This design comes from an exercise in tuning for small area and a short achievable clock period on the open sky130 flow, not from production work.
Only simulation tests tie the RTL to the original design; equivalence was not proved.
Power and IR drop assume default switching activity.

`flow/run.sh`:
```
#!/bin/bash
# synth_recipe.tcl (not shown) runs the flow's synth.tcl, then flattens the netlist and writes it again
# the make line also repeats each setting of config.mk as NAME=value (left out here)
make -C /OpenROAD-flow-scripts/flow DESIGN_CONFIG=/design/flow/config.mk WORK_HOME=/design/flow/orfs CLKGATE_MAP_FILE= SYNTH_SCRIPT=/design/flow/synth_recipe.tcl finish
```
`flow/config.mk`:
```
export PLATFORM = sky130hd
export DESIGN_NAME = PlicVerilog
export DESIGN_NICKNAME = PlicVerilog
export VERILOG_FILES = /design/flow/design.v
export SDC_FILE = /design/flow/constraint.sdc
export NUM_CORES = 4
export LEC_CHECK = 0
export CAP_MARGIN = 20
export CORE_MARGIN = 2
export CORE_UTILIZATION = 40
export SLEW_MARGIN = 20
```
`flow/constraint.sdc`:
```
create_clock -name core_clock -period 10.0 [get_ports {clk}]
set_input_delay 2.0000 -clock core_clock [delete_from_list [all_inputs] [get_ports {clk}]]
set_output_delay 2.0000 -clock core_clock [all_outputs]
set_load 0.01 [all_outputs]
```
`flow/design.v`:
```
`timescale 1ns/1ps
module PlicVerilog (
  input  wire [30:0]   io_sources,
  output wire [1:0]    io_targets,
  input  wire          io_axilite_aw_valid,
  output wire          io_axilite_aw_ready,
  input  wire [21:0]   io_axilite_aw_payload_addr,
  input  wire [2:0]    io_axilite_aw_payload_prot,
  input  wire          io_axilite_w_valid,
  output wire          io_axilite_w_ready,
  input  wire [31:0]   io_axilite_w_payload_data,
  input  wire [3:0]    io_axilite_w_payload_strb,
  output wire          io_axilite_b_valid,
  input  wire          io_axilite_b_ready,
  output wire [1:0]    io_axilite_b_payload_resp,
  input  wire          io_axilite_ar_valid,
  output wire          io_axilite_ar_ready,
  input  wire [21:0]   io_axilite_ar_payload_addr,
  input  wire [2:0]    io_axilite_ar_payload_prot,
  output wire          io_axilite_r_valid,
  input  wire          io_axilite_r_ready,
  output wire [31:0]   io_axilite_r_payload_data,
  output wire [1:0]    io_axilite_r_payload_resp,
  input  wire          clk,
  input  wire          resetn
);
  wire       [4:0]    _zz_targets_0_bestRequest_id_82;
  wire       [4:0]    _zz_targets_0_bestRequest_id_83;
  wire       [4:0]    _zz_targets_0_bestRequest_id_84;
  wire       [4:0]    _zz_targets_0_bestRequest_id_85;
  wire       [4:0]    _zz_targets_0_bestRequest_id_86;
  wire       [4:0]    _zz_targets_0_bestRequest_id_87;
  wire       [4:0]    _zz_targets_0_bestRequest_id_88;
  wire       [4:0]    _zz_targets_0_bestRequest_id_89;
  wire       [4:0]    _zz_targets_0_bestRequest_id_90;
  wire       [4:0]    _zz_targets_0_bestRequest_id_91;
  wire       [4:0]    _zz_targets_0_bestRequest_id_92;
  wire       [4:0]    _zz_targets_0_bestRequest_id_93;
  wire       [4:0]    _zz_targets_0_bestRequest_id_94;
  wire       [4:0]    _zz_targets_0_bestRequest_id_95;
  wire       [4:0]    _zz_targets_0_bestRequest_id_96;
  wire       [4:0]    _zz_targets_0_bestRequest_id_97;
  wire       [4:0]    _zz_targets_1_bestRequest_id_82;
  wire       [4:0]    _zz_targets_1_bestRequest_id_83;
  wire       [4:0]    _zz_targets_1_bestRequest_id_84;
  wire       [4:0]    _zz_targets_1_bestRequest_id_85;
  wire       [4:0]    _zz_targets_1_bestRequest_id_86;
  wire       [4:0]    _zz_targets_1_bestRequest_id_87;
  wire       [4:0]    _zz_targets_1_bestRequest_id_88;
  wire       [4:0]    _zz_targets_1_bestRequest_id_89;
  wire       [4:0]    _zz_targets_1_bestRequest_id_90;
  wire       [4:0]    _zz_targets_1_bestRequest_id_91;
  wire       [4:0]    _zz_targets_1_bestRequest_id_92;
  wire       [4:0]    _zz_targets_1_bestRequest_id_93;
  wire       [4:0]    _zz_targets_1_bestRequest_id_94;
  wire       [4:0]    _zz_targets_1_bestRequest_id_95;
  wire       [4:0]    _zz_targets_1_bestRequest_id_96;
  wire       [4:0]    _zz_targets_1_bestRequest_id_97;
  wire                _zz_gateways_0_ip;
  wire                _zz_gateways_1_ip;
  wire                _zz_gateways_2_ip;
  wire                _zz_gateways_3_ip;
  wire                _zz_gateways_4_ip;
  wire                _zz_gateways_5_ip;
  wire                _zz_gateways_6_ip;
  wire                _zz_gateways_7_ip;
  wire                _zz_gateways_8_ip;
  wire                _zz_gateways_9_ip;
  wire                _zz_gateways_10_ip;
  wire                _zz_gateways_11_ip;
  wire                _zz_gateways_12_ip;
  wire                _zz_gateways_13_ip;
  wire                _zz_gateways_14_ip;
  wire                _zz_gateways_15_ip;
  wire                _zz_gateways_16_ip;
  wire                _zz_gateways_17_ip;
  wire                _zz_gateways_18_ip;
  wire                _zz_gateways_19_ip;
  wire                _zz_gateways_20_ip;
  wire                _zz_gateways_21_ip;
  wire                _zz_gateways_22_ip;
  wire                _zz_gateways_23_ip;
  wire                _zz_gateways_24_ip;
  wire                _zz_gateways_25_ip;
  wire                _zz_gateways_26_ip;
  wire                _zz_gateways_27_ip;
  wire                _zz_gateways_28_ip;
  wire                _zz_gateways_29_ip;
  wire                _zz_gateways_30_ip;
  wire       [1:0]    gateways_0_priority;
  reg                 gateways_0_ip;
  reg                 gateways_0_waitCompletion;
  wire                when_PlicGateway_l21;
  wire       [1:0]    gateways_1_priority;
  reg                 gateways_1_ip;
  reg                 gateways_1_waitCompletion;
  wire                when_PlicGateway_l21_1;
  wire       [1:0]    gateways_2_priority;
  reg                 gateways_2_ip;
  reg                 gateways_2_waitCompletion;
  wire                when_PlicGateway_l21_2;
  wire       [1:0]    gateways_3_priority;
  reg                 gateways_3_ip;
  reg                 gateways_3_waitCompletion;
  wire                when_PlicGateway_l21_3;
  wire       [1:0]    gateways_4_priority;
  reg                 gateways_4_ip;
  reg                 gateways_4_waitCompletion;
  wire                when_PlicGateway_l21_4;
  wire       [1:0]    gateways_5_priority;
  reg                 gateways_5_ip;
  reg                 gateways_5_waitCompletion;
  wire                when_PlicGateway_l21_5;
  wire       [1:0]    gateways_6_priority;
  reg                 gateways_6_ip;
  reg                 gateways_6_waitCompletion;
  wire                when_PlicGateway_l21_6;
  wire       [1:0]    gateways_7_priority;
  reg                 gateways_7_ip;
  reg                 gateways_7_waitCompletion;
  wire                when_PlicGateway_l21_7;
  wire       [1:0]    gateways_8_priority;
  reg                 gateways_8_ip;
  reg                 gateways_8_waitCompletion;
  wire                when_PlicGateway_l21_8;
  wire       [1:0]    gateways_9_priority;
  reg                 gateways_9_ip;
  reg                 gateways_9_waitCompletion;
  wire                when_PlicGateway_l21_9;
  wire       [1:0]    gateways_10_priority;
  reg                 gateways_10_ip;
  reg                 gateways_10_waitCompletion;
  wire                when_PlicGateway_l21_10;
  wire       [1:0]    gateways_11_priority;
  reg                 gateways_11_ip;
  reg                 gateways_11_waitCompletion;
  wire                when_PlicGateway_l21_11;
  wire       [1:0]    gateways_12_priority;
  reg                 gateways_12_ip;
  reg                 gateways_12_waitCompletion;
  wire                when_PlicGateway_l21_12;
  wire       [1:0]    gateways_13_priority;
  reg                 gateways_13_ip;
  reg                 gateways_13_waitCompletion;
  wire                when_PlicGateway_l21_13;
  wire       [1:0]    gateways_14_priority;
  reg                 gateways_14_ip;
  reg                 gateways_14_waitCompletion;
  wire                when_PlicGateway_l21_14;
  wire       [1:0]    gateways_15_priority;
  reg                 gateways_15_ip;
  reg                 gateways_15_waitCompletion;
  wire                when_PlicGateway_l21_15;
  wire       [1:0]    gateways_16_priority;
  reg                 gateways_16_ip;
  reg                 gateways_16_waitCompletion;
  wire                when_PlicGateway_l21_16;
  wire       [1:0]    gateways_17_priority;
  reg                 gateways_17_ip;
  reg                 gateways_17_waitCompletion;
  wire                when_PlicGateway_l21_17;
  wire       [1:0]    gateways_18_priority;
  reg                 gateways_18_ip;
  reg                 gateways_18_waitCompletion;
  wire                when_PlicGateway_l21_18;
  wire       [1:0]    gateways_19_priority;
  reg                 gateways_19_ip;
  reg                 gateways_19_waitCompletion;
  wire                when_PlicGateway_l21_19;
  wire       [1:0]    gateways_20_priority;
  reg                 gateways_20_ip;
  reg                 gateways_20_waitCompletion;
  wire                when_PlicGateway_l21_20;
  wire       [1:0]    gateways_21_priority;
  reg                 gateways_21_ip;
  reg                 gateways_21_waitCompletion;
  wire                when_PlicGateway_l21_21;
  wire       [1:0]    gateways_22_priority;
  reg                 gateways_22_ip;
  reg                 gateways_22_waitCompletion;
  wire                when_PlicGateway_l21_22;
  wire       [1:0]    gateways_23_priority;
  reg                 gateways_23_ip;
  reg                 gateways_23_waitCompletion;
  wire                when_PlicGateway_l21_23;
  wire       [1:0]    gateways_24_priority;
  reg                 gateways_24_ip;
  reg                 gateways_24_waitCompletion;
  wire                when_PlicGateway_l21_24;
  wire       [1:0]    gateways_25_priority;
  reg                 gateways_25_ip;
  reg                 gateways_25_waitCompletion;
  wire                when_PlicGateway_l21_25;
  wire       [1:0]    gateways_26_priority;
  reg                 gateways_26_ip;
  reg                 gateways_26_waitCompletion;
  wire                when_PlicGateway_l21_26;
  wire       [1:0]    gateways_27_priority;
  reg                 gateways_27_ip;
  reg                 gateways_27_waitCompletion;
  wire                when_PlicGateway_l21_27;
  wire       [1:0]    gateways_28_priority;
  reg                 gateways_28_ip;
  reg                 gateways_28_waitCompletion;
  wire                when_PlicGateway_l21_28;
  wire       [1:0]    gateways_29_priority;
  reg                 gateways_29_ip;
  reg                 gateways_29_waitCompletion;
  wire                when_PlicGateway_l21_29;
  wire       [1:0]    gateways_30_priority;
  reg                 gateways_30_ip;
  reg                 gateways_30_waitCompletion;
  wire                when_PlicGateway_l21_30;
  wire                targets_0_ie_0;
  wire                targets_0_ie_1;
  wire                targets_0_ie_2;
  wire                targets_0_ie_3;
  wire                targets_0_ie_4;
  wire                targets_0_ie_5;
  wire                targets_0_ie_6;
  wire                targets_0_ie_7;
  wire                targets_0_ie_8;
  wire                targets_0_ie_9;
  wire                targets_0_ie_10;
  wire                targets_0_ie_11;
  wire                targets_0_ie_12;
  wire                targets_0_ie_13;
  wire                targets_0_ie_14;
  wire                targets_0_ie_15;
  wire                targets_0_ie_16;
  wire                targets_0_ie_17;
  wire                targets_0_ie_18;
  wire                targets_0_ie_19;
  wire                targets_0_ie_20;
  wire                targets_0_ie_21;
  wire                targets_0_ie_22;
  wire                targets_0_ie_23;
  wire                targets_0_ie_24;
  wire                targets_0_ie_25;
  wire                targets_0_ie_26;
  wire                targets_0_ie_27;
  wire                targets_0_ie_28;
  wire                targets_0_ie_29;
  wire                targets_0_ie_30;
  wire       [1:0]    targets_0_threshold;
  wire       [1:0]    targets_0_requests_0_priority;
  wire       [4:0]    targets_0_requests_0_id;
  wire                targets_0_requests_0_valid;
  wire       [1:0]    targets_0_requests_1_priority;
  wire       [4:0]    targets_0_requests_1_id;
  wire                targets_0_requests_1_valid;
  wire       [1:0]    targets_0_requests_2_priority;
  wire       [4:0]    targets_0_requests_2_id;
  wire                targets_0_requests_2_valid;
  wire       [1:0]    targets_0_requests_3_priority;
  wire       [4:0]    targets_0_requests_3_id;
  wire                targets_0_requests_3_valid;
  wire       [1:0]    targets_0_requests_4_priority;
  wire       [4:0]    targets_0_requests_4_id;
  wire                targets_0_requests_4_valid;
  wire       [1:0]    targets_0_requests_5_priority;
  wire       [4:0]    targets_0_requests_5_id;
  wire                targets_0_requests_5_valid;
  wire       [1:0]    targets_0_requests_6_priority;
  wire       [4:0]    targets_0_requests_6_id;
  wire                targets_0_requests_6_valid;
  wire       [1:0]    targets_0_requests_7_priority;
  wire       [4:0]    targets_0_requests_7_id;
  wire                targets_0_requests_7_valid;
  wire       [1:0]    targets_0_requests_8_priority;
  wire       [4:0]    targets_0_requests_8_id;
  wire                targets_0_requests_8_valid;
  wire       [1:0]    targets_0_requests_9_priority;
  wire       [4:0]    targets_0_requests_9_id;
  wire                targets_0_requests_9_valid;
  wire       [1:0]    targets_0_requests_10_priority;
  wire       [4:0]    targets_0_requests_10_id;
  wire                targets_0_requests_10_valid;
  wire       [1:0]    targets_0_requests_11_priority;
  wire       [4:0]    targets_0_requests_11_id;
  wire                targets_0_requests_11_valid;
  wire       [1:0]    targets_0_requests_12_priority;
  wire       [4:0]    targets_0_requests_12_id;
  wire                targets_0_requests_12_valid;
  wire       [1:0]    targets_0_requests_13_priority;
  wire       [4:0]    targets_0_requests_13_id;
  wire                targets_0_requests_13_valid;
  wire       [1:0]    targets_0_requests_14_priority;
  wire       [4:0]    targets_0_requests_14_id;
  wire                targets_0_requests_14_valid;
  wire       [1:0]    targets_0_requests_15_priority;
  wire       [4:0]    targets_0_requests_15_id;
  wire                targets_0_requests_15_valid;
  wire       [1:0]    targets_0_requests_16_priority;
  wire       [4:0]    targets_0_requests_16_id;
  wire                targets_0_requests_16_valid;
  wire       [1:0]    targets_0_requests_17_priority;
  wire       [4:0]    targets_0_requests_17_id;
  wire                targets_0_requests_17_valid;
  wire       [1:0]    targets_0_requests_18_priority;
  wire       [4:0]    targets_0_requests_18_id;
  wire                targets_0_requests_18_valid;
  wire       [1:0]    targets_0_requests_19_priority;
  wire       [4:0]    targets_0_requests_19_id;
  wire                targets_0_requests_19_valid;
  wire       [1:0]    targets_0_requests_20_priority;
  wire       [4:0]    targets_0_requests_20_id;
  wire                targets_0_requests_20_valid;
  wire       [1:0]    targets_0_requests_21_priority;
  wire       [4:0]    targets_0_requests_21_id;
  wire                targets_0_requests_21_valid;
  wire       [1:0]    targets_0_requests_22_priority;
  wire       [4:0]    targets_0_requests_22_id;
  wire                targets_0_requests_22_valid;
  wire       [1:0]    targets_0_requests_23_priority;
  wire       [4:0]    targets_0_requests_23_id;
  wire                targets_0_requests_23_valid;
  wire       [1:0]    targets_0_requests_24_priority;
  wire       [4:0]    targets_0_requests_24_id;
  wire                targets_0_requests_24_valid;
  wire       [1:0]    targets_0_requests_25_priority;
  wire       [4:0]    targets_0_requests_25_id;
  wire                targets_0_requests_25_valid;
  wire       [1:0]    targets_0_requests_26_priority;
  wire       [4:0]    targets_0_requests_26_id;
  wire                targets_0_requests_26_valid;
  wire       [1:0]    targets_0_requests_27_priority;
  wire       [4:0]    targets_0_requests_27_id;
  wire                targets_0_requests_27_valid;
  wire       [1:0]    targets_0_requests_28_priority;
  wire       [4:0]    targets_0_requests_28_id;
  wire                targets_0_requests_28_valid;
  wire       [1:0]    targets_0_requests_29_priority;
  wire       [4:0]    targets_0_requests_29_id;
  wire                targets_0_requests_29_valid;
  wire       [1:0]    targets_0_requests_30_priority;
  wire       [4:0]    targets_0_requests_30_id;
  wire                targets_0_requests_30_valid;
  wire       [1:0]    targets_0_requests_31_priority;
  wire       [4:0]    targets_0_requests_31_id;
  wire                targets_0_requests_31_valid;
  wire                _zz_targets_0_bestRequest_id;
  wire       [1:0]    _zz_targets_0_bestRequest_id_1;
  wire                _zz_targets_0_bestRequest_id_2;
  wire                _zz_targets_0_bestRequest_id_3;
  wire       [1:0]    _zz_targets_0_bestRequest_id_4;
  wire                _zz_targets_0_bestRequest_id_5;
  wire                _zz_targets_0_bestRequest_id_6;
  wire       [1:0]    _zz_targets_0_bestRequest_id_7;
  wire                _zz_targets_0_bestRequest_id_8;
  wire                _zz_targets_0_bestRequest_id_9;
  wire       [1:0]    _zz_targets_0_bestRequest_id_10;
  wire                _zz_targets_0_bestRequest_id_11;
  wire                _zz_targets_0_bestRequest_id_12;
  wire       [1:0]    _zz_targets_0_bestRequest_id_13;
  wire                _zz_targets_0_bestRequest_id_14;
  wire                _zz_targets_0_bestRequest_id_15;
  wire       [1:0]    _zz_targets_0_bestRequest_id_16;
  wire                _zz_targets_0_bestRequest_id_17;
  wire                _zz_targets_0_bestRequest_id_18;
  wire       [1:0]    _zz_targets_0_bestRequest_id_19;
  wire                _zz_targets_0_bestRequest_id_20;
  wire                _zz_targets_0_bestRequest_id_21;
  wire       [1:0]    _zz_targets_0_bestRequest_id_22;
  wire                _zz_targets_0_bestRequest_id_23;
  wire                _zz_targets_0_bestRequest_id_24;
  wire       [1:0]    _zz_targets_0_bestRequest_id_25;
  wire                _zz_targets_0_bestRequest_id_26;
  wire                _zz_targets_0_bestRequest_id_27;
  wire       [1:0]    _zz_targets_0_bestRequest_id_28;
  wire                _zz_targets_0_bestRequest_id_29;
  wire                _zz_targets_0_bestRequest_id_30;
  wire       [1:0]    _zz_targets_0_bestRequest_id_31;
  wire                _zz_targets_0_bestRequest_id_32;
  wire                _zz_targets_0_bestRequest_id_33;
  wire       [1:0]    _zz_targets_0_bestRequest_id_34;
  wire                _zz_targets_0_bestRequest_id_35;
  wire                _zz_targets_0_bestRequest_id_36;
  wire       [1:0]    _zz_targets_0_bestRequest_id_37;
  wire                _zz_targets_0_bestRequest_id_38;
  wire                _zz_targets_0_bestRequest_id_39;
  wire       [1:0]    _zz_targets_0_bestRequest_id_40;
  wire                _zz_targets_0_bestRequest_id_41;
  wire                _zz_targets_0_bestRequest_id_42;
  wire       [1:0]    _zz_targets_0_bestRequest_id_43;
  wire                _zz_targets_0_bestRequest_id_44;
  wire                _zz_targets_0_bestRequest_id_45;
  wire       [1:0]    _zz_targets_0_bestRequest_id_46;
  wire                _zz_targets_0_bestRequest_id_47;
  wire                _zz_targets_0_bestRequest_id_48;
  wire       [1:0]    _zz_targets_0_bestRequest_id_49;
  wire                _zz_targets_0_bestRequest_id_50;
  wire                _zz_targets_0_bestRequest_id_51;
  wire       [1:0]    _zz_targets_0_bestRequest_id_52;
  wire                _zz_targets_0_bestRequest_id_53;
  wire                _zz_targets_0_bestRequest_id_54;
  wire       [1:0]    _zz_targets_0_bestRequest_id_55;
  wire                _zz_targets_0_bestRequest_id_56;
  wire                _zz_targets_0_bestRequest_id_57;
  wire       [1:0]    _zz_targets_0_bestRequest_id_58;
  wire                _zz_targets_0_bestRequest_id_59;
  wire                _zz_targets_0_bestRequest_id_60;
  wire       [1:0]    _zz_targets_0_bestRequest_id_61;
  wire                _zz_targets_0_bestRequest_id_62;
  wire                _zz_targets_0_bestRequest_id_63;
  wire       [1:0]    _zz_targets_0_bestRequest_id_64;
  wire                _zz_targets_0_bestRequest_id_65;
  wire                _zz_targets_0_bestRequest_id_66;
  wire       [1:0]    _zz_targets_0_bestRequest_id_67;
  wire                _zz_targets_0_bestRequest_id_68;
  wire                _zz_targets_0_bestRequest_id_69;
  wire       [1:0]    _zz_targets_0_bestRequest_id_70;
  wire                _zz_targets_0_bestRequest_id_71;
  wire                _zz_targets_0_bestRequest_id_72;
  wire       [1:0]    _zz_targets_0_bestRequest_priority;
  wire                _zz_targets_0_bestRequest_id_73;
  wire                _zz_targets_0_bestRequest_id_74;
  wire       [1:0]    _zz_targets_0_bestRequest_priority_1;
  wire                _zz_targets_0_bestRequest_id_75;
  wire                _zz_targets_0_bestRequest_id_76;
  wire       [1:0]    _zz_targets_0_bestRequest_priority_2;
  wire                _zz_targets_0_bestRequest_id_77;
  wire                _zz_targets_0_bestRequest_id_78;
  wire       [1:0]    _zz_targets_0_bestRequest_priority_3;
  wire                _zz_targets_0_bestRequest_id_79;
  wire                _zz_targets_0_bestRequest_id_80;
  wire       [1:0]    _zz_targets_0_bestRequest_priority_4;
  wire                _zz_targets_0_bestRequest_valid;
  wire                _zz_targets_0_bestRequest_id_81;
  wire       [1:0]    _zz_targets_0_bestRequest_priority_5;
  wire                _zz_targets_0_bestRequest_valid_1;
  wire                _zz_targets_0_bestRequest_priority_6;
  reg        [1:0]    targets_0_bestRequest_priority;
  reg        [4:0]    targets_0_bestRequest_id;
  reg                 targets_0_bestRequest_valid;
  wire                targets_0_iep;
  wire       [4:0]    targets_0_claim;
  wire                targets_1_ie_0;
  wire                targets_1_ie_1;
  wire                targets_1_ie_2;
  wire                targets_1_ie_3;
  wire                targets_1_ie_4;
  wire                targets_1_ie_5;
  wire                targets_1_ie_6;
  wire                targets_1_ie_7;
  wire                targets_1_ie_8;
  wire                targets_1_ie_9;
  wire                targets_1_ie_10;
  wire                targets_1_ie_11;
  wire                targets_1_ie_12;
  wire                targets_1_ie_13;
  wire                targets_1_ie_14;
  wire                targets_1_ie_15;
  wire                targets_1_ie_16;
  wire                targets_1_ie_17;
  wire                targets_1_ie_18;
  wire                targets_1_ie_19;
  wire                targets_1_ie_20;
  wire                targets_1_ie_21;
  wire                targets_1_ie_22;
  wire                targets_1_ie_23;
  wire                targets_1_ie_24;
  wire                targets_1_ie_25;
  wire                targets_1_ie_26;
  wire                targets_1_ie_27;
  wire                targets_1_ie_28;
  wire                targets_1_ie_29;
  wire                targets_1_ie_30;
  wire       [1:0]    targets_1_threshold;
  wire       [1:0]    targets_1_requests_0_priority;
  wire       [4:0]    targets_1_requests_0_id;
  wire                targets_1_requests_0_valid;
  wire       [1:0]    targets_1_requests_1_priority;
  wire       [4:0]    targets_1_requests_1_id;
  wire                targets_1_requests_1_valid;
  wire       [1:0]    targets_1_requests_2_priority;
  wire       [4:0]    targets_1_requests_2_id;
  wire                targets_1_requests_2_valid;
  wire       [1:0]    targets_1_requests_3_priority;
  wire       [4:0]    targets_1_requests_3_id;
  wire                targets_1_requests_3_valid;
  wire       [1:0]    targets_1_requests_4_priority;
  wire       [4:0]    targets_1_requests_4_id;
  wire                targets_1_requests_4_valid;
  wire       [1:0]    targets_1_requests_5_priority;
  wire       [4:0]    targets_1_requests_5_id;
  wire                targets_1_requests_5_valid;
  wire       [1:0]    targets_1_requests_6_priority;
  wire       [4:0]    targets_1_requests_6_id;
  wire                targets_1_requests_6_valid;
  wire       [1:0]    targets_1_requests_7_priority;
  wire       [4:0]    targets_1_requests_7_id;
  wire                targets_1_requests_7_valid;
  wire       [1:0]    targets_1_requests_8_priority;
  wire       [4:0]    targets_1_requests_8_id;
  wire                targets_1_requests_8_valid;
  wire       [1:0]    targets_1_requests_9_priority;
  wire       [4:0]    targets_1_requests_9_id;
  wire                targets_1_requests_9_valid;
  wire       [1:0]    targets_1_requests_10_priority;
  wire       [4:0]    targets_1_requests_10_id;
  wire                targets_1_requests_10_valid;
  wire       [1:0]    targets_1_requests_11_priority;
  wire       [4:0]    targets_1_requests_11_id;
  wire                targets_1_requests_11_valid;
  wire       [1:0]    targets_1_requests_12_priority;
  wire       [4:0]    targets_1_requests_12_id;
  wire                targets_1_requests_12_valid;
  wire       [1:0]    targets_1_requests_13_priority;
  wire       [4:0]    targets_1_requests_13_id;
  wire                targets_1_requests_13_valid;
  wire       [1:0]    targets_1_requests_14_priority;
  wire       [4:0]    targets_1_requests_14_id;
  wire                targets_1_requests_14_valid;
  wire       [1:0]    targets_1_requests_15_priority;
  wire       [4:0]    targets_1_requests_15_id;
  wire                targets_1_requests_15_valid;
  wire       [1:0]    targets_1_requests_16_priority;
  wire       [4:0]    targets_1_requests_16_id;
  wire                targets_1_requests_16_valid;
  wire       [1:0]    targets_1_requests_17_priority;
  wire       [4:0]    targets_1_requests_17_id;
  wire                targets_1_requests_17_valid;
  wire       [1:0]    targets_1_requests_18_priority;
  wire       [4:0]    targets_1_requests_18_id;
  wire                targets_1_requests_18_valid;
  wire       [1:0]    targets_1_requests_19_priority;
  wire       [4:0]    targets_1_requests_19_id;
  wire                targets_1_requests_19_valid;
  wire       [1:0]    targets_1_requests_20_priority;
  wire       [4:0]    targets_1_requests_20_id;
  wire                targets_1_requests_20_valid;
  wire       [1:0]    targets_1_requests_21_priority;
  wire       [4:0]    targets_1_requests_21_id;
  wire                targets_1_requests_21_valid;
  wire       [1:0]    targets_1_requests_22_priority;
  wire       [4:0]    targets_1_requests_22_id;
  wire                targets_1_requests_22_valid;
  wire       [1:0]    targets_1_requests_23_priority;
  wire       [4:0]    targets_1_requests_23_id;
  wire                targets_1_requests_23_valid;
  wire       [1:0]    targets_1_requests_24_priority;
  wire       [4:0]    targets_1_requests_24_id;
  wire                targets_1_requests_24_valid;
  wire       [1:0]    targets_1_requests_25_priority;
  wire       [4:0]    targets_1_requests_25_id;
  wire                targets_1_requests_25_valid;
  wire       [1:0]    targets_1_requests_26_priority;
  wire       [4:0]    targets_1_requests_26_id;
  wire                targets_1_requests_26_valid;
  wire       [1:0]    targets_1_requests_27_priority;
  wire       [4:0]    targets_1_requests_27_id;
  wire                targets_1_requests_27_valid;
  wire       [1:0]    targets_1_requests_28_priority;
  wire       [4:0]    targets_1_requests_28_id;
  wire                targets_1_requests_28_valid;
  wire       [1:0]    targets_1_requests_29_priority;
  wire       [4:0]    targets_1_requests_29_id;
  wire                targets_1_requests_29_valid;
  wire       [1:0]    targets_1_requests_30_priority;
  wire       [4:0]    targets_1_requests_30_id;
  wire                targets_1_requests_30_valid;
  wire       [1:0]    targets_1_requests_31_priority;
  wire       [4:0]    targets_1_requests_31_id;
  wire                targets_1_requests_31_valid;
  wire                _zz_targets_1_bestRequest_id;
  wire       [1:0]    _zz_targets_1_bestRequest_id_1;
  wire                _zz_targets_1_bestRequest_id_2;
  wire                _zz_targets_1_bestRequest_id_3;
  wire       [1:0]    _zz_targets_1_bestRequest_id_4;
  wire                _zz_targets_1_bestRequest_id_5;
  wire                _zz_targets_1_bestRequest_id_6;
  wire       [1:0]    _zz_targets_1_bestRequest_id_7;
  wire                _zz_targets_1_bestRequest_id_8;
  wire                _zz_targets_1_bestRequest_id_9;
  wire       [1:0]    _zz_targets_1_bestRequest_id_10;
  wire                _zz_targets_1_bestRequest_id_11;
  wire                _zz_targets_1_bestRequest_id_12;
  wire       [1:0]    _zz_targets_1_bestRequest_id_13;
  wire                _zz_targets_1_bestRequest_id_14;
  wire                _zz_targets_1_bestRequest_id_15;
  wire       [1:0]    _zz_targets_1_bestRequest_id_16;
  wire                _zz_targets_1_bestRequest_id_17;
  wire                _zz_targets_1_bestRequest_id_18;
  wire       [1:0]    _zz_targets_1_bestRequest_id_19;
  wire                _zz_targets_1_bestRequest_id_20;
  wire                _zz_targets_1_bestRequest_id_21;
  wire       [1:0]    _zz_targets_1_bestRequest_id_22;
  wire                _zz_targets_1_bestRequest_id_23;
  wire                _zz_targets_1_bestRequest_id_24;
  wire       [1:0]    _zz_targets_1_bestRequest_id_25;
  wire                _zz_targets_1_bestRequest_id_26;
  wire                _zz_targets_1_bestRequest_id_27;
  wire       [1:0]    _zz_targets_1_bestRequest_id_28;
  wire                _zz_targets_1_bestRequest_id_29;
  wire                _zz_targets_1_bestRequest_id_30;
  wire       [1:0]    _zz_targets_1_bestRequest_id_31;
  wire                _zz_targets_1_bestRequest_id_32;
  wire                _zz_targets_1_bestRequest_id_33;
  wire       [1:0]    _zz_targets_1_bestRequest_id_34;
  wire                _zz_targets_1_bestRequest_id_35;
  wire                _zz_targets_1_bestRequest_id_36;
  wire       [1:0]    _zz_targets_1_bestRequest_id_37;
  wire                _zz_targets_1_bestRequest_id_38;
  wire                _zz_targets_1_bestRequest_id_39;
  wire       [1:0]    _zz_targets_1_bestRequest_id_40;
  wire                _zz_targets_1_bestRequest_id_41;
  wire                _zz_targets_1_bestRequest_id_42;
  wire       [1:0]    _zz_targets_1_bestRequest_id_43;
  wire                _zz_targets_1_bestRequest_id_44;
  wire                _zz_targets_1_bestRequest_id_45;
  wire       [1:0]    _zz_targets_1_bestRequest_id_46;
  wire                _zz_targets_1_bestRequest_id_47;
  wire                _zz_targets_1_bestRequest_id_48;
  wire       [1:0]    _zz_targets_1_bestRequest_id_49;
  wire                _zz_targets_1_bestRequest_id_50;
  wire                _zz_targets_1_bestRequest_id_51;
  wire       [1:0]    _zz_targets_1_bestRequest_id_52;
  wire                _zz_targets_1_bestRequest_id_53;
  wire                _zz_targets_1_bestRequest_id_54;
  wire       [1:0]    _zz_targets_1_bestRequest_id_55;
  wire                _zz_targets_1_bestRequest_id_56;
  wire                _zz_targets_1_bestRequest_id_57;
  wire       [1:0]    _zz_targets_1_bestRequest_id_58;
  wire                _zz_targets_1_bestRequest_id_59;
  wire                _zz_targets_1_bestRequest_id_60;
  wire       [1:0]    _zz_targets_1_bestRequest_id_61;
  wire                _zz_targets_1_bestRequest_id_62;
  wire                _zz_targets_1_bestRequest_id_63;
  wire       [1:0]    _zz_targets_1_bestRequest_id_64;
  wire                _zz_targets_1_bestRequest_id_65;
  wire                _zz_targets_1_bestRequest_id_66;
  wire       [1:0]    _zz_targets_1_bestRequest_id_67;
  wire                _zz_targets_1_bestRequest_id_68;
  wire                _zz_targets_1_bestRequest_id_69;
  wire       [1:0]    _zz_targets_1_bestRequest_id_70;
  wire                _zz_targets_1_bestRequest_id_71;
  wire                _zz_targets_1_bestRequest_id_72;
  wire       [1:0]    _zz_targets_1_bestRequest_priority;
  wire                _zz_targets_1_bestRequest_id_73;
  wire                _zz_targets_1_bestRequest_id_74;
  wire       [1:0]    _zz_targets_1_bestRequest_priority_1;
  wire                _zz_targets_1_bestRequest_id_75;
  wire                _zz_targets_1_bestRequest_id_76;
  wire       [1:0]    _zz_targets_1_bestRequest_priority_2;
  wire                _zz_targets_1_bestRequest_id_77;
  wire                _zz_targets_1_bestRequest_id_78;
  wire       [1:0]    _zz_targets_1_bestRequest_priority_3;
  wire                _zz_targets_1_bestRequest_id_79;
  wire                _zz_targets_1_bestRequest_id_80;
  wire       [1:0]    _zz_targets_1_bestRequest_priority_4;
  wire                _zz_targets_1_bestRequest_valid;
  wire                _zz_targets_1_bestRequest_id_81;
  wire       [1:0]    _zz_targets_1_bestRequest_priority_5;
  wire                _zz_targets_1_bestRequest_valid_1;
  wire                _zz_targets_1_bestRequest_priority_6;
  reg        [1:0]    targets_1_bestRequest_priority;
  reg        [4:0]    targets_1_bestRequest_id;
  reg                 targets_1_bestRequest_valid;
  wire                targets_1_iep;
  wire       [4:0]    targets_1_claim;
  wire                bus_readErrorFlag;
  wire                bus_writeErrorFlag;
  reg                 bus_readHaltRequest;
  wire                bus_writeHaltRequest;
  wire                bus_writeJoinEvent_valid;
  wire                bus_writeJoinEvent_ready;
  wire                bus_writeOccur;
  reg        [1:0]    bus_writeRsp_resp;
  wire                bus_writeJoinEvent_translated_valid;
  wire                bus_writeJoinEvent_translated_ready;
  wire       [1:0]    bus_writeJoinEvent_translated_payload_resp;
  wire                _zz_bus_writeJoinEvent_translated_ready;
  wire                bus_writeJoinEvent_translated_haltWhen_valid;
  wire                bus_writeJoinEvent_translated_haltWhen_ready;
  wire       [1:0]    bus_writeJoinEvent_translated_haltWhen_payload_resp;
  wire                bus_writeJoinEvent_translated_haltWhen_halfPipe_valid;
  wire                bus_writeJoinEvent_translated_haltWhen_halfPipe_ready;
  wire       [1:0]    bus_writeJoinEvent_translated_haltWhen_halfPipe_payload_resp;
  reg                 bus_writeJoinEvent_translated_haltWhen_rValid;
  wire                bus_writeJoinEvent_translated_haltWhen_halfPipe_fire;
  reg        [1:0]    bus_writeJoinEvent_translated_haltWhen_rData_resp;
  wire                bus_readDataStage_valid;
  wire                bus_readDataStage_ready;
  wire       [21:0]   bus_readDataStage_payload_addr;
  wire       [2:0]    bus_readDataStage_payload_prot;
  reg                 io_axilite_ar_rValid;
  wire                bus_readDataStage_fire;
  reg        [21:0]   io_axilite_ar_rData_addr;
  reg        [2:0]    io_axilite_ar_rData_prot;
  reg        [31:0]   bus_readRsp_data;
  reg        [1:0]    bus_readRsp_resp;
  wire                _zz_bus_readDataStage_ready;
  wire                bus_readDataStage_haltWhen_valid;
  wire                bus_readDataStage_haltWhen_ready;
  wire       [21:0]   bus_readDataStage_haltWhen_payload_addr;
  wire       [2:0]    bus_readDataStage_haltWhen_payload_prot;
  wire                bus_readDataStage_haltWhen_translated_valid;
  wire                bus_readDataStage_haltWhen_translated_ready;
  wire       [31:0]   bus_readDataStage_haltWhen_translated_payload_data;
  wire       [1:0]    bus_readDataStage_haltWhen_translated_payload_resp;
  wire       [21:0]   bus_readAddressMasked;
  wire       [21:0]   bus_writeAddressMasked;
  wire                bus_readOccur;
  reg        [1:0]    gateways_0_priority_driver;
  reg        [1:0]    gateways_1_priority_driver;
  reg        [1:0]    gateways_2_priority_driver;
  reg        [1:0]    gateways_3_priority_driver;
  reg        [1:0]    gateways_4_priority_driver;
  reg        [1:0]    gateways_5_priority_driver;
  reg        [1:0]    gateways_6_priority_driver;
  reg        [1:0]    gateways_7_priority_driver;
  reg        [1:0]    gateways_8_priority_driver;
  reg        [1:0]    gateways_9_priority_driver;
  reg        [1:0]    gateways_10_priority_driver;
  reg        [1:0]    gateways_11_priority_driver;
  reg        [1:0]    gateways_12_priority_driver;
  reg        [1:0]    gateways_13_priority_driver;
  reg        [1:0]    gateways_14_priority_driver;
  reg        [1:0]    gateways_15_priority_driver;
  reg        [1:0]    gateways_16_priority_driver;
  reg        [1:0]    gateways_17_priority_driver;
  reg        [1:0]    gateways_18_priority_driver;
  reg        [1:0]    gateways_19_priority_driver;
  reg        [1:0]    gateways_20_priority_driver;
  reg        [1:0]    gateways_21_priority_driver;
  reg        [1:0]    gateways_22_priority_driver;
  reg        [1:0]    gateways_23_priority_driver;
  reg        [1:0]    gateways_24_priority_driver;
  reg        [1:0]    gateways_25_priority_driver;
  reg        [1:0]    gateways_26_priority_driver;
  reg        [1:0]    gateways_27_priority_driver;
  reg        [1:0]    gateways_28_priority_driver;
  reg        [1:0]    gateways_29_priority_driver;
  reg        [1:0]    gateways_30_priority_driver;
  reg                 mapping_claim_valid;
  reg        [4:0]    mapping_claim_payload;
  reg                 mapping_completion_valid;
  reg        [4:0]    mapping_completion_payload;
  reg                 mapping_coherencyStall_willIncrement;
  wire                mapping_coherencyStall_willClear;
  reg        [0:0]    mapping_coherencyStall_valueNext;
  reg        [0:0]    mapping_coherencyStall_value;
  wire                mapping_coherencyStall_willOverflowIfInc;
  wire                mapping_coherencyStall_willOverflow;
  wire                when_PlicMapper_l122;
  reg        [1:0]    targets_0_threshold_driver;
  reg                 mapping_targetMapping_0_targetCompletion_valid;
  wire       [4:0]    mapping_targetMapping_0_targetCompletion_payload;
  reg                 targets_0_ie_0_driver;
  reg                 targets_0_ie_1_driver;
  reg                 targets_0_ie_2_driver;
  reg                 targets_0_ie_3_driver;
  reg                 targets_0_ie_4_driver;
  reg                 targets_0_ie_5_driver;
  reg                 targets_0_ie_6_driver;
  reg                 targets_0_ie_7_driver;
  reg                 targets_0_ie_8_driver;
  reg                 targets_0_ie_9_driver;
  reg                 targets_0_ie_10_driver;
  reg                 targets_0_ie_11_driver;
  reg                 targets_0_ie_12_driver;
  reg                 targets_0_ie_13_driver;
  reg                 targets_0_ie_14_driver;
  reg                 targets_0_ie_15_driver;
  reg                 targets_0_ie_16_driver;
  reg                 targets_0_ie_17_driver;
  reg                 targets_0_ie_18_driver;
  reg                 targets_0_ie_19_driver;
  reg                 targets_0_ie_20_driver;
  reg                 targets_0_ie_21_driver;
  reg                 targets_0_ie_22_driver;
  reg                 targets_0_ie_23_driver;
  reg                 targets_0_ie_24_driver;
  reg                 targets_0_ie_25_driver;
  reg                 targets_0_ie_26_driver;
  reg                 targets_0_ie_27_driver;
  reg                 targets_0_ie_28_driver;
  reg                 targets_0_ie_29_driver;
  reg                 targets_0_ie_30_driver;
  reg        [1:0]    targets_1_threshold_driver;
  reg                 mapping_targetMapping_1_targetCompletion_valid;
  wire       [4:0]    mapping_targetMapping_1_targetCompletion_payload;
  reg                 targets_1_ie_0_driver;
  reg                 targets_1_ie_1_driver;
  reg                 targets_1_ie_2_driver;
  reg                 targets_1_ie_3_driver;
  reg                 targets_1_ie_4_driver;
  reg                 targets_1_ie_5_driver;
  reg                 targets_1_ie_6_driver;
  reg                 targets_1_ie_7_driver;
  reg                 targets_1_ie_8_driver;
  reg                 targets_1_ie_9_driver;
  reg                 targets_1_ie_10_driver;
  reg                 targets_1_ie_11_driver;
  reg                 targets_1_ie_12_driver;
  reg                 targets_1_ie_13_driver;
  reg                 targets_1_ie_14_driver;
  reg                 targets_1_ie_15_driver;
  reg                 targets_1_ie_16_driver;
  reg                 targets_1_ie_17_driver;
  reg                 targets_1_ie_18_driver;
  reg                 targets_1_ie_19_driver;
  reg                 targets_1_ie_20_driver;
  reg                 targets_1_ie_21_driver;
  reg                 targets_1_ie_22_driver;
  reg                 targets_1_ie_23_driver;
  reg                 targets_1_ie_24_driver;
  reg                 targets_1_ie_25_driver;
  reg                 targets_1_ie_26_driver;
  reg                 targets_1_ie_27_driver;
  reg                 targets_1_ie_28_driver;
  reg                 targets_1_ie_29_driver;
  reg                 targets_1_ie_30_driver;
  wire                when_AxiLite4SlaveFactory_l68;
  wire                when_AxiLite4SlaveFactory_l86;
  assign _zz_targets_0_bestRequest_id_82 = (_zz_targets_0_bestRequest_id ? targets_0_requests_0_id : targets_0_requests_1_id);
  assign _zz_targets_0_bestRequest_id_83 = (_zz_targets_0_bestRequest_id_3 ? targets_0_requests_2_id : targets_0_requests_3_id);
  assign _zz_targets_0_bestRequest_id_84 = (_zz_targets_0_bestRequest_id_6 ? targets_0_requests_4_id : targets_0_requests_5_id);
  assign _zz_targets_0_bestRequest_id_85 = (_zz_targets_0_bestRequest_id_9 ? targets_0_requests_6_id : targets_0_requests_7_id);
  assign _zz_targets_0_bestRequest_id_86 = (_zz_targets_0_bestRequest_id_12 ? targets_0_requests_8_id : targets_0_requests_9_id);
  assign _zz_targets_0_bestRequest_id_87 = (_zz_targets_0_bestRequest_id_15 ? targets_0_requests_10_id : targets_0_requests_11_id);
  assign _zz_targets_0_bestRequest_id_88 = (_zz_targets_0_bestRequest_id_18 ? targets_0_requests_12_id : targets_0_requests_13_id);
  assign _zz_targets_0_bestRequest_id_89 = (_zz_targets_0_bestRequest_id_21 ? targets_0_requests_14_id : targets_0_requests_15_id);
  assign _zz_targets_0_bestRequest_id_90 = (_zz_targets_0_bestRequest_id_24 ? targets_0_requests_16_id : targets_0_requests_17_id);
  assign _zz_targets_0_bestRequest_id_91 = (_zz_targets_0_bestRequest_id_27 ? targets_0_requests_18_id : targets_0_requests_19_id);
  assign _zz_targets_0_bestRequest_id_92 = (_zz_targets_0_bestRequest_id_30 ? targets_0_requests_20_id : targets_0_requests_21_id);
  assign _zz_targets_0_bestRequest_id_93 = (_zz_targets_0_bestRequest_id_33 ? targets_0_requests_22_id : targets_0_requests_23_id);
  assign _zz_targets_0_bestRequest_id_94 = (_zz_targets_0_bestRequest_id_36 ? targets_0_requests_24_id : targets_0_requests_25_id);
  assign _zz_targets_0_bestRequest_id_95 = (_zz_targets_0_bestRequest_id_39 ? targets_0_requests_26_id : targets_0_requests_27_id);
  assign _zz_targets_0_bestRequest_id_96 = (_zz_targets_0_bestRequest_id_42 ? targets_0_requests_28_id : targets_0_requests_29_id);
  assign _zz_targets_0_bestRequest_id_97 = (_zz_targets_0_bestRequest_id_45 ? targets_0_requests_30_id : targets_0_requests_31_id);
  assign _zz_targets_1_bestRequest_id_82 = (_zz_targets_1_bestRequest_id ? targets_1_requests_0_id : targets_1_requests_1_id);
  assign _zz_targets_1_bestRequest_id_83 = (_zz_targets_1_bestRequest_id_3 ? targets_1_requests_2_id : targets_1_requests_3_id);
  assign _zz_targets_1_bestRequest_id_84 = (_zz_targets_1_bestRequest_id_6 ? targets_1_requests_4_id : targets_1_requests_5_id);
  assign _zz_targets_1_bestRequest_id_85 = (_zz_targets_1_bestRequest_id_9 ? targets_1_requests_6_id : targets_1_requests_7_id);
  assign _zz_targets_1_bestRequest_id_86 = (_zz_targets_1_bestRequest_id_12 ? targets_1_requests_8_id : targets_1_requests_9_id);
  assign _zz_targets_1_bestRequest_id_87 = (_zz_targets_1_bestRequest_id_15 ? targets_1_requests_10_id : targets_1_requests_11_id);
  assign _zz_targets_1_bestRequest_id_88 = (_zz_targets_1_bestRequest_id_18 ? targets_1_requests_12_id : targets_1_requests_13_id);
  assign _zz_targets_1_bestRequest_id_89 = (_zz_targets_1_bestRequest_id_21 ? targets_1_requests_14_id : targets_1_requests_15_id);
  assign _zz_targets_1_bestRequest_id_90 = (_zz_targets_1_bestRequest_id_24 ? targets_1_requests_16_id : targets_1_requests_17_id);
  assign _zz_targets_1_bestRequest_id_91 = (_zz_targets_1_bestRequest_id_27 ? targets_1_requests_18_id : targets_1_requests_19_id);
  assign _zz_targets_1_bestRequest_id_92 = (_zz_targets_1_bestRequest_id_30 ? targets_1_requests_20_id : targets_1_requests_21_id);
  assign _zz_targets_1_bestRequest_id_93 = (_zz_targets_1_bestRequest_id_33 ? targets_1_requests_22_id : targets_1_requests_23_id);
  assign _zz_targets_1_bestRequest_id_94 = (_zz_targets_1_bestRequest_id_36 ? targets_1_requests_24_id : targets_1_requests_25_id);
  assign _zz_targets_1_bestRequest_id_95 = (_zz_targets_1_bestRequest_id_39 ? targets_1_requests_26_id : targets_1_requests_27_id);
  assign _zz_targets_1_bestRequest_id_96 = (_zz_targets_1_bestRequest_id_42 ? targets_1_requests_28_id : targets_1_requests_29_id);
  assign _zz_targets_1_bestRequest_id_97 = (_zz_targets_1_bestRequest_id_45 ? targets_1_requests_30_id : targets_1_requests_31_id);
  assign _zz_gateways_0_ip = io_sources[0];
  assign _zz_gateways_1_ip = io_sources[1];
  assign _zz_gateways_2_ip = io_sources[2];
  assign _zz_gateways_3_ip = io_sources[3];
  assign _zz_gateways_4_ip = io_sources[4];
  assign _zz_gateways_5_ip = io_sources[5];
  assign _zz_gateways_6_ip = io_sources[6];
  assign _zz_gateways_7_ip = io_sources[7];
  assign _zz_gateways_8_ip = io_sources[8];
  assign _zz_gateways_9_ip = io_sources[9];
  assign _zz_gateways_10_ip = io_sources[10];
  assign _zz_gateways_11_ip = io_sources[11];
  assign _zz_gateways_12_ip = io_sources[12];
  assign _zz_gateways_13_ip = io_sources[13];
  assign _zz_gateways_14_ip = io_sources[14];
  assign _zz_gateways_15_ip = io_sources[15];
  assign _zz_gateways_16_ip = io_sources[16];
  assign _zz_gateways_17_ip = io_sources[17];
  assign _zz_gateways_18_ip = io_sources[18];
  assign _zz_gateways_19_ip = io_sources[19];
  assign _zz_gateways_20_ip = io_sources[20];
  assign _zz_gateways_21_ip = io_sources[21];
  assign _zz_gateways_22_ip = io_sources[22];
  assign _zz_gateways_23_ip = io_sources[23];
  assign _zz_gateways_24_ip = io_sources[24];
  assign _zz_gateways_25_ip = io_sources[25];
  assign _zz_gateways_26_ip = io_sources[26];
  assign _zz_gateways_27_ip = io_sources[27];
  assign _zz_gateways_28_ip = io_sources[28];
  assign _zz_gateways_29_ip = io_sources[29];
  assign _zz_gateways_30_ip = io_sources[30];
  assign when_PlicGateway_l21 = (! gateways_0_waitCompletion);
  assign when_PlicGateway_l21_1 = (! gateways_1_waitCompletion);
  assign when_PlicGateway_l21_2 = (! gateways_2_waitCompletion);
  assign when_PlicGateway_l21_3 = (! gateways_3_waitCompletion);
  assign when_PlicGateway_l21_4 = (! gateways_4_waitCompletion);
  assign when_PlicGateway_l21_5 = (! gateways_5_waitCompletion);
  assign when_PlicGateway_l21_6 = (! gateways_6_waitCompletion);
  assign when_PlicGateway_l21_7 = (! gateways_7_waitCompletion);
  assign when_PlicGateway_l21_8 = (! gateways_8_waitCompletion);
  assign when_PlicGateway_l21_9 = (! gateways_9_waitCompletion);
  assign when_PlicGateway_l21_10 = (! gateways_10_waitCompletion);
  assign when_PlicGateway_l21_11 = (! gateways_11_waitCompletion);
  assign when_PlicGateway_l21_12 = (! gateways_12_waitCompletion);
  assign when_PlicGateway_l21_13 = (! gateways_13_waitCompletion);
  assign when_PlicGateway_l21_14 = (! gateways_14_waitCompletion);
  assign when_PlicGateway_l21_15 = (! gateways_15_waitCompletion);
  assign when_PlicGateway_l21_16 = (! gateways_16_waitCompletion);
  assign when_PlicGateway_l21_17 = (! gateways_17_waitCompletion);
  assign when_PlicGateway_l21_18 = (! gateways_18_waitCompletion);
  assign when_PlicGateway_l21_19 = (! gateways_19_waitCompletion);
  assign when_PlicGateway_l21_20 = (! gateways_20_waitCompletion);
  assign when_PlicGateway_l21_21 = (! gateways_21_waitCompletion);
  assign when_PlicGateway_l21_22 = (! gateways_22_waitCompletion);
  assign when_PlicGateway_l21_23 = (! gateways_23_waitCompletion);
  assign when_PlicGateway_l21_24 = (! gateways_24_waitCompletion);
  assign when_PlicGateway_l21_25 = (! gateways_25_waitCompletion);
  assign when_PlicGateway_l21_26 = (! gateways_26_waitCompletion);
  assign when_PlicGateway_l21_27 = (! gateways_27_waitCompletion);
  assign when_PlicGateway_l21_28 = (! gateways_28_waitCompletion);
  assign when_PlicGateway_l21_29 = (! gateways_29_waitCompletion);
  assign when_PlicGateway_l21_30 = (! gateways_30_waitCompletion);
  assign targets_0_requests_0_priority = 2'b00;
  assign targets_0_requests_0_id = 5'h0;
  assign targets_0_requests_0_valid = 1'b1;
  assign targets_0_requests_1_priority = gateways_0_priority;
  assign targets_0_requests_1_id = 5'h01;
  assign targets_0_requests_1_valid = (gateways_0_ip && targets_0_ie_0);
  assign targets_0_requests_2_priority = gateways_1_priority;
  assign targets_0_requests_2_id = 5'h02;
  assign targets_0_requests_2_valid = (gateways_1_ip && targets_0_ie_1);
  assign targets_0_requests_3_priority = gateways_2_priority;
  assign targets_0_requests_3_id = 5'h03;
  assign targets_0_requests_3_valid = (gateways_2_ip && targets_0_ie_2);
  assign targets_0_requests_4_priority = gateways_3_priority;
  assign targets_0_requests_4_id = 5'h04;
  assign targets_0_requests_4_valid = (gateways_3_ip && targets_0_ie_3);
  assign targets_0_requests_5_priority = gateways_4_priority;
  assign targets_0_requests_5_id = 5'h05;
  assign targets_0_requests_5_valid = (gateways_4_ip && targets_0_ie_4);
  assign targets_0_requests_6_priority = gateways_5_priority;
  assign targets_0_requests_6_id = 5'h06;
  assign targets_0_requests_6_valid = (gateways_5_ip && targets_0_ie_5);
  assign targets_0_requests_7_priority = gateways_6_priority;
  assign targets_0_requests_7_id = 5'h07;
  assign targets_0_requests_7_valid = (gateways_6_ip && targets_0_ie_6);
  assign targets_0_requests_8_priority = gateways_7_priority;
  assign targets_0_requests_8_id = 5'h08;
  assign targets_0_requests_8_valid = (gateways_7_ip && targets_0_ie_7);
  assign targets_0_requests_9_priority = gateways_8_priority;
  assign targets_0_requests_9_id = 5'h09;
  assign targets_0_requests_9_valid = (gateways_8_ip && targets_0_ie_8);
  assign targets_0_requests_10_priority = gateways_9_priority;
  assign targets_0_requests_10_id = 5'h0a;
  assign targets_0_requests_10_valid = (gateways_9_ip && targets_0_ie_9);
  assign targets_0_requests_11_priority = gateways_10_priority;
  assign targets_0_requests_11_id = 5'h0b;
  assign targets_0_requests_11_valid = (gateways_10_ip && targets_0_ie_10);
  assign targets_0_requests_12_priority = gateways_11_priority;
  assign targets_0_requests_12_id = 5'h0c;
  assign targets_0_requests_12_valid = (gateways_11_ip && targets_0_ie_11);
  assign targets_0_requests_13_priority = gateways_12_priority;
  assign targets_0_requests_13_id = 5'h0d;
  assign targets_0_requests_13_valid = (gateways_12_ip && targets_0_ie_12);
  assign targets_0_requests_14_priority = gateways_13_priority;
  assign targets_0_requests_14_id = 5'h0e;
  assign targets_0_requests_14_valid = (gateways_13_ip && targets_0_ie_13);
  assign targets_0_requests_15_priority = gateways_14_priority;
  assign targets_0_requests_15_id = 5'h0f;
  assign targets_0_requests_15_valid = (gateways_14_ip && targets_0_ie_14);
  assign targets_0_requests_16_priority = gateways_15_priority;
  assign targets_0_requests_16_id = 5'h10;
  assign targets_0_requests_16_valid = (gateways_15_ip && targets_0_ie_15);
  assign targets_0_requests_17_priority = gateways_16_priority;
  assign targets_0_requests_17_id = 5'h11;
  assign targets_0_requests_17_valid = (gateways_16_ip && targets_0_ie_16);
  assign targets_0_requests_18_priority = gateways_17_priority;
  assign targets_0_requests_18_id = 5'h12;
  assign targets_0_requests_18_valid = (gateways_17_ip && targets_0_ie_17);
  assign targets_0_requests_19_priority = gateways_18_priority;
  assign targets_0_requests_19_id = 5'h13;
  assign targets_0_requests_19_valid = (gateways_18_ip && targets_0_ie_18);
  assign targets_0_requests_20_priority = gateways_19_priority;
  assign targets_0_requests_20_id = 5'h14;
  assign targets_0_requests_20_valid = (gateways_19_ip && targets_0_ie_19);
  assign targets_0_requests_21_priority = gateways_20_priority;
  assign targets_0_requests_21_id = 5'h15;
  assign targets_0_requests_21_valid = (gateways_20_ip && targets_0_ie_20);
  assign targets_0_requests_22_priority = gateways_21_priority;
  assign targets_0_requests_22_id = 5'h16;
  assign targets_0_requests_22_valid = (gateways_21_ip && targets_0_ie_21);
  assign targets_0_requests_23_priority = gateways_22_priority;
  assign targets_0_requests_23_id = 5'h17;
  assign targets_0_requests_23_valid = (gateways_22_ip && targets_0_ie_22);
  assign targets_0_requests_24_priority = gateways_23_priority;
  assign targets_0_requests_24_id = 5'h18;
  assign targets_0_requests_24_valid = (gateways_23_ip && targets_0_ie_23);
  assign targets_0_requests_25_priority = gateways_24_priority;
  assign targets_0_requests_25_id = 5'h19;
  assign targets_0_requests_25_valid = (gateways_24_ip && targets_0_ie_24);
  assign targets_0_requests_26_priority = gateways_25_priority;
  assign targets_0_requests_26_id = 5'h1a;
  assign targets_0_requests_26_valid = (gateways_25_ip && targets_0_ie_25);
  assign targets_0_requests_27_priority = gateways_26_priority;
  assign targets_0_requests_27_id = 5'h1b;
  assign targets_0_requests_27_valid = (gateways_26_ip && targets_0_ie_26);
  assign targets_0_requests_28_priority = gateways_27_priority;
  assign targets_0_requests_28_id = 5'h1c;
  assign targets_0_requests_28_valid = (gateways_27_ip && targets_0_ie_27);
  assign targets_0_requests_29_priority = gateways_28_priority;
  assign targets_0_requests_29_id = 5'h1d;
  assign targets_0_requests_29_valid = (gateways_28_ip && targets_0_ie_28);
  assign targets_0_requests_30_priority = gateways_29_priority;
  assign targets_0_requests_30_id = 5'h1e;
  assign targets_0_requests_30_valid = (gateways_29_ip && targets_0_ie_29);
  assign targets_0_requests_31_priority = gateways_30_priority;
  assign targets_0_requests_31_id = 5'h1f;
  assign targets_0_requests_31_valid = (gateways_30_ip && targets_0_ie_30);
  assign _zz_targets_0_bestRequest_id = ((! targets_0_requests_1_valid) || (targets_0_requests_0_valid && (targets_0_requests_1_priority <= targets_0_requests_0_priority)));
  assign _zz_targets_0_bestRequest_id_1 = (_zz_targets_0_bestRequest_id ? targets_0_requests_0_priority : targets_0_requests_1_priority);
  assign _zz_targets_0_bestRequest_id_2 = (_zz_targets_0_bestRequest_id ? targets_0_requests_0_valid : targets_0_requests_1_valid);
  assign _zz_targets_0_bestRequest_id_3 = ((! targets_0_requests_3_valid) || (targets_0_requests_2_valid && (targets_0_requests_3_priority <= targets_0_requests_2_priority)));
  assign _zz_targets_0_bestRequest_id_4 = (_zz_targets_0_bestRequest_id_3 ? targets_0_requests_2_priority : targets_0_requests_3_priority);
  assign _zz_targets_0_bestRequest_id_5 = (_zz_targets_0_bestRequest_id_3 ? targets_0_requests_2_valid : targets_0_requests_3_valid);
  assign _zz_targets_0_bestRequest_id_6 = ((! targets_0_requests_5_valid) || (targets_0_requests_4_valid && (targets_0_requests_5_priority <= targets_0_requests_4_priority)));
  assign _zz_targets_0_bestRequest_id_7 = (_zz_targets_0_bestRequest_id_6 ? targets_0_requests_4_priority : targets_0_requests_5_priority);
  assign _zz_targets_0_bestRequest_id_8 = (_zz_targets_0_bestRequest_id_6 ? targets_0_requests_4_valid : targets_0_requests_5_valid);
  assign _zz_targets_0_bestRequest_id_9 = ((! targets_0_requests_7_valid) || (targets_0_requests_6_valid && (targets_0_requests_7_priority <= targets_0_requests_6_priority)));
  assign _zz_targets_0_bestRequest_id_10 = (_zz_targets_0_bestRequest_id_9 ? targets_0_requests_6_priority : targets_0_requests_7_priority);
  assign _zz_targets_0_bestRequest_id_11 = (_zz_targets_0_bestRequest_id_9 ? targets_0_requests_6_valid : targets_0_requests_7_valid);
  assign _zz_targets_0_bestRequest_id_12 = ((! targets_0_requests_9_valid) || (targets_0_requests_8_valid && (targets_0_requests_9_priority <= targets_0_requests_8_priority)));
  assign _zz_targets_0_bestRequest_id_13 = (_zz_targets_0_bestRequest_id_12 ? targets_0_requests_8_priority : targets_0_requests_9_priority);
  assign _zz_targets_0_bestRequest_id_14 = (_zz_targets_0_bestRequest_id_12 ? targets_0_requests_8_valid : targets_0_requests_9_valid);
  assign _zz_targets_0_bestRequest_id_15 = ((! targets_0_requests_11_valid) || (targets_0_requests_10_valid && (targets_0_requests_11_priority <= targets_0_requests_10_priority)));
  assign _zz_targets_0_bestRequest_id_16 = (_zz_targets_0_bestRequest_id_15 ? targets_0_requests_10_priority : targets_0_requests_11_priority);
  assign _zz_targets_0_bestRequest_id_17 = (_zz_targets_0_bestRequest_id_15 ? targets_0_requests_10_valid : targets_0_requests_11_valid);
  assign _zz_targets_0_bestRequest_id_18 = ((! targets_0_requests_13_valid) || (targets_0_requests_12_valid && (targets_0_requests_13_priority <= targets_0_requests_12_priority)));
  assign _zz_targets_0_bestRequest_id_19 = (_zz_targets_0_bestRequest_id_18 ? targets_0_requests_12_priority : targets_0_requests_13_priority);
  assign _zz_targets_0_bestRequest_id_20 = (_zz_targets_0_bestRequest_id_18 ? targets_0_requests_12_valid : targets_0_requests_13_valid);
  assign _zz_targets_0_bestRequest_id_21 = ((! targets_0_requests_15_valid) || (targets_0_requests_14_valid && (targets_0_requests_15_priority <= targets_0_requests_14_priority)));
  assign _zz_targets_0_bestRequest_id_22 = (_zz_targets_0_bestRequest_id_21 ? targets_0_requests_14_priority : targets_0_requests_15_priority);
  assign _zz_targets_0_bestRequest_id_23 = (_zz_targets_0_bestRequest_id_21 ? targets_0_requests_14_valid : targets_0_requests_15_valid);
  assign _zz_targets_0_bestRequest_id_24 = ((! targets_0_requests_17_valid) || (targets_0_requests_16_valid && (targets_0_requests_17_priority <= targets_0_requests_16_priority)));
  assign _zz_targets_0_bestRequest_id_25 = (_zz_targets_0_bestRequest_id_24 ? targets_0_requests_16_priority : targets_0_requests_17_priority);
  assign _zz_targets_0_bestRequest_id_26 = (_zz_targets_0_bestRequest_id_24 ? targets_0_requests_16_valid : targets_0_requests_17_valid);
  assign _zz_targets_0_bestRequest_id_27 = ((! targets_0_requests_19_valid) || (targets_0_requests_18_valid && (targets_0_requests_19_priority <= targets_0_requests_18_priority)));
  assign _zz_targets_0_bestRequest_id_28 = (_zz_targets_0_bestRequest_id_27 ? targets_0_requests_18_priority : targets_0_requests_19_priority);
  assign _zz_targets_0_bestRequest_id_29 = (_zz_targets_0_bestRequest_id_27 ? targets_0_requests_18_valid : targets_0_requests_19_valid);
  assign _zz_targets_0_bestRequest_id_30 = ((! targets_0_requests_21_valid) || (targets_0_requests_20_valid && (targets_0_requests_21_priority <= targets_0_requests_20_priority)));
  assign _zz_targets_0_bestRequest_id_31 = (_zz_targets_0_bestRequest_id_30 ? targets_0_requests_20_priority : targets_0_requests_21_priority);
  assign _zz_targets_0_bestRequest_id_32 = (_zz_targets_0_bestRequest_id_30 ? targets_0_requests_20_valid : targets_0_requests_21_valid);
  assign _zz_targets_0_bestRequest_id_33 = ((! targets_0_requests_23_valid) || (targets_0_requests_22_valid && (targets_0_requests_23_priority <= targets_0_requests_22_priority)));
  assign _zz_targets_0_bestRequest_id_34 = (_zz_targets_0_bestRequest_id_33 ? targets_0_requests_22_priority : targets_0_requests_23_priority);
  assign _zz_targets_0_bestRequest_id_35 = (_zz_targets_0_bestRequest_id_33 ? targets_0_requests_22_valid : targets_0_requests_23_valid);
  assign _zz_targets_0_bestRequest_id_36 = ((! targets_0_requests_25_valid) || (targets_0_requests_24_valid && (targets_0_requests_25_priority <= targets_0_requests_24_priority)));
  assign _zz_targets_0_bestRequest_id_37 = (_zz_targets_0_bestRequest_id_36 ? targets_0_requests_24_priority : targets_0_requests_25_priority);
  assign _zz_targets_0_bestRequest_id_38 = (_zz_targets_0_bestRequest_id_36 ? targets_0_requests_24_valid : targets_0_requests_25_valid);
  assign _zz_targets_0_bestRequest_id_39 = ((! targets_0_requests_27_valid) || (targets_0_requests_26_valid && (targets_0_requests_27_priority <= targets_0_requests_26_priority)));
  assign _zz_targets_0_bestRequest_id_40 = (_zz_targets_0_bestRequest_id_39 ? targets_0_requests_26_priority : targets_0_requests_27_priority);
  assign _zz_targets_0_bestRequest_id_41 = (_zz_targets_0_bestRequest_id_39 ? targets_0_requests_26_valid : targets_0_requests_27_valid);
  assign _zz_targets_0_bestRequest_id_42 = ((! targets_0_requests_29_valid) || (targets_0_requests_28_valid && (targets_0_requests_29_priority <= targets_0_requests_28_priority)));
  assign _zz_targets_0_bestRequest_id_43 = (_zz_targets_0_bestRequest_id_42 ? targets_0_requests_28_priority : targets_0_requests_29_priority);
  assign _zz_targets_0_bestRequest_id_44 = (_zz_targets_0_bestRequest_id_42 ? targets_0_requests_28_valid : targets_0_requests_29_valid);
  assign _zz_targets_0_bestRequest_id_45 = ((! targets_0_requests_31_valid) || (targets_0_requests_30_valid && (targets_0_requests_31_priority <= targets_0_requests_30_priority)));
  assign _zz_targets_0_bestRequest_id_46 = (_zz_targets_0_bestRequest_id_45 ? targets_0_requests_30_priority : targets_0_requests_31_priority);
  assign _zz_targets_0_bestRequest_id_47 = (_zz_targets_0_bestRequest_id_45 ? targets_0_requests_30_valid : targets_0_requests_31_valid);
  assign _zz_targets_0_bestRequest_id_48 = ((! _zz_targets_0_bestRequest_id_5) || (_zz_targets_0_bestRequest_id_2 && (_zz_targets_0_bestRequest_id_4 <= _zz_targets_0_bestRequest_id_1)));
  assign _zz_targets_0_bestRequest_id_49 = (_zz_targets_0_bestRequest_id_48 ? _zz_targets_0_bestRequest_id_1 : _zz_targets_0_bestRequest_id_4);
  assign _zz_targets_0_bestRequest_id_50 = (_zz_targets_0_bestRequest_id_48 ? _zz_targets_0_bestRequest_id_2 : _zz_targets_0_bestRequest_id_5);
  assign _zz_targets_0_bestRequest_id_51 = ((! _zz_targets_0_bestRequest_id_11) || (_zz_targets_0_bestRequest_id_8 && (_zz_targets_0_bestRequest_id_10 <= _zz_targets_0_bestRequest_id_7)));
  assign _zz_targets_0_bestRequest_id_52 = (_zz_targets_0_bestRequest_id_51 ? _zz_targets_0_bestRequest_id_7 : _zz_targets_0_bestRequest_id_10);
  assign _zz_targets_0_bestRequest_id_53 = (_zz_targets_0_bestRequest_id_51 ? _zz_targets_0_bestRequest_id_8 : _zz_targets_0_bestRequest_id_11);
  assign _zz_targets_0_bestRequest_id_54 = ((! _zz_targets_0_bestRequest_id_17) || (_zz_targets_0_bestRequest_id_14 && (_zz_targets_0_bestRequest_id_16 <= _zz_targets_0_bestRequest_id_13)));
  assign _zz_targets_0_bestRequest_id_55 = (_zz_targets_0_bestRequest_id_54 ? _zz_targets_0_bestRequest_id_13 : _zz_targets_0_bestRequest_id_16);
  assign _zz_targets_0_bestRequest_id_56 = (_zz_targets_0_bestRequest_id_54 ? _zz_targets_0_bestRequest_id_14 : _zz_targets_0_bestRequest_id_17);
  assign _zz_targets_0_bestRequest_id_57 = ((! _zz_targets_0_bestRequest_id_23) || (_zz_targets_0_bestRequest_id_20 && (_zz_targets_0_bestRequest_id_22 <= _zz_targets_0_bestRequest_id_19)));
  assign _zz_targets_0_bestRequest_id_58 = (_zz_targets_0_bestRequest_id_57 ? _zz_targets_0_bestRequest_id_19 : _zz_targets_0_bestRequest_id_22);
  assign _zz_targets_0_bestRequest_id_59 = (_zz_targets_0_bestRequest_id_57 ? _zz_targets_0_bestRequest_id_20 : _zz_targets_0_bestRequest_id_23);
  assign _zz_targets_0_bestRequest_id_60 = ((! _zz_targets_0_bestRequest_id_29) || (_zz_targets_0_bestRequest_id_26 && (_zz_targets_0_bestRequest_id_28 <= _zz_targets_0_bestRequest_id_25)));
  assign _zz_targets_0_bestRequest_id_61 = (_zz_targets_0_bestRequest_id_60 ? _zz_targets_0_bestRequest_id_25 : _zz_targets_0_bestRequest_id_28);
  assign _zz_targets_0_bestRequest_id_62 = (_zz_targets_0_bestRequest_id_60 ? _zz_targets_0_bestRequest_id_26 : _zz_targets_0_bestRequest_id_29);
  assign _zz_targets_0_bestRequest_id_63 = ((! _zz_targets_0_bestRequest_id_35) || (_zz_targets_0_bestRequest_id_32 && (_zz_targets_0_bestRequest_id_34 <= _zz_targets_0_bestRequest_id_31)));
  assign _zz_targets_0_bestRequest_id_64 = (_zz_targets_0_bestRequest_id_63 ? _zz_targets_0_bestRequest_id_31 : _zz_targets_0_bestRequest_id_34);
  assign _zz_targets_0_bestRequest_id_65 = (_zz_targets_0_bestRequest_id_63 ? _zz_targets_0_bestRequest_id_32 : _zz_targets_0_bestRequest_id_35);
  assign _zz_targets_0_bestRequest_id_66 = ((! _zz_targets_0_bestRequest_id_41) || (_zz_targets_0_bestRequest_id_38 && (_zz_targets_0_bestRequest_id_40 <= _zz_targets_0_bestRequest_id_37)));
  assign _zz_targets_0_bestRequest_id_67 = (_zz_targets_0_bestRequest_id_66 ? _zz_targets_0_bestRequest_id_37 : _zz_targets_0_bestRequest_id_40);
  assign _zz_targets_0_bestRequest_id_68 = (_zz_targets_0_bestRequest_id_66 ? _zz_targets_0_bestRequest_id_38 : _zz_targets_0_bestRequest_id_41);
  assign _zz_targets_0_bestRequest_id_69 = ((! _zz_targets_0_bestRequest_id_47) || (_zz_targets_0_bestRequest_id_44 && (_zz_targets_0_bestRequest_id_46 <= _zz_targets_0_bestRequest_id_43)));
  assign _zz_targets_0_bestRequest_id_70 = (_zz_targets_0_bestRequest_id_69 ? _zz_targets_0_bestRequest_id_43 : _zz_targets_0_bestRequest_id_46);
  assign _zz_targets_0_bestRequest_id_71 = (_zz_targets_0_bestRequest_id_69 ? _zz_targets_0_bestRequest_id_44 : _zz_targets_0_bestRequest_id_47);
  assign _zz_targets_0_bestRequest_id_72 = ((! _zz_targets_0_bestRequest_id_53) || (_zz_targets_0_bestRequest_id_50 && (_zz_targets_0_bestRequest_id_52 <= _zz_targets_0_bestRequest_id_49)));
  assign _zz_targets_0_bestRequest_priority = (_zz_targets_0_bestRequest_id_72 ? _zz_targets_0_bestRequest_id_49 : _zz_targets_0_bestRequest_id_52);
  assign _zz_targets_0_bestRequest_id_73 = (_zz_targets_0_bestRequest_id_72 ? _zz_targets_0_bestRequest_id_50 : _zz_targets_0_bestRequest_id_53);
  assign _zz_targets_0_bestRequest_id_74 = ((! _zz_targets_0_bestRequest_id_59) || (_zz_targets_0_bestRequest_id_56 && (_zz_targets_0_bestRequest_id_58 <= _zz_targets_0_bestRequest_id_55)));
  assign _zz_targets_0_bestRequest_priority_1 = (_zz_targets_0_bestRequest_id_74 ? _zz_targets_0_bestRequest_id_55 : _zz_targets_0_bestRequest_id_58);
  assign _zz_targets_0_bestRequest_id_75 = (_zz_targets_0_bestRequest_id_74 ? _zz_targets_0_bestRequest_id_56 : _zz_targets_0_bestRequest_id_59);
  assign _zz_targets_0_bestRequest_id_76 = ((! _zz_targets_0_bestRequest_id_65) || (_zz_targets_0_bestRequest_id_62 && (_zz_targets_0_bestRequest_id_64 <= _zz_targets_0_bestRequest_id_61)));
  assign _zz_targets_0_bestRequest_priority_2 = (_zz_targets_0_bestRequest_id_76 ? _zz_targets_0_bestRequest_id_61 : _zz_targets_0_bestRequest_id_64);
  assign _zz_targets_0_bestRequest_id_77 = (_zz_targets_0_bestRequest_id_76 ? _zz_targets_0_bestRequest_id_62 : _zz_targets_0_bestRequest_id_65);
  assign _zz_targets_0_bestRequest_id_78 = ((! _zz_targets_0_bestRequest_id_71) || (_zz_targets_0_bestRequest_id_68 && (_zz_targets_0_bestRequest_id_70 <= _zz_targets_0_bestRequest_id_67)));
  assign _zz_targets_0_bestRequest_priority_3 = (_zz_targets_0_bestRequest_id_78 ? _zz_targets_0_bestRequest_id_67 : _zz_targets_0_bestRequest_id_70);
  assign _zz_targets_0_bestRequest_id_79 = (_zz_targets_0_bestRequest_id_78 ? _zz_targets_0_bestRequest_id_68 : _zz_targets_0_bestRequest_id_71);
  assign _zz_targets_0_bestRequest_id_80 = ((! _zz_targets_0_bestRequest_id_75) || (_zz_targets_0_bestRequest_id_73 && (_zz_targets_0_bestRequest_priority_1 <= _zz_targets_0_bestRequest_priority)));
  assign _zz_targets_0_bestRequest_priority_4 = (_zz_targets_0_bestRequest_id_80 ? _zz_targets_0_bestRequest_priority : _zz_targets_0_bestRequest_priority_1);
  assign _zz_targets_0_bestRequest_valid = (_zz_targets_0_bestRequest_id_80 ? _zz_targets_0_bestRequest_id_73 : _zz_targets_0_bestRequest_id_75);
  assign _zz_targets_0_bestRequest_id_81 = ((! _zz_targets_0_bestRequest_id_79) || (_zz_targets_0_bestRequest_id_77 && (_zz_targets_0_bestRequest_priority_3 <= _zz_targets_0_bestRequest_priority_2)));
  assign _zz_targets_0_bestRequest_priority_5 = (_zz_targets_0_bestRequest_id_81 ? _zz_targets_0_bestRequest_priority_2 : _zz_targets_0_bestRequest_priority_3);
  assign _zz_targets_0_bestRequest_valid_1 = (_zz_targets_0_bestRequest_id_81 ? _zz_targets_0_bestRequest_id_77 : _zz_targets_0_bestRequest_id_79);
  assign _zz_targets_0_bestRequest_priority_6 = ((! _zz_targets_0_bestRequest_valid_1) || (_zz_targets_0_bestRequest_valid && (_zz_targets_0_bestRequest_priority_5 <= _zz_targets_0_bestRequest_priority_4)));
  assign targets_0_iep = (targets_0_threshold < targets_0_bestRequest_priority);
  assign targets_0_claim = (targets_0_iep ? targets_0_bestRequest_id : 5'h0);
  assign targets_1_requests_0_priority = 2'b00;
  assign targets_1_requests_0_id = 5'h0;
  assign targets_1_requests_0_valid = 1'b1;
  assign targets_1_requests_1_priority = gateways_0_priority;
  assign targets_1_requests_1_id = 5'h01;
  assign targets_1_requests_1_valid = (gateways_0_ip && targets_1_ie_0);
  assign targets_1_requests_2_priority = gateways_1_priority;
  assign targets_1_requests_2_id = 5'h02;
  assign targets_1_requests_2_valid = (gateways_1_ip && targets_1_ie_1);
  assign targets_1_requests_3_priority = gateways_2_priority;
  assign targets_1_requests_3_id = 5'h03;
  assign targets_1_requests_3_valid = (gateways_2_ip && targets_1_ie_2);
  assign targets_1_requests_4_priority = gateways_3_priority;
  assign targets_1_requests_4_id = 5'h04;
  assign targets_1_requests_4_valid = (gateways_3_ip && targets_1_ie_3);
  assign targets_1_requests_5_priority = gateways_4_priority;
  assign targets_1_requests_5_id = 5'h05;
  assign targets_1_requests_5_valid = (gateways_4_ip && targets_1_ie_4);
  assign targets_1_requests_6_priority = gateways_5_priority;
  assign targets_1_requests_6_id = 5'h06;
  assign targets_1_requests_6_valid = (gateways_5_ip && targets_1_ie_5);
  assign targets_1_requests_7_priority = gateways_6_priority;
  assign targets_1_requests_7_id = 5'h07;
  assign targets_1_requests_7_valid = (gateways_6_ip && targets_1_ie_6);
  assign targets_1_requests_8_priority = gateways_7_priority;
  assign targets_1_requests_8_id = 5'h08;
  assign targets_1_requests_8_valid = (gateways_7_ip && targets_1_ie_7);
  assign targets_1_requests_9_priority = gateways_8_priority;
  assign targets_1_requests_9_id = 5'h09;
  assign targets_1_requests_9_valid = (gateways_8_ip && targets_1_ie_8);
  assign targets_1_requests_10_priority = gateways_9_priority;
  assign targets_1_requests_10_id = 5'h0a;
  assign targets_1_requests_10_valid = (gateways_9_ip && targets_1_ie_9);
  assign targets_1_requests_11_priority = gateways_10_priority;
  assign targets_1_requests_11_id = 5'h0b;
  assign targets_1_requests_11_valid = (gateways_10_ip && targets_1_ie_10);
  assign targets_1_requests_12_priority = gateways_11_priority;
  assign targets_1_requests_12_id = 5'h0c;
  assign targets_1_requests_12_valid = (gateways_11_ip && targets_1_ie_11);
  assign targets_1_requests_13_priority = gateways_12_priority;
  assign targets_1_requests_13_id = 5'h0d;
  assign targets_1_requests_13_valid = (gateways_12_ip && targets_1_ie_12);
  assign targets_1_requests_14_priority = gateways_13_priority;
  assign targets_1_requests_14_id = 5'h0e;
  assign targets_1_requests_14_valid = (gateways_13_ip && targets_1_ie_13);
  assign targets_1_requests_15_priority = gateways_14_priority;
  assign targets_1_requests_15_id = 5'h0f;
  assign targets_1_requests_15_valid = (gateways_14_ip && targets_1_ie_14);
  assign targets_1_requests_16_priority = gateways_15_priority;
  assign targets_1_requests_16_id = 5'h10;
  assign targets_1_requests_16_valid = (gateways_15_ip && targets_1_ie_15);
  assign targets_1_requests_17_priority = gateways_16_priority;
  assign targets_1_requests_17_id = 5'h11;
  assign targets_1_requests_17_valid = (gateways_16_ip && targets_1_ie_16);
  assign targets_1_requests_18_priority = gateways_17_priority;
  assign targets_1_requests_18_id = 5'h12;
  assign targets_1_requests_18_valid = (gateways_17_ip && targets_1_ie_17);
  assign targets_1_requests_19_priority = gateways_18_priority;
  assign targets_1_requests_19_id = 5'h13;
  assign targets_1_requests_19_valid = (gateways_18_ip && targets_1_ie_18);
  assign targets_1_requests_20_priority = gateways_19_priority;
  assign targets_1_requests_20_id = 5'h14;
  assign targets_1_requests_20_valid = (gateways_19_ip && targets_1_ie_19);
  assign targets_1_requests_21_priority = gateways_20_priority;
  assign targets_1_requests_21_id = 5'h15;
  assign targets_1_requests_21_valid = (gateways_20_ip && targets_1_ie_20);
  assign targets_1_requests_22_priority = gateways_21_priority;
  assign targets_1_requests_22_id = 5'h16;
  assign targets_1_requests_22_valid = (gateways_21_ip && targets_1_ie_21);
  assign targets_1_requests_23_priority = gateways_22_priority;
  assign targets_1_requests_23_id = 5'h17;
  assign targets_1_requests_23_valid = (gateways_22_ip && targets_1_ie_22);
  assign targets_1_requests_24_priority = gateways_23_priority;
  assign targets_1_requests_24_id = 5'h18;
  assign targets_1_requests_24_valid = (gateways_23_ip && targets_1_ie_23);
  assign targets_1_requests_25_priority = gateways_24_priority;
  assign targets_1_requests_25_id = 5'h19;
  assign targets_1_requests_25_valid = (gateways_24_ip && targets_1_ie_24);
  assign targets_1_requests_26_priority = gateways_25_priority;
  assign targets_1_requests_26_id = 5'h1a;
  assign targets_1_requests_26_valid = (gateways_25_ip && targets_1_ie_25);
  assign targets_1_requests_27_priority = gateways_26_priority;
  assign targets_1_requests_27_id = 5'h1b;
  assign targets_1_requests_27_valid = (gateways_26_ip && targets_1_ie_26);
  assign targets_1_requests_28_priority = gateways_27_priority;
  assign targets_1_requests_28_id = 5'h1c;
  assign targets_1_requests_28_valid = (gateways_27_ip && targets_1_ie_27);
  assign targets_1_requests_29_priority = gateways_28_priority;
  assign targets_1_requests_29_id = 5'h1d;
  assign targets_1_requests_29_valid = (gateways_28_ip && targets_1_ie_28);
  assign targets_1_requests_30_priority = gateways_29_priority;
  assign targets_1_requests_30_id = 5'h1e;
  assign targets_1_requests_30_valid = (gateways_29_ip && targets_1_ie_29);
  assign targets_1_requests_31_priority = gateways_30_priority;
  assign targets_1_requests_31_id = 5'h1f;
  assign targets_1_requests_31_valid = (gateways_30_ip && targets_1_ie_30);
  assign _zz_targets_1_bestRequest_id = ((! targets_1_requests_1_valid) || (targets_1_requests_0_valid && (targets_1_requests_1_priority <= targets_1_requests_0_priority)));
  assign _zz_targets_1_bestRequest_id_1 = (_zz_targets_1_bestRequest_id ? targets_1_requests_0_priority : targets_1_requests_1_priority);
  assign _zz_targets_1_bestRequest_id_2 = (_zz_targets_1_bestRequest_id ? targets_1_requests_0_valid : targets_1_requests_1_valid);
  assign _zz_targets_1_bestRequest_id_3 = ((! targets_1_requests_3_valid) || (targets_1_requests_2_valid && (targets_1_requests_3_priority <= targets_1_requests_2_priority)));
  assign _zz_targets_1_bestRequest_id_4 = (_zz_targets_1_bestRequest_id_3 ? targets_1_requests_2_priority : targets_1_requests_3_priority);
  assign _zz_targets_1_bestRequest_id_5 = (_zz_targets_1_bestRequest_id_3 ? targets_1_requests_2_valid : targets_1_requests_3_valid);
  assign _zz_targets_1_bestRequest_id_6 = ((! targets_1_requests_5_valid) || (targets_1_requests_4_valid && (targets_1_requests_5_priority <= targets_1_requests_4_priority)));
  assign _zz_targets_1_bestRequest_id_7 = (_zz_targets_1_bestRequest_id_6 ? targets_1_requests_4_priority : targets_1_requests_5_priority);
  assign _zz_targets_1_bestRequest_id_8 = (_zz_targets_1_bestRequest_id_6 ? targets_1_requests_4_valid : targets_1_requests_5_valid);
  assign _zz_targets_1_bestRequest_id_9 = ((! targets_1_requests_7_valid) || (targets_1_requests_6_valid && (targets_1_requests_7_priority <= targets_1_requests_6_priority)));
  assign _zz_targets_1_bestRequest_id_10 = (_zz_targets_1_bestRequest_id_9 ? targets_1_requests_6_priority : targets_1_requests_7_priority);
  assign _zz_targets_1_bestRequest_id_11 = (_zz_targets_1_bestRequest_id_9 ? targets_1_requests_6_valid : targets_1_requests_7_valid);
  assign _zz_targets_1_bestRequest_id_12 = ((! targets_1_requests_9_valid) || (targets_1_requests_8_valid && (targets_1_requests_9_priority <= targets_1_requests_8_priority)));
  assign _zz_targets_1_bestRequest_id_13 = (_zz_targets_1_bestRequest_id_12 ? targets_1_requests_8_priority : targets_1_requests_9_priority);
  assign _zz_targets_1_bestRequest_id_14 = (_zz_targets_1_bestRequest_id_12 ? targets_1_requests_8_valid : targets_1_requests_9_valid);
  assign _zz_targets_1_bestRequest_id_15 = ((! targets_1_requests_11_valid) || (targets_1_requests_10_valid && (targets_1_requests_11_priority <= targets_1_requests_10_priority)));
  assign _zz_targets_1_bestRequest_id_16 = (_zz_targets_1_bestRequest_id_15 ? targets_1_requests_10_priority : targets_1_requests_11_priority);
  assign _zz_targets_1_bestRequest_id_17 = (_zz_targets_1_bestRequest_id_15 ? targets_1_requests_10_valid : targets_1_requests_11_valid);
  assign _zz_targets_1_bestRequest_id_18 = ((! targets_1_requests_13_valid) || (targets_1_requests_12_valid && (targets_1_requests_13_priority <= targets_1_requests_12_priority)));
  assign _zz_targets_1_bestRequest_id_19 = (_zz_targets_1_bestRequest_id_18 ? targets_1_requests_12_priority : targets_1_requests_13_priority);
  assign _zz_targets_1_bestRequest_id_20 = (_zz_targets_1_bestRequest_id_18 ? targets_1_requests_12_valid : targets_1_requests_13_valid);
  assign _zz_targets_1_bestRequest_id_21 = ((! targets_1_requests_15_valid) || (targets_1_requests_14_valid && (targets_1_requests_15_priority <= targets_1_requests_14_priority)));
  assign _zz_targets_1_bestRequest_id_22 = (_zz_targets_1_bestRequest_id_21 ? targets_1_requests_14_priority : targets_1_requests_15_priority);
  assign _zz_targets_1_bestRequest_id_23 = (_zz_targets_1_bestRequest_id_21 ? targets_1_requests_14_valid : targets_1_requests_15_valid);
  assign _zz_targets_1_bestRequest_id_24 = ((! targets_1_requests_17_valid) || (targets_1_requests_16_valid && (targets_1_requests_17_priority <= targets_1_requests_16_priority)));
  assign _zz_targets_1_bestRequest_id_25 = (_zz_targets_1_bestRequest_id_24 ? targets_1_requests_16_priority : targets_1_requests_17_priority);
  assign _zz_targets_1_bestRequest_id_26 = (_zz_targets_1_bestRequest_id_24 ? targets_1_requests_16_valid : targets_1_requests_17_valid);
  assign _zz_targets_1_bestRequest_id_27 = ((! targets_1_requests_19_valid) || (targets_1_requests_18_valid && (targets_1_requests_19_priority <= targets_1_requests_18_priority)));
  assign _zz_targets_1_bestRequest_id_28 = (_zz_targets_1_bestRequest_id_27 ? targets_1_requests_18_priority : targets_1_requests_19_priority);
  assign _zz_targets_1_bestRequest_id_29 = (_zz_targets_1_bestRequest_id_27 ? targets_1_requests_18_valid : targets_1_requests_19_valid);
  assign _zz_targets_1_bestRequest_id_30 = ((! targets_1_requests_21_valid) || (targets_1_requests_20_valid && (targets_1_requests_21_priority <= targets_1_requests_20_priority)));
  assign _zz_targets_1_bestRequest_id_31 = (_zz_targets_1_bestRequest_id_30 ? targets_1_requests_20_priority : targets_1_requests_21_priority);
  assign _zz_targets_1_bestRequest_id_32 = (_zz_targets_1_bestRequest_id_30 ? targets_1_requests_20_valid : targets_1_requests_21_valid);
  assign _zz_targets_1_bestRequest_id_33 = ((! targets_1_requests_23_valid) || (targets_1_requests_22_valid && (targets_1_requests_23_priority <= targets_1_requests_22_priority)));
  assign _zz_targets_1_bestRequest_id_34 = (_zz_targets_1_bestRequest_id_33 ? targets_1_requests_22_priority : targets_1_requests_23_priority);
  assign _zz_targets_1_bestRequest_id_35 = (_zz_targets_1_bestRequest_id_33 ? targets_1_requests_22_valid : targets_1_requests_23_valid);
  assign _zz_targets_1_bestRequest_id_36 = ((! targets_1_requests_25_valid) || (targets_1_requests_24_valid && (targets_1_requests_25_priority <= targets_1_requests_24_priority)));
  assign _zz_targets_1_bestRequest_id_37 = (_zz_targets_1_bestRequest_id_36 ? targets_1_requests_24_priority : targets_1_requests_25_priority);
  assign _zz_targets_1_bestRequest_id_38 = (_zz_targets_1_bestRequest_id_36 ? targets_1_requests_24_valid : targets_1_requests_25_valid);
  assign _zz_targets_1_bestRequest_id_39 = ((! targets_1_requests_27_valid) || (targets_1_requests_26_valid && (targets_1_requests_27_priority <= targets_1_requests_26_priority)));
  assign _zz_targets_1_bestRequest_id_40 = (_zz_targets_1_bestRequest_id_39 ? targets_1_requests_26_priority : targets_1_requests_27_priority);
  assign _zz_targets_1_bestRequest_id_41 = (_zz_targets_1_bestRequest_id_39 ? targets_1_requests_26_valid : targets_1_requests_27_valid);
  assign _zz_targets_1_bestRequest_id_42 = ((! targets_1_requests_29_valid) || (targets_1_requests_28_valid && (targets_1_requests_29_priority <= targets_1_requests_28_priority)));
  assign _zz_targets_1_bestRequest_id_43 = (_zz_targets_1_bestRequest_id_42 ? targets_1_requests_28_priority : targets_1_requests_29_priority);
  assign _zz_targets_1_bestRequest_id_44 = (_zz_targets_1_bestRequest_id_42 ? targets_1_requests_28_valid : targets_1_requests_29_valid);
  assign _zz_targets_1_bestRequest_id_45 = ((! targets_1_requests_31_valid) || (targets_1_requests_30_valid && (targets_1_requests_31_priority <= targets_1_requests_30_priority)));
  assign _zz_targets_1_bestRequest_id_46 = (_zz_targets_1_bestRequest_id_45 ? targets_1_requests_30_priority : targets_1_requests_31_priority);
  assign _zz_targets_1_bestRequest_id_47 = (_zz_targets_1_bestRequest_id_45 ? targets_1_requests_30_valid : targets_1_requests_31_valid);
  assign _zz_targets_1_bestRequest_id_48 = ((! _zz_targets_1_bestRequest_id_5) || (_zz_targets_1_bestRequest_id_2 && (_zz_targets_1_bestRequest_id_4 <= _zz_targets_1_bestRequest_id_1)));
  assign _zz_targets_1_bestRequest_id_49 = (_zz_targets_1_bestRequest_id_48 ? _zz_targets_1_bestRequest_id_1 : _zz_targets_1_bestRequest_id_4);
  assign _zz_targets_1_bestRequest_id_50 = (_zz_targets_1_bestRequest_id_48 ? _zz_targets_1_bestRequest_id_2 : _zz_targets_1_bestRequest_id_5);
  assign _zz_targets_1_bestRequest_id_51 = ((! _zz_targets_1_bestRequest_id_11) || (_zz_targets_1_bestRequest_id_8 && (_zz_targets_1_bestRequest_id_10 <= _zz_targets_1_bestRequest_id_7)));
  assign _zz_targets_1_bestRequest_id_52 = (_zz_targets_1_bestRequest_id_51 ? _zz_targets_1_bestRequest_id_7 : _zz_targets_1_bestRequest_id_10);
  assign _zz_targets_1_bestRequest_id_53 = (_zz_targets_1_bestRequest_id_51 ? _zz_targets_1_bestRequest_id_8 : _zz_targets_1_bestRequest_id_11);
  assign _zz_targets_1_bestRequest_id_54 = ((! _zz_targets_1_bestRequest_id_17) || (_zz_targets_1_bestRequest_id_14 && (_zz_targets_1_bestRequest_id_16 <= _zz_targets_1_bestRequest_id_13)));
  assign _zz_targets_1_bestRequest_id_55 = (_zz_targets_1_bestRequest_id_54 ? _zz_targets_1_bestRequest_id_13 : _zz_targets_1_bestRequest_id_16);
  assign _zz_targets_1_bestRequest_id_56 = (_zz_targets_1_bestRequest_id_54 ? _zz_targets_1_bestRequest_id_14 : _zz_targets_1_bestRequest_id_17);
  assign _zz_targets_1_bestRequest_id_57 = ((! _zz_targets_1_bestRequest_id_23) || (_zz_targets_1_bestRequest_id_20 && (_zz_targets_1_bestRequest_id_22 <= _zz_targets_1_bestRequest_id_19)));
  assign _zz_targets_1_bestRequest_id_58 = (_zz_targets_1_bestRequest_id_57 ? _zz_targets_1_bestRequest_id_19 : _zz_targets_1_bestRequest_id_22);
  assign _zz_targets_1_bestRequest_id_59 = (_zz_targets_1_bestRequest_id_57 ? _zz_targets_1_bestRequest_id_20 : _zz_targets_1_bestRequest_id_23);
  assign _zz_targets_1_bestRequest_id_60 = ((! _zz_targets_1_bestRequest_id_29) || (_zz_targets_1_bestRequest_id_26 && (_zz_targets_1_bestRequest_id_28 <= _zz_targets_1_bestRequest_id_25)));
  assign _zz_targets_1_bestRequest_id_61 = (_zz_targets_1_bestRequest_id_60 ? _zz_targets_1_bestRequest_id_25 : _zz_targets_1_bestRequest_id_28);
  assign _zz_targets_1_bestRequest_id_62 = (_zz_targets_1_bestRequest_id_60 ? _zz_targets_1_bestRequest_id_26 : _zz_targets_1_bestRequest_id_29);
  assign _zz_targets_1_bestRequest_id_63 = ((! _zz_targets_1_bestRequest_id_35) || (_zz_targets_1_bestRequest_id_32 && (_zz_targets_1_bestRequest_id_34 <= _zz_targets_1_bestRequest_id_31)));
  assign _zz_targets_1_bestRequest_id_64 = (_zz_targets_1_bestRequest_id_63 ? _zz_targets_1_bestRequest_id_31 : _zz_targets_1_bestRequest_id_34);
  assign _zz_targets_1_bestRequest_id_65 = (_zz_targets_1_bestRequest_id_63 ? _zz_targets_1_bestRequest_id_32 : _zz_targets_1_bestRequest_id_35);
  assign _zz_targets_1_bestRequest_id_66 = ((! _zz_targets_1_bestRequest_id_41) || (_zz_targets_1_bestRequest_id_38 && (_zz_targets_1_bestRequest_id_40 <= _zz_targets_1_bestRequest_id_37)));
  assign _zz_targets_1_bestRequest_id_67 = (_zz_targets_1_bestRequest_id_66 ? _zz_targets_1_bestRequest_id_37 : _zz_targets_1_bestRequest_id_40);
  assign _zz_targets_1_bestRequest_id_68 = (_zz_targets_1_bestRequest_id_66 ? _zz_targets_1_bestRequest_id_38 : _zz_targets_1_bestRequest_id_41);
  assign _zz_targets_1_bestRequest_id_69 = ((! _zz_targets_1_bestRequest_id_47) || (_zz_targets_1_bestRequest_id_44 && (_zz_targets_1_bestRequest_id_46 <= _zz_targets_1_bestRequest_id_43)));
  assign _zz_targets_1_bestRequest_id_70 = (_zz_targets_1_bestRequest_id_69 ? _zz_targets_1_bestRequest_id_43 : _zz_targets_1_bestRequest_id_46);
  assign _zz_targets_1_bestRequest_id_71 = (_zz_targets_1_bestRequest_id_69 ? _zz_targets_1_bestRequest_id_44 : _zz_targets_1_bestRequest_id_47);
  assign _zz_targets_1_bestRequest_id_72 = ((! _zz_targets_1_bestRequest_id_53) || (_zz_targets_1_bestRequest_id_50 && (_zz_targets_1_bestRequest_id_52 <= _zz_targets_1_bestRequest_id_49)));
  assign _zz_targets_1_bestRequest_priority = (_zz_targets_1_bestRequest_id_72 ? _zz_targets_1_bestRequest_id_49 : _zz_targets_1_bestRequest_id_52);
  assign _zz_targets_1_bestRequest_id_73 = (_zz_targets_1_bestRequest_id_72 ? _zz_targets_1_bestRequest_id_50 : _zz_targets_1_bestRequest_id_53);
  assign _zz_targets_1_bestRequest_id_74 = ((! _zz_targets_1_bestRequest_id_59) || (_zz_targets_1_bestRequest_id_56 && (_zz_targets_1_bestRequest_id_58 <= _zz_targets_1_bestRequest_id_55)));
  assign _zz_targets_1_bestRequest_priority_1 = (_zz_targets_1_bestRequest_id_74 ? _zz_targets_1_bestRequest_id_55 : _zz_targets_1_bestRequest_id_58);
  assign _zz_targets_1_bestRequest_id_75 = (_zz_targets_1_bestRequest_id_74 ? _zz_targets_1_bestRequest_id_56 : _zz_targets_1_bestRequest_id_59);
  assign _zz_targets_1_bestRequest_id_76 = ((! _zz_targets_1_bestRequest_id_65) || (_zz_targets_1_bestRequest_id_62 && (_zz_targets_1_bestRequest_id_64 <= _zz_targets_1_bestRequest_id_61)));
  assign _zz_targets_1_bestRequest_priority_2 = (_zz_targets_1_bestRequest_id_76 ? _zz_targets_1_bestRequest_id_61 : _zz_targets_1_bestRequest_id_64);
  assign _zz_targets_1_bestRequest_id_77 = (_zz_targets_1_bestRequest_id_76 ? _zz_targets_1_bestRequest_id_62 : _zz_targets_1_bestRequest_id_65);
  assign _zz_targets_1_bestRequest_id_78 = ((! _zz_targets_1_bestRequest_id_71) || (_zz_targets_1_bestRequest_id_68 && (_zz_targets_1_bestRequest_id_70 <= _zz_targets_1_bestRequest_id_67)));
  assign _zz_targets_1_bestRequest_priority_3 = (_zz_targets_1_bestRequest_id_78 ? _zz_targets_1_bestRequest_id_67 : _zz_targets_1_bestRequest_id_70);
  assign _zz_targets_1_bestRequest_id_79 = (_zz_targets_1_bestRequest_id_78 ? _zz_targets_1_bestRequest_id_68 : _zz_targets_1_bestRequest_id_71);
  assign _zz_targets_1_bestRequest_id_80 = ((! _zz_targets_1_bestRequest_id_75) || (_zz_targets_1_bestRequest_id_73 && (_zz_targets_1_bestRequest_priority_1 <= _zz_targets_1_bestRequest_priority)));
  assign _zz_targets_1_bestRequest_priority_4 = (_zz_targets_1_bestRequest_id_80 ? _zz_targets_1_bestRequest_priority : _zz_targets_1_bestRequest_priority_1);
  assign _zz_targets_1_bestRequest_valid = (_zz_targets_1_bestRequest_id_80 ? _zz_targets_1_bestRequest_id_73 : _zz_targets_1_bestRequest_id_75);
  assign _zz_targets_1_bestRequest_id_81 = ((! _zz_targets_1_bestRequest_id_79) || (_zz_targets_1_bestRequest_id_77 && (_zz_targets_1_bestRequest_priority_3 <= _zz_targets_1_bestRequest_priority_2)));
  assign _zz_targets_1_bestRequest_priority_5 = (_zz_targets_1_bestRequest_id_81 ? _zz_targets_1_bestRequest_priority_2 : _zz_targets_1_bestRequest_priority_3);
  assign _zz_targets_1_bestRequest_valid_1 = (_zz_targets_1_bestRequest_id_81 ? _zz_targets_1_bestRequest_id_77 : _zz_targets_1_bestRequest_id_79);
  assign _zz_targets_1_bestRequest_priority_6 = ((! _zz_targets_1_bestRequest_valid_1) || (_zz_targets_1_bestRequest_valid && (_zz_targets_1_bestRequest_priority_5 <= _zz_targets_1_bestRequest_priority_4)));
  assign targets_1_iep = (targets_1_threshold < targets_1_bestRequest_priority);
  assign targets_1_claim = (targets_1_iep ? targets_1_bestRequest_id : 5'h0);
  assign io_targets = {targets_1_iep,targets_0_iep};
  assign bus_readErrorFlag = 1'b0;
  assign bus_writeErrorFlag = 1'b0;
  always @(*) begin
    bus_readHaltRequest = 1'b0;
    if(when_PlicMapper_l122) begin
      bus_readHaltRequest = 1'b1;
    end
  end
  assign bus_writeHaltRequest = 1'b0;
  assign bus_writeOccur = (bus_writeJoinEvent_valid && bus_writeJoinEvent_ready);
  assign bus_writeJoinEvent_valid = (io_axilite_aw_valid && io_axilite_w_valid);
  assign io_axilite_aw_ready = bus_writeOccur;
  assign io_axilite_w_ready = bus_writeOccur;
  assign bus_writeJoinEvent_translated_valid = bus_writeJoinEvent_valid;
  assign bus_writeJoinEvent_ready = bus_writeJoinEvent_translated_ready;
  assign bus_writeJoinEvent_translated_payload_resp = bus_writeRsp_resp;
  assign _zz_bus_writeJoinEvent_translated_ready = (! bus_writeHaltRequest);
  assign bus_writeJoinEvent_translated_haltWhen_valid = (bus_writeJoinEvent_translated_valid && _zz_bus_writeJoinEvent_translated_ready);
  assign bus_writeJoinEvent_translated_ready = (bus_writeJoinEvent_translated_haltWhen_ready && _zz_bus_writeJoinEvent_translated_ready);
  assign bus_writeJoinEvent_translated_haltWhen_payload_resp = bus_writeJoinEvent_translated_payload_resp;
  assign bus_writeJoinEvent_translated_haltWhen_halfPipe_fire = (bus_writeJoinEvent_translated_haltWhen_halfPipe_valid && bus_writeJoinEvent_translated_haltWhen_halfPipe_ready);
  assign bus_writeJoinEvent_translated_haltWhen_ready = (! bus_writeJoinEvent_translated_haltWhen_rValid);
  assign bus_writeJoinEvent_translated_haltWhen_halfPipe_valid = bus_writeJoinEvent_translated_haltWhen_rValid;
  assign bus_writeJoinEvent_translated_haltWhen_halfPipe_payload_resp = bus_writeJoinEvent_translated_haltWhen_rData_resp;
  assign io_axilite_b_valid = bus_writeJoinEvent_translated_haltWhen_halfPipe_valid;
  assign bus_writeJoinEvent_translated_haltWhen_halfPipe_ready = io_axilite_b_ready;
  assign io_axilite_b_payload_resp = bus_writeJoinEvent_translated_haltWhen_halfPipe_payload_resp;
  assign bus_readDataStage_fire = (bus_readDataStage_valid && bus_readDataStage_ready);
  assign io_axilite_ar_ready = (! io_axilite_ar_rValid);
  assign bus_readDataStage_valid = io_axilite_ar_rValid;
  assign bus_readDataStage_payload_addr = io_axilite_ar_rData_addr;
  assign bus_readDataStage_payload_prot = io_axilite_ar_rData_prot;
  assign _zz_bus_readDataStage_ready = (! bus_readHaltRequest);
  assign bus_readDataStage_haltWhen_valid = (bus_readDataStage_valid && _zz_bus_readDataStage_ready);
  assign bus_readDataStage_ready = (bus_readDataStage_haltWhen_ready && _zz_bus_readDataStage_ready);
  assign bus_readDataStage_haltWhen_payload_addr = bus_readDataStage_payload_addr;
  assign bus_readDataStage_haltWhen_payload_prot = bus_readDataStage_payload_prot;
  assign bus_readDataStage_haltWhen_translated_valid = bus_readDataStage_haltWhen_valid;
  assign bus_readDataStage_haltWhen_ready = bus_readDataStage_haltWhen_translated_ready;
  assign bus_readDataStage_haltWhen_translated_payload_data = bus_readRsp_data;
  assign bus_readDataStage_haltWhen_translated_payload_resp = bus_readRsp_resp;
  assign io_axilite_r_valid = bus_readDataStage_haltWhen_translated_valid;
  assign bus_readDataStage_haltWhen_translated_ready = io_axilite_r_ready;
  assign io_axilite_r_payload_data = bus_readDataStage_haltWhen_translated_payload_data;
  assign io_axilite_r_payload_resp = bus_readDataStage_haltWhen_translated_payload_resp;
  always @(*) begin
    if(bus_writeErrorFlag) begin
      bus_writeRsp_resp = 2'b10;
    end else begin
      bus_writeRsp_resp = 2'b00;
    end
  end
  always @(*) begin
    if(bus_readErrorFlag) begin
      bus_readRsp_resp = 2'b10;
    end else begin
      bus_readRsp_resp = 2'b00;
    end
  end
  always @(*) begin
    bus_readRsp_data = 32'h0;
    case(bus_readAddressMasked)
      22'h000004 : begin
        bus_readRsp_data[1 : 0] = gateways_0_priority;
      end
      22'h001000 : begin
        bus_readRsp_data[1 : 1] = gateways_0_ip;
        bus_readRsp_data[2 : 2] = gateways_1_ip;
        bus_readRsp_data[3 : 3] = gateways_2_ip;
        bus_readRsp_data[4 : 4] = gateways_3_ip;
        bus_readRsp_data[5 : 5] = gateways_4_ip;
        bus_readRsp_data[6 : 6] = gateways_5_ip;
        bus_readRsp_data[7 : 7] = gateways_6_ip;
        bus_readRsp_data[8 : 8] = gateways_7_ip;
        bus_readRsp_data[9 : 9] = gateways_8_ip;
        bus_readRsp_data[10 : 10] = gateways_9_ip;
        bus_readRsp_data[11 : 11] = gateways_10_ip;
        bus_readRsp_data[12 : 12] = gateways_11_ip;
        bus_readRsp_data[13 : 13] = gateways_12_ip;
        bus_readRsp_data[14 : 14] = gateways_13_ip;
        bus_readRsp_data[15 : 15] = gateways_14_ip;
        bus_readRsp_data[16 : 16] = gateways_15_ip;
        bus_readRsp_data[17 : 17] = gateways_16_ip;
        bus_readRsp_data[18 : 18] = gateways_17_ip;
        bus_readRsp_data[19 : 19] = gateways_18_ip;
        bus_readRsp_data[20 : 20] = gateways_19_ip;
        bus_readRsp_data[21 : 21] = gateways_20_ip;
        bus_readRsp_data[22 : 22] = gateways_21_ip;
        bus_readRsp_data[23 : 23] = gateways_22_ip;
        bus_readRsp_data[24 : 24] = gateways_23_ip;
        bus_readRsp_data[25 : 25] = gateways_24_ip;
        bus_readRsp_data[26 : 26] = gateways_25_ip;
        bus_readRsp_data[27 : 27] = gateways_26_ip;
        bus_readRsp_data[28 : 28] = gateways_27_ip;
        bus_readRsp_data[29 : 29] = gateways_28_ip;
        bus_readRsp_data[30 : 30] = gateways_29_ip;
        bus_readRsp_data[31 : 31] = gateways_30_ip;
      end
      22'h000008 : begin
        bus_readRsp_data[1 : 0] = gateways_1_priority;
      end
      22'h00000c : begin
        bus_readRsp_data[1 : 0] = gateways_2_priority;
      end
      22'h000010 : begin
        bus_readRsp_data[1 : 0] = gateways_3_priority;
      end
      22'h000014 : begin
        bus_readRsp_data[1 : 0] = gateways_4_priority;
      end
      22'h000018 : begin
        bus_readRsp_data[1 : 0] = gateways_5_priority;
      end
      22'h00001c : begin
        bus_readRsp_data[1 : 0] = gateways_6_priority;
      end
      22'h000020 : begin
        bus_readRsp_data[1 : 0] = gateways_7_priority;
      end
      22'h000024 : begin
        bus_readRsp_data[1 : 0] = gateways_8_priority;
      end
      22'h000028 : begin
        bus_readRsp_data[1 : 0] = gateways_9_priority;
      end
      22'h00002c : begin
        bus_readRsp_data[1 : 0] = gateways_10_priority;
      end
      22'h000030 : begin
        bus_readRsp_data[1 : 0] = gateways_11_priority;
      end
      22'h000034 : begin
        bus_readRsp_data[1 : 0] = gateways_12_priority;
      end
      22'h000038 : begin
        bus_readRsp_data[1 : 0] = gateways_13_priority;
      end
      22'h00003c : begin
        bus_readRsp_data[1 : 0] = gateways_14_priority;
      end
      22'h000040 : begin
        bus_readRsp_data[1 : 0] = gateways_15_priority;
      end
      22'h000044 : begin
        bus_readRsp_data[1 : 0] = gateways_16_priority;
      end
      22'h000048 : begin
        bus_readRsp_data[1 : 0] = gateways_17_priority;
      end
      22'h00004c : begin
        bus_readRsp_data[1 : 0] = gateways_18_priority;
      end
      22'h000050 : begin
        bus_readRsp_data[1 : 0] = gateways_19_priority;
      end
      22'h000054 : begin
        bus_readRsp_data[1 : 0] = gateways_20_priority;
      end
      22'h000058 : begin
        bus_readRsp_data[1 : 0] = gateways_21_priority;
      end
      22'h00005c : begin
        bus_readRsp_data[1 : 0] = gateways_22_priority;
      end
      22'h000060 : begin
        bus_readRsp_data[1 : 0] = gateways_23_priority;
      end
      22'h000064 : begin
        bus_readRsp_data[1 : 0] = gateways_24_priority;
      end
      22'h000068 : begin
        bus_readRsp_data[1 : 0] = gateways_25_priority;
      end
      22'h00006c : begin
        bus_readRsp_data[1 : 0] = gateways_26_priority;
      end
      22'h000070 : begin
        bus_readRsp_data[1 : 0] = gateways_27_priority;
      end
      22'h000074 : begin
        bus_readRsp_data[1 : 0] = gateways_28_priority;
      end
      22'h000078 : begin
        bus_readRsp_data[1 : 0] = gateways_29_priority;
      end
      22'h00007c : begin
        bus_readRsp_data[1 : 0] = gateways_30_priority;
      end
      22'h200000 : begin
        bus_readRsp_data[1 : 0] = targets_0_threshold;
      end
      22'h200004 : begin
        bus_readRsp_data[4 : 0] = targets_0_claim;
      end
      22'h002000 : begin
        bus_readRsp_data[1 : 1] = targets_0_ie_0;
        bus_readRsp_data[2 : 2] = targets_0_ie_1;
        bus_readRsp_data[3 : 3] = targets_0_ie_2;
        bus_readRsp_data[4 : 4] = targets_0_ie_3;
        bus_readRsp_data[5 : 5] = targets_0_ie_4;
        bus_readRsp_data[6 : 6] = targets_0_ie_5;
        bus_readRsp_data[7 : 7] = targets_0_ie_6;
        bus_readRsp_data[8 : 8] = targets_0_ie_7;
        bus_readRsp_data[9 : 9] = targets_0_ie_8;
        bus_readRsp_data[10 : 10] = targets_0_ie_9;
        bus_readRsp_data[11 : 11] = targets_0_ie_10;
        bus_readRsp_data[12 : 12] = targets_0_ie_11;
        bus_readRsp_data[13 : 13] = targets_0_ie_12;
        bus_readRsp_data[14 : 14] = targets_0_ie_13;
        bus_readRsp_data[15 : 15] = targets_0_ie_14;
        bus_readRsp_data[16 : 16] = targets_0_ie_15;
        bus_readRsp_data[17 : 17] = targets_0_ie_16;
        bus_readRsp_data[18 : 18] = targets_0_ie_17;
        bus_readRsp_data[19 : 19] = targets_0_ie_18;
        bus_readRsp_data[20 : 20] = targets_0_ie_19;
        bus_readRsp_data[21 : 21] = targets_0_ie_20;
        bus_readRsp_data[22 : 22] = targets_0_ie_21;
        bus_readRsp_data[23 : 23] = targets_0_ie_22;
        bus_readRsp_data[24 : 24] = targets_0_ie_23;
        bus_readRsp_data[25 : 25] = targets_0_ie_24;
        bus_readRsp_data[26 : 26] = targets_0_ie_25;
        bus_readRsp_data[27 : 27] = targets_0_ie_26;
        bus_readRsp_data[28 : 28] = targets_0_ie_27;
        bus_readRsp_data[29 : 29] = targets_0_ie_28;
        bus_readRsp_data[30 : 30] = targets_0_ie_29;
        bus_readRsp_data[31 : 31] = targets_0_ie_30;
      end
      22'h201000 : begin
        bus_readRsp_data[1 : 0] = targets_1_threshold;
      end
      22'h201004 : begin
        bus_readRsp_data[4 : 0] = targets_1_claim;
      end
      22'h002080 : begin
        bus_readRsp_data[1 : 1] = targets_1_ie_0;
        bus_readRsp_data[2 : 2] = targets_1_ie_1;
        bus_readRsp_data[3 : 3] = targets_1_ie_2;
        bus_readRsp_data[4 : 4] = targets_1_ie_3;
        bus_readRsp_data[5 : 5] = targets_1_ie_4;
        bus_readRsp_data[6 : 6] = targets_1_ie_5;
        bus_readRsp_data[7 : 7] = targets_1_ie_6;
        bus_readRsp_data[8 : 8] = targets_1_ie_7;
        bus_readRsp_data[9 : 9] = targets_1_ie_8;
        bus_readRsp_data[10 : 10] = targets_1_ie_9;
        bus_readRsp_data[11 : 11] = targets_1_ie_10;
        bus_readRsp_data[12 : 12] = targets_1_ie_11;
        bus_readRsp_data[13 : 13] = targets_1_ie_12;
        bus_readRsp_data[14 : 14] = targets_1_ie_13;
        bus_readRsp_data[15 : 15] = targets_1_ie_14;
        bus_readRsp_data[16 : 16] = targets_1_ie_15;
        bus_readRsp_data[17 : 17] = targets_1_ie_16;
        bus_readRsp_data[18 : 18] = targets_1_ie_17;
        bus_readRsp_data[19 : 19] = targets_1_ie_18;
        bus_readRsp_data[20 : 20] = targets_1_ie_19;
        bus_readRsp_data[21 : 21] = targets_1_ie_20;
        bus_readRsp_data[22 : 22] = targets_1_ie_21;
        bus_readRsp_data[23 : 23] = targets_1_ie_22;
        bus_readRsp_data[24 : 24] = targets_1_ie_23;
        bus_readRsp_data[25 : 25] = targets_1_ie_24;
        bus_readRsp_data[26 : 26] = targets_1_ie_25;
        bus_readRsp_data[27 : 27] = targets_1_ie_26;
        bus_readRsp_data[28 : 28] = targets_1_ie_27;
        bus_readRsp_data[29 : 29] = targets_1_ie_28;
        bus_readRsp_data[30 : 30] = targets_1_ie_29;
        bus_readRsp_data[31 : 31] = targets_1_ie_30;
      end
      default : begin
      end
    endcase
  end
  assign bus_readAddressMasked = (bus_readDataStage_payload_addr & (~ 22'h000003));
  assign bus_writeAddressMasked = (io_axilite_aw_payload_addr & (~ 22'h000003));
  assign bus_readOccur = (io_axilite_r_valid && io_axilite_r_ready);
  assign gateways_0_priority = gateways_0_priority_driver;
  assign gateways_1_priority = gateways_1_priority_driver;
  assign gateways_2_priority = gateways_2_priority_driver;
  assign gateways_3_priority = gateways_3_priority_driver;
  assign gateways_4_priority = gateways_4_priority_driver;
  assign gateways_5_priority = gateways_5_priority_driver;
  assign gateways_6_priority = gateways_6_priority_driver;
  assign gateways_7_priority = gateways_7_priority_driver;
  assign gateways_8_priority = gateways_8_priority_driver;
  assign gateways_9_priority = gateways_9_priority_driver;
  assign gateways_10_priority = gateways_10_priority_driver;
  assign gateways_11_priority = gateways_11_priority_driver;
  assign gateways_12_priority = gateways_12_priority_driver;
  assign gateways_13_priority = gateways_13_priority_driver;
  assign gateways_14_priority = gateways_14_priority_driver;
  assign gateways_15_priority = gateways_15_priority_driver;
  assign gateways_16_priority = gateways_16_priority_driver;
  assign gateways_17_priority = gateways_17_priority_driver;
  assign gateways_18_priority = gateways_18_priority_driver;
  assign gateways_19_priority = gateways_19_priority_driver;
  assign gateways_20_priority = gateways_20_priority_driver;
  assign gateways_21_priority = gateways_21_priority_driver;
  assign gateways_22_priority = gateways_22_priority_driver;
  assign gateways_23_priority = gateways_23_priority_driver;
  assign gateways_24_priority = gateways_24_priority_driver;
  assign gateways_25_priority = gateways_25_priority_driver;
  assign gateways_26_priority = gateways_26_priority_driver;
  assign gateways_27_priority = gateways_27_priority_driver;
  assign gateways_28_priority = gateways_28_priority_driver;
  assign gateways_29_priority = gateways_29_priority_driver;
  assign gateways_30_priority = gateways_30_priority_driver;
  always @(*) begin
    mapping_claim_valid = 1'b0;
    case(bus_readAddressMasked)
      22'h200004 : begin
        if(bus_readOccur) begin
          mapping_claim_valid = 1'b1;
        end
      end
      22'h201004 : begin
        if(bus_readOccur) begin
          mapping_claim_valid = 1'b1;
        end
      end
      default : begin
      end
    endcase
  end
  always @(*) begin
    mapping_claim_payload = 5'bxxxxx;
    case(bus_readAddressMasked)
      22'h200004 : begin
        if(bus_readOccur) begin
          mapping_claim_payload = targets_0_claim;
        end
      end
      22'h201004 : begin
        if(bus_readOccur) begin
          mapping_claim_payload = targets_1_claim;
        end
      end
      default : begin
      end
    endcase
  end
  always @(*) begin
    mapping_completion_valid = 1'b0;
    if(mapping_targetMapping_0_targetCompletion_valid) begin
      mapping_completion_valid = 1'b1;
    end
    if(mapping_targetMapping_1_targetCompletion_valid) begin
      mapping_completion_valid = 1'b1;
    end
  end
  always @(*) begin
    mapping_completion_payload = 5'bxxxxx;
    if(mapping_targetMapping_0_targetCompletion_valid) begin
      mapping_completion_payload = mapping_targetMapping_0_targetCompletion_payload;
    end
    if(mapping_targetMapping_1_targetCompletion_valid) begin
      mapping_completion_payload = mapping_targetMapping_1_targetCompletion_payload;
    end
  end
  always @(*) begin
    mapping_coherencyStall_willIncrement = 1'b0;
    if(when_PlicMapper_l122) begin
      mapping_coherencyStall_willIncrement = 1'b1;
    end
    if(when_AxiLite4SlaveFactory_l68) begin
      if(bus_writeJoinEvent_valid) begin
        mapping_coherencyStall_willIncrement = 1'b1;
      end
    end
    if(when_AxiLite4SlaveFactory_l86) begin
      if(bus_readDataStage_valid) begin
        mapping_coherencyStall_willIncrement = 1'b1;
      end
    end
  end
  assign mapping_coherencyStall_willClear = 1'b0;
  assign mapping_coherencyStall_willOverflowIfInc = (mapping_coherencyStall_value == 1'b1);
  assign mapping_coherencyStall_willOverflow = (mapping_coherencyStall_willOverflowIfInc && mapping_coherencyStall_willIncrement);
  always @(*) begin
    mapping_coherencyStall_valueNext = (mapping_coherencyStall_value + mapping_coherencyStall_willIncrement);
    if(mapping_coherencyStall_willClear) begin
      mapping_coherencyStall_valueNext = 1'b0;
    end
  end
  assign when_PlicMapper_l122 = (mapping_coherencyStall_value != 1'b0);
  assign targets_0_threshold = targets_0_threshold_driver;
  always @(*) begin
    mapping_targetMapping_0_targetCompletion_valid = 1'b0;
    case(bus_writeAddressMasked)
      22'h200004 : begin
        if(bus_writeOccur) begin
          mapping_targetMapping_0_targetCompletion_valid = 1'b1;
        end
      end
      default : begin
      end
    endcase
  end
  assign targets_0_ie_0 = targets_0_ie_0_driver;
  assign targets_0_ie_1 = targets_0_ie_1_driver;
  assign targets_0_ie_2 = targets_0_ie_2_driver;
  assign targets_0_ie_3 = targets_0_ie_3_driver;
  assign targets_0_ie_4 = targets_0_ie_4_driver;
  assign targets_0_ie_5 = targets_0_ie_5_driver;
  assign targets_0_ie_6 = targets_0_ie_6_driver;
  assign targets_0_ie_7 = targets_0_ie_7_driver;
  assign targets_0_ie_8 = targets_0_ie_8_driver;
  assign targets_0_ie_9 = targets_0_ie_9_driver;
  assign targets_0_ie_10 = targets_0_ie_10_driver;
  assign targets_0_ie_11 = targets_0_ie_11_driver;
  assign targets_0_ie_12 = targets_0_ie_12_driver;
  assign targets_0_ie_13 = targets_0_ie_13_driver;
  assign targets_0_ie_14 = targets_0_ie_14_driver;
  assign targets_0_ie_15 = targets_0_ie_15_driver;
  assign targets_0_ie_16 = targets_0_ie_16_driver;
  assign targets_0_ie_17 = targets_0_ie_17_driver;
  assign targets_0_ie_18 = targets_0_ie_18_driver;
  assign targets_0_ie_19 = targets_0_ie_19_driver;
  assign targets_0_ie_20 = targets_0_ie_20_driver;
  assign targets_0_ie_21 = targets_0_ie_21_driver;
  assign targets_0_ie_22 = targets_0_ie_22_driver;
  assign targets_0_ie_23 = targets_0_ie_23_driver;
  assign targets_0_ie_24 = targets_0_ie_24_driver;
  assign targets_0_ie_25 = targets_0_ie_25_driver;
  assign targets_0_ie_26 = targets_0_ie_26_driver;
  assign targets_0_ie_27 = targets_0_ie_27_driver;
  assign targets_0_ie_28 = targets_0_ie_28_driver;
  assign targets_0_ie_29 = targets_0_ie_29_driver;
  assign targets_0_ie_30 = targets_0_ie_30_driver;
  assign targets_1_threshold = targets_1_threshold_driver;
  always @(*) begin
    mapping_targetMapping_1_targetCompletion_valid = 1'b0;
    case(bus_writeAddressMasked)
      22'h201004 : begin
        if(bus_writeOccur) begin
          mapping_targetMapping_1_targetCompletion_valid = 1'b1;
        end
      end
      default : begin
      end
    endcase
  end
  assign targets_1_ie_0 = targets_1_ie_0_driver;
  assign targets_1_ie_1 = targets_1_ie_1_driver;
  assign targets_1_ie_2 = targets_1_ie_2_driver;
  assign targets_1_ie_3 = targets_1_ie_3_driver;
  assign targets_1_ie_4 = targets_1_ie_4_driver;
  assign targets_1_ie_5 = targets_1_ie_5_driver;
  assign targets_1_ie_6 = targets_1_ie_6_driver;
  assign targets_1_ie_7 = targets_1_ie_7_driver;
  assign targets_1_ie_8 = targets_1_ie_8_driver;
  assign targets_1_ie_9 = targets_1_ie_9_driver;
  assign targets_1_ie_10 = targets_1_ie_10_driver;
  assign targets_1_ie_11 = targets_1_ie_11_driver;
  assign targets_1_ie_12 = targets_1_ie_12_driver;
  assign targets_1_ie_13 = targets_1_ie_13_driver;
  assign targets_1_ie_14 = targets_1_ie_14_driver;
  assign targets_1_ie_15 = targets_1_ie_15_driver;
  assign targets_1_ie_16 = targets_1_ie_16_driver;
  assign targets_1_ie_17 = targets_1_ie_17_driver;
  assign targets_1_ie_18 = targets_1_ie_18_driver;
  assign targets_1_ie_19 = targets_1_ie_19_driver;
  assign targets_1_ie_20 = targets_1_ie_20_driver;
  assign targets_1_ie_21 = targets_1_ie_21_driver;
  assign targets_1_ie_22 = targets_1_ie_22_driver;
  assign targets_1_ie_23 = targets_1_ie_23_driver;
  assign targets_1_ie_24 = targets_1_ie_24_driver;
  assign targets_1_ie_25 = targets_1_ie_25_driver;
  assign targets_1_ie_26 = targets_1_ie_26_driver;
  assign targets_1_ie_27 = targets_1_ie_27_driver;
  assign targets_1_ie_28 = targets_1_ie_28_driver;
  assign targets_1_ie_29 = targets_1_ie_29_driver;
  assign targets_1_ie_30 = targets_1_ie_30_driver;
  assign mapping_targetMapping_0_targetCompletion_payload = io_axilite_w_payload_data[4 : 0];
  assign mapping_targetMapping_1_targetCompletion_payload = io_axilite_w_payload_data[4 : 0];
  assign when_AxiLite4SlaveFactory_l68 = 1'b1;
  assign when_AxiLite4SlaveFactory_l86 = 1'b1;
  always @(posedge clk or negedge resetn) begin
    if(!resetn) begin
      gateways_0_ip <= 1'b0;
      gateways_0_waitCompletion <= 1'b0;
      gateways_1_ip <= 1'b0;
      gateways_1_waitCompletion <= 1'b0;
      gateways_2_ip <= 1'b0;
      gateways_2_waitCompletion <= 1'b0;
      gateways_3_ip <= 1'b0;
      gateways_3_waitCompletion <= 1'b0;
      gateways_4_ip <= 1'b0;
      gateways_4_waitCompletion <= 1'b0;
      gateways_5_ip <= 1'b0;
      gateways_5_waitCompletion <= 1'b0;
      gateways_6_ip <= 1'b0;
      gateways_6_waitCompletion <= 1'b0;
      gateways_7_ip <= 1'b0;
      gateways_7_waitCompletion <= 1'b0;
      gateways_8_ip <= 1'b0;
      gateways_8_waitCompletion <= 1'b0;
      gateways_9_ip <= 1'b0;
      gateways_9_waitCompletion <= 1'b0;
      gateways_10_ip <= 1'b0;
      gateways_10_waitCompletion <= 1'b0;
      gateways_11_ip <= 1'b0;
      gateways_11_waitCompletion <= 1'b0;
      gateways_12_ip <= 1'b0;
      gateways_12_waitCompletion <= 1'b0;
      gateways_13_ip <= 1'b0;
      gateways_13_waitCompletion <= 1'b0;
      gateways_14_ip <= 1'b0;
      gateways_14_waitCompletion <= 1'b0;
      gateways_15_ip <= 1'b0;
      gateways_15_waitCompletion <= 1'b0;
      gateways_16_ip <= 1'b0;
      gateways_16_waitCompletion <= 1'b0;
      gateways_17_ip <= 1'b0;
      gateways_17_waitCompletion <= 1'b0;
      gateways_18_ip <= 1'b0;
      gateways_18_waitCompletion <= 1'b0;
      gateways_19_ip <= 1'b0;
      gateways_19_waitCompletion <= 1'b0;
      gateways_20_ip <= 1'b0;
      gateways_20_waitCompletion <= 1'b0;
      gateways_21_ip <= 1'b0;
      gateways_21_waitCompletion <= 1'b0;
      gateways_22_ip <= 1'b0;
      gateways_22_waitCompletion <= 1'b0;
      gateways_23_ip <= 1'b0;
      gateways_23_waitCompletion <= 1'b0;
      gateways_24_ip <= 1'b0;
      gateways_24_waitCompletion <= 1'b0;
      gateways_25_ip <= 1'b0;
      gateways_25_waitCompletion <= 1'b0;
      gateways_26_ip <= 1'b0;
      gateways_26_waitCompletion <= 1'b0;
      gateways_27_ip <= 1'b0;
      gateways_27_waitCompletion <= 1'b0;
      gateways_28_ip <= 1'b0;
      gateways_28_waitCompletion <= 1'b0;
      gateways_29_ip <= 1'b0;
      gateways_29_waitCompletion <= 1'b0;
      gateways_30_ip <= 1'b0;
      gateways_30_waitCompletion <= 1'b0;
      bus_writeJoinEvent_translated_haltWhen_rValid <= 1'b0;
      io_axilite_ar_rValid <= 1'b0;
      gateways_0_priority_driver <= 2'b00;
      gateways_1_priority_driver <= 2'b00;
      gateways_2_priority_driver <= 2'b00;
      gateways_3_priority_driver <= 2'b00;
      gateways_4_priority_driver <= 2'b00;
      gateways_5_priority_driver <= 2'b00;
      gateways_6_priority_driver <= 2'b00;
      gateways_7_priority_driver <= 2'b00;
      gateways_8_priority_driver <= 2'b00;
      gateways_9_priority_driver <= 2'b00;
      gateways_10_priority_driver <= 2'b00;
      gateways_11_priority_driver <= 2'b00;
      gateways_12_priority_driver <= 2'b00;
      gateways_13_priority_driver <= 2'b00;
      gateways_14_priority_driver <= 2'b00;
      gateways_15_priority_driver <= 2'b00;
      gateways_16_priority_driver <= 2'b00;
      gateways_17_priority_driver <= 2'b00;
      gateways_18_priority_driver <= 2'b00;
      gateways_19_priority_driver <= 2'b00;
      gateways_20_priority_driver <= 2'b00;
      gateways_21_priority_driver <= 2'b00;
      gateways_22_priority_driver <= 2'b00;
      gateways_23_priority_driver <= 2'b00;
      gateways_24_priority_driver <= 2'b00;
      gateways_25_priority_driver <= 2'b00;
      gateways_26_priority_driver <= 2'b00;
      gateways_27_priority_driver <= 2'b00;
      gateways_28_priority_driver <= 2'b00;
      gateways_29_priority_driver <= 2'b00;
      gateways_30_priority_driver <= 2'b00;
      mapping_coherencyStall_value <= 1'b0;
      targets_0_threshold_driver <= 2'b00;
      targets_0_ie_0_driver <= 1'b0;
      targets_0_ie_1_driver <= 1'b0;
      targets_0_ie_2_driver <= 1'b0;
      targets_0_ie_3_driver <= 1'b0;
      targets_0_ie_4_driver <= 1'b0;
      targets_0_ie_5_driver <= 1'b0;
      targets_0_ie_6_driver <= 1'b0;
      targets_0_ie_7_driver <= 1'b0;
      targets_0_ie_8_driver <= 1'b0;
      targets_0_ie_9_driver <= 1'b0;
      targets_0_ie_10_driver <= 1'b0;
      targets_0_ie_11_driver <= 1'b0;
      targets_0_ie_12_driver <= 1'b0;
      targets_0_ie_13_driver <= 1'b0;
      targets_0_ie_14_driver <= 1'b0;
      targets_0_ie_15_driver <= 1'b0;
      targets_0_ie_16_driver <= 1'b0;
      targets_0_ie_17_driver <= 1'b0;
      targets_0_ie_18_driver <= 1'b0;
      targets_0_ie_19_driver <= 1'b0;
      targets_0_ie_20_driver <= 1'b0;
      targets_0_ie_21_driver <= 1'b0;
      targets_0_ie_22_driver <= 1'b0;
      targets_0_ie_23_driver <= 1'b0;
      targets_0_ie_24_driver <= 1'b0;
      targets_0_ie_25_driver <= 1'b0;
      targets_0_ie_26_driver <= 1'b0;
      targets_0_ie_27_driver <= 1'b0;
      targets_0_ie_28_driver <= 1'b0;
      targets_0_ie_29_driver <= 1'b0;
      targets_0_ie_30_driver <= 1'b0;
      targets_1_threshold_driver <= 2'b00;
      targets_1_ie_0_driver <= 1'b0;
      targets_1_ie_1_driver <= 1'b0;
      targets_1_ie_2_driver <= 1'b0;
      targets_1_ie_3_driver <= 1'b0;
      targets_1_ie_4_driver <= 1'b0;
      targets_1_ie_5_driver <= 1'b0;
      targets_1_ie_6_driver <= 1'b0;
      targets_1_ie_7_driver <= 1'b0;
      targets_1_ie_8_driver <= 1'b0;
      targets_1_ie_9_driver <= 1'b0;
      targets_1_ie_10_driver <= 1'b0;
      targets_1_ie_11_driver <= 1'b0;
      targets_1_ie_12_driver <= 1'b0;
      targets_1_ie_13_driver <= 1'b0;
      targets_1_ie_14_driver <= 1'b0;
      targets_1_ie_15_driver <= 1'b0;
      targets_1_ie_16_driver <= 1'b0;
      targets_1_ie_17_driver <= 1'b0;
      targets_1_ie_18_driver <= 1'b0;
      targets_1_ie_19_driver <= 1'b0;
      targets_1_ie_20_driver <= 1'b0;
      targets_1_ie_21_driver <= 1'b0;
      targets_1_ie_22_driver <= 1'b0;
      targets_1_ie_23_driver <= 1'b0;
      targets_1_ie_24_driver <= 1'b0;
      targets_1_ie_25_driver <= 1'b0;
      targets_1_ie_26_driver <= 1'b0;
      targets_1_ie_27_driver <= 1'b0;
      targets_1_ie_28_driver <= 1'b0;
      targets_1_ie_29_driver <= 1'b0;
      targets_1_ie_30_driver <= 1'b0;
    end else begin
      if(when_PlicGateway_l21) begin
        gateways_0_ip <= _zz_gateways_0_ip;
        gateways_0_waitCompletion <= _zz_gateways_0_ip;
      end
      if(when_PlicGateway_l21_1) begin
        gateways_1_ip <= _zz_gateways_1_ip;
        gateways_1_waitCompletion <= _zz_gateways_1_ip;
      end
      if(when_PlicGateway_l21_2) begin
        gateways_2_ip <= _zz_gateways_2_ip;
        gateways_2_waitCompletion <= _zz_gateways_2_ip;
      end
      if(when_PlicGateway_l21_3) begin
        gateways_3_ip <= _zz_gateways_3_ip;
        gateways_3_waitCompletion <= _zz_gateways_3_ip;
      end
      if(when_PlicGateway_l21_4) begin
        gateways_4_ip <= _zz_gateways_4_ip;
        gateways_4_waitCompletion <= _zz_gateways_4_ip;
      end
      if(when_PlicGateway_l21_5) begin
        gateways_5_ip <= _zz_gateways_5_ip;
        gateways_5_waitCompletion <= _zz_gateways_5_ip;
      end
      if(when_PlicGateway_l21_6) begin
        gateways_6_ip <= _zz_gateways_6_ip;
        gateways_6_waitCompletion <= _zz_gateways_6_ip;
      end
      if(when_PlicGateway_l21_7) begin
        gateways_7_ip <= _zz_gateways_7_ip;
        gateways_7_waitCompletion <= _zz_gateways_7_ip;
      end
      if(when_PlicGateway_l21_8) begin
        gateways_8_ip <= _zz_gateways_8_ip;
        gateways_8_waitCompletion <= _zz_gateways_8_ip;
      end
      if(when_PlicGateway_l21_9) begin
        gateways_9_ip <= _zz_gateways_9_ip;
        gateways_9_waitCompletion <= _zz_gateways_9_ip;
      end
      if(when_PlicGateway_l21_10) begin
        gateways_10_ip <= _zz_gateways_10_ip;
        gateways_10_waitCompletion <= _zz_gateways_10_ip;
      end
      if(when_PlicGateway_l21_11) begin
        gateways_11_ip <= _zz_gateways_11_ip;
        gateways_11_waitCompletion <= _zz_gateways_11_ip;
      end
      if(when_PlicGateway_l21_12) begin
        gateways_12_ip <= _zz_gateways_12_ip;
        gateways_12_waitCompletion <= _zz_gateways_12_ip;
      end
      if(when_PlicGateway_l21_13) begin
        gateways_13_ip <= _zz_gateways_13_ip;
        gateways_13_waitCompletion <= _zz_gateways_13_ip;
      end
      if(when_PlicGateway_l21_14) begin
        gateways_14_ip <= _zz_gateways_14_ip;
        gateways_14_waitCompletion <= _zz_gateways_14_ip;
      end
      if(when_PlicGateway_l21_15) begin
        gateways_15_ip <= _zz_gateways_15_ip;
        gateways_15_waitCompletion <= _zz_gateways_15_ip;
      end
      if(when_PlicGateway_l21_16) begin
        gateways_16_ip <= _zz_gateways_16_ip;
        gateways_16_waitCompletion <= _zz_gateways_16_ip;
      end
      if(when_PlicGateway_l21_17) begin
        gateways_17_ip <= _zz_gateways_17_ip;
        gateways_17_waitCompletion <= _zz_gateways_17_ip;
      end
      if(when_PlicGateway_l21_18) begin
        gateways_18_ip <= _zz_gateways_18_ip;
        gateways_18_waitCompletion <= _zz_gateways_18_ip;
      end
      if(when_PlicGateway_l21_19) begin
        gateways_19_ip <= _zz_gateways_19_ip;
        gateways_19_waitCompletion <= _zz_gateways_19_ip;
      end
      if(when_PlicGateway_l21_20) begin
        gateways_20_ip <= _zz_gateways_20_ip;
        gateways_20_waitCompletion <= _zz_gateways_20_ip;
      end
      if(when_PlicGateway_l21_21) begin
        gateways_21_ip <= _zz_gateways_21_ip;
        gateways_21_waitCompletion <= _zz_gateways_21_ip;
      end
      if(when_PlicGateway_l21_22) begin
        gateways_22_ip <= _zz_gateways_22_ip;
        gateways_22_waitCompletion <= _zz_gateways_22_ip;
      end
      if(when_PlicGateway_l21_23) begin
        gateways_23_ip <= _zz_gateways_23_ip;
        gateways_23_waitCompletion <= _zz_gateways_23_ip;
      end
      if(when_PlicGateway_l21_24) begin
        gateways_24_ip <= _zz_gateways_24_ip;
        gateways_24_waitCompletion <= _zz_gateways_24_ip;
      end
      if(when_PlicGateway_l21_25) begin
        gateways_25_ip <= _zz_gateways_25_ip;
        gateways_25_waitCompletion <= _zz_gateways_25_ip;
      end
      if(when_PlicGateway_l21_26) begin
        gateways_26_ip <= _zz_gateways_26_ip;
        gateways_26_waitCompletion <= _zz_gateways_26_ip;
      end
      if(when_PlicGateway_l21_27) begin
        gateways_27_ip <= _zz_gateways_27_ip;
        gateways_27_waitCompletion <= _zz_gateways_27_ip;
      end
      if(when_PlicGateway_l21_28) begin
        gateways_28_ip <= _zz_gateways_28_ip;
        gateways_28_waitCompletion <= _zz_gateways_28_ip;
      end
      if(when_PlicGateway_l21_29) begin
        gateways_29_ip <= _zz_gateways_29_ip;
        gateways_29_waitCompletion <= _zz_gateways_29_ip;
      end
      if(when_PlicGateway_l21_30) begin
        gateways_30_ip <= _zz_gateways_30_ip;
        gateways_30_waitCompletion <= _zz_gateways_30_ip;
      end
      if(bus_writeJoinEvent_translated_haltWhen_valid) begin
        bus_writeJoinEvent_translated_haltWhen_rValid <= 1'b1;
      end
      if(bus_writeJoinEvent_translated_haltWhen_halfPipe_fire) begin
        bus_writeJoinEvent_translated_haltWhen_rValid <= 1'b0;
      end
      if(io_axilite_ar_valid) begin
        io_axilite_ar_rValid <= 1'b1;
      end
      if(bus_readDataStage_fire) begin
        io_axilite_ar_rValid <= 1'b0;
      end
      if(mapping_claim_valid) begin
        case(mapping_claim_payload)
          5'h01 : begin
            gateways_0_ip <= 1'b0;
          end
          5'h02 : begin
            gateways_1_ip <= 1'b0;
          end
          5'h03 : begin
            gateways_2_ip <= 1'b0;
          end
          5'h04 : begin
            gateways_3_ip <= 1'b0;
          end
          5'h05 : begin
            gateways_4_ip <= 1'b0;
          end
          5'h06 : begin
            gateways_5_ip <= 1'b0;
          end
          5'h07 : begin
            gateways_6_ip <= 1'b0;
          end
          5'h08 : begin
            gateways_7_ip <= 1'b0;
          end
          5'h09 : begin
            gateways_8_ip <= 1'b0;
          end
          5'h0a : begin
            gateways_9_ip <= 1'b0;
          end
          5'h0b : begin
            gateways_10_ip <= 1'b0;
          end
          5'h0c : begin
            gateways_11_ip <= 1'b0;
          end
          5'h0d : begin
            gateways_12_ip <= 1'b0;
          end
          5'h0e : begin
            gateways_13_ip <= 1'b0;
          end
          5'h0f : begin
            gateways_14_ip <= 1'b0;
          end
          5'h10 : begin
            gateways_15_ip <= 1'b0;
          end
          5'h11 : begin
            gateways_16_ip <= 1'b0;
          end
          5'h12 : begin
            gateways_17_ip <= 1'b0;
          end
          5'h13 : begin
            gateways_18_ip <= 1'b0;
          end
          5'h14 : begin
            gateways_19_ip <= 1'b0;
          end
          5'h15 : begin
            gateways_20_ip <= 1'b0;
          end
          5'h16 : begin
            gateways_21_ip <= 1'b0;
          end
          5'h17 : begin
            gateways_22_ip <= 1'b0;
          end
          5'h18 : begin
            gateways_23_ip <= 1'b0;
          end
          5'h19 : begin
            gateways_24_ip <= 1'b0;
          end
          5'h1a : begin
            gateways_25_ip <= 1'b0;
          end
          5'h1b : begin
            gateways_26_ip <= 1'b0;
          end
          5'h1c : begin
            gateways_27_ip <= 1'b0;
          end
          5'h1d : begin
            gateways_28_ip <= 1'b0;
          end
          5'h1e : begin
            gateways_29_ip <= 1'b0;
          end
          5'h1f : begin
            gateways_30_ip <= 1'b0;
          end
          default : begin
          end
        endcase
      end
      if(mapping_completion_valid) begin
        case(mapping_completion_payload)
          5'h01 : begin
            gateways_0_waitCompletion <= 1'b0;
          end
          5'h02 : begin
            gateways_1_waitCompletion <= 1'b0;
          end
          5'h03 : begin
            gateways_2_waitCompletion <= 1'b0;
          end
          5'h04 : begin
            gateways_3_waitCompletion <= 1'b0;
          end
          5'h05 : begin
            gateways_4_waitCompletion <= 1'b0;
          end
          5'h06 : begin
            gateways_5_waitCompletion <= 1'b0;
          end
          5'h07 : begin
            gateways_6_waitCompletion <= 1'b0;
          end
          5'h08 : begin
            gateways_7_waitCompletion <= 1'b0;
          end
          5'h09 : begin
            gateways_8_waitCompletion <= 1'b0;
          end
          5'h0a : begin
            gateways_9_waitCompletion <= 1'b0;
          end
          5'h0b : begin
            gateways_10_waitCompletion <= 1'b0;
          end
          5'h0c : begin
            gateways_11_waitCompletion <= 1'b0;
          end
          5'h0d : begin
            gateways_12_waitCompletion <= 1'b0;
          end
          5'h0e : begin
            gateways_13_waitCompletion <= 1'b0;
          end
          5'h0f : begin
            gateways_14_waitCompletion <= 1'b0;
          end
          5'h10 : begin
            gateways_15_waitCompletion <= 1'b0;
          end
          5'h11 : begin
            gateways_16_waitCompletion <= 1'b0;
          end
          5'h12 : begin
            gateways_17_waitCompletion <= 1'b0;
          end
          5'h13 : begin
            gateways_18_waitCompletion <= 1'b0;
          end
          5'h14 : begin
            gateways_19_waitCompletion <= 1'b0;
          end
          5'h15 : begin
            gateways_20_waitCompletion <= 1'b0;
          end
          5'h16 : begin
            gateways_21_waitCompletion <= 1'b0;
          end
          5'h17 : begin
            gateways_22_waitCompletion <= 1'b0;
          end
          5'h18 : begin
            gateways_23_waitCompletion <= 1'b0;
          end
          5'h19 : begin
            gateways_24_waitCompletion <= 1'b0;
          end
          5'h1a : begin
            gateways_25_waitCompletion <= 1'b0;
          end
          5'h1b : begin
            gateways_26_waitCompletion <= 1'b0;
          end
          5'h1c : begin
            gateways_27_waitCompletion <= 1'b0;
          end
          5'h1d : begin
            gateways_28_waitCompletion <= 1'b0;
          end
          5'h1e : begin
            gateways_29_waitCompletion <= 1'b0;
          end
          5'h1f : begin
            gateways_30_waitCompletion <= 1'b0;
          end
          default : begin
          end
        endcase
      end
      mapping_coherencyStall_value <= mapping_coherencyStall_valueNext;
      case(bus_writeAddressMasked)
        22'h000004 : begin
          if(bus_writeOccur) begin
            gateways_0_priority_driver <= io_axilite_w_payload_data[1 : 0];
          end
        end
        22'h000008 : begin
          if(bus_writeOccur) begin
            gateways_1_priority_driver <= io_axilite_w_payload_data[1 : 0];
          end
        end
        22'h00000c : begin
          if(bus_writeOccur) begin
            gateways_2_priority_driver <= io_axilite_w_payload_data[1 : 0];
          end
        end
        22'h000010 : begin
          if(bus_writeOccur) begin
            gateways_3_priority_driver <= io_axilite_w_payload_data[1 : 0];
          end
        end
        22'h000014 : begin
          if(bus_writeOccur) begin
            gateways_4_priority_driver <= io_axilite_w_payload_data[1 : 0];
          end
        end
        22'h000018 : begin
          if(bus_writeOccur) begin
            gateways_5_priority_driver <= io_axilite_w_payload_data[1 : 0];
          end
        end
        22'h00001c : begin
          if(bus_writeOccur) begin
            gateways_6_priority_driver <= io_axilite_w_payload_data[1 : 0];
          end
        end
        22'h000020 : begin
          if(bus_writeOccur) begin
            gateways_7_priority_driver <= io_axilite_w_payload_data[1 : 0];
          end
        end
        22'h000024 : begin
          if(bus_writeOccur) begin
            gateways_8_priority_driver <= io_axilite_w_payload_data[1 : 0];
          end
        end
        22'h000028 : begin
          if(bus_writeOccur) begin
            gateways_9_priority_driver <= io_axilite_w_payload_data[1 : 0];
          end
        end
        22'h00002c : begin
          if(bus_writeOccur) begin
            gateways_10_priority_driver <= io_axilite_w_payload_data[1 : 0];
          end
        end
        22'h000030 : begin
          if(bus_writeOccur) begin
            gateways_11_priority_driver <= io_axilite_w_payload_data[1 : 0];
          end
        end
        22'h000034 : begin
          if(bus_writeOccur) begin
            gateways_12_priority_driver <= io_axilite_w_payload_data[1 : 0];
          end
        end
        22'h000038 : begin
          if(bus_writeOccur) begin
            gateways_13_priority_driver <= io_axilite_w_payload_data[1 : 0];
          end
        end
        22'h00003c : begin
          if(bus_writeOccur) begin
            gateways_14_priority_driver <= io_axilite_w_payload_data[1 : 0];
          end
        end
        22'h000040 : begin
          if(bus_writeOccur) begin
            gateways_15_priority_driver <= io_axilite_w_payload_data[1 : 0];
          end
        end
        22'h000044 : begin
          if(bus_writeOccur) begin
            gateways_16_priority_driver <= io_axilite_w_payload_data[1 : 0];
          end
        end
        22'h000048 : begin
          if(bus_writeOccur) begin
            gateways_17_priority_driver <= io_axilite_w_payload_data[1 : 0];
          end
        end
        22'h00004c : begin
          if(bus_writeOccur) begin
            gateways_18_priority_driver <= io_axilite_w_payload_data[1 : 0];
          end
        end
        22'h000050 : begin
          if(bus_writeOccur) begin
            gateways_19_priority_driver <= io_axilite_w_payload_data[1 : 0];
          end
        end
        22'h000054 : begin
          if(bus_writeOccur) begin
            gateways_20_priority_driver <= io_axilite_w_payload_data[1 : 0];
          end
        end
        22'h000058 : begin
          if(bus_writeOccur) begin
            gateways_21_priority_driver <= io_axilite_w_payload_data[1 : 0];
          end
        end
        22'h00005c : begin
          if(bus_writeOccur) begin
            gateways_22_priority_driver <= io_axilite_w_payload_data[1 : 0];
          end
        end
        22'h000060 : begin
          if(bus_writeOccur) begin
            gateways_23_priority_driver <= io_axilite_w_payload_data[1 : 0];
          end
        end
        22'h000064 : begin
          if(bus_writeOccur) begin
            gateways_24_priority_driver <= io_axilite_w_payload_data[1 : 0];
          end
        end
        22'h000068 : begin
          if(bus_writeOccur) begin
            gateways_25_priority_driver <= io_axilite_w_payload_data[1 : 0];
          end
        end
        22'h00006c : begin
          if(bus_writeOccur) begin
            gateways_26_priority_driver <= io_axilite_w_payload_data[1 : 0];
          end
        end
        22'h000070 : begin
          if(bus_writeOccur) begin
            gateways_27_priority_driver <= io_axilite_w_payload_data[1 : 0];
          end
        end
        22'h000074 : begin
          if(bus_writeOccur) begin
            gateways_28_priority_driver <= io_axilite_w_payload_data[1 : 0];
          end
        end
        22'h000078 : begin
          if(bus_writeOccur) begin
            gateways_29_priority_driver <= io_axilite_w_payload_data[1 : 0];
          end
        end
        22'h00007c : begin
          if(bus_writeOccur) begin
            gateways_30_priority_driver <= io_axilite_w_payload_data[1 : 0];
          end
        end
        22'h200000 : begin
          if(bus_writeOccur) begin
            targets_0_threshold_driver <= io_axilite_w_payload_data[1 : 0];
          end
        end
        22'h002000 : begin
          if(bus_writeOccur) begin
            targets_0_ie_0_driver <= io_axilite_w_payload_data[1];
            targets_0_ie_1_driver <= io_axilite_w_payload_data[2];
            targets_0_ie_2_driver <= io_axilite_w_payload_data[3];
            targets_0_ie_3_driver <= io_axilite_w_payload_data[4];
            targets_0_ie_4_driver <= io_axilite_w_payload_data[5];
            targets_0_ie_5_driver <= io_axilite_w_payload_data[6];
            targets_0_ie_6_driver <= io_axilite_w_payload_data[7];
            targets_0_ie_7_driver <= io_axilite_w_payload_data[8];
            targets_0_ie_8_driver <= io_axilite_w_payload_data[9];
            targets_0_ie_9_driver <= io_axilite_w_payload_data[10];
            targets_0_ie_10_driver <= io_axilite_w_payload_data[11];
            targets_0_ie_11_driver <= io_axilite_w_payload_data[12];
            targets_0_ie_12_driver <= io_axilite_w_payload_data[13];
            targets_0_ie_13_driver <= io_axilite_w_payload_data[14];
            targets_0_ie_14_driver <= io_axilite_w_payload_data[15];
            targets_0_ie_15_driver <= io_axilite_w_payload_data[16];
            targets_0_ie_16_driver <= io_axilite_w_payload_data[17];
            targets_0_ie_17_driver <= io_axilite_w_payload_data[18];
            targets_0_ie_18_driver <= io_axilite_w_payload_data[19];
            targets_0_ie_19_driver <= io_axilite_w_payload_data[20];
            targets_0_ie_20_driver <= io_axilite_w_payload_data[21];
            targets_0_ie_21_driver <= io_axilite_w_payload_data[22];
            targets_0_ie_22_driver <= io_axilite_w_payload_data[23];
            targets_0_ie_23_driver <= io_axilite_w_payload_data[24];
            targets_0_ie_24_driver <= io_axilite_w_payload_data[25];
            targets_0_ie_25_driver <= io_axilite_w_payload_data[26];
            targets_0_ie_26_driver <= io_axilite_w_payload_data[27];
            targets_0_ie_27_driver <= io_axilite_w_payload_data[28];
            targets_0_ie_28_driver <= io_axilite_w_payload_data[29];
            targets_0_ie_29_driver <= io_axilite_w_payload_data[30];
            targets_0_ie_30_driver <= io_axilite_w_payload_data[31];
          end
        end
        22'h201000 : begin
          if(bus_writeOccur) begin
            targets_1_threshold_driver <= io_axilite_w_payload_data[1 : 0];
          end
        end
        22'h002080 : begin
          if(bus_writeOccur) begin
            targets_1_ie_0_driver <= io_axilite_w_payload_data[1];
            targets_1_ie_1_driver <= io_axilite_w_payload_data[2];
            targets_1_ie_2_driver <= io_axilite_w_payload_data[3];
            targets_1_ie_3_driver <= io_axilite_w_payload_data[4];
            targets_1_ie_4_driver <= io_axilite_w_payload_data[5];
            targets_1_ie_5_driver <= io_axilite_w_payload_data[6];
            targets_1_ie_6_driver <= io_axilite_w_payload_data[7];
            targets_1_ie_7_driver <= io_axilite_w_payload_data[8];
            targets_1_ie_8_driver <= io_axilite_w_payload_data[9];
            targets_1_ie_9_driver <= io_axilite_w_payload_data[10];
            targets_1_ie_10_driver <= io_axilite_w_payload_data[11];
            targets_1_ie_11_driver <= io_axilite_w_payload_data[12];
            targets_1_ie_12_driver <= io_axilite_w_payload_data[13];
            targets_1_ie_13_driver <= io_axilite_w_payload_data[14];
            targets_1_ie_14_driver <= io_axilite_w_payload_data[15];
            targets_1_ie_15_driver <= io_axilite_w_payload_data[16];
            targets_1_ie_16_driver <= io_axilite_w_payload_data[17];
            targets_1_ie_17_driver <= io_axilite_w_payload_data[18];
            targets_1_ie_18_driver <= io_axilite_w_payload_data[19];
            targets_1_ie_19_driver <= io_axilite_w_payload_data[20];
            targets_1_ie_20_driver <= io_axilite_w_payload_data[21];
            targets_1_ie_21_driver <= io_axilite_w_payload_data[22];
            targets_1_ie_22_driver <= io_axilite_w_payload_data[23];
            targets_1_ie_23_driver <= io_axilite_w_payload_data[24];
            targets_1_ie_24_driver <= io_axilite_w_payload_data[25];
            targets_1_ie_25_driver <= io_axilite_w_payload_data[26];
            targets_1_ie_26_driver <= io_axilite_w_payload_data[27];
            targets_1_ie_27_driver <= io_axilite_w_payload_data[28];
            targets_1_ie_28_driver <= io_axilite_w_payload_data[29];
            targets_1_ie_29_driver <= io_axilite_w_payload_data[30];
            targets_1_ie_30_driver <= io_axilite_w_payload_data[31];
          end
        end
        default : begin
        end
      endcase
    end
  end
  always @(posedge clk) begin
    targets_0_bestRequest_priority <= (_zz_targets_0_bestRequest_priority_6 ? _zz_targets_0_bestRequest_priority_4 : _zz_targets_0_bestRequest_priority_5);
    targets_0_bestRequest_id <= (_zz_targets_0_bestRequest_priority_6 ? (_zz_targets_0_bestRequest_id_80 ? (_zz_targets_0_bestRequest_id_72 ? (_zz_targets_0_bestRequest_id_48 ? _zz_targets_0_bestRequest_id_82 : _zz_targets_0_bestRequest_id_83) : (_zz_targets_0_bestRequest_id_51 ? _zz_targets_0_bestRequest_id_84 : _zz_targets_0_bestRequest_id_85)) : (_zz_targets_0_bestRequest_id_74 ? (_zz_targets_0_bestRequest_id_54 ? _zz_targets_0_bestRequest_id_86 : _zz_targets_0_bestRequest_id_87) : (_zz_targets_0_bestRequest_id_57 ? _zz_targets_0_bestRequest_id_88 : _zz_targets_0_bestRequest_id_89))) : (_zz_targets_0_bestRequest_id_81 ? (_zz_targets_0_bestRequest_id_76 ? (_zz_targets_0_bestRequest_id_60 ? _zz_targets_0_bestRequest_id_90 : _zz_targets_0_bestRequest_id_91) : (_zz_targets_0_bestRequest_id_63 ? _zz_targets_0_bestRequest_id_92 : _zz_targets_0_bestRequest_id_93)) : (_zz_targets_0_bestRequest_id_78 ? (_zz_targets_0_bestRequest_id_66 ? _zz_targets_0_bestRequest_id_94 : _zz_targets_0_bestRequest_id_95) : (_zz_targets_0_bestRequest_id_69 ? _zz_targets_0_bestRequest_id_96 : _zz_targets_0_bestRequest_id_97))));
    targets_0_bestRequest_valid <= (_zz_targets_0_bestRequest_priority_6 ? _zz_targets_0_bestRequest_valid : _zz_targets_0_bestRequest_valid_1);
    targets_1_bestRequest_priority <= (_zz_targets_1_bestRequest_priority_6 ? _zz_targets_1_bestRequest_priority_4 : _zz_targets_1_bestRequest_priority_5);
    targets_1_bestRequest_id <= (_zz_targets_1_bestRequest_priority_6 ? (_zz_targets_1_bestRequest_id_80 ? (_zz_targets_1_bestRequest_id_72 ? (_zz_targets_1_bestRequest_id_48 ? _zz_targets_1_bestRequest_id_82 : _zz_targets_1_bestRequest_id_83) : (_zz_targets_1_bestRequest_id_51 ? _zz_targets_1_bestRequest_id_84 : _zz_targets_1_bestRequest_id_85)) : (_zz_targets_1_bestRequest_id_74 ? (_zz_targets_1_bestRequest_id_54 ? _zz_targets_1_bestRequest_id_86 : _zz_targets_1_bestRequest_id_87) : (_zz_targets_1_bestRequest_id_57 ? _zz_targets_1_bestRequest_id_88 : _zz_targets_1_bestRequest_id_89))) : (_zz_targets_1_bestRequest_id_81 ? (_zz_targets_1_bestRequest_id_76 ? (_zz_targets_1_bestRequest_id_60 ? _zz_targets_1_bestRequest_id_90 : _zz_targets_1_bestRequest_id_91) : (_zz_targets_1_bestRequest_id_63 ? _zz_targets_1_bestRequest_id_92 : _zz_targets_1_bestRequest_id_93)) : (_zz_targets_1_bestRequest_id_78 ? (_zz_targets_1_bestRequest_id_66 ? _zz_targets_1_bestRequest_id_94 : _zz_targets_1_bestRequest_id_95) : (_zz_targets_1_bestRequest_id_69 ? _zz_targets_1_bestRequest_id_96 : _zz_targets_1_bestRequest_id_97))));
    targets_1_bestRequest_valid <= (_zz_targets_1_bestRequest_priority_6 ? _zz_targets_1_bestRequest_valid : _zz_targets_1_bestRequest_valid_1);
    if(bus_writeJoinEvent_translated_haltWhen_ready) begin
      bus_writeJoinEvent_translated_haltWhen_rData_resp <= bus_writeJoinEvent_translated_haltWhen_payload_resp;
    end
    if(io_axilite_ar_ready) begin
      io_axilite_ar_rData_addr <= io_axilite_ar_payload_addr;
      io_axilite_ar_rData_prot <= io_axilite_ar_payload_prot;
    end
  end
endmodule
```
Figure 1. Wires after detailed routing.
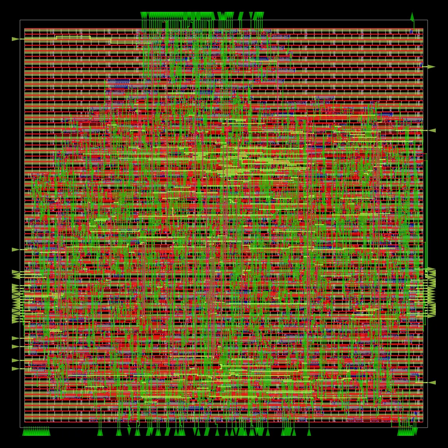
met2 routed wirelength: 24.8 mm
wire length on met3: 2.62 mm
WL/cell: 21.5 um
overall via count from detail_route: 13700
wire length on met1: 21.3 mm

Figure 2. Local utilization.
20 x 20 tiles, from white (low) to dark blue (high), 0 to 100% covered.
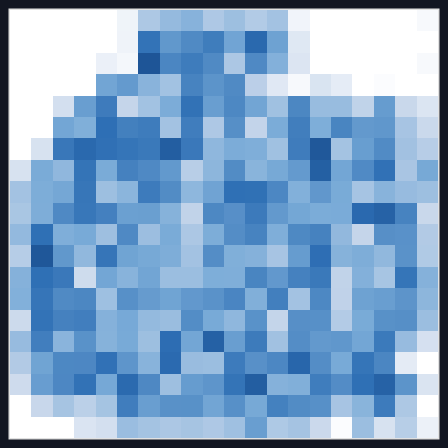
- fullest tile: 85%
- nearly empty tiles: 13%
- tiles over 75% full: 4.0%
final standard cell utilization of the core: 48.4%
effective utilization at floorplan: 40.7%
Core Footprint: 0.0378 sq mm

Figure 3. Metal 1.
Supply wires on this layer in gray.
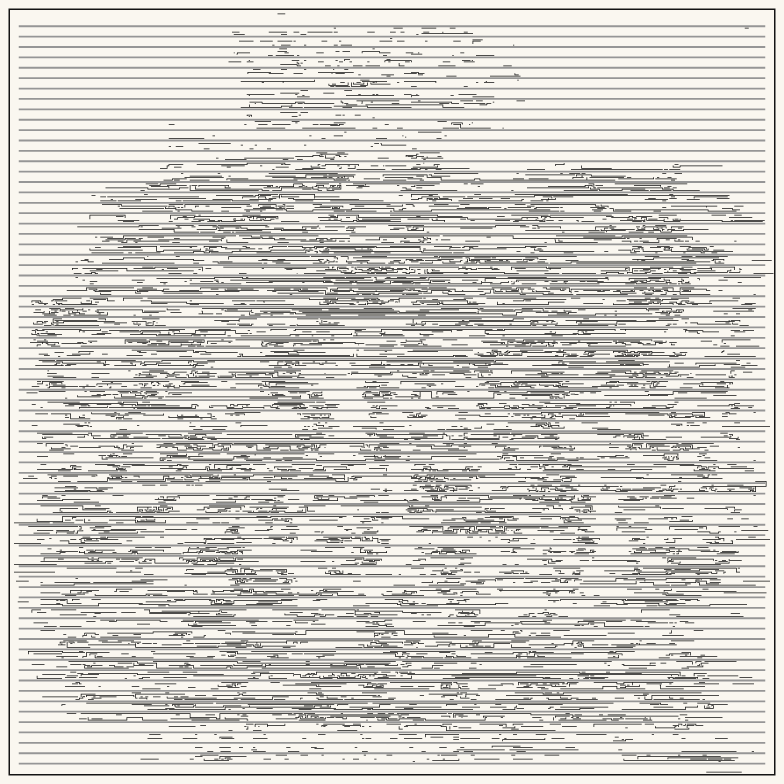
- share of all routed wire: 42%
- longest straight run: 75.0 um
- nets with wire on the layer: 1915
- wire length on this layer: 21.3 mm
- main direction: horizontal

==> metrics.sh <==
TIMING.CRITICAL_PATH.MODE_CELL='sky130_fd_sc_hd__ha_1'
PLACE_CONGESTION=0.923
BUFFER_PORTS.INSERTED=148
SEQPWRFRAC_PCT=44.2
FMAX_GHz=0.120
YOSYS_WARNINGS=1
P_INT_uW=1740
FINALWIRELENGTH_MM=50.6
SYNTH.DISTINCT_CELLS=71
DRT-INITIAL-DRC-COUNT=1005
NETSWITCHINGPOWER_uW=598
CRITICALPATHCATEGORY='reg2reg'
SYNTH_SEQ_AREA_SHARE_PCT=37.1
FIRST_GLOBAL_VIAS=13500
REG.LARGEST.LIST='io_axilite_ar_rData_addr x20, targets_0_bestRequest_id x5, targets_1_bestRequest_id x5'
GRT_USAGE_PCT=25.1
DRC_ERRORS=0
NUM_IO_PINS=167
WORST_SETUP_PATH_END_KIND='flop'
YS_ASYNC_SR_FRACTION_PCT=85.0
INSERTION_DELAY_PS=560
CRIT_ARRIVAL_PS=8780
CPPEAKSTAGEDELAY_PS=570
FINALINSTANCEAREA_SQ_MM=0.0183
LARGEST_REGISTER_FF_COUNT=20
VDD_DROP_MAX_V=0.000110
CRITICAL_PATH_PEAK_FANOUT=9
CRIT_REQUIRED_PS=10480
DEPTH_OF_THE_MOST_CRITICAL_REG_TO_REG_PATH=32
GLOBAL_ROUTE.OVERFLOW_TOTAL=0
YOSYSMOSTFREQUENTCELL='sky130_fd_sc_hd__nand2_1'
POWER_FRAC_CLOCK_PCT=45.7
TIMING.FINAL.HOLD_VIOLATIONS=0
RUN_STATUS='no timing/DRC/antenna violations'
POSTCTSSETUPREPAIRBUFS=0
CRITICAL_PATH.N_BUFFERS_INVERTERS=3
FIN_WORST_SKEW_PS=11.0
POWER_DENSITY_mW_PER_MM2=128
REPORT.FINAL.SETUP_VIOL=0
CELL_COUNT_AFTER_SYNTHESIS=1696
RSZ0062_AT_GRT='no'
PLACE.DETAILED.HPWL_MM=38.8
SYNTH_TOP_CELL_AREA_SHARE_PCT=31.4
CRITICAL_PATH.REG2REG.STARTPOINT='gateways_19_priority_driver[1]$_DFFE_PN0P_'
COUNT_OF_FLIP_FLOPS_WITH_A_BUILT_IN_ENABLE_AFTER_SYNTHESIS=20
ROW_COUNT=71
DESIGN.DIE.AREA_SQ_MM=0.0400
SYNTH.CELL_AREA_SQ_MM=0.0154
FIN_WORST_HOLD_SLACK_PS=436
MOST_INSTANTIATED_CELLS_AFTER_SYNTHESIS='203 x sky130_fd_sc_hd__nand2_1, 193 x sky130_fd_sc_hd__dfrtp_1, 133 x sky130_fd_sc_hd__nor2_1'
FINAL_MIN_PERIOD_OVER_CLOCK_PERIOD_PCT=83.0
GRT_PASS1_WL_MM=76.3
PERIOD_MINUS_SLACK_PS=8300
FIN_SETUP_TNS_PS=0
WORST_SETUP_HOLD_PATH_CLK_SLEW_PS=60
SYNTH_LARGEST_AREA_CELL='sky130_fd_sc_hd__dfrtp_1'
SWITCHING_SHARE_PCT=25.6
CTS.ROOT.BUFFER_CELL='sky130_fd_sc_hd__clkbuf_16'
WHS_ENDPOINT='mapping_coherencyStall_value$_DFF_PN0_'
HOLD-PATH-CELL-COUNT=1
FIRSTDRTPASSITERS=6
SYNTHESIS.AREA_PER_INSTANCE_SQ_UM=9.07
Figure 4. Track usage over the die.
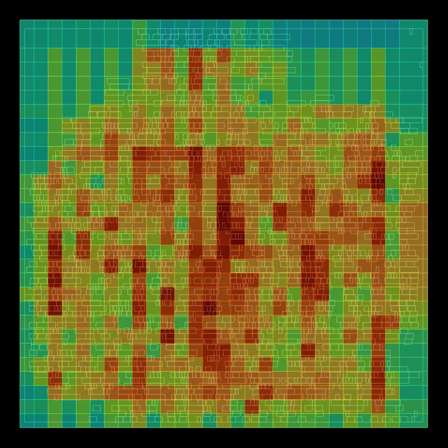
met3 track demand over resource in global routing: 3.31%
busiest grt layer: met2

Figure 5. Clock network drawn from the DEF.
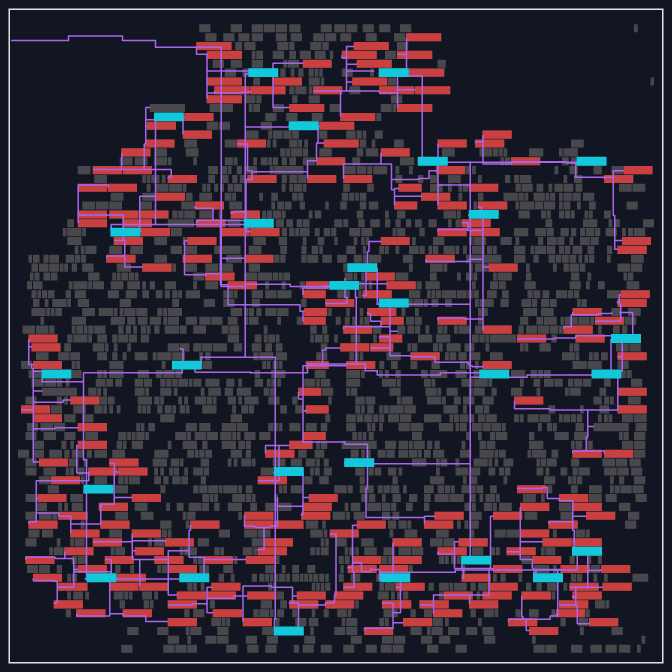
- purple: clock wires (length 3430 um)
- cyan: clock drivers (count 27)
- red: flip-flops (count 227)
- routed clock nets: 28

==> power groups by stage <==
stage                     combinational [uW]  sequential (uW)  clock [uW]
after floorplan                          125             1020           0
after global placement                   235             1050           0
after detailed placement                 236             1050           0
after CTS                                238             1040        1090
after global routing                     254             1040        1130
final                                    236             1030        1070
==> placed cells by master (no fill, tap or decap), types with 10 or more instances in the layout <==
master,n
sky130_fd_sc_hd__a21oi_1,84
sky130_fd_sc_hd__or3_1,11
sky130_fd_sc_hd__edfxtp_1,20
sky130_fd_sc_hd__o211ai_1,13
sky130_fd_sc_hd__a31oi_1,33
sky130_fd_sc_hd__nor2_1,133
sky130_fd_sc_hd__a22oi_1,18
sky130_fd_sc_hd__and2_1,28
sky130_fd_sc_hd__nand2b_1,11
sky130_fd_sc_hd__mux2_2,124
sky130_fd_sc_hd__dfrtp_1,193
sky130_fd_sc_hd__a221oi_1,38
sky130_fd_sc_hd__clkdlybuf4s50_1,146
sky130_fd_sc_hd__nor2b_1,36
sky130_fd_sc_hd__ha_1,76
sky130_fd_sc_hd__nand2_1,203
sky130_fd_sc_hd__buf_4,10
sky130_fd_sc_hd__inv_1,114
sky130_fd_sc_hd__a211oi_1,13
sky130_fd_sc_hd__nand3_1,39
sky130_fd_sc_hd__nor3_1,38
sky130_fd_sc_hd__mux2i_1,114
sky130_fd_sc_hd__dfxtp_1,14
sky130_fd_sc_hd__o21ai_0,107
sky130_fd_sc_hd__clkbuf_16,28
==> worst max path at each step <==
stage          slack (ps)  cells past startpoint                                       start                                   to
2_1_floorplan        3210                     32  gateways_19_priority_driver[1]$_DFFE_PN0P_  targets_0_bestRequest_id[1]$_DFF_P_
3_3_place_gp         2070                     31  gateways_19_priority_driver[1]$_DFFE_PN0P_  targets_0_bestRequest_id[1]$_DFF_P_
3_5_place_dp         1840                     31  gateways_15_priority_driver[1]$_DFFE_PN0P_  targets_1_bestRequest_id[1]$_DFF_P_
4_1_cts              1800                     31  gateways_15_priority_driver[1]$_DFFE_PN0P_  targets_1_bestRequest_id[1]$_DFF_P_
5_1_grt              1100                     31  gateways_19_priority_driver[1]$_DFFE_PN0P_  targets_0_bestRequest_id[1]$_DFF_P_
6_report             1700                     32  gateways_19_priority_driver[1]$_DFFE_PN0P_  targets_0_bestRequest_id[1]$_DFF_P_
==> per-layer routing <==
| metal | share of wire, % | track usage, % |
|---|---|---|
| met1 | 42 | 31.7 |
| met2 | 49 | 44.1 |
| met3 | 5.2 | 3.31 |
| met4 | 3.7 | 8.81 |
| met5 | 0 | 0 |
==> cell families after synthesis <==
kind of cell    count (synthesis)  synth area share (%)
fa+ha+maj                      82                  6.57
simple gates                  559                  16.9
other cells                     1                0.0244
compound gates                411                  17.7
flops                         227                  37.1
mux                           243                  17.1
buf+inv                       173                  4.55
==> area by class of cell <==
class / instances / area, sq um
clock buffer: 36 / 751
clock inverter: 12 / 200
fill: 3562 / 19500
inverter: 114 / 428
multi-input combinational: 1299 / 8990
sequential: 227 / 5710
tap: 511 / 639
timing repair buffer: 158 / 1560
==> stage by stage <==
step                utilization, %  instances  setup WS [ps]
floorplan                        -       1699           3210
global placement              45.9       2309           2070
detailed placement            45.9       2309           1840
CTS                           48.4       2357           1800
global route                  48.4       2357           1100
finish                        48.4       2357           1700

==> static timing again, ports no longer ideal <==
No port has a modelled driver above. Below, the same layout with a new extraction and two added sets of constraints.
Step 1 (the two cells are an assumption about what drives the block):
set clk [get_ports {clk}]
set_driving_cell -lib_cell sky130_fd_sc_hd__clkbuf_16 $clk
set_driving_cell -lib_cell sky130_fd_sc_hd__buf_2 [delete_from_list [all_inputs] $clk]
Step 2 also shifts input and output timing later by t, the mid clock arrival at the registers, as if the neighbouring blocks saw the same clock.
Slacks: no drivers / after step 1 / after step 2; pairs: no drivers / after step 1.
t (ns): 0.609
setup slack, ns: 1.698 / 1.698 / 1.698
hold WS [ns]: 0.436 / 0.436 / 0.436
worst register clock-pin slew, ns: 0.06 / 0.06
After both steps this run still meets setup and hold. For this run, drivers alone change the setup slack by 0.000 ns; drivers and shift together by 0.000 ns.
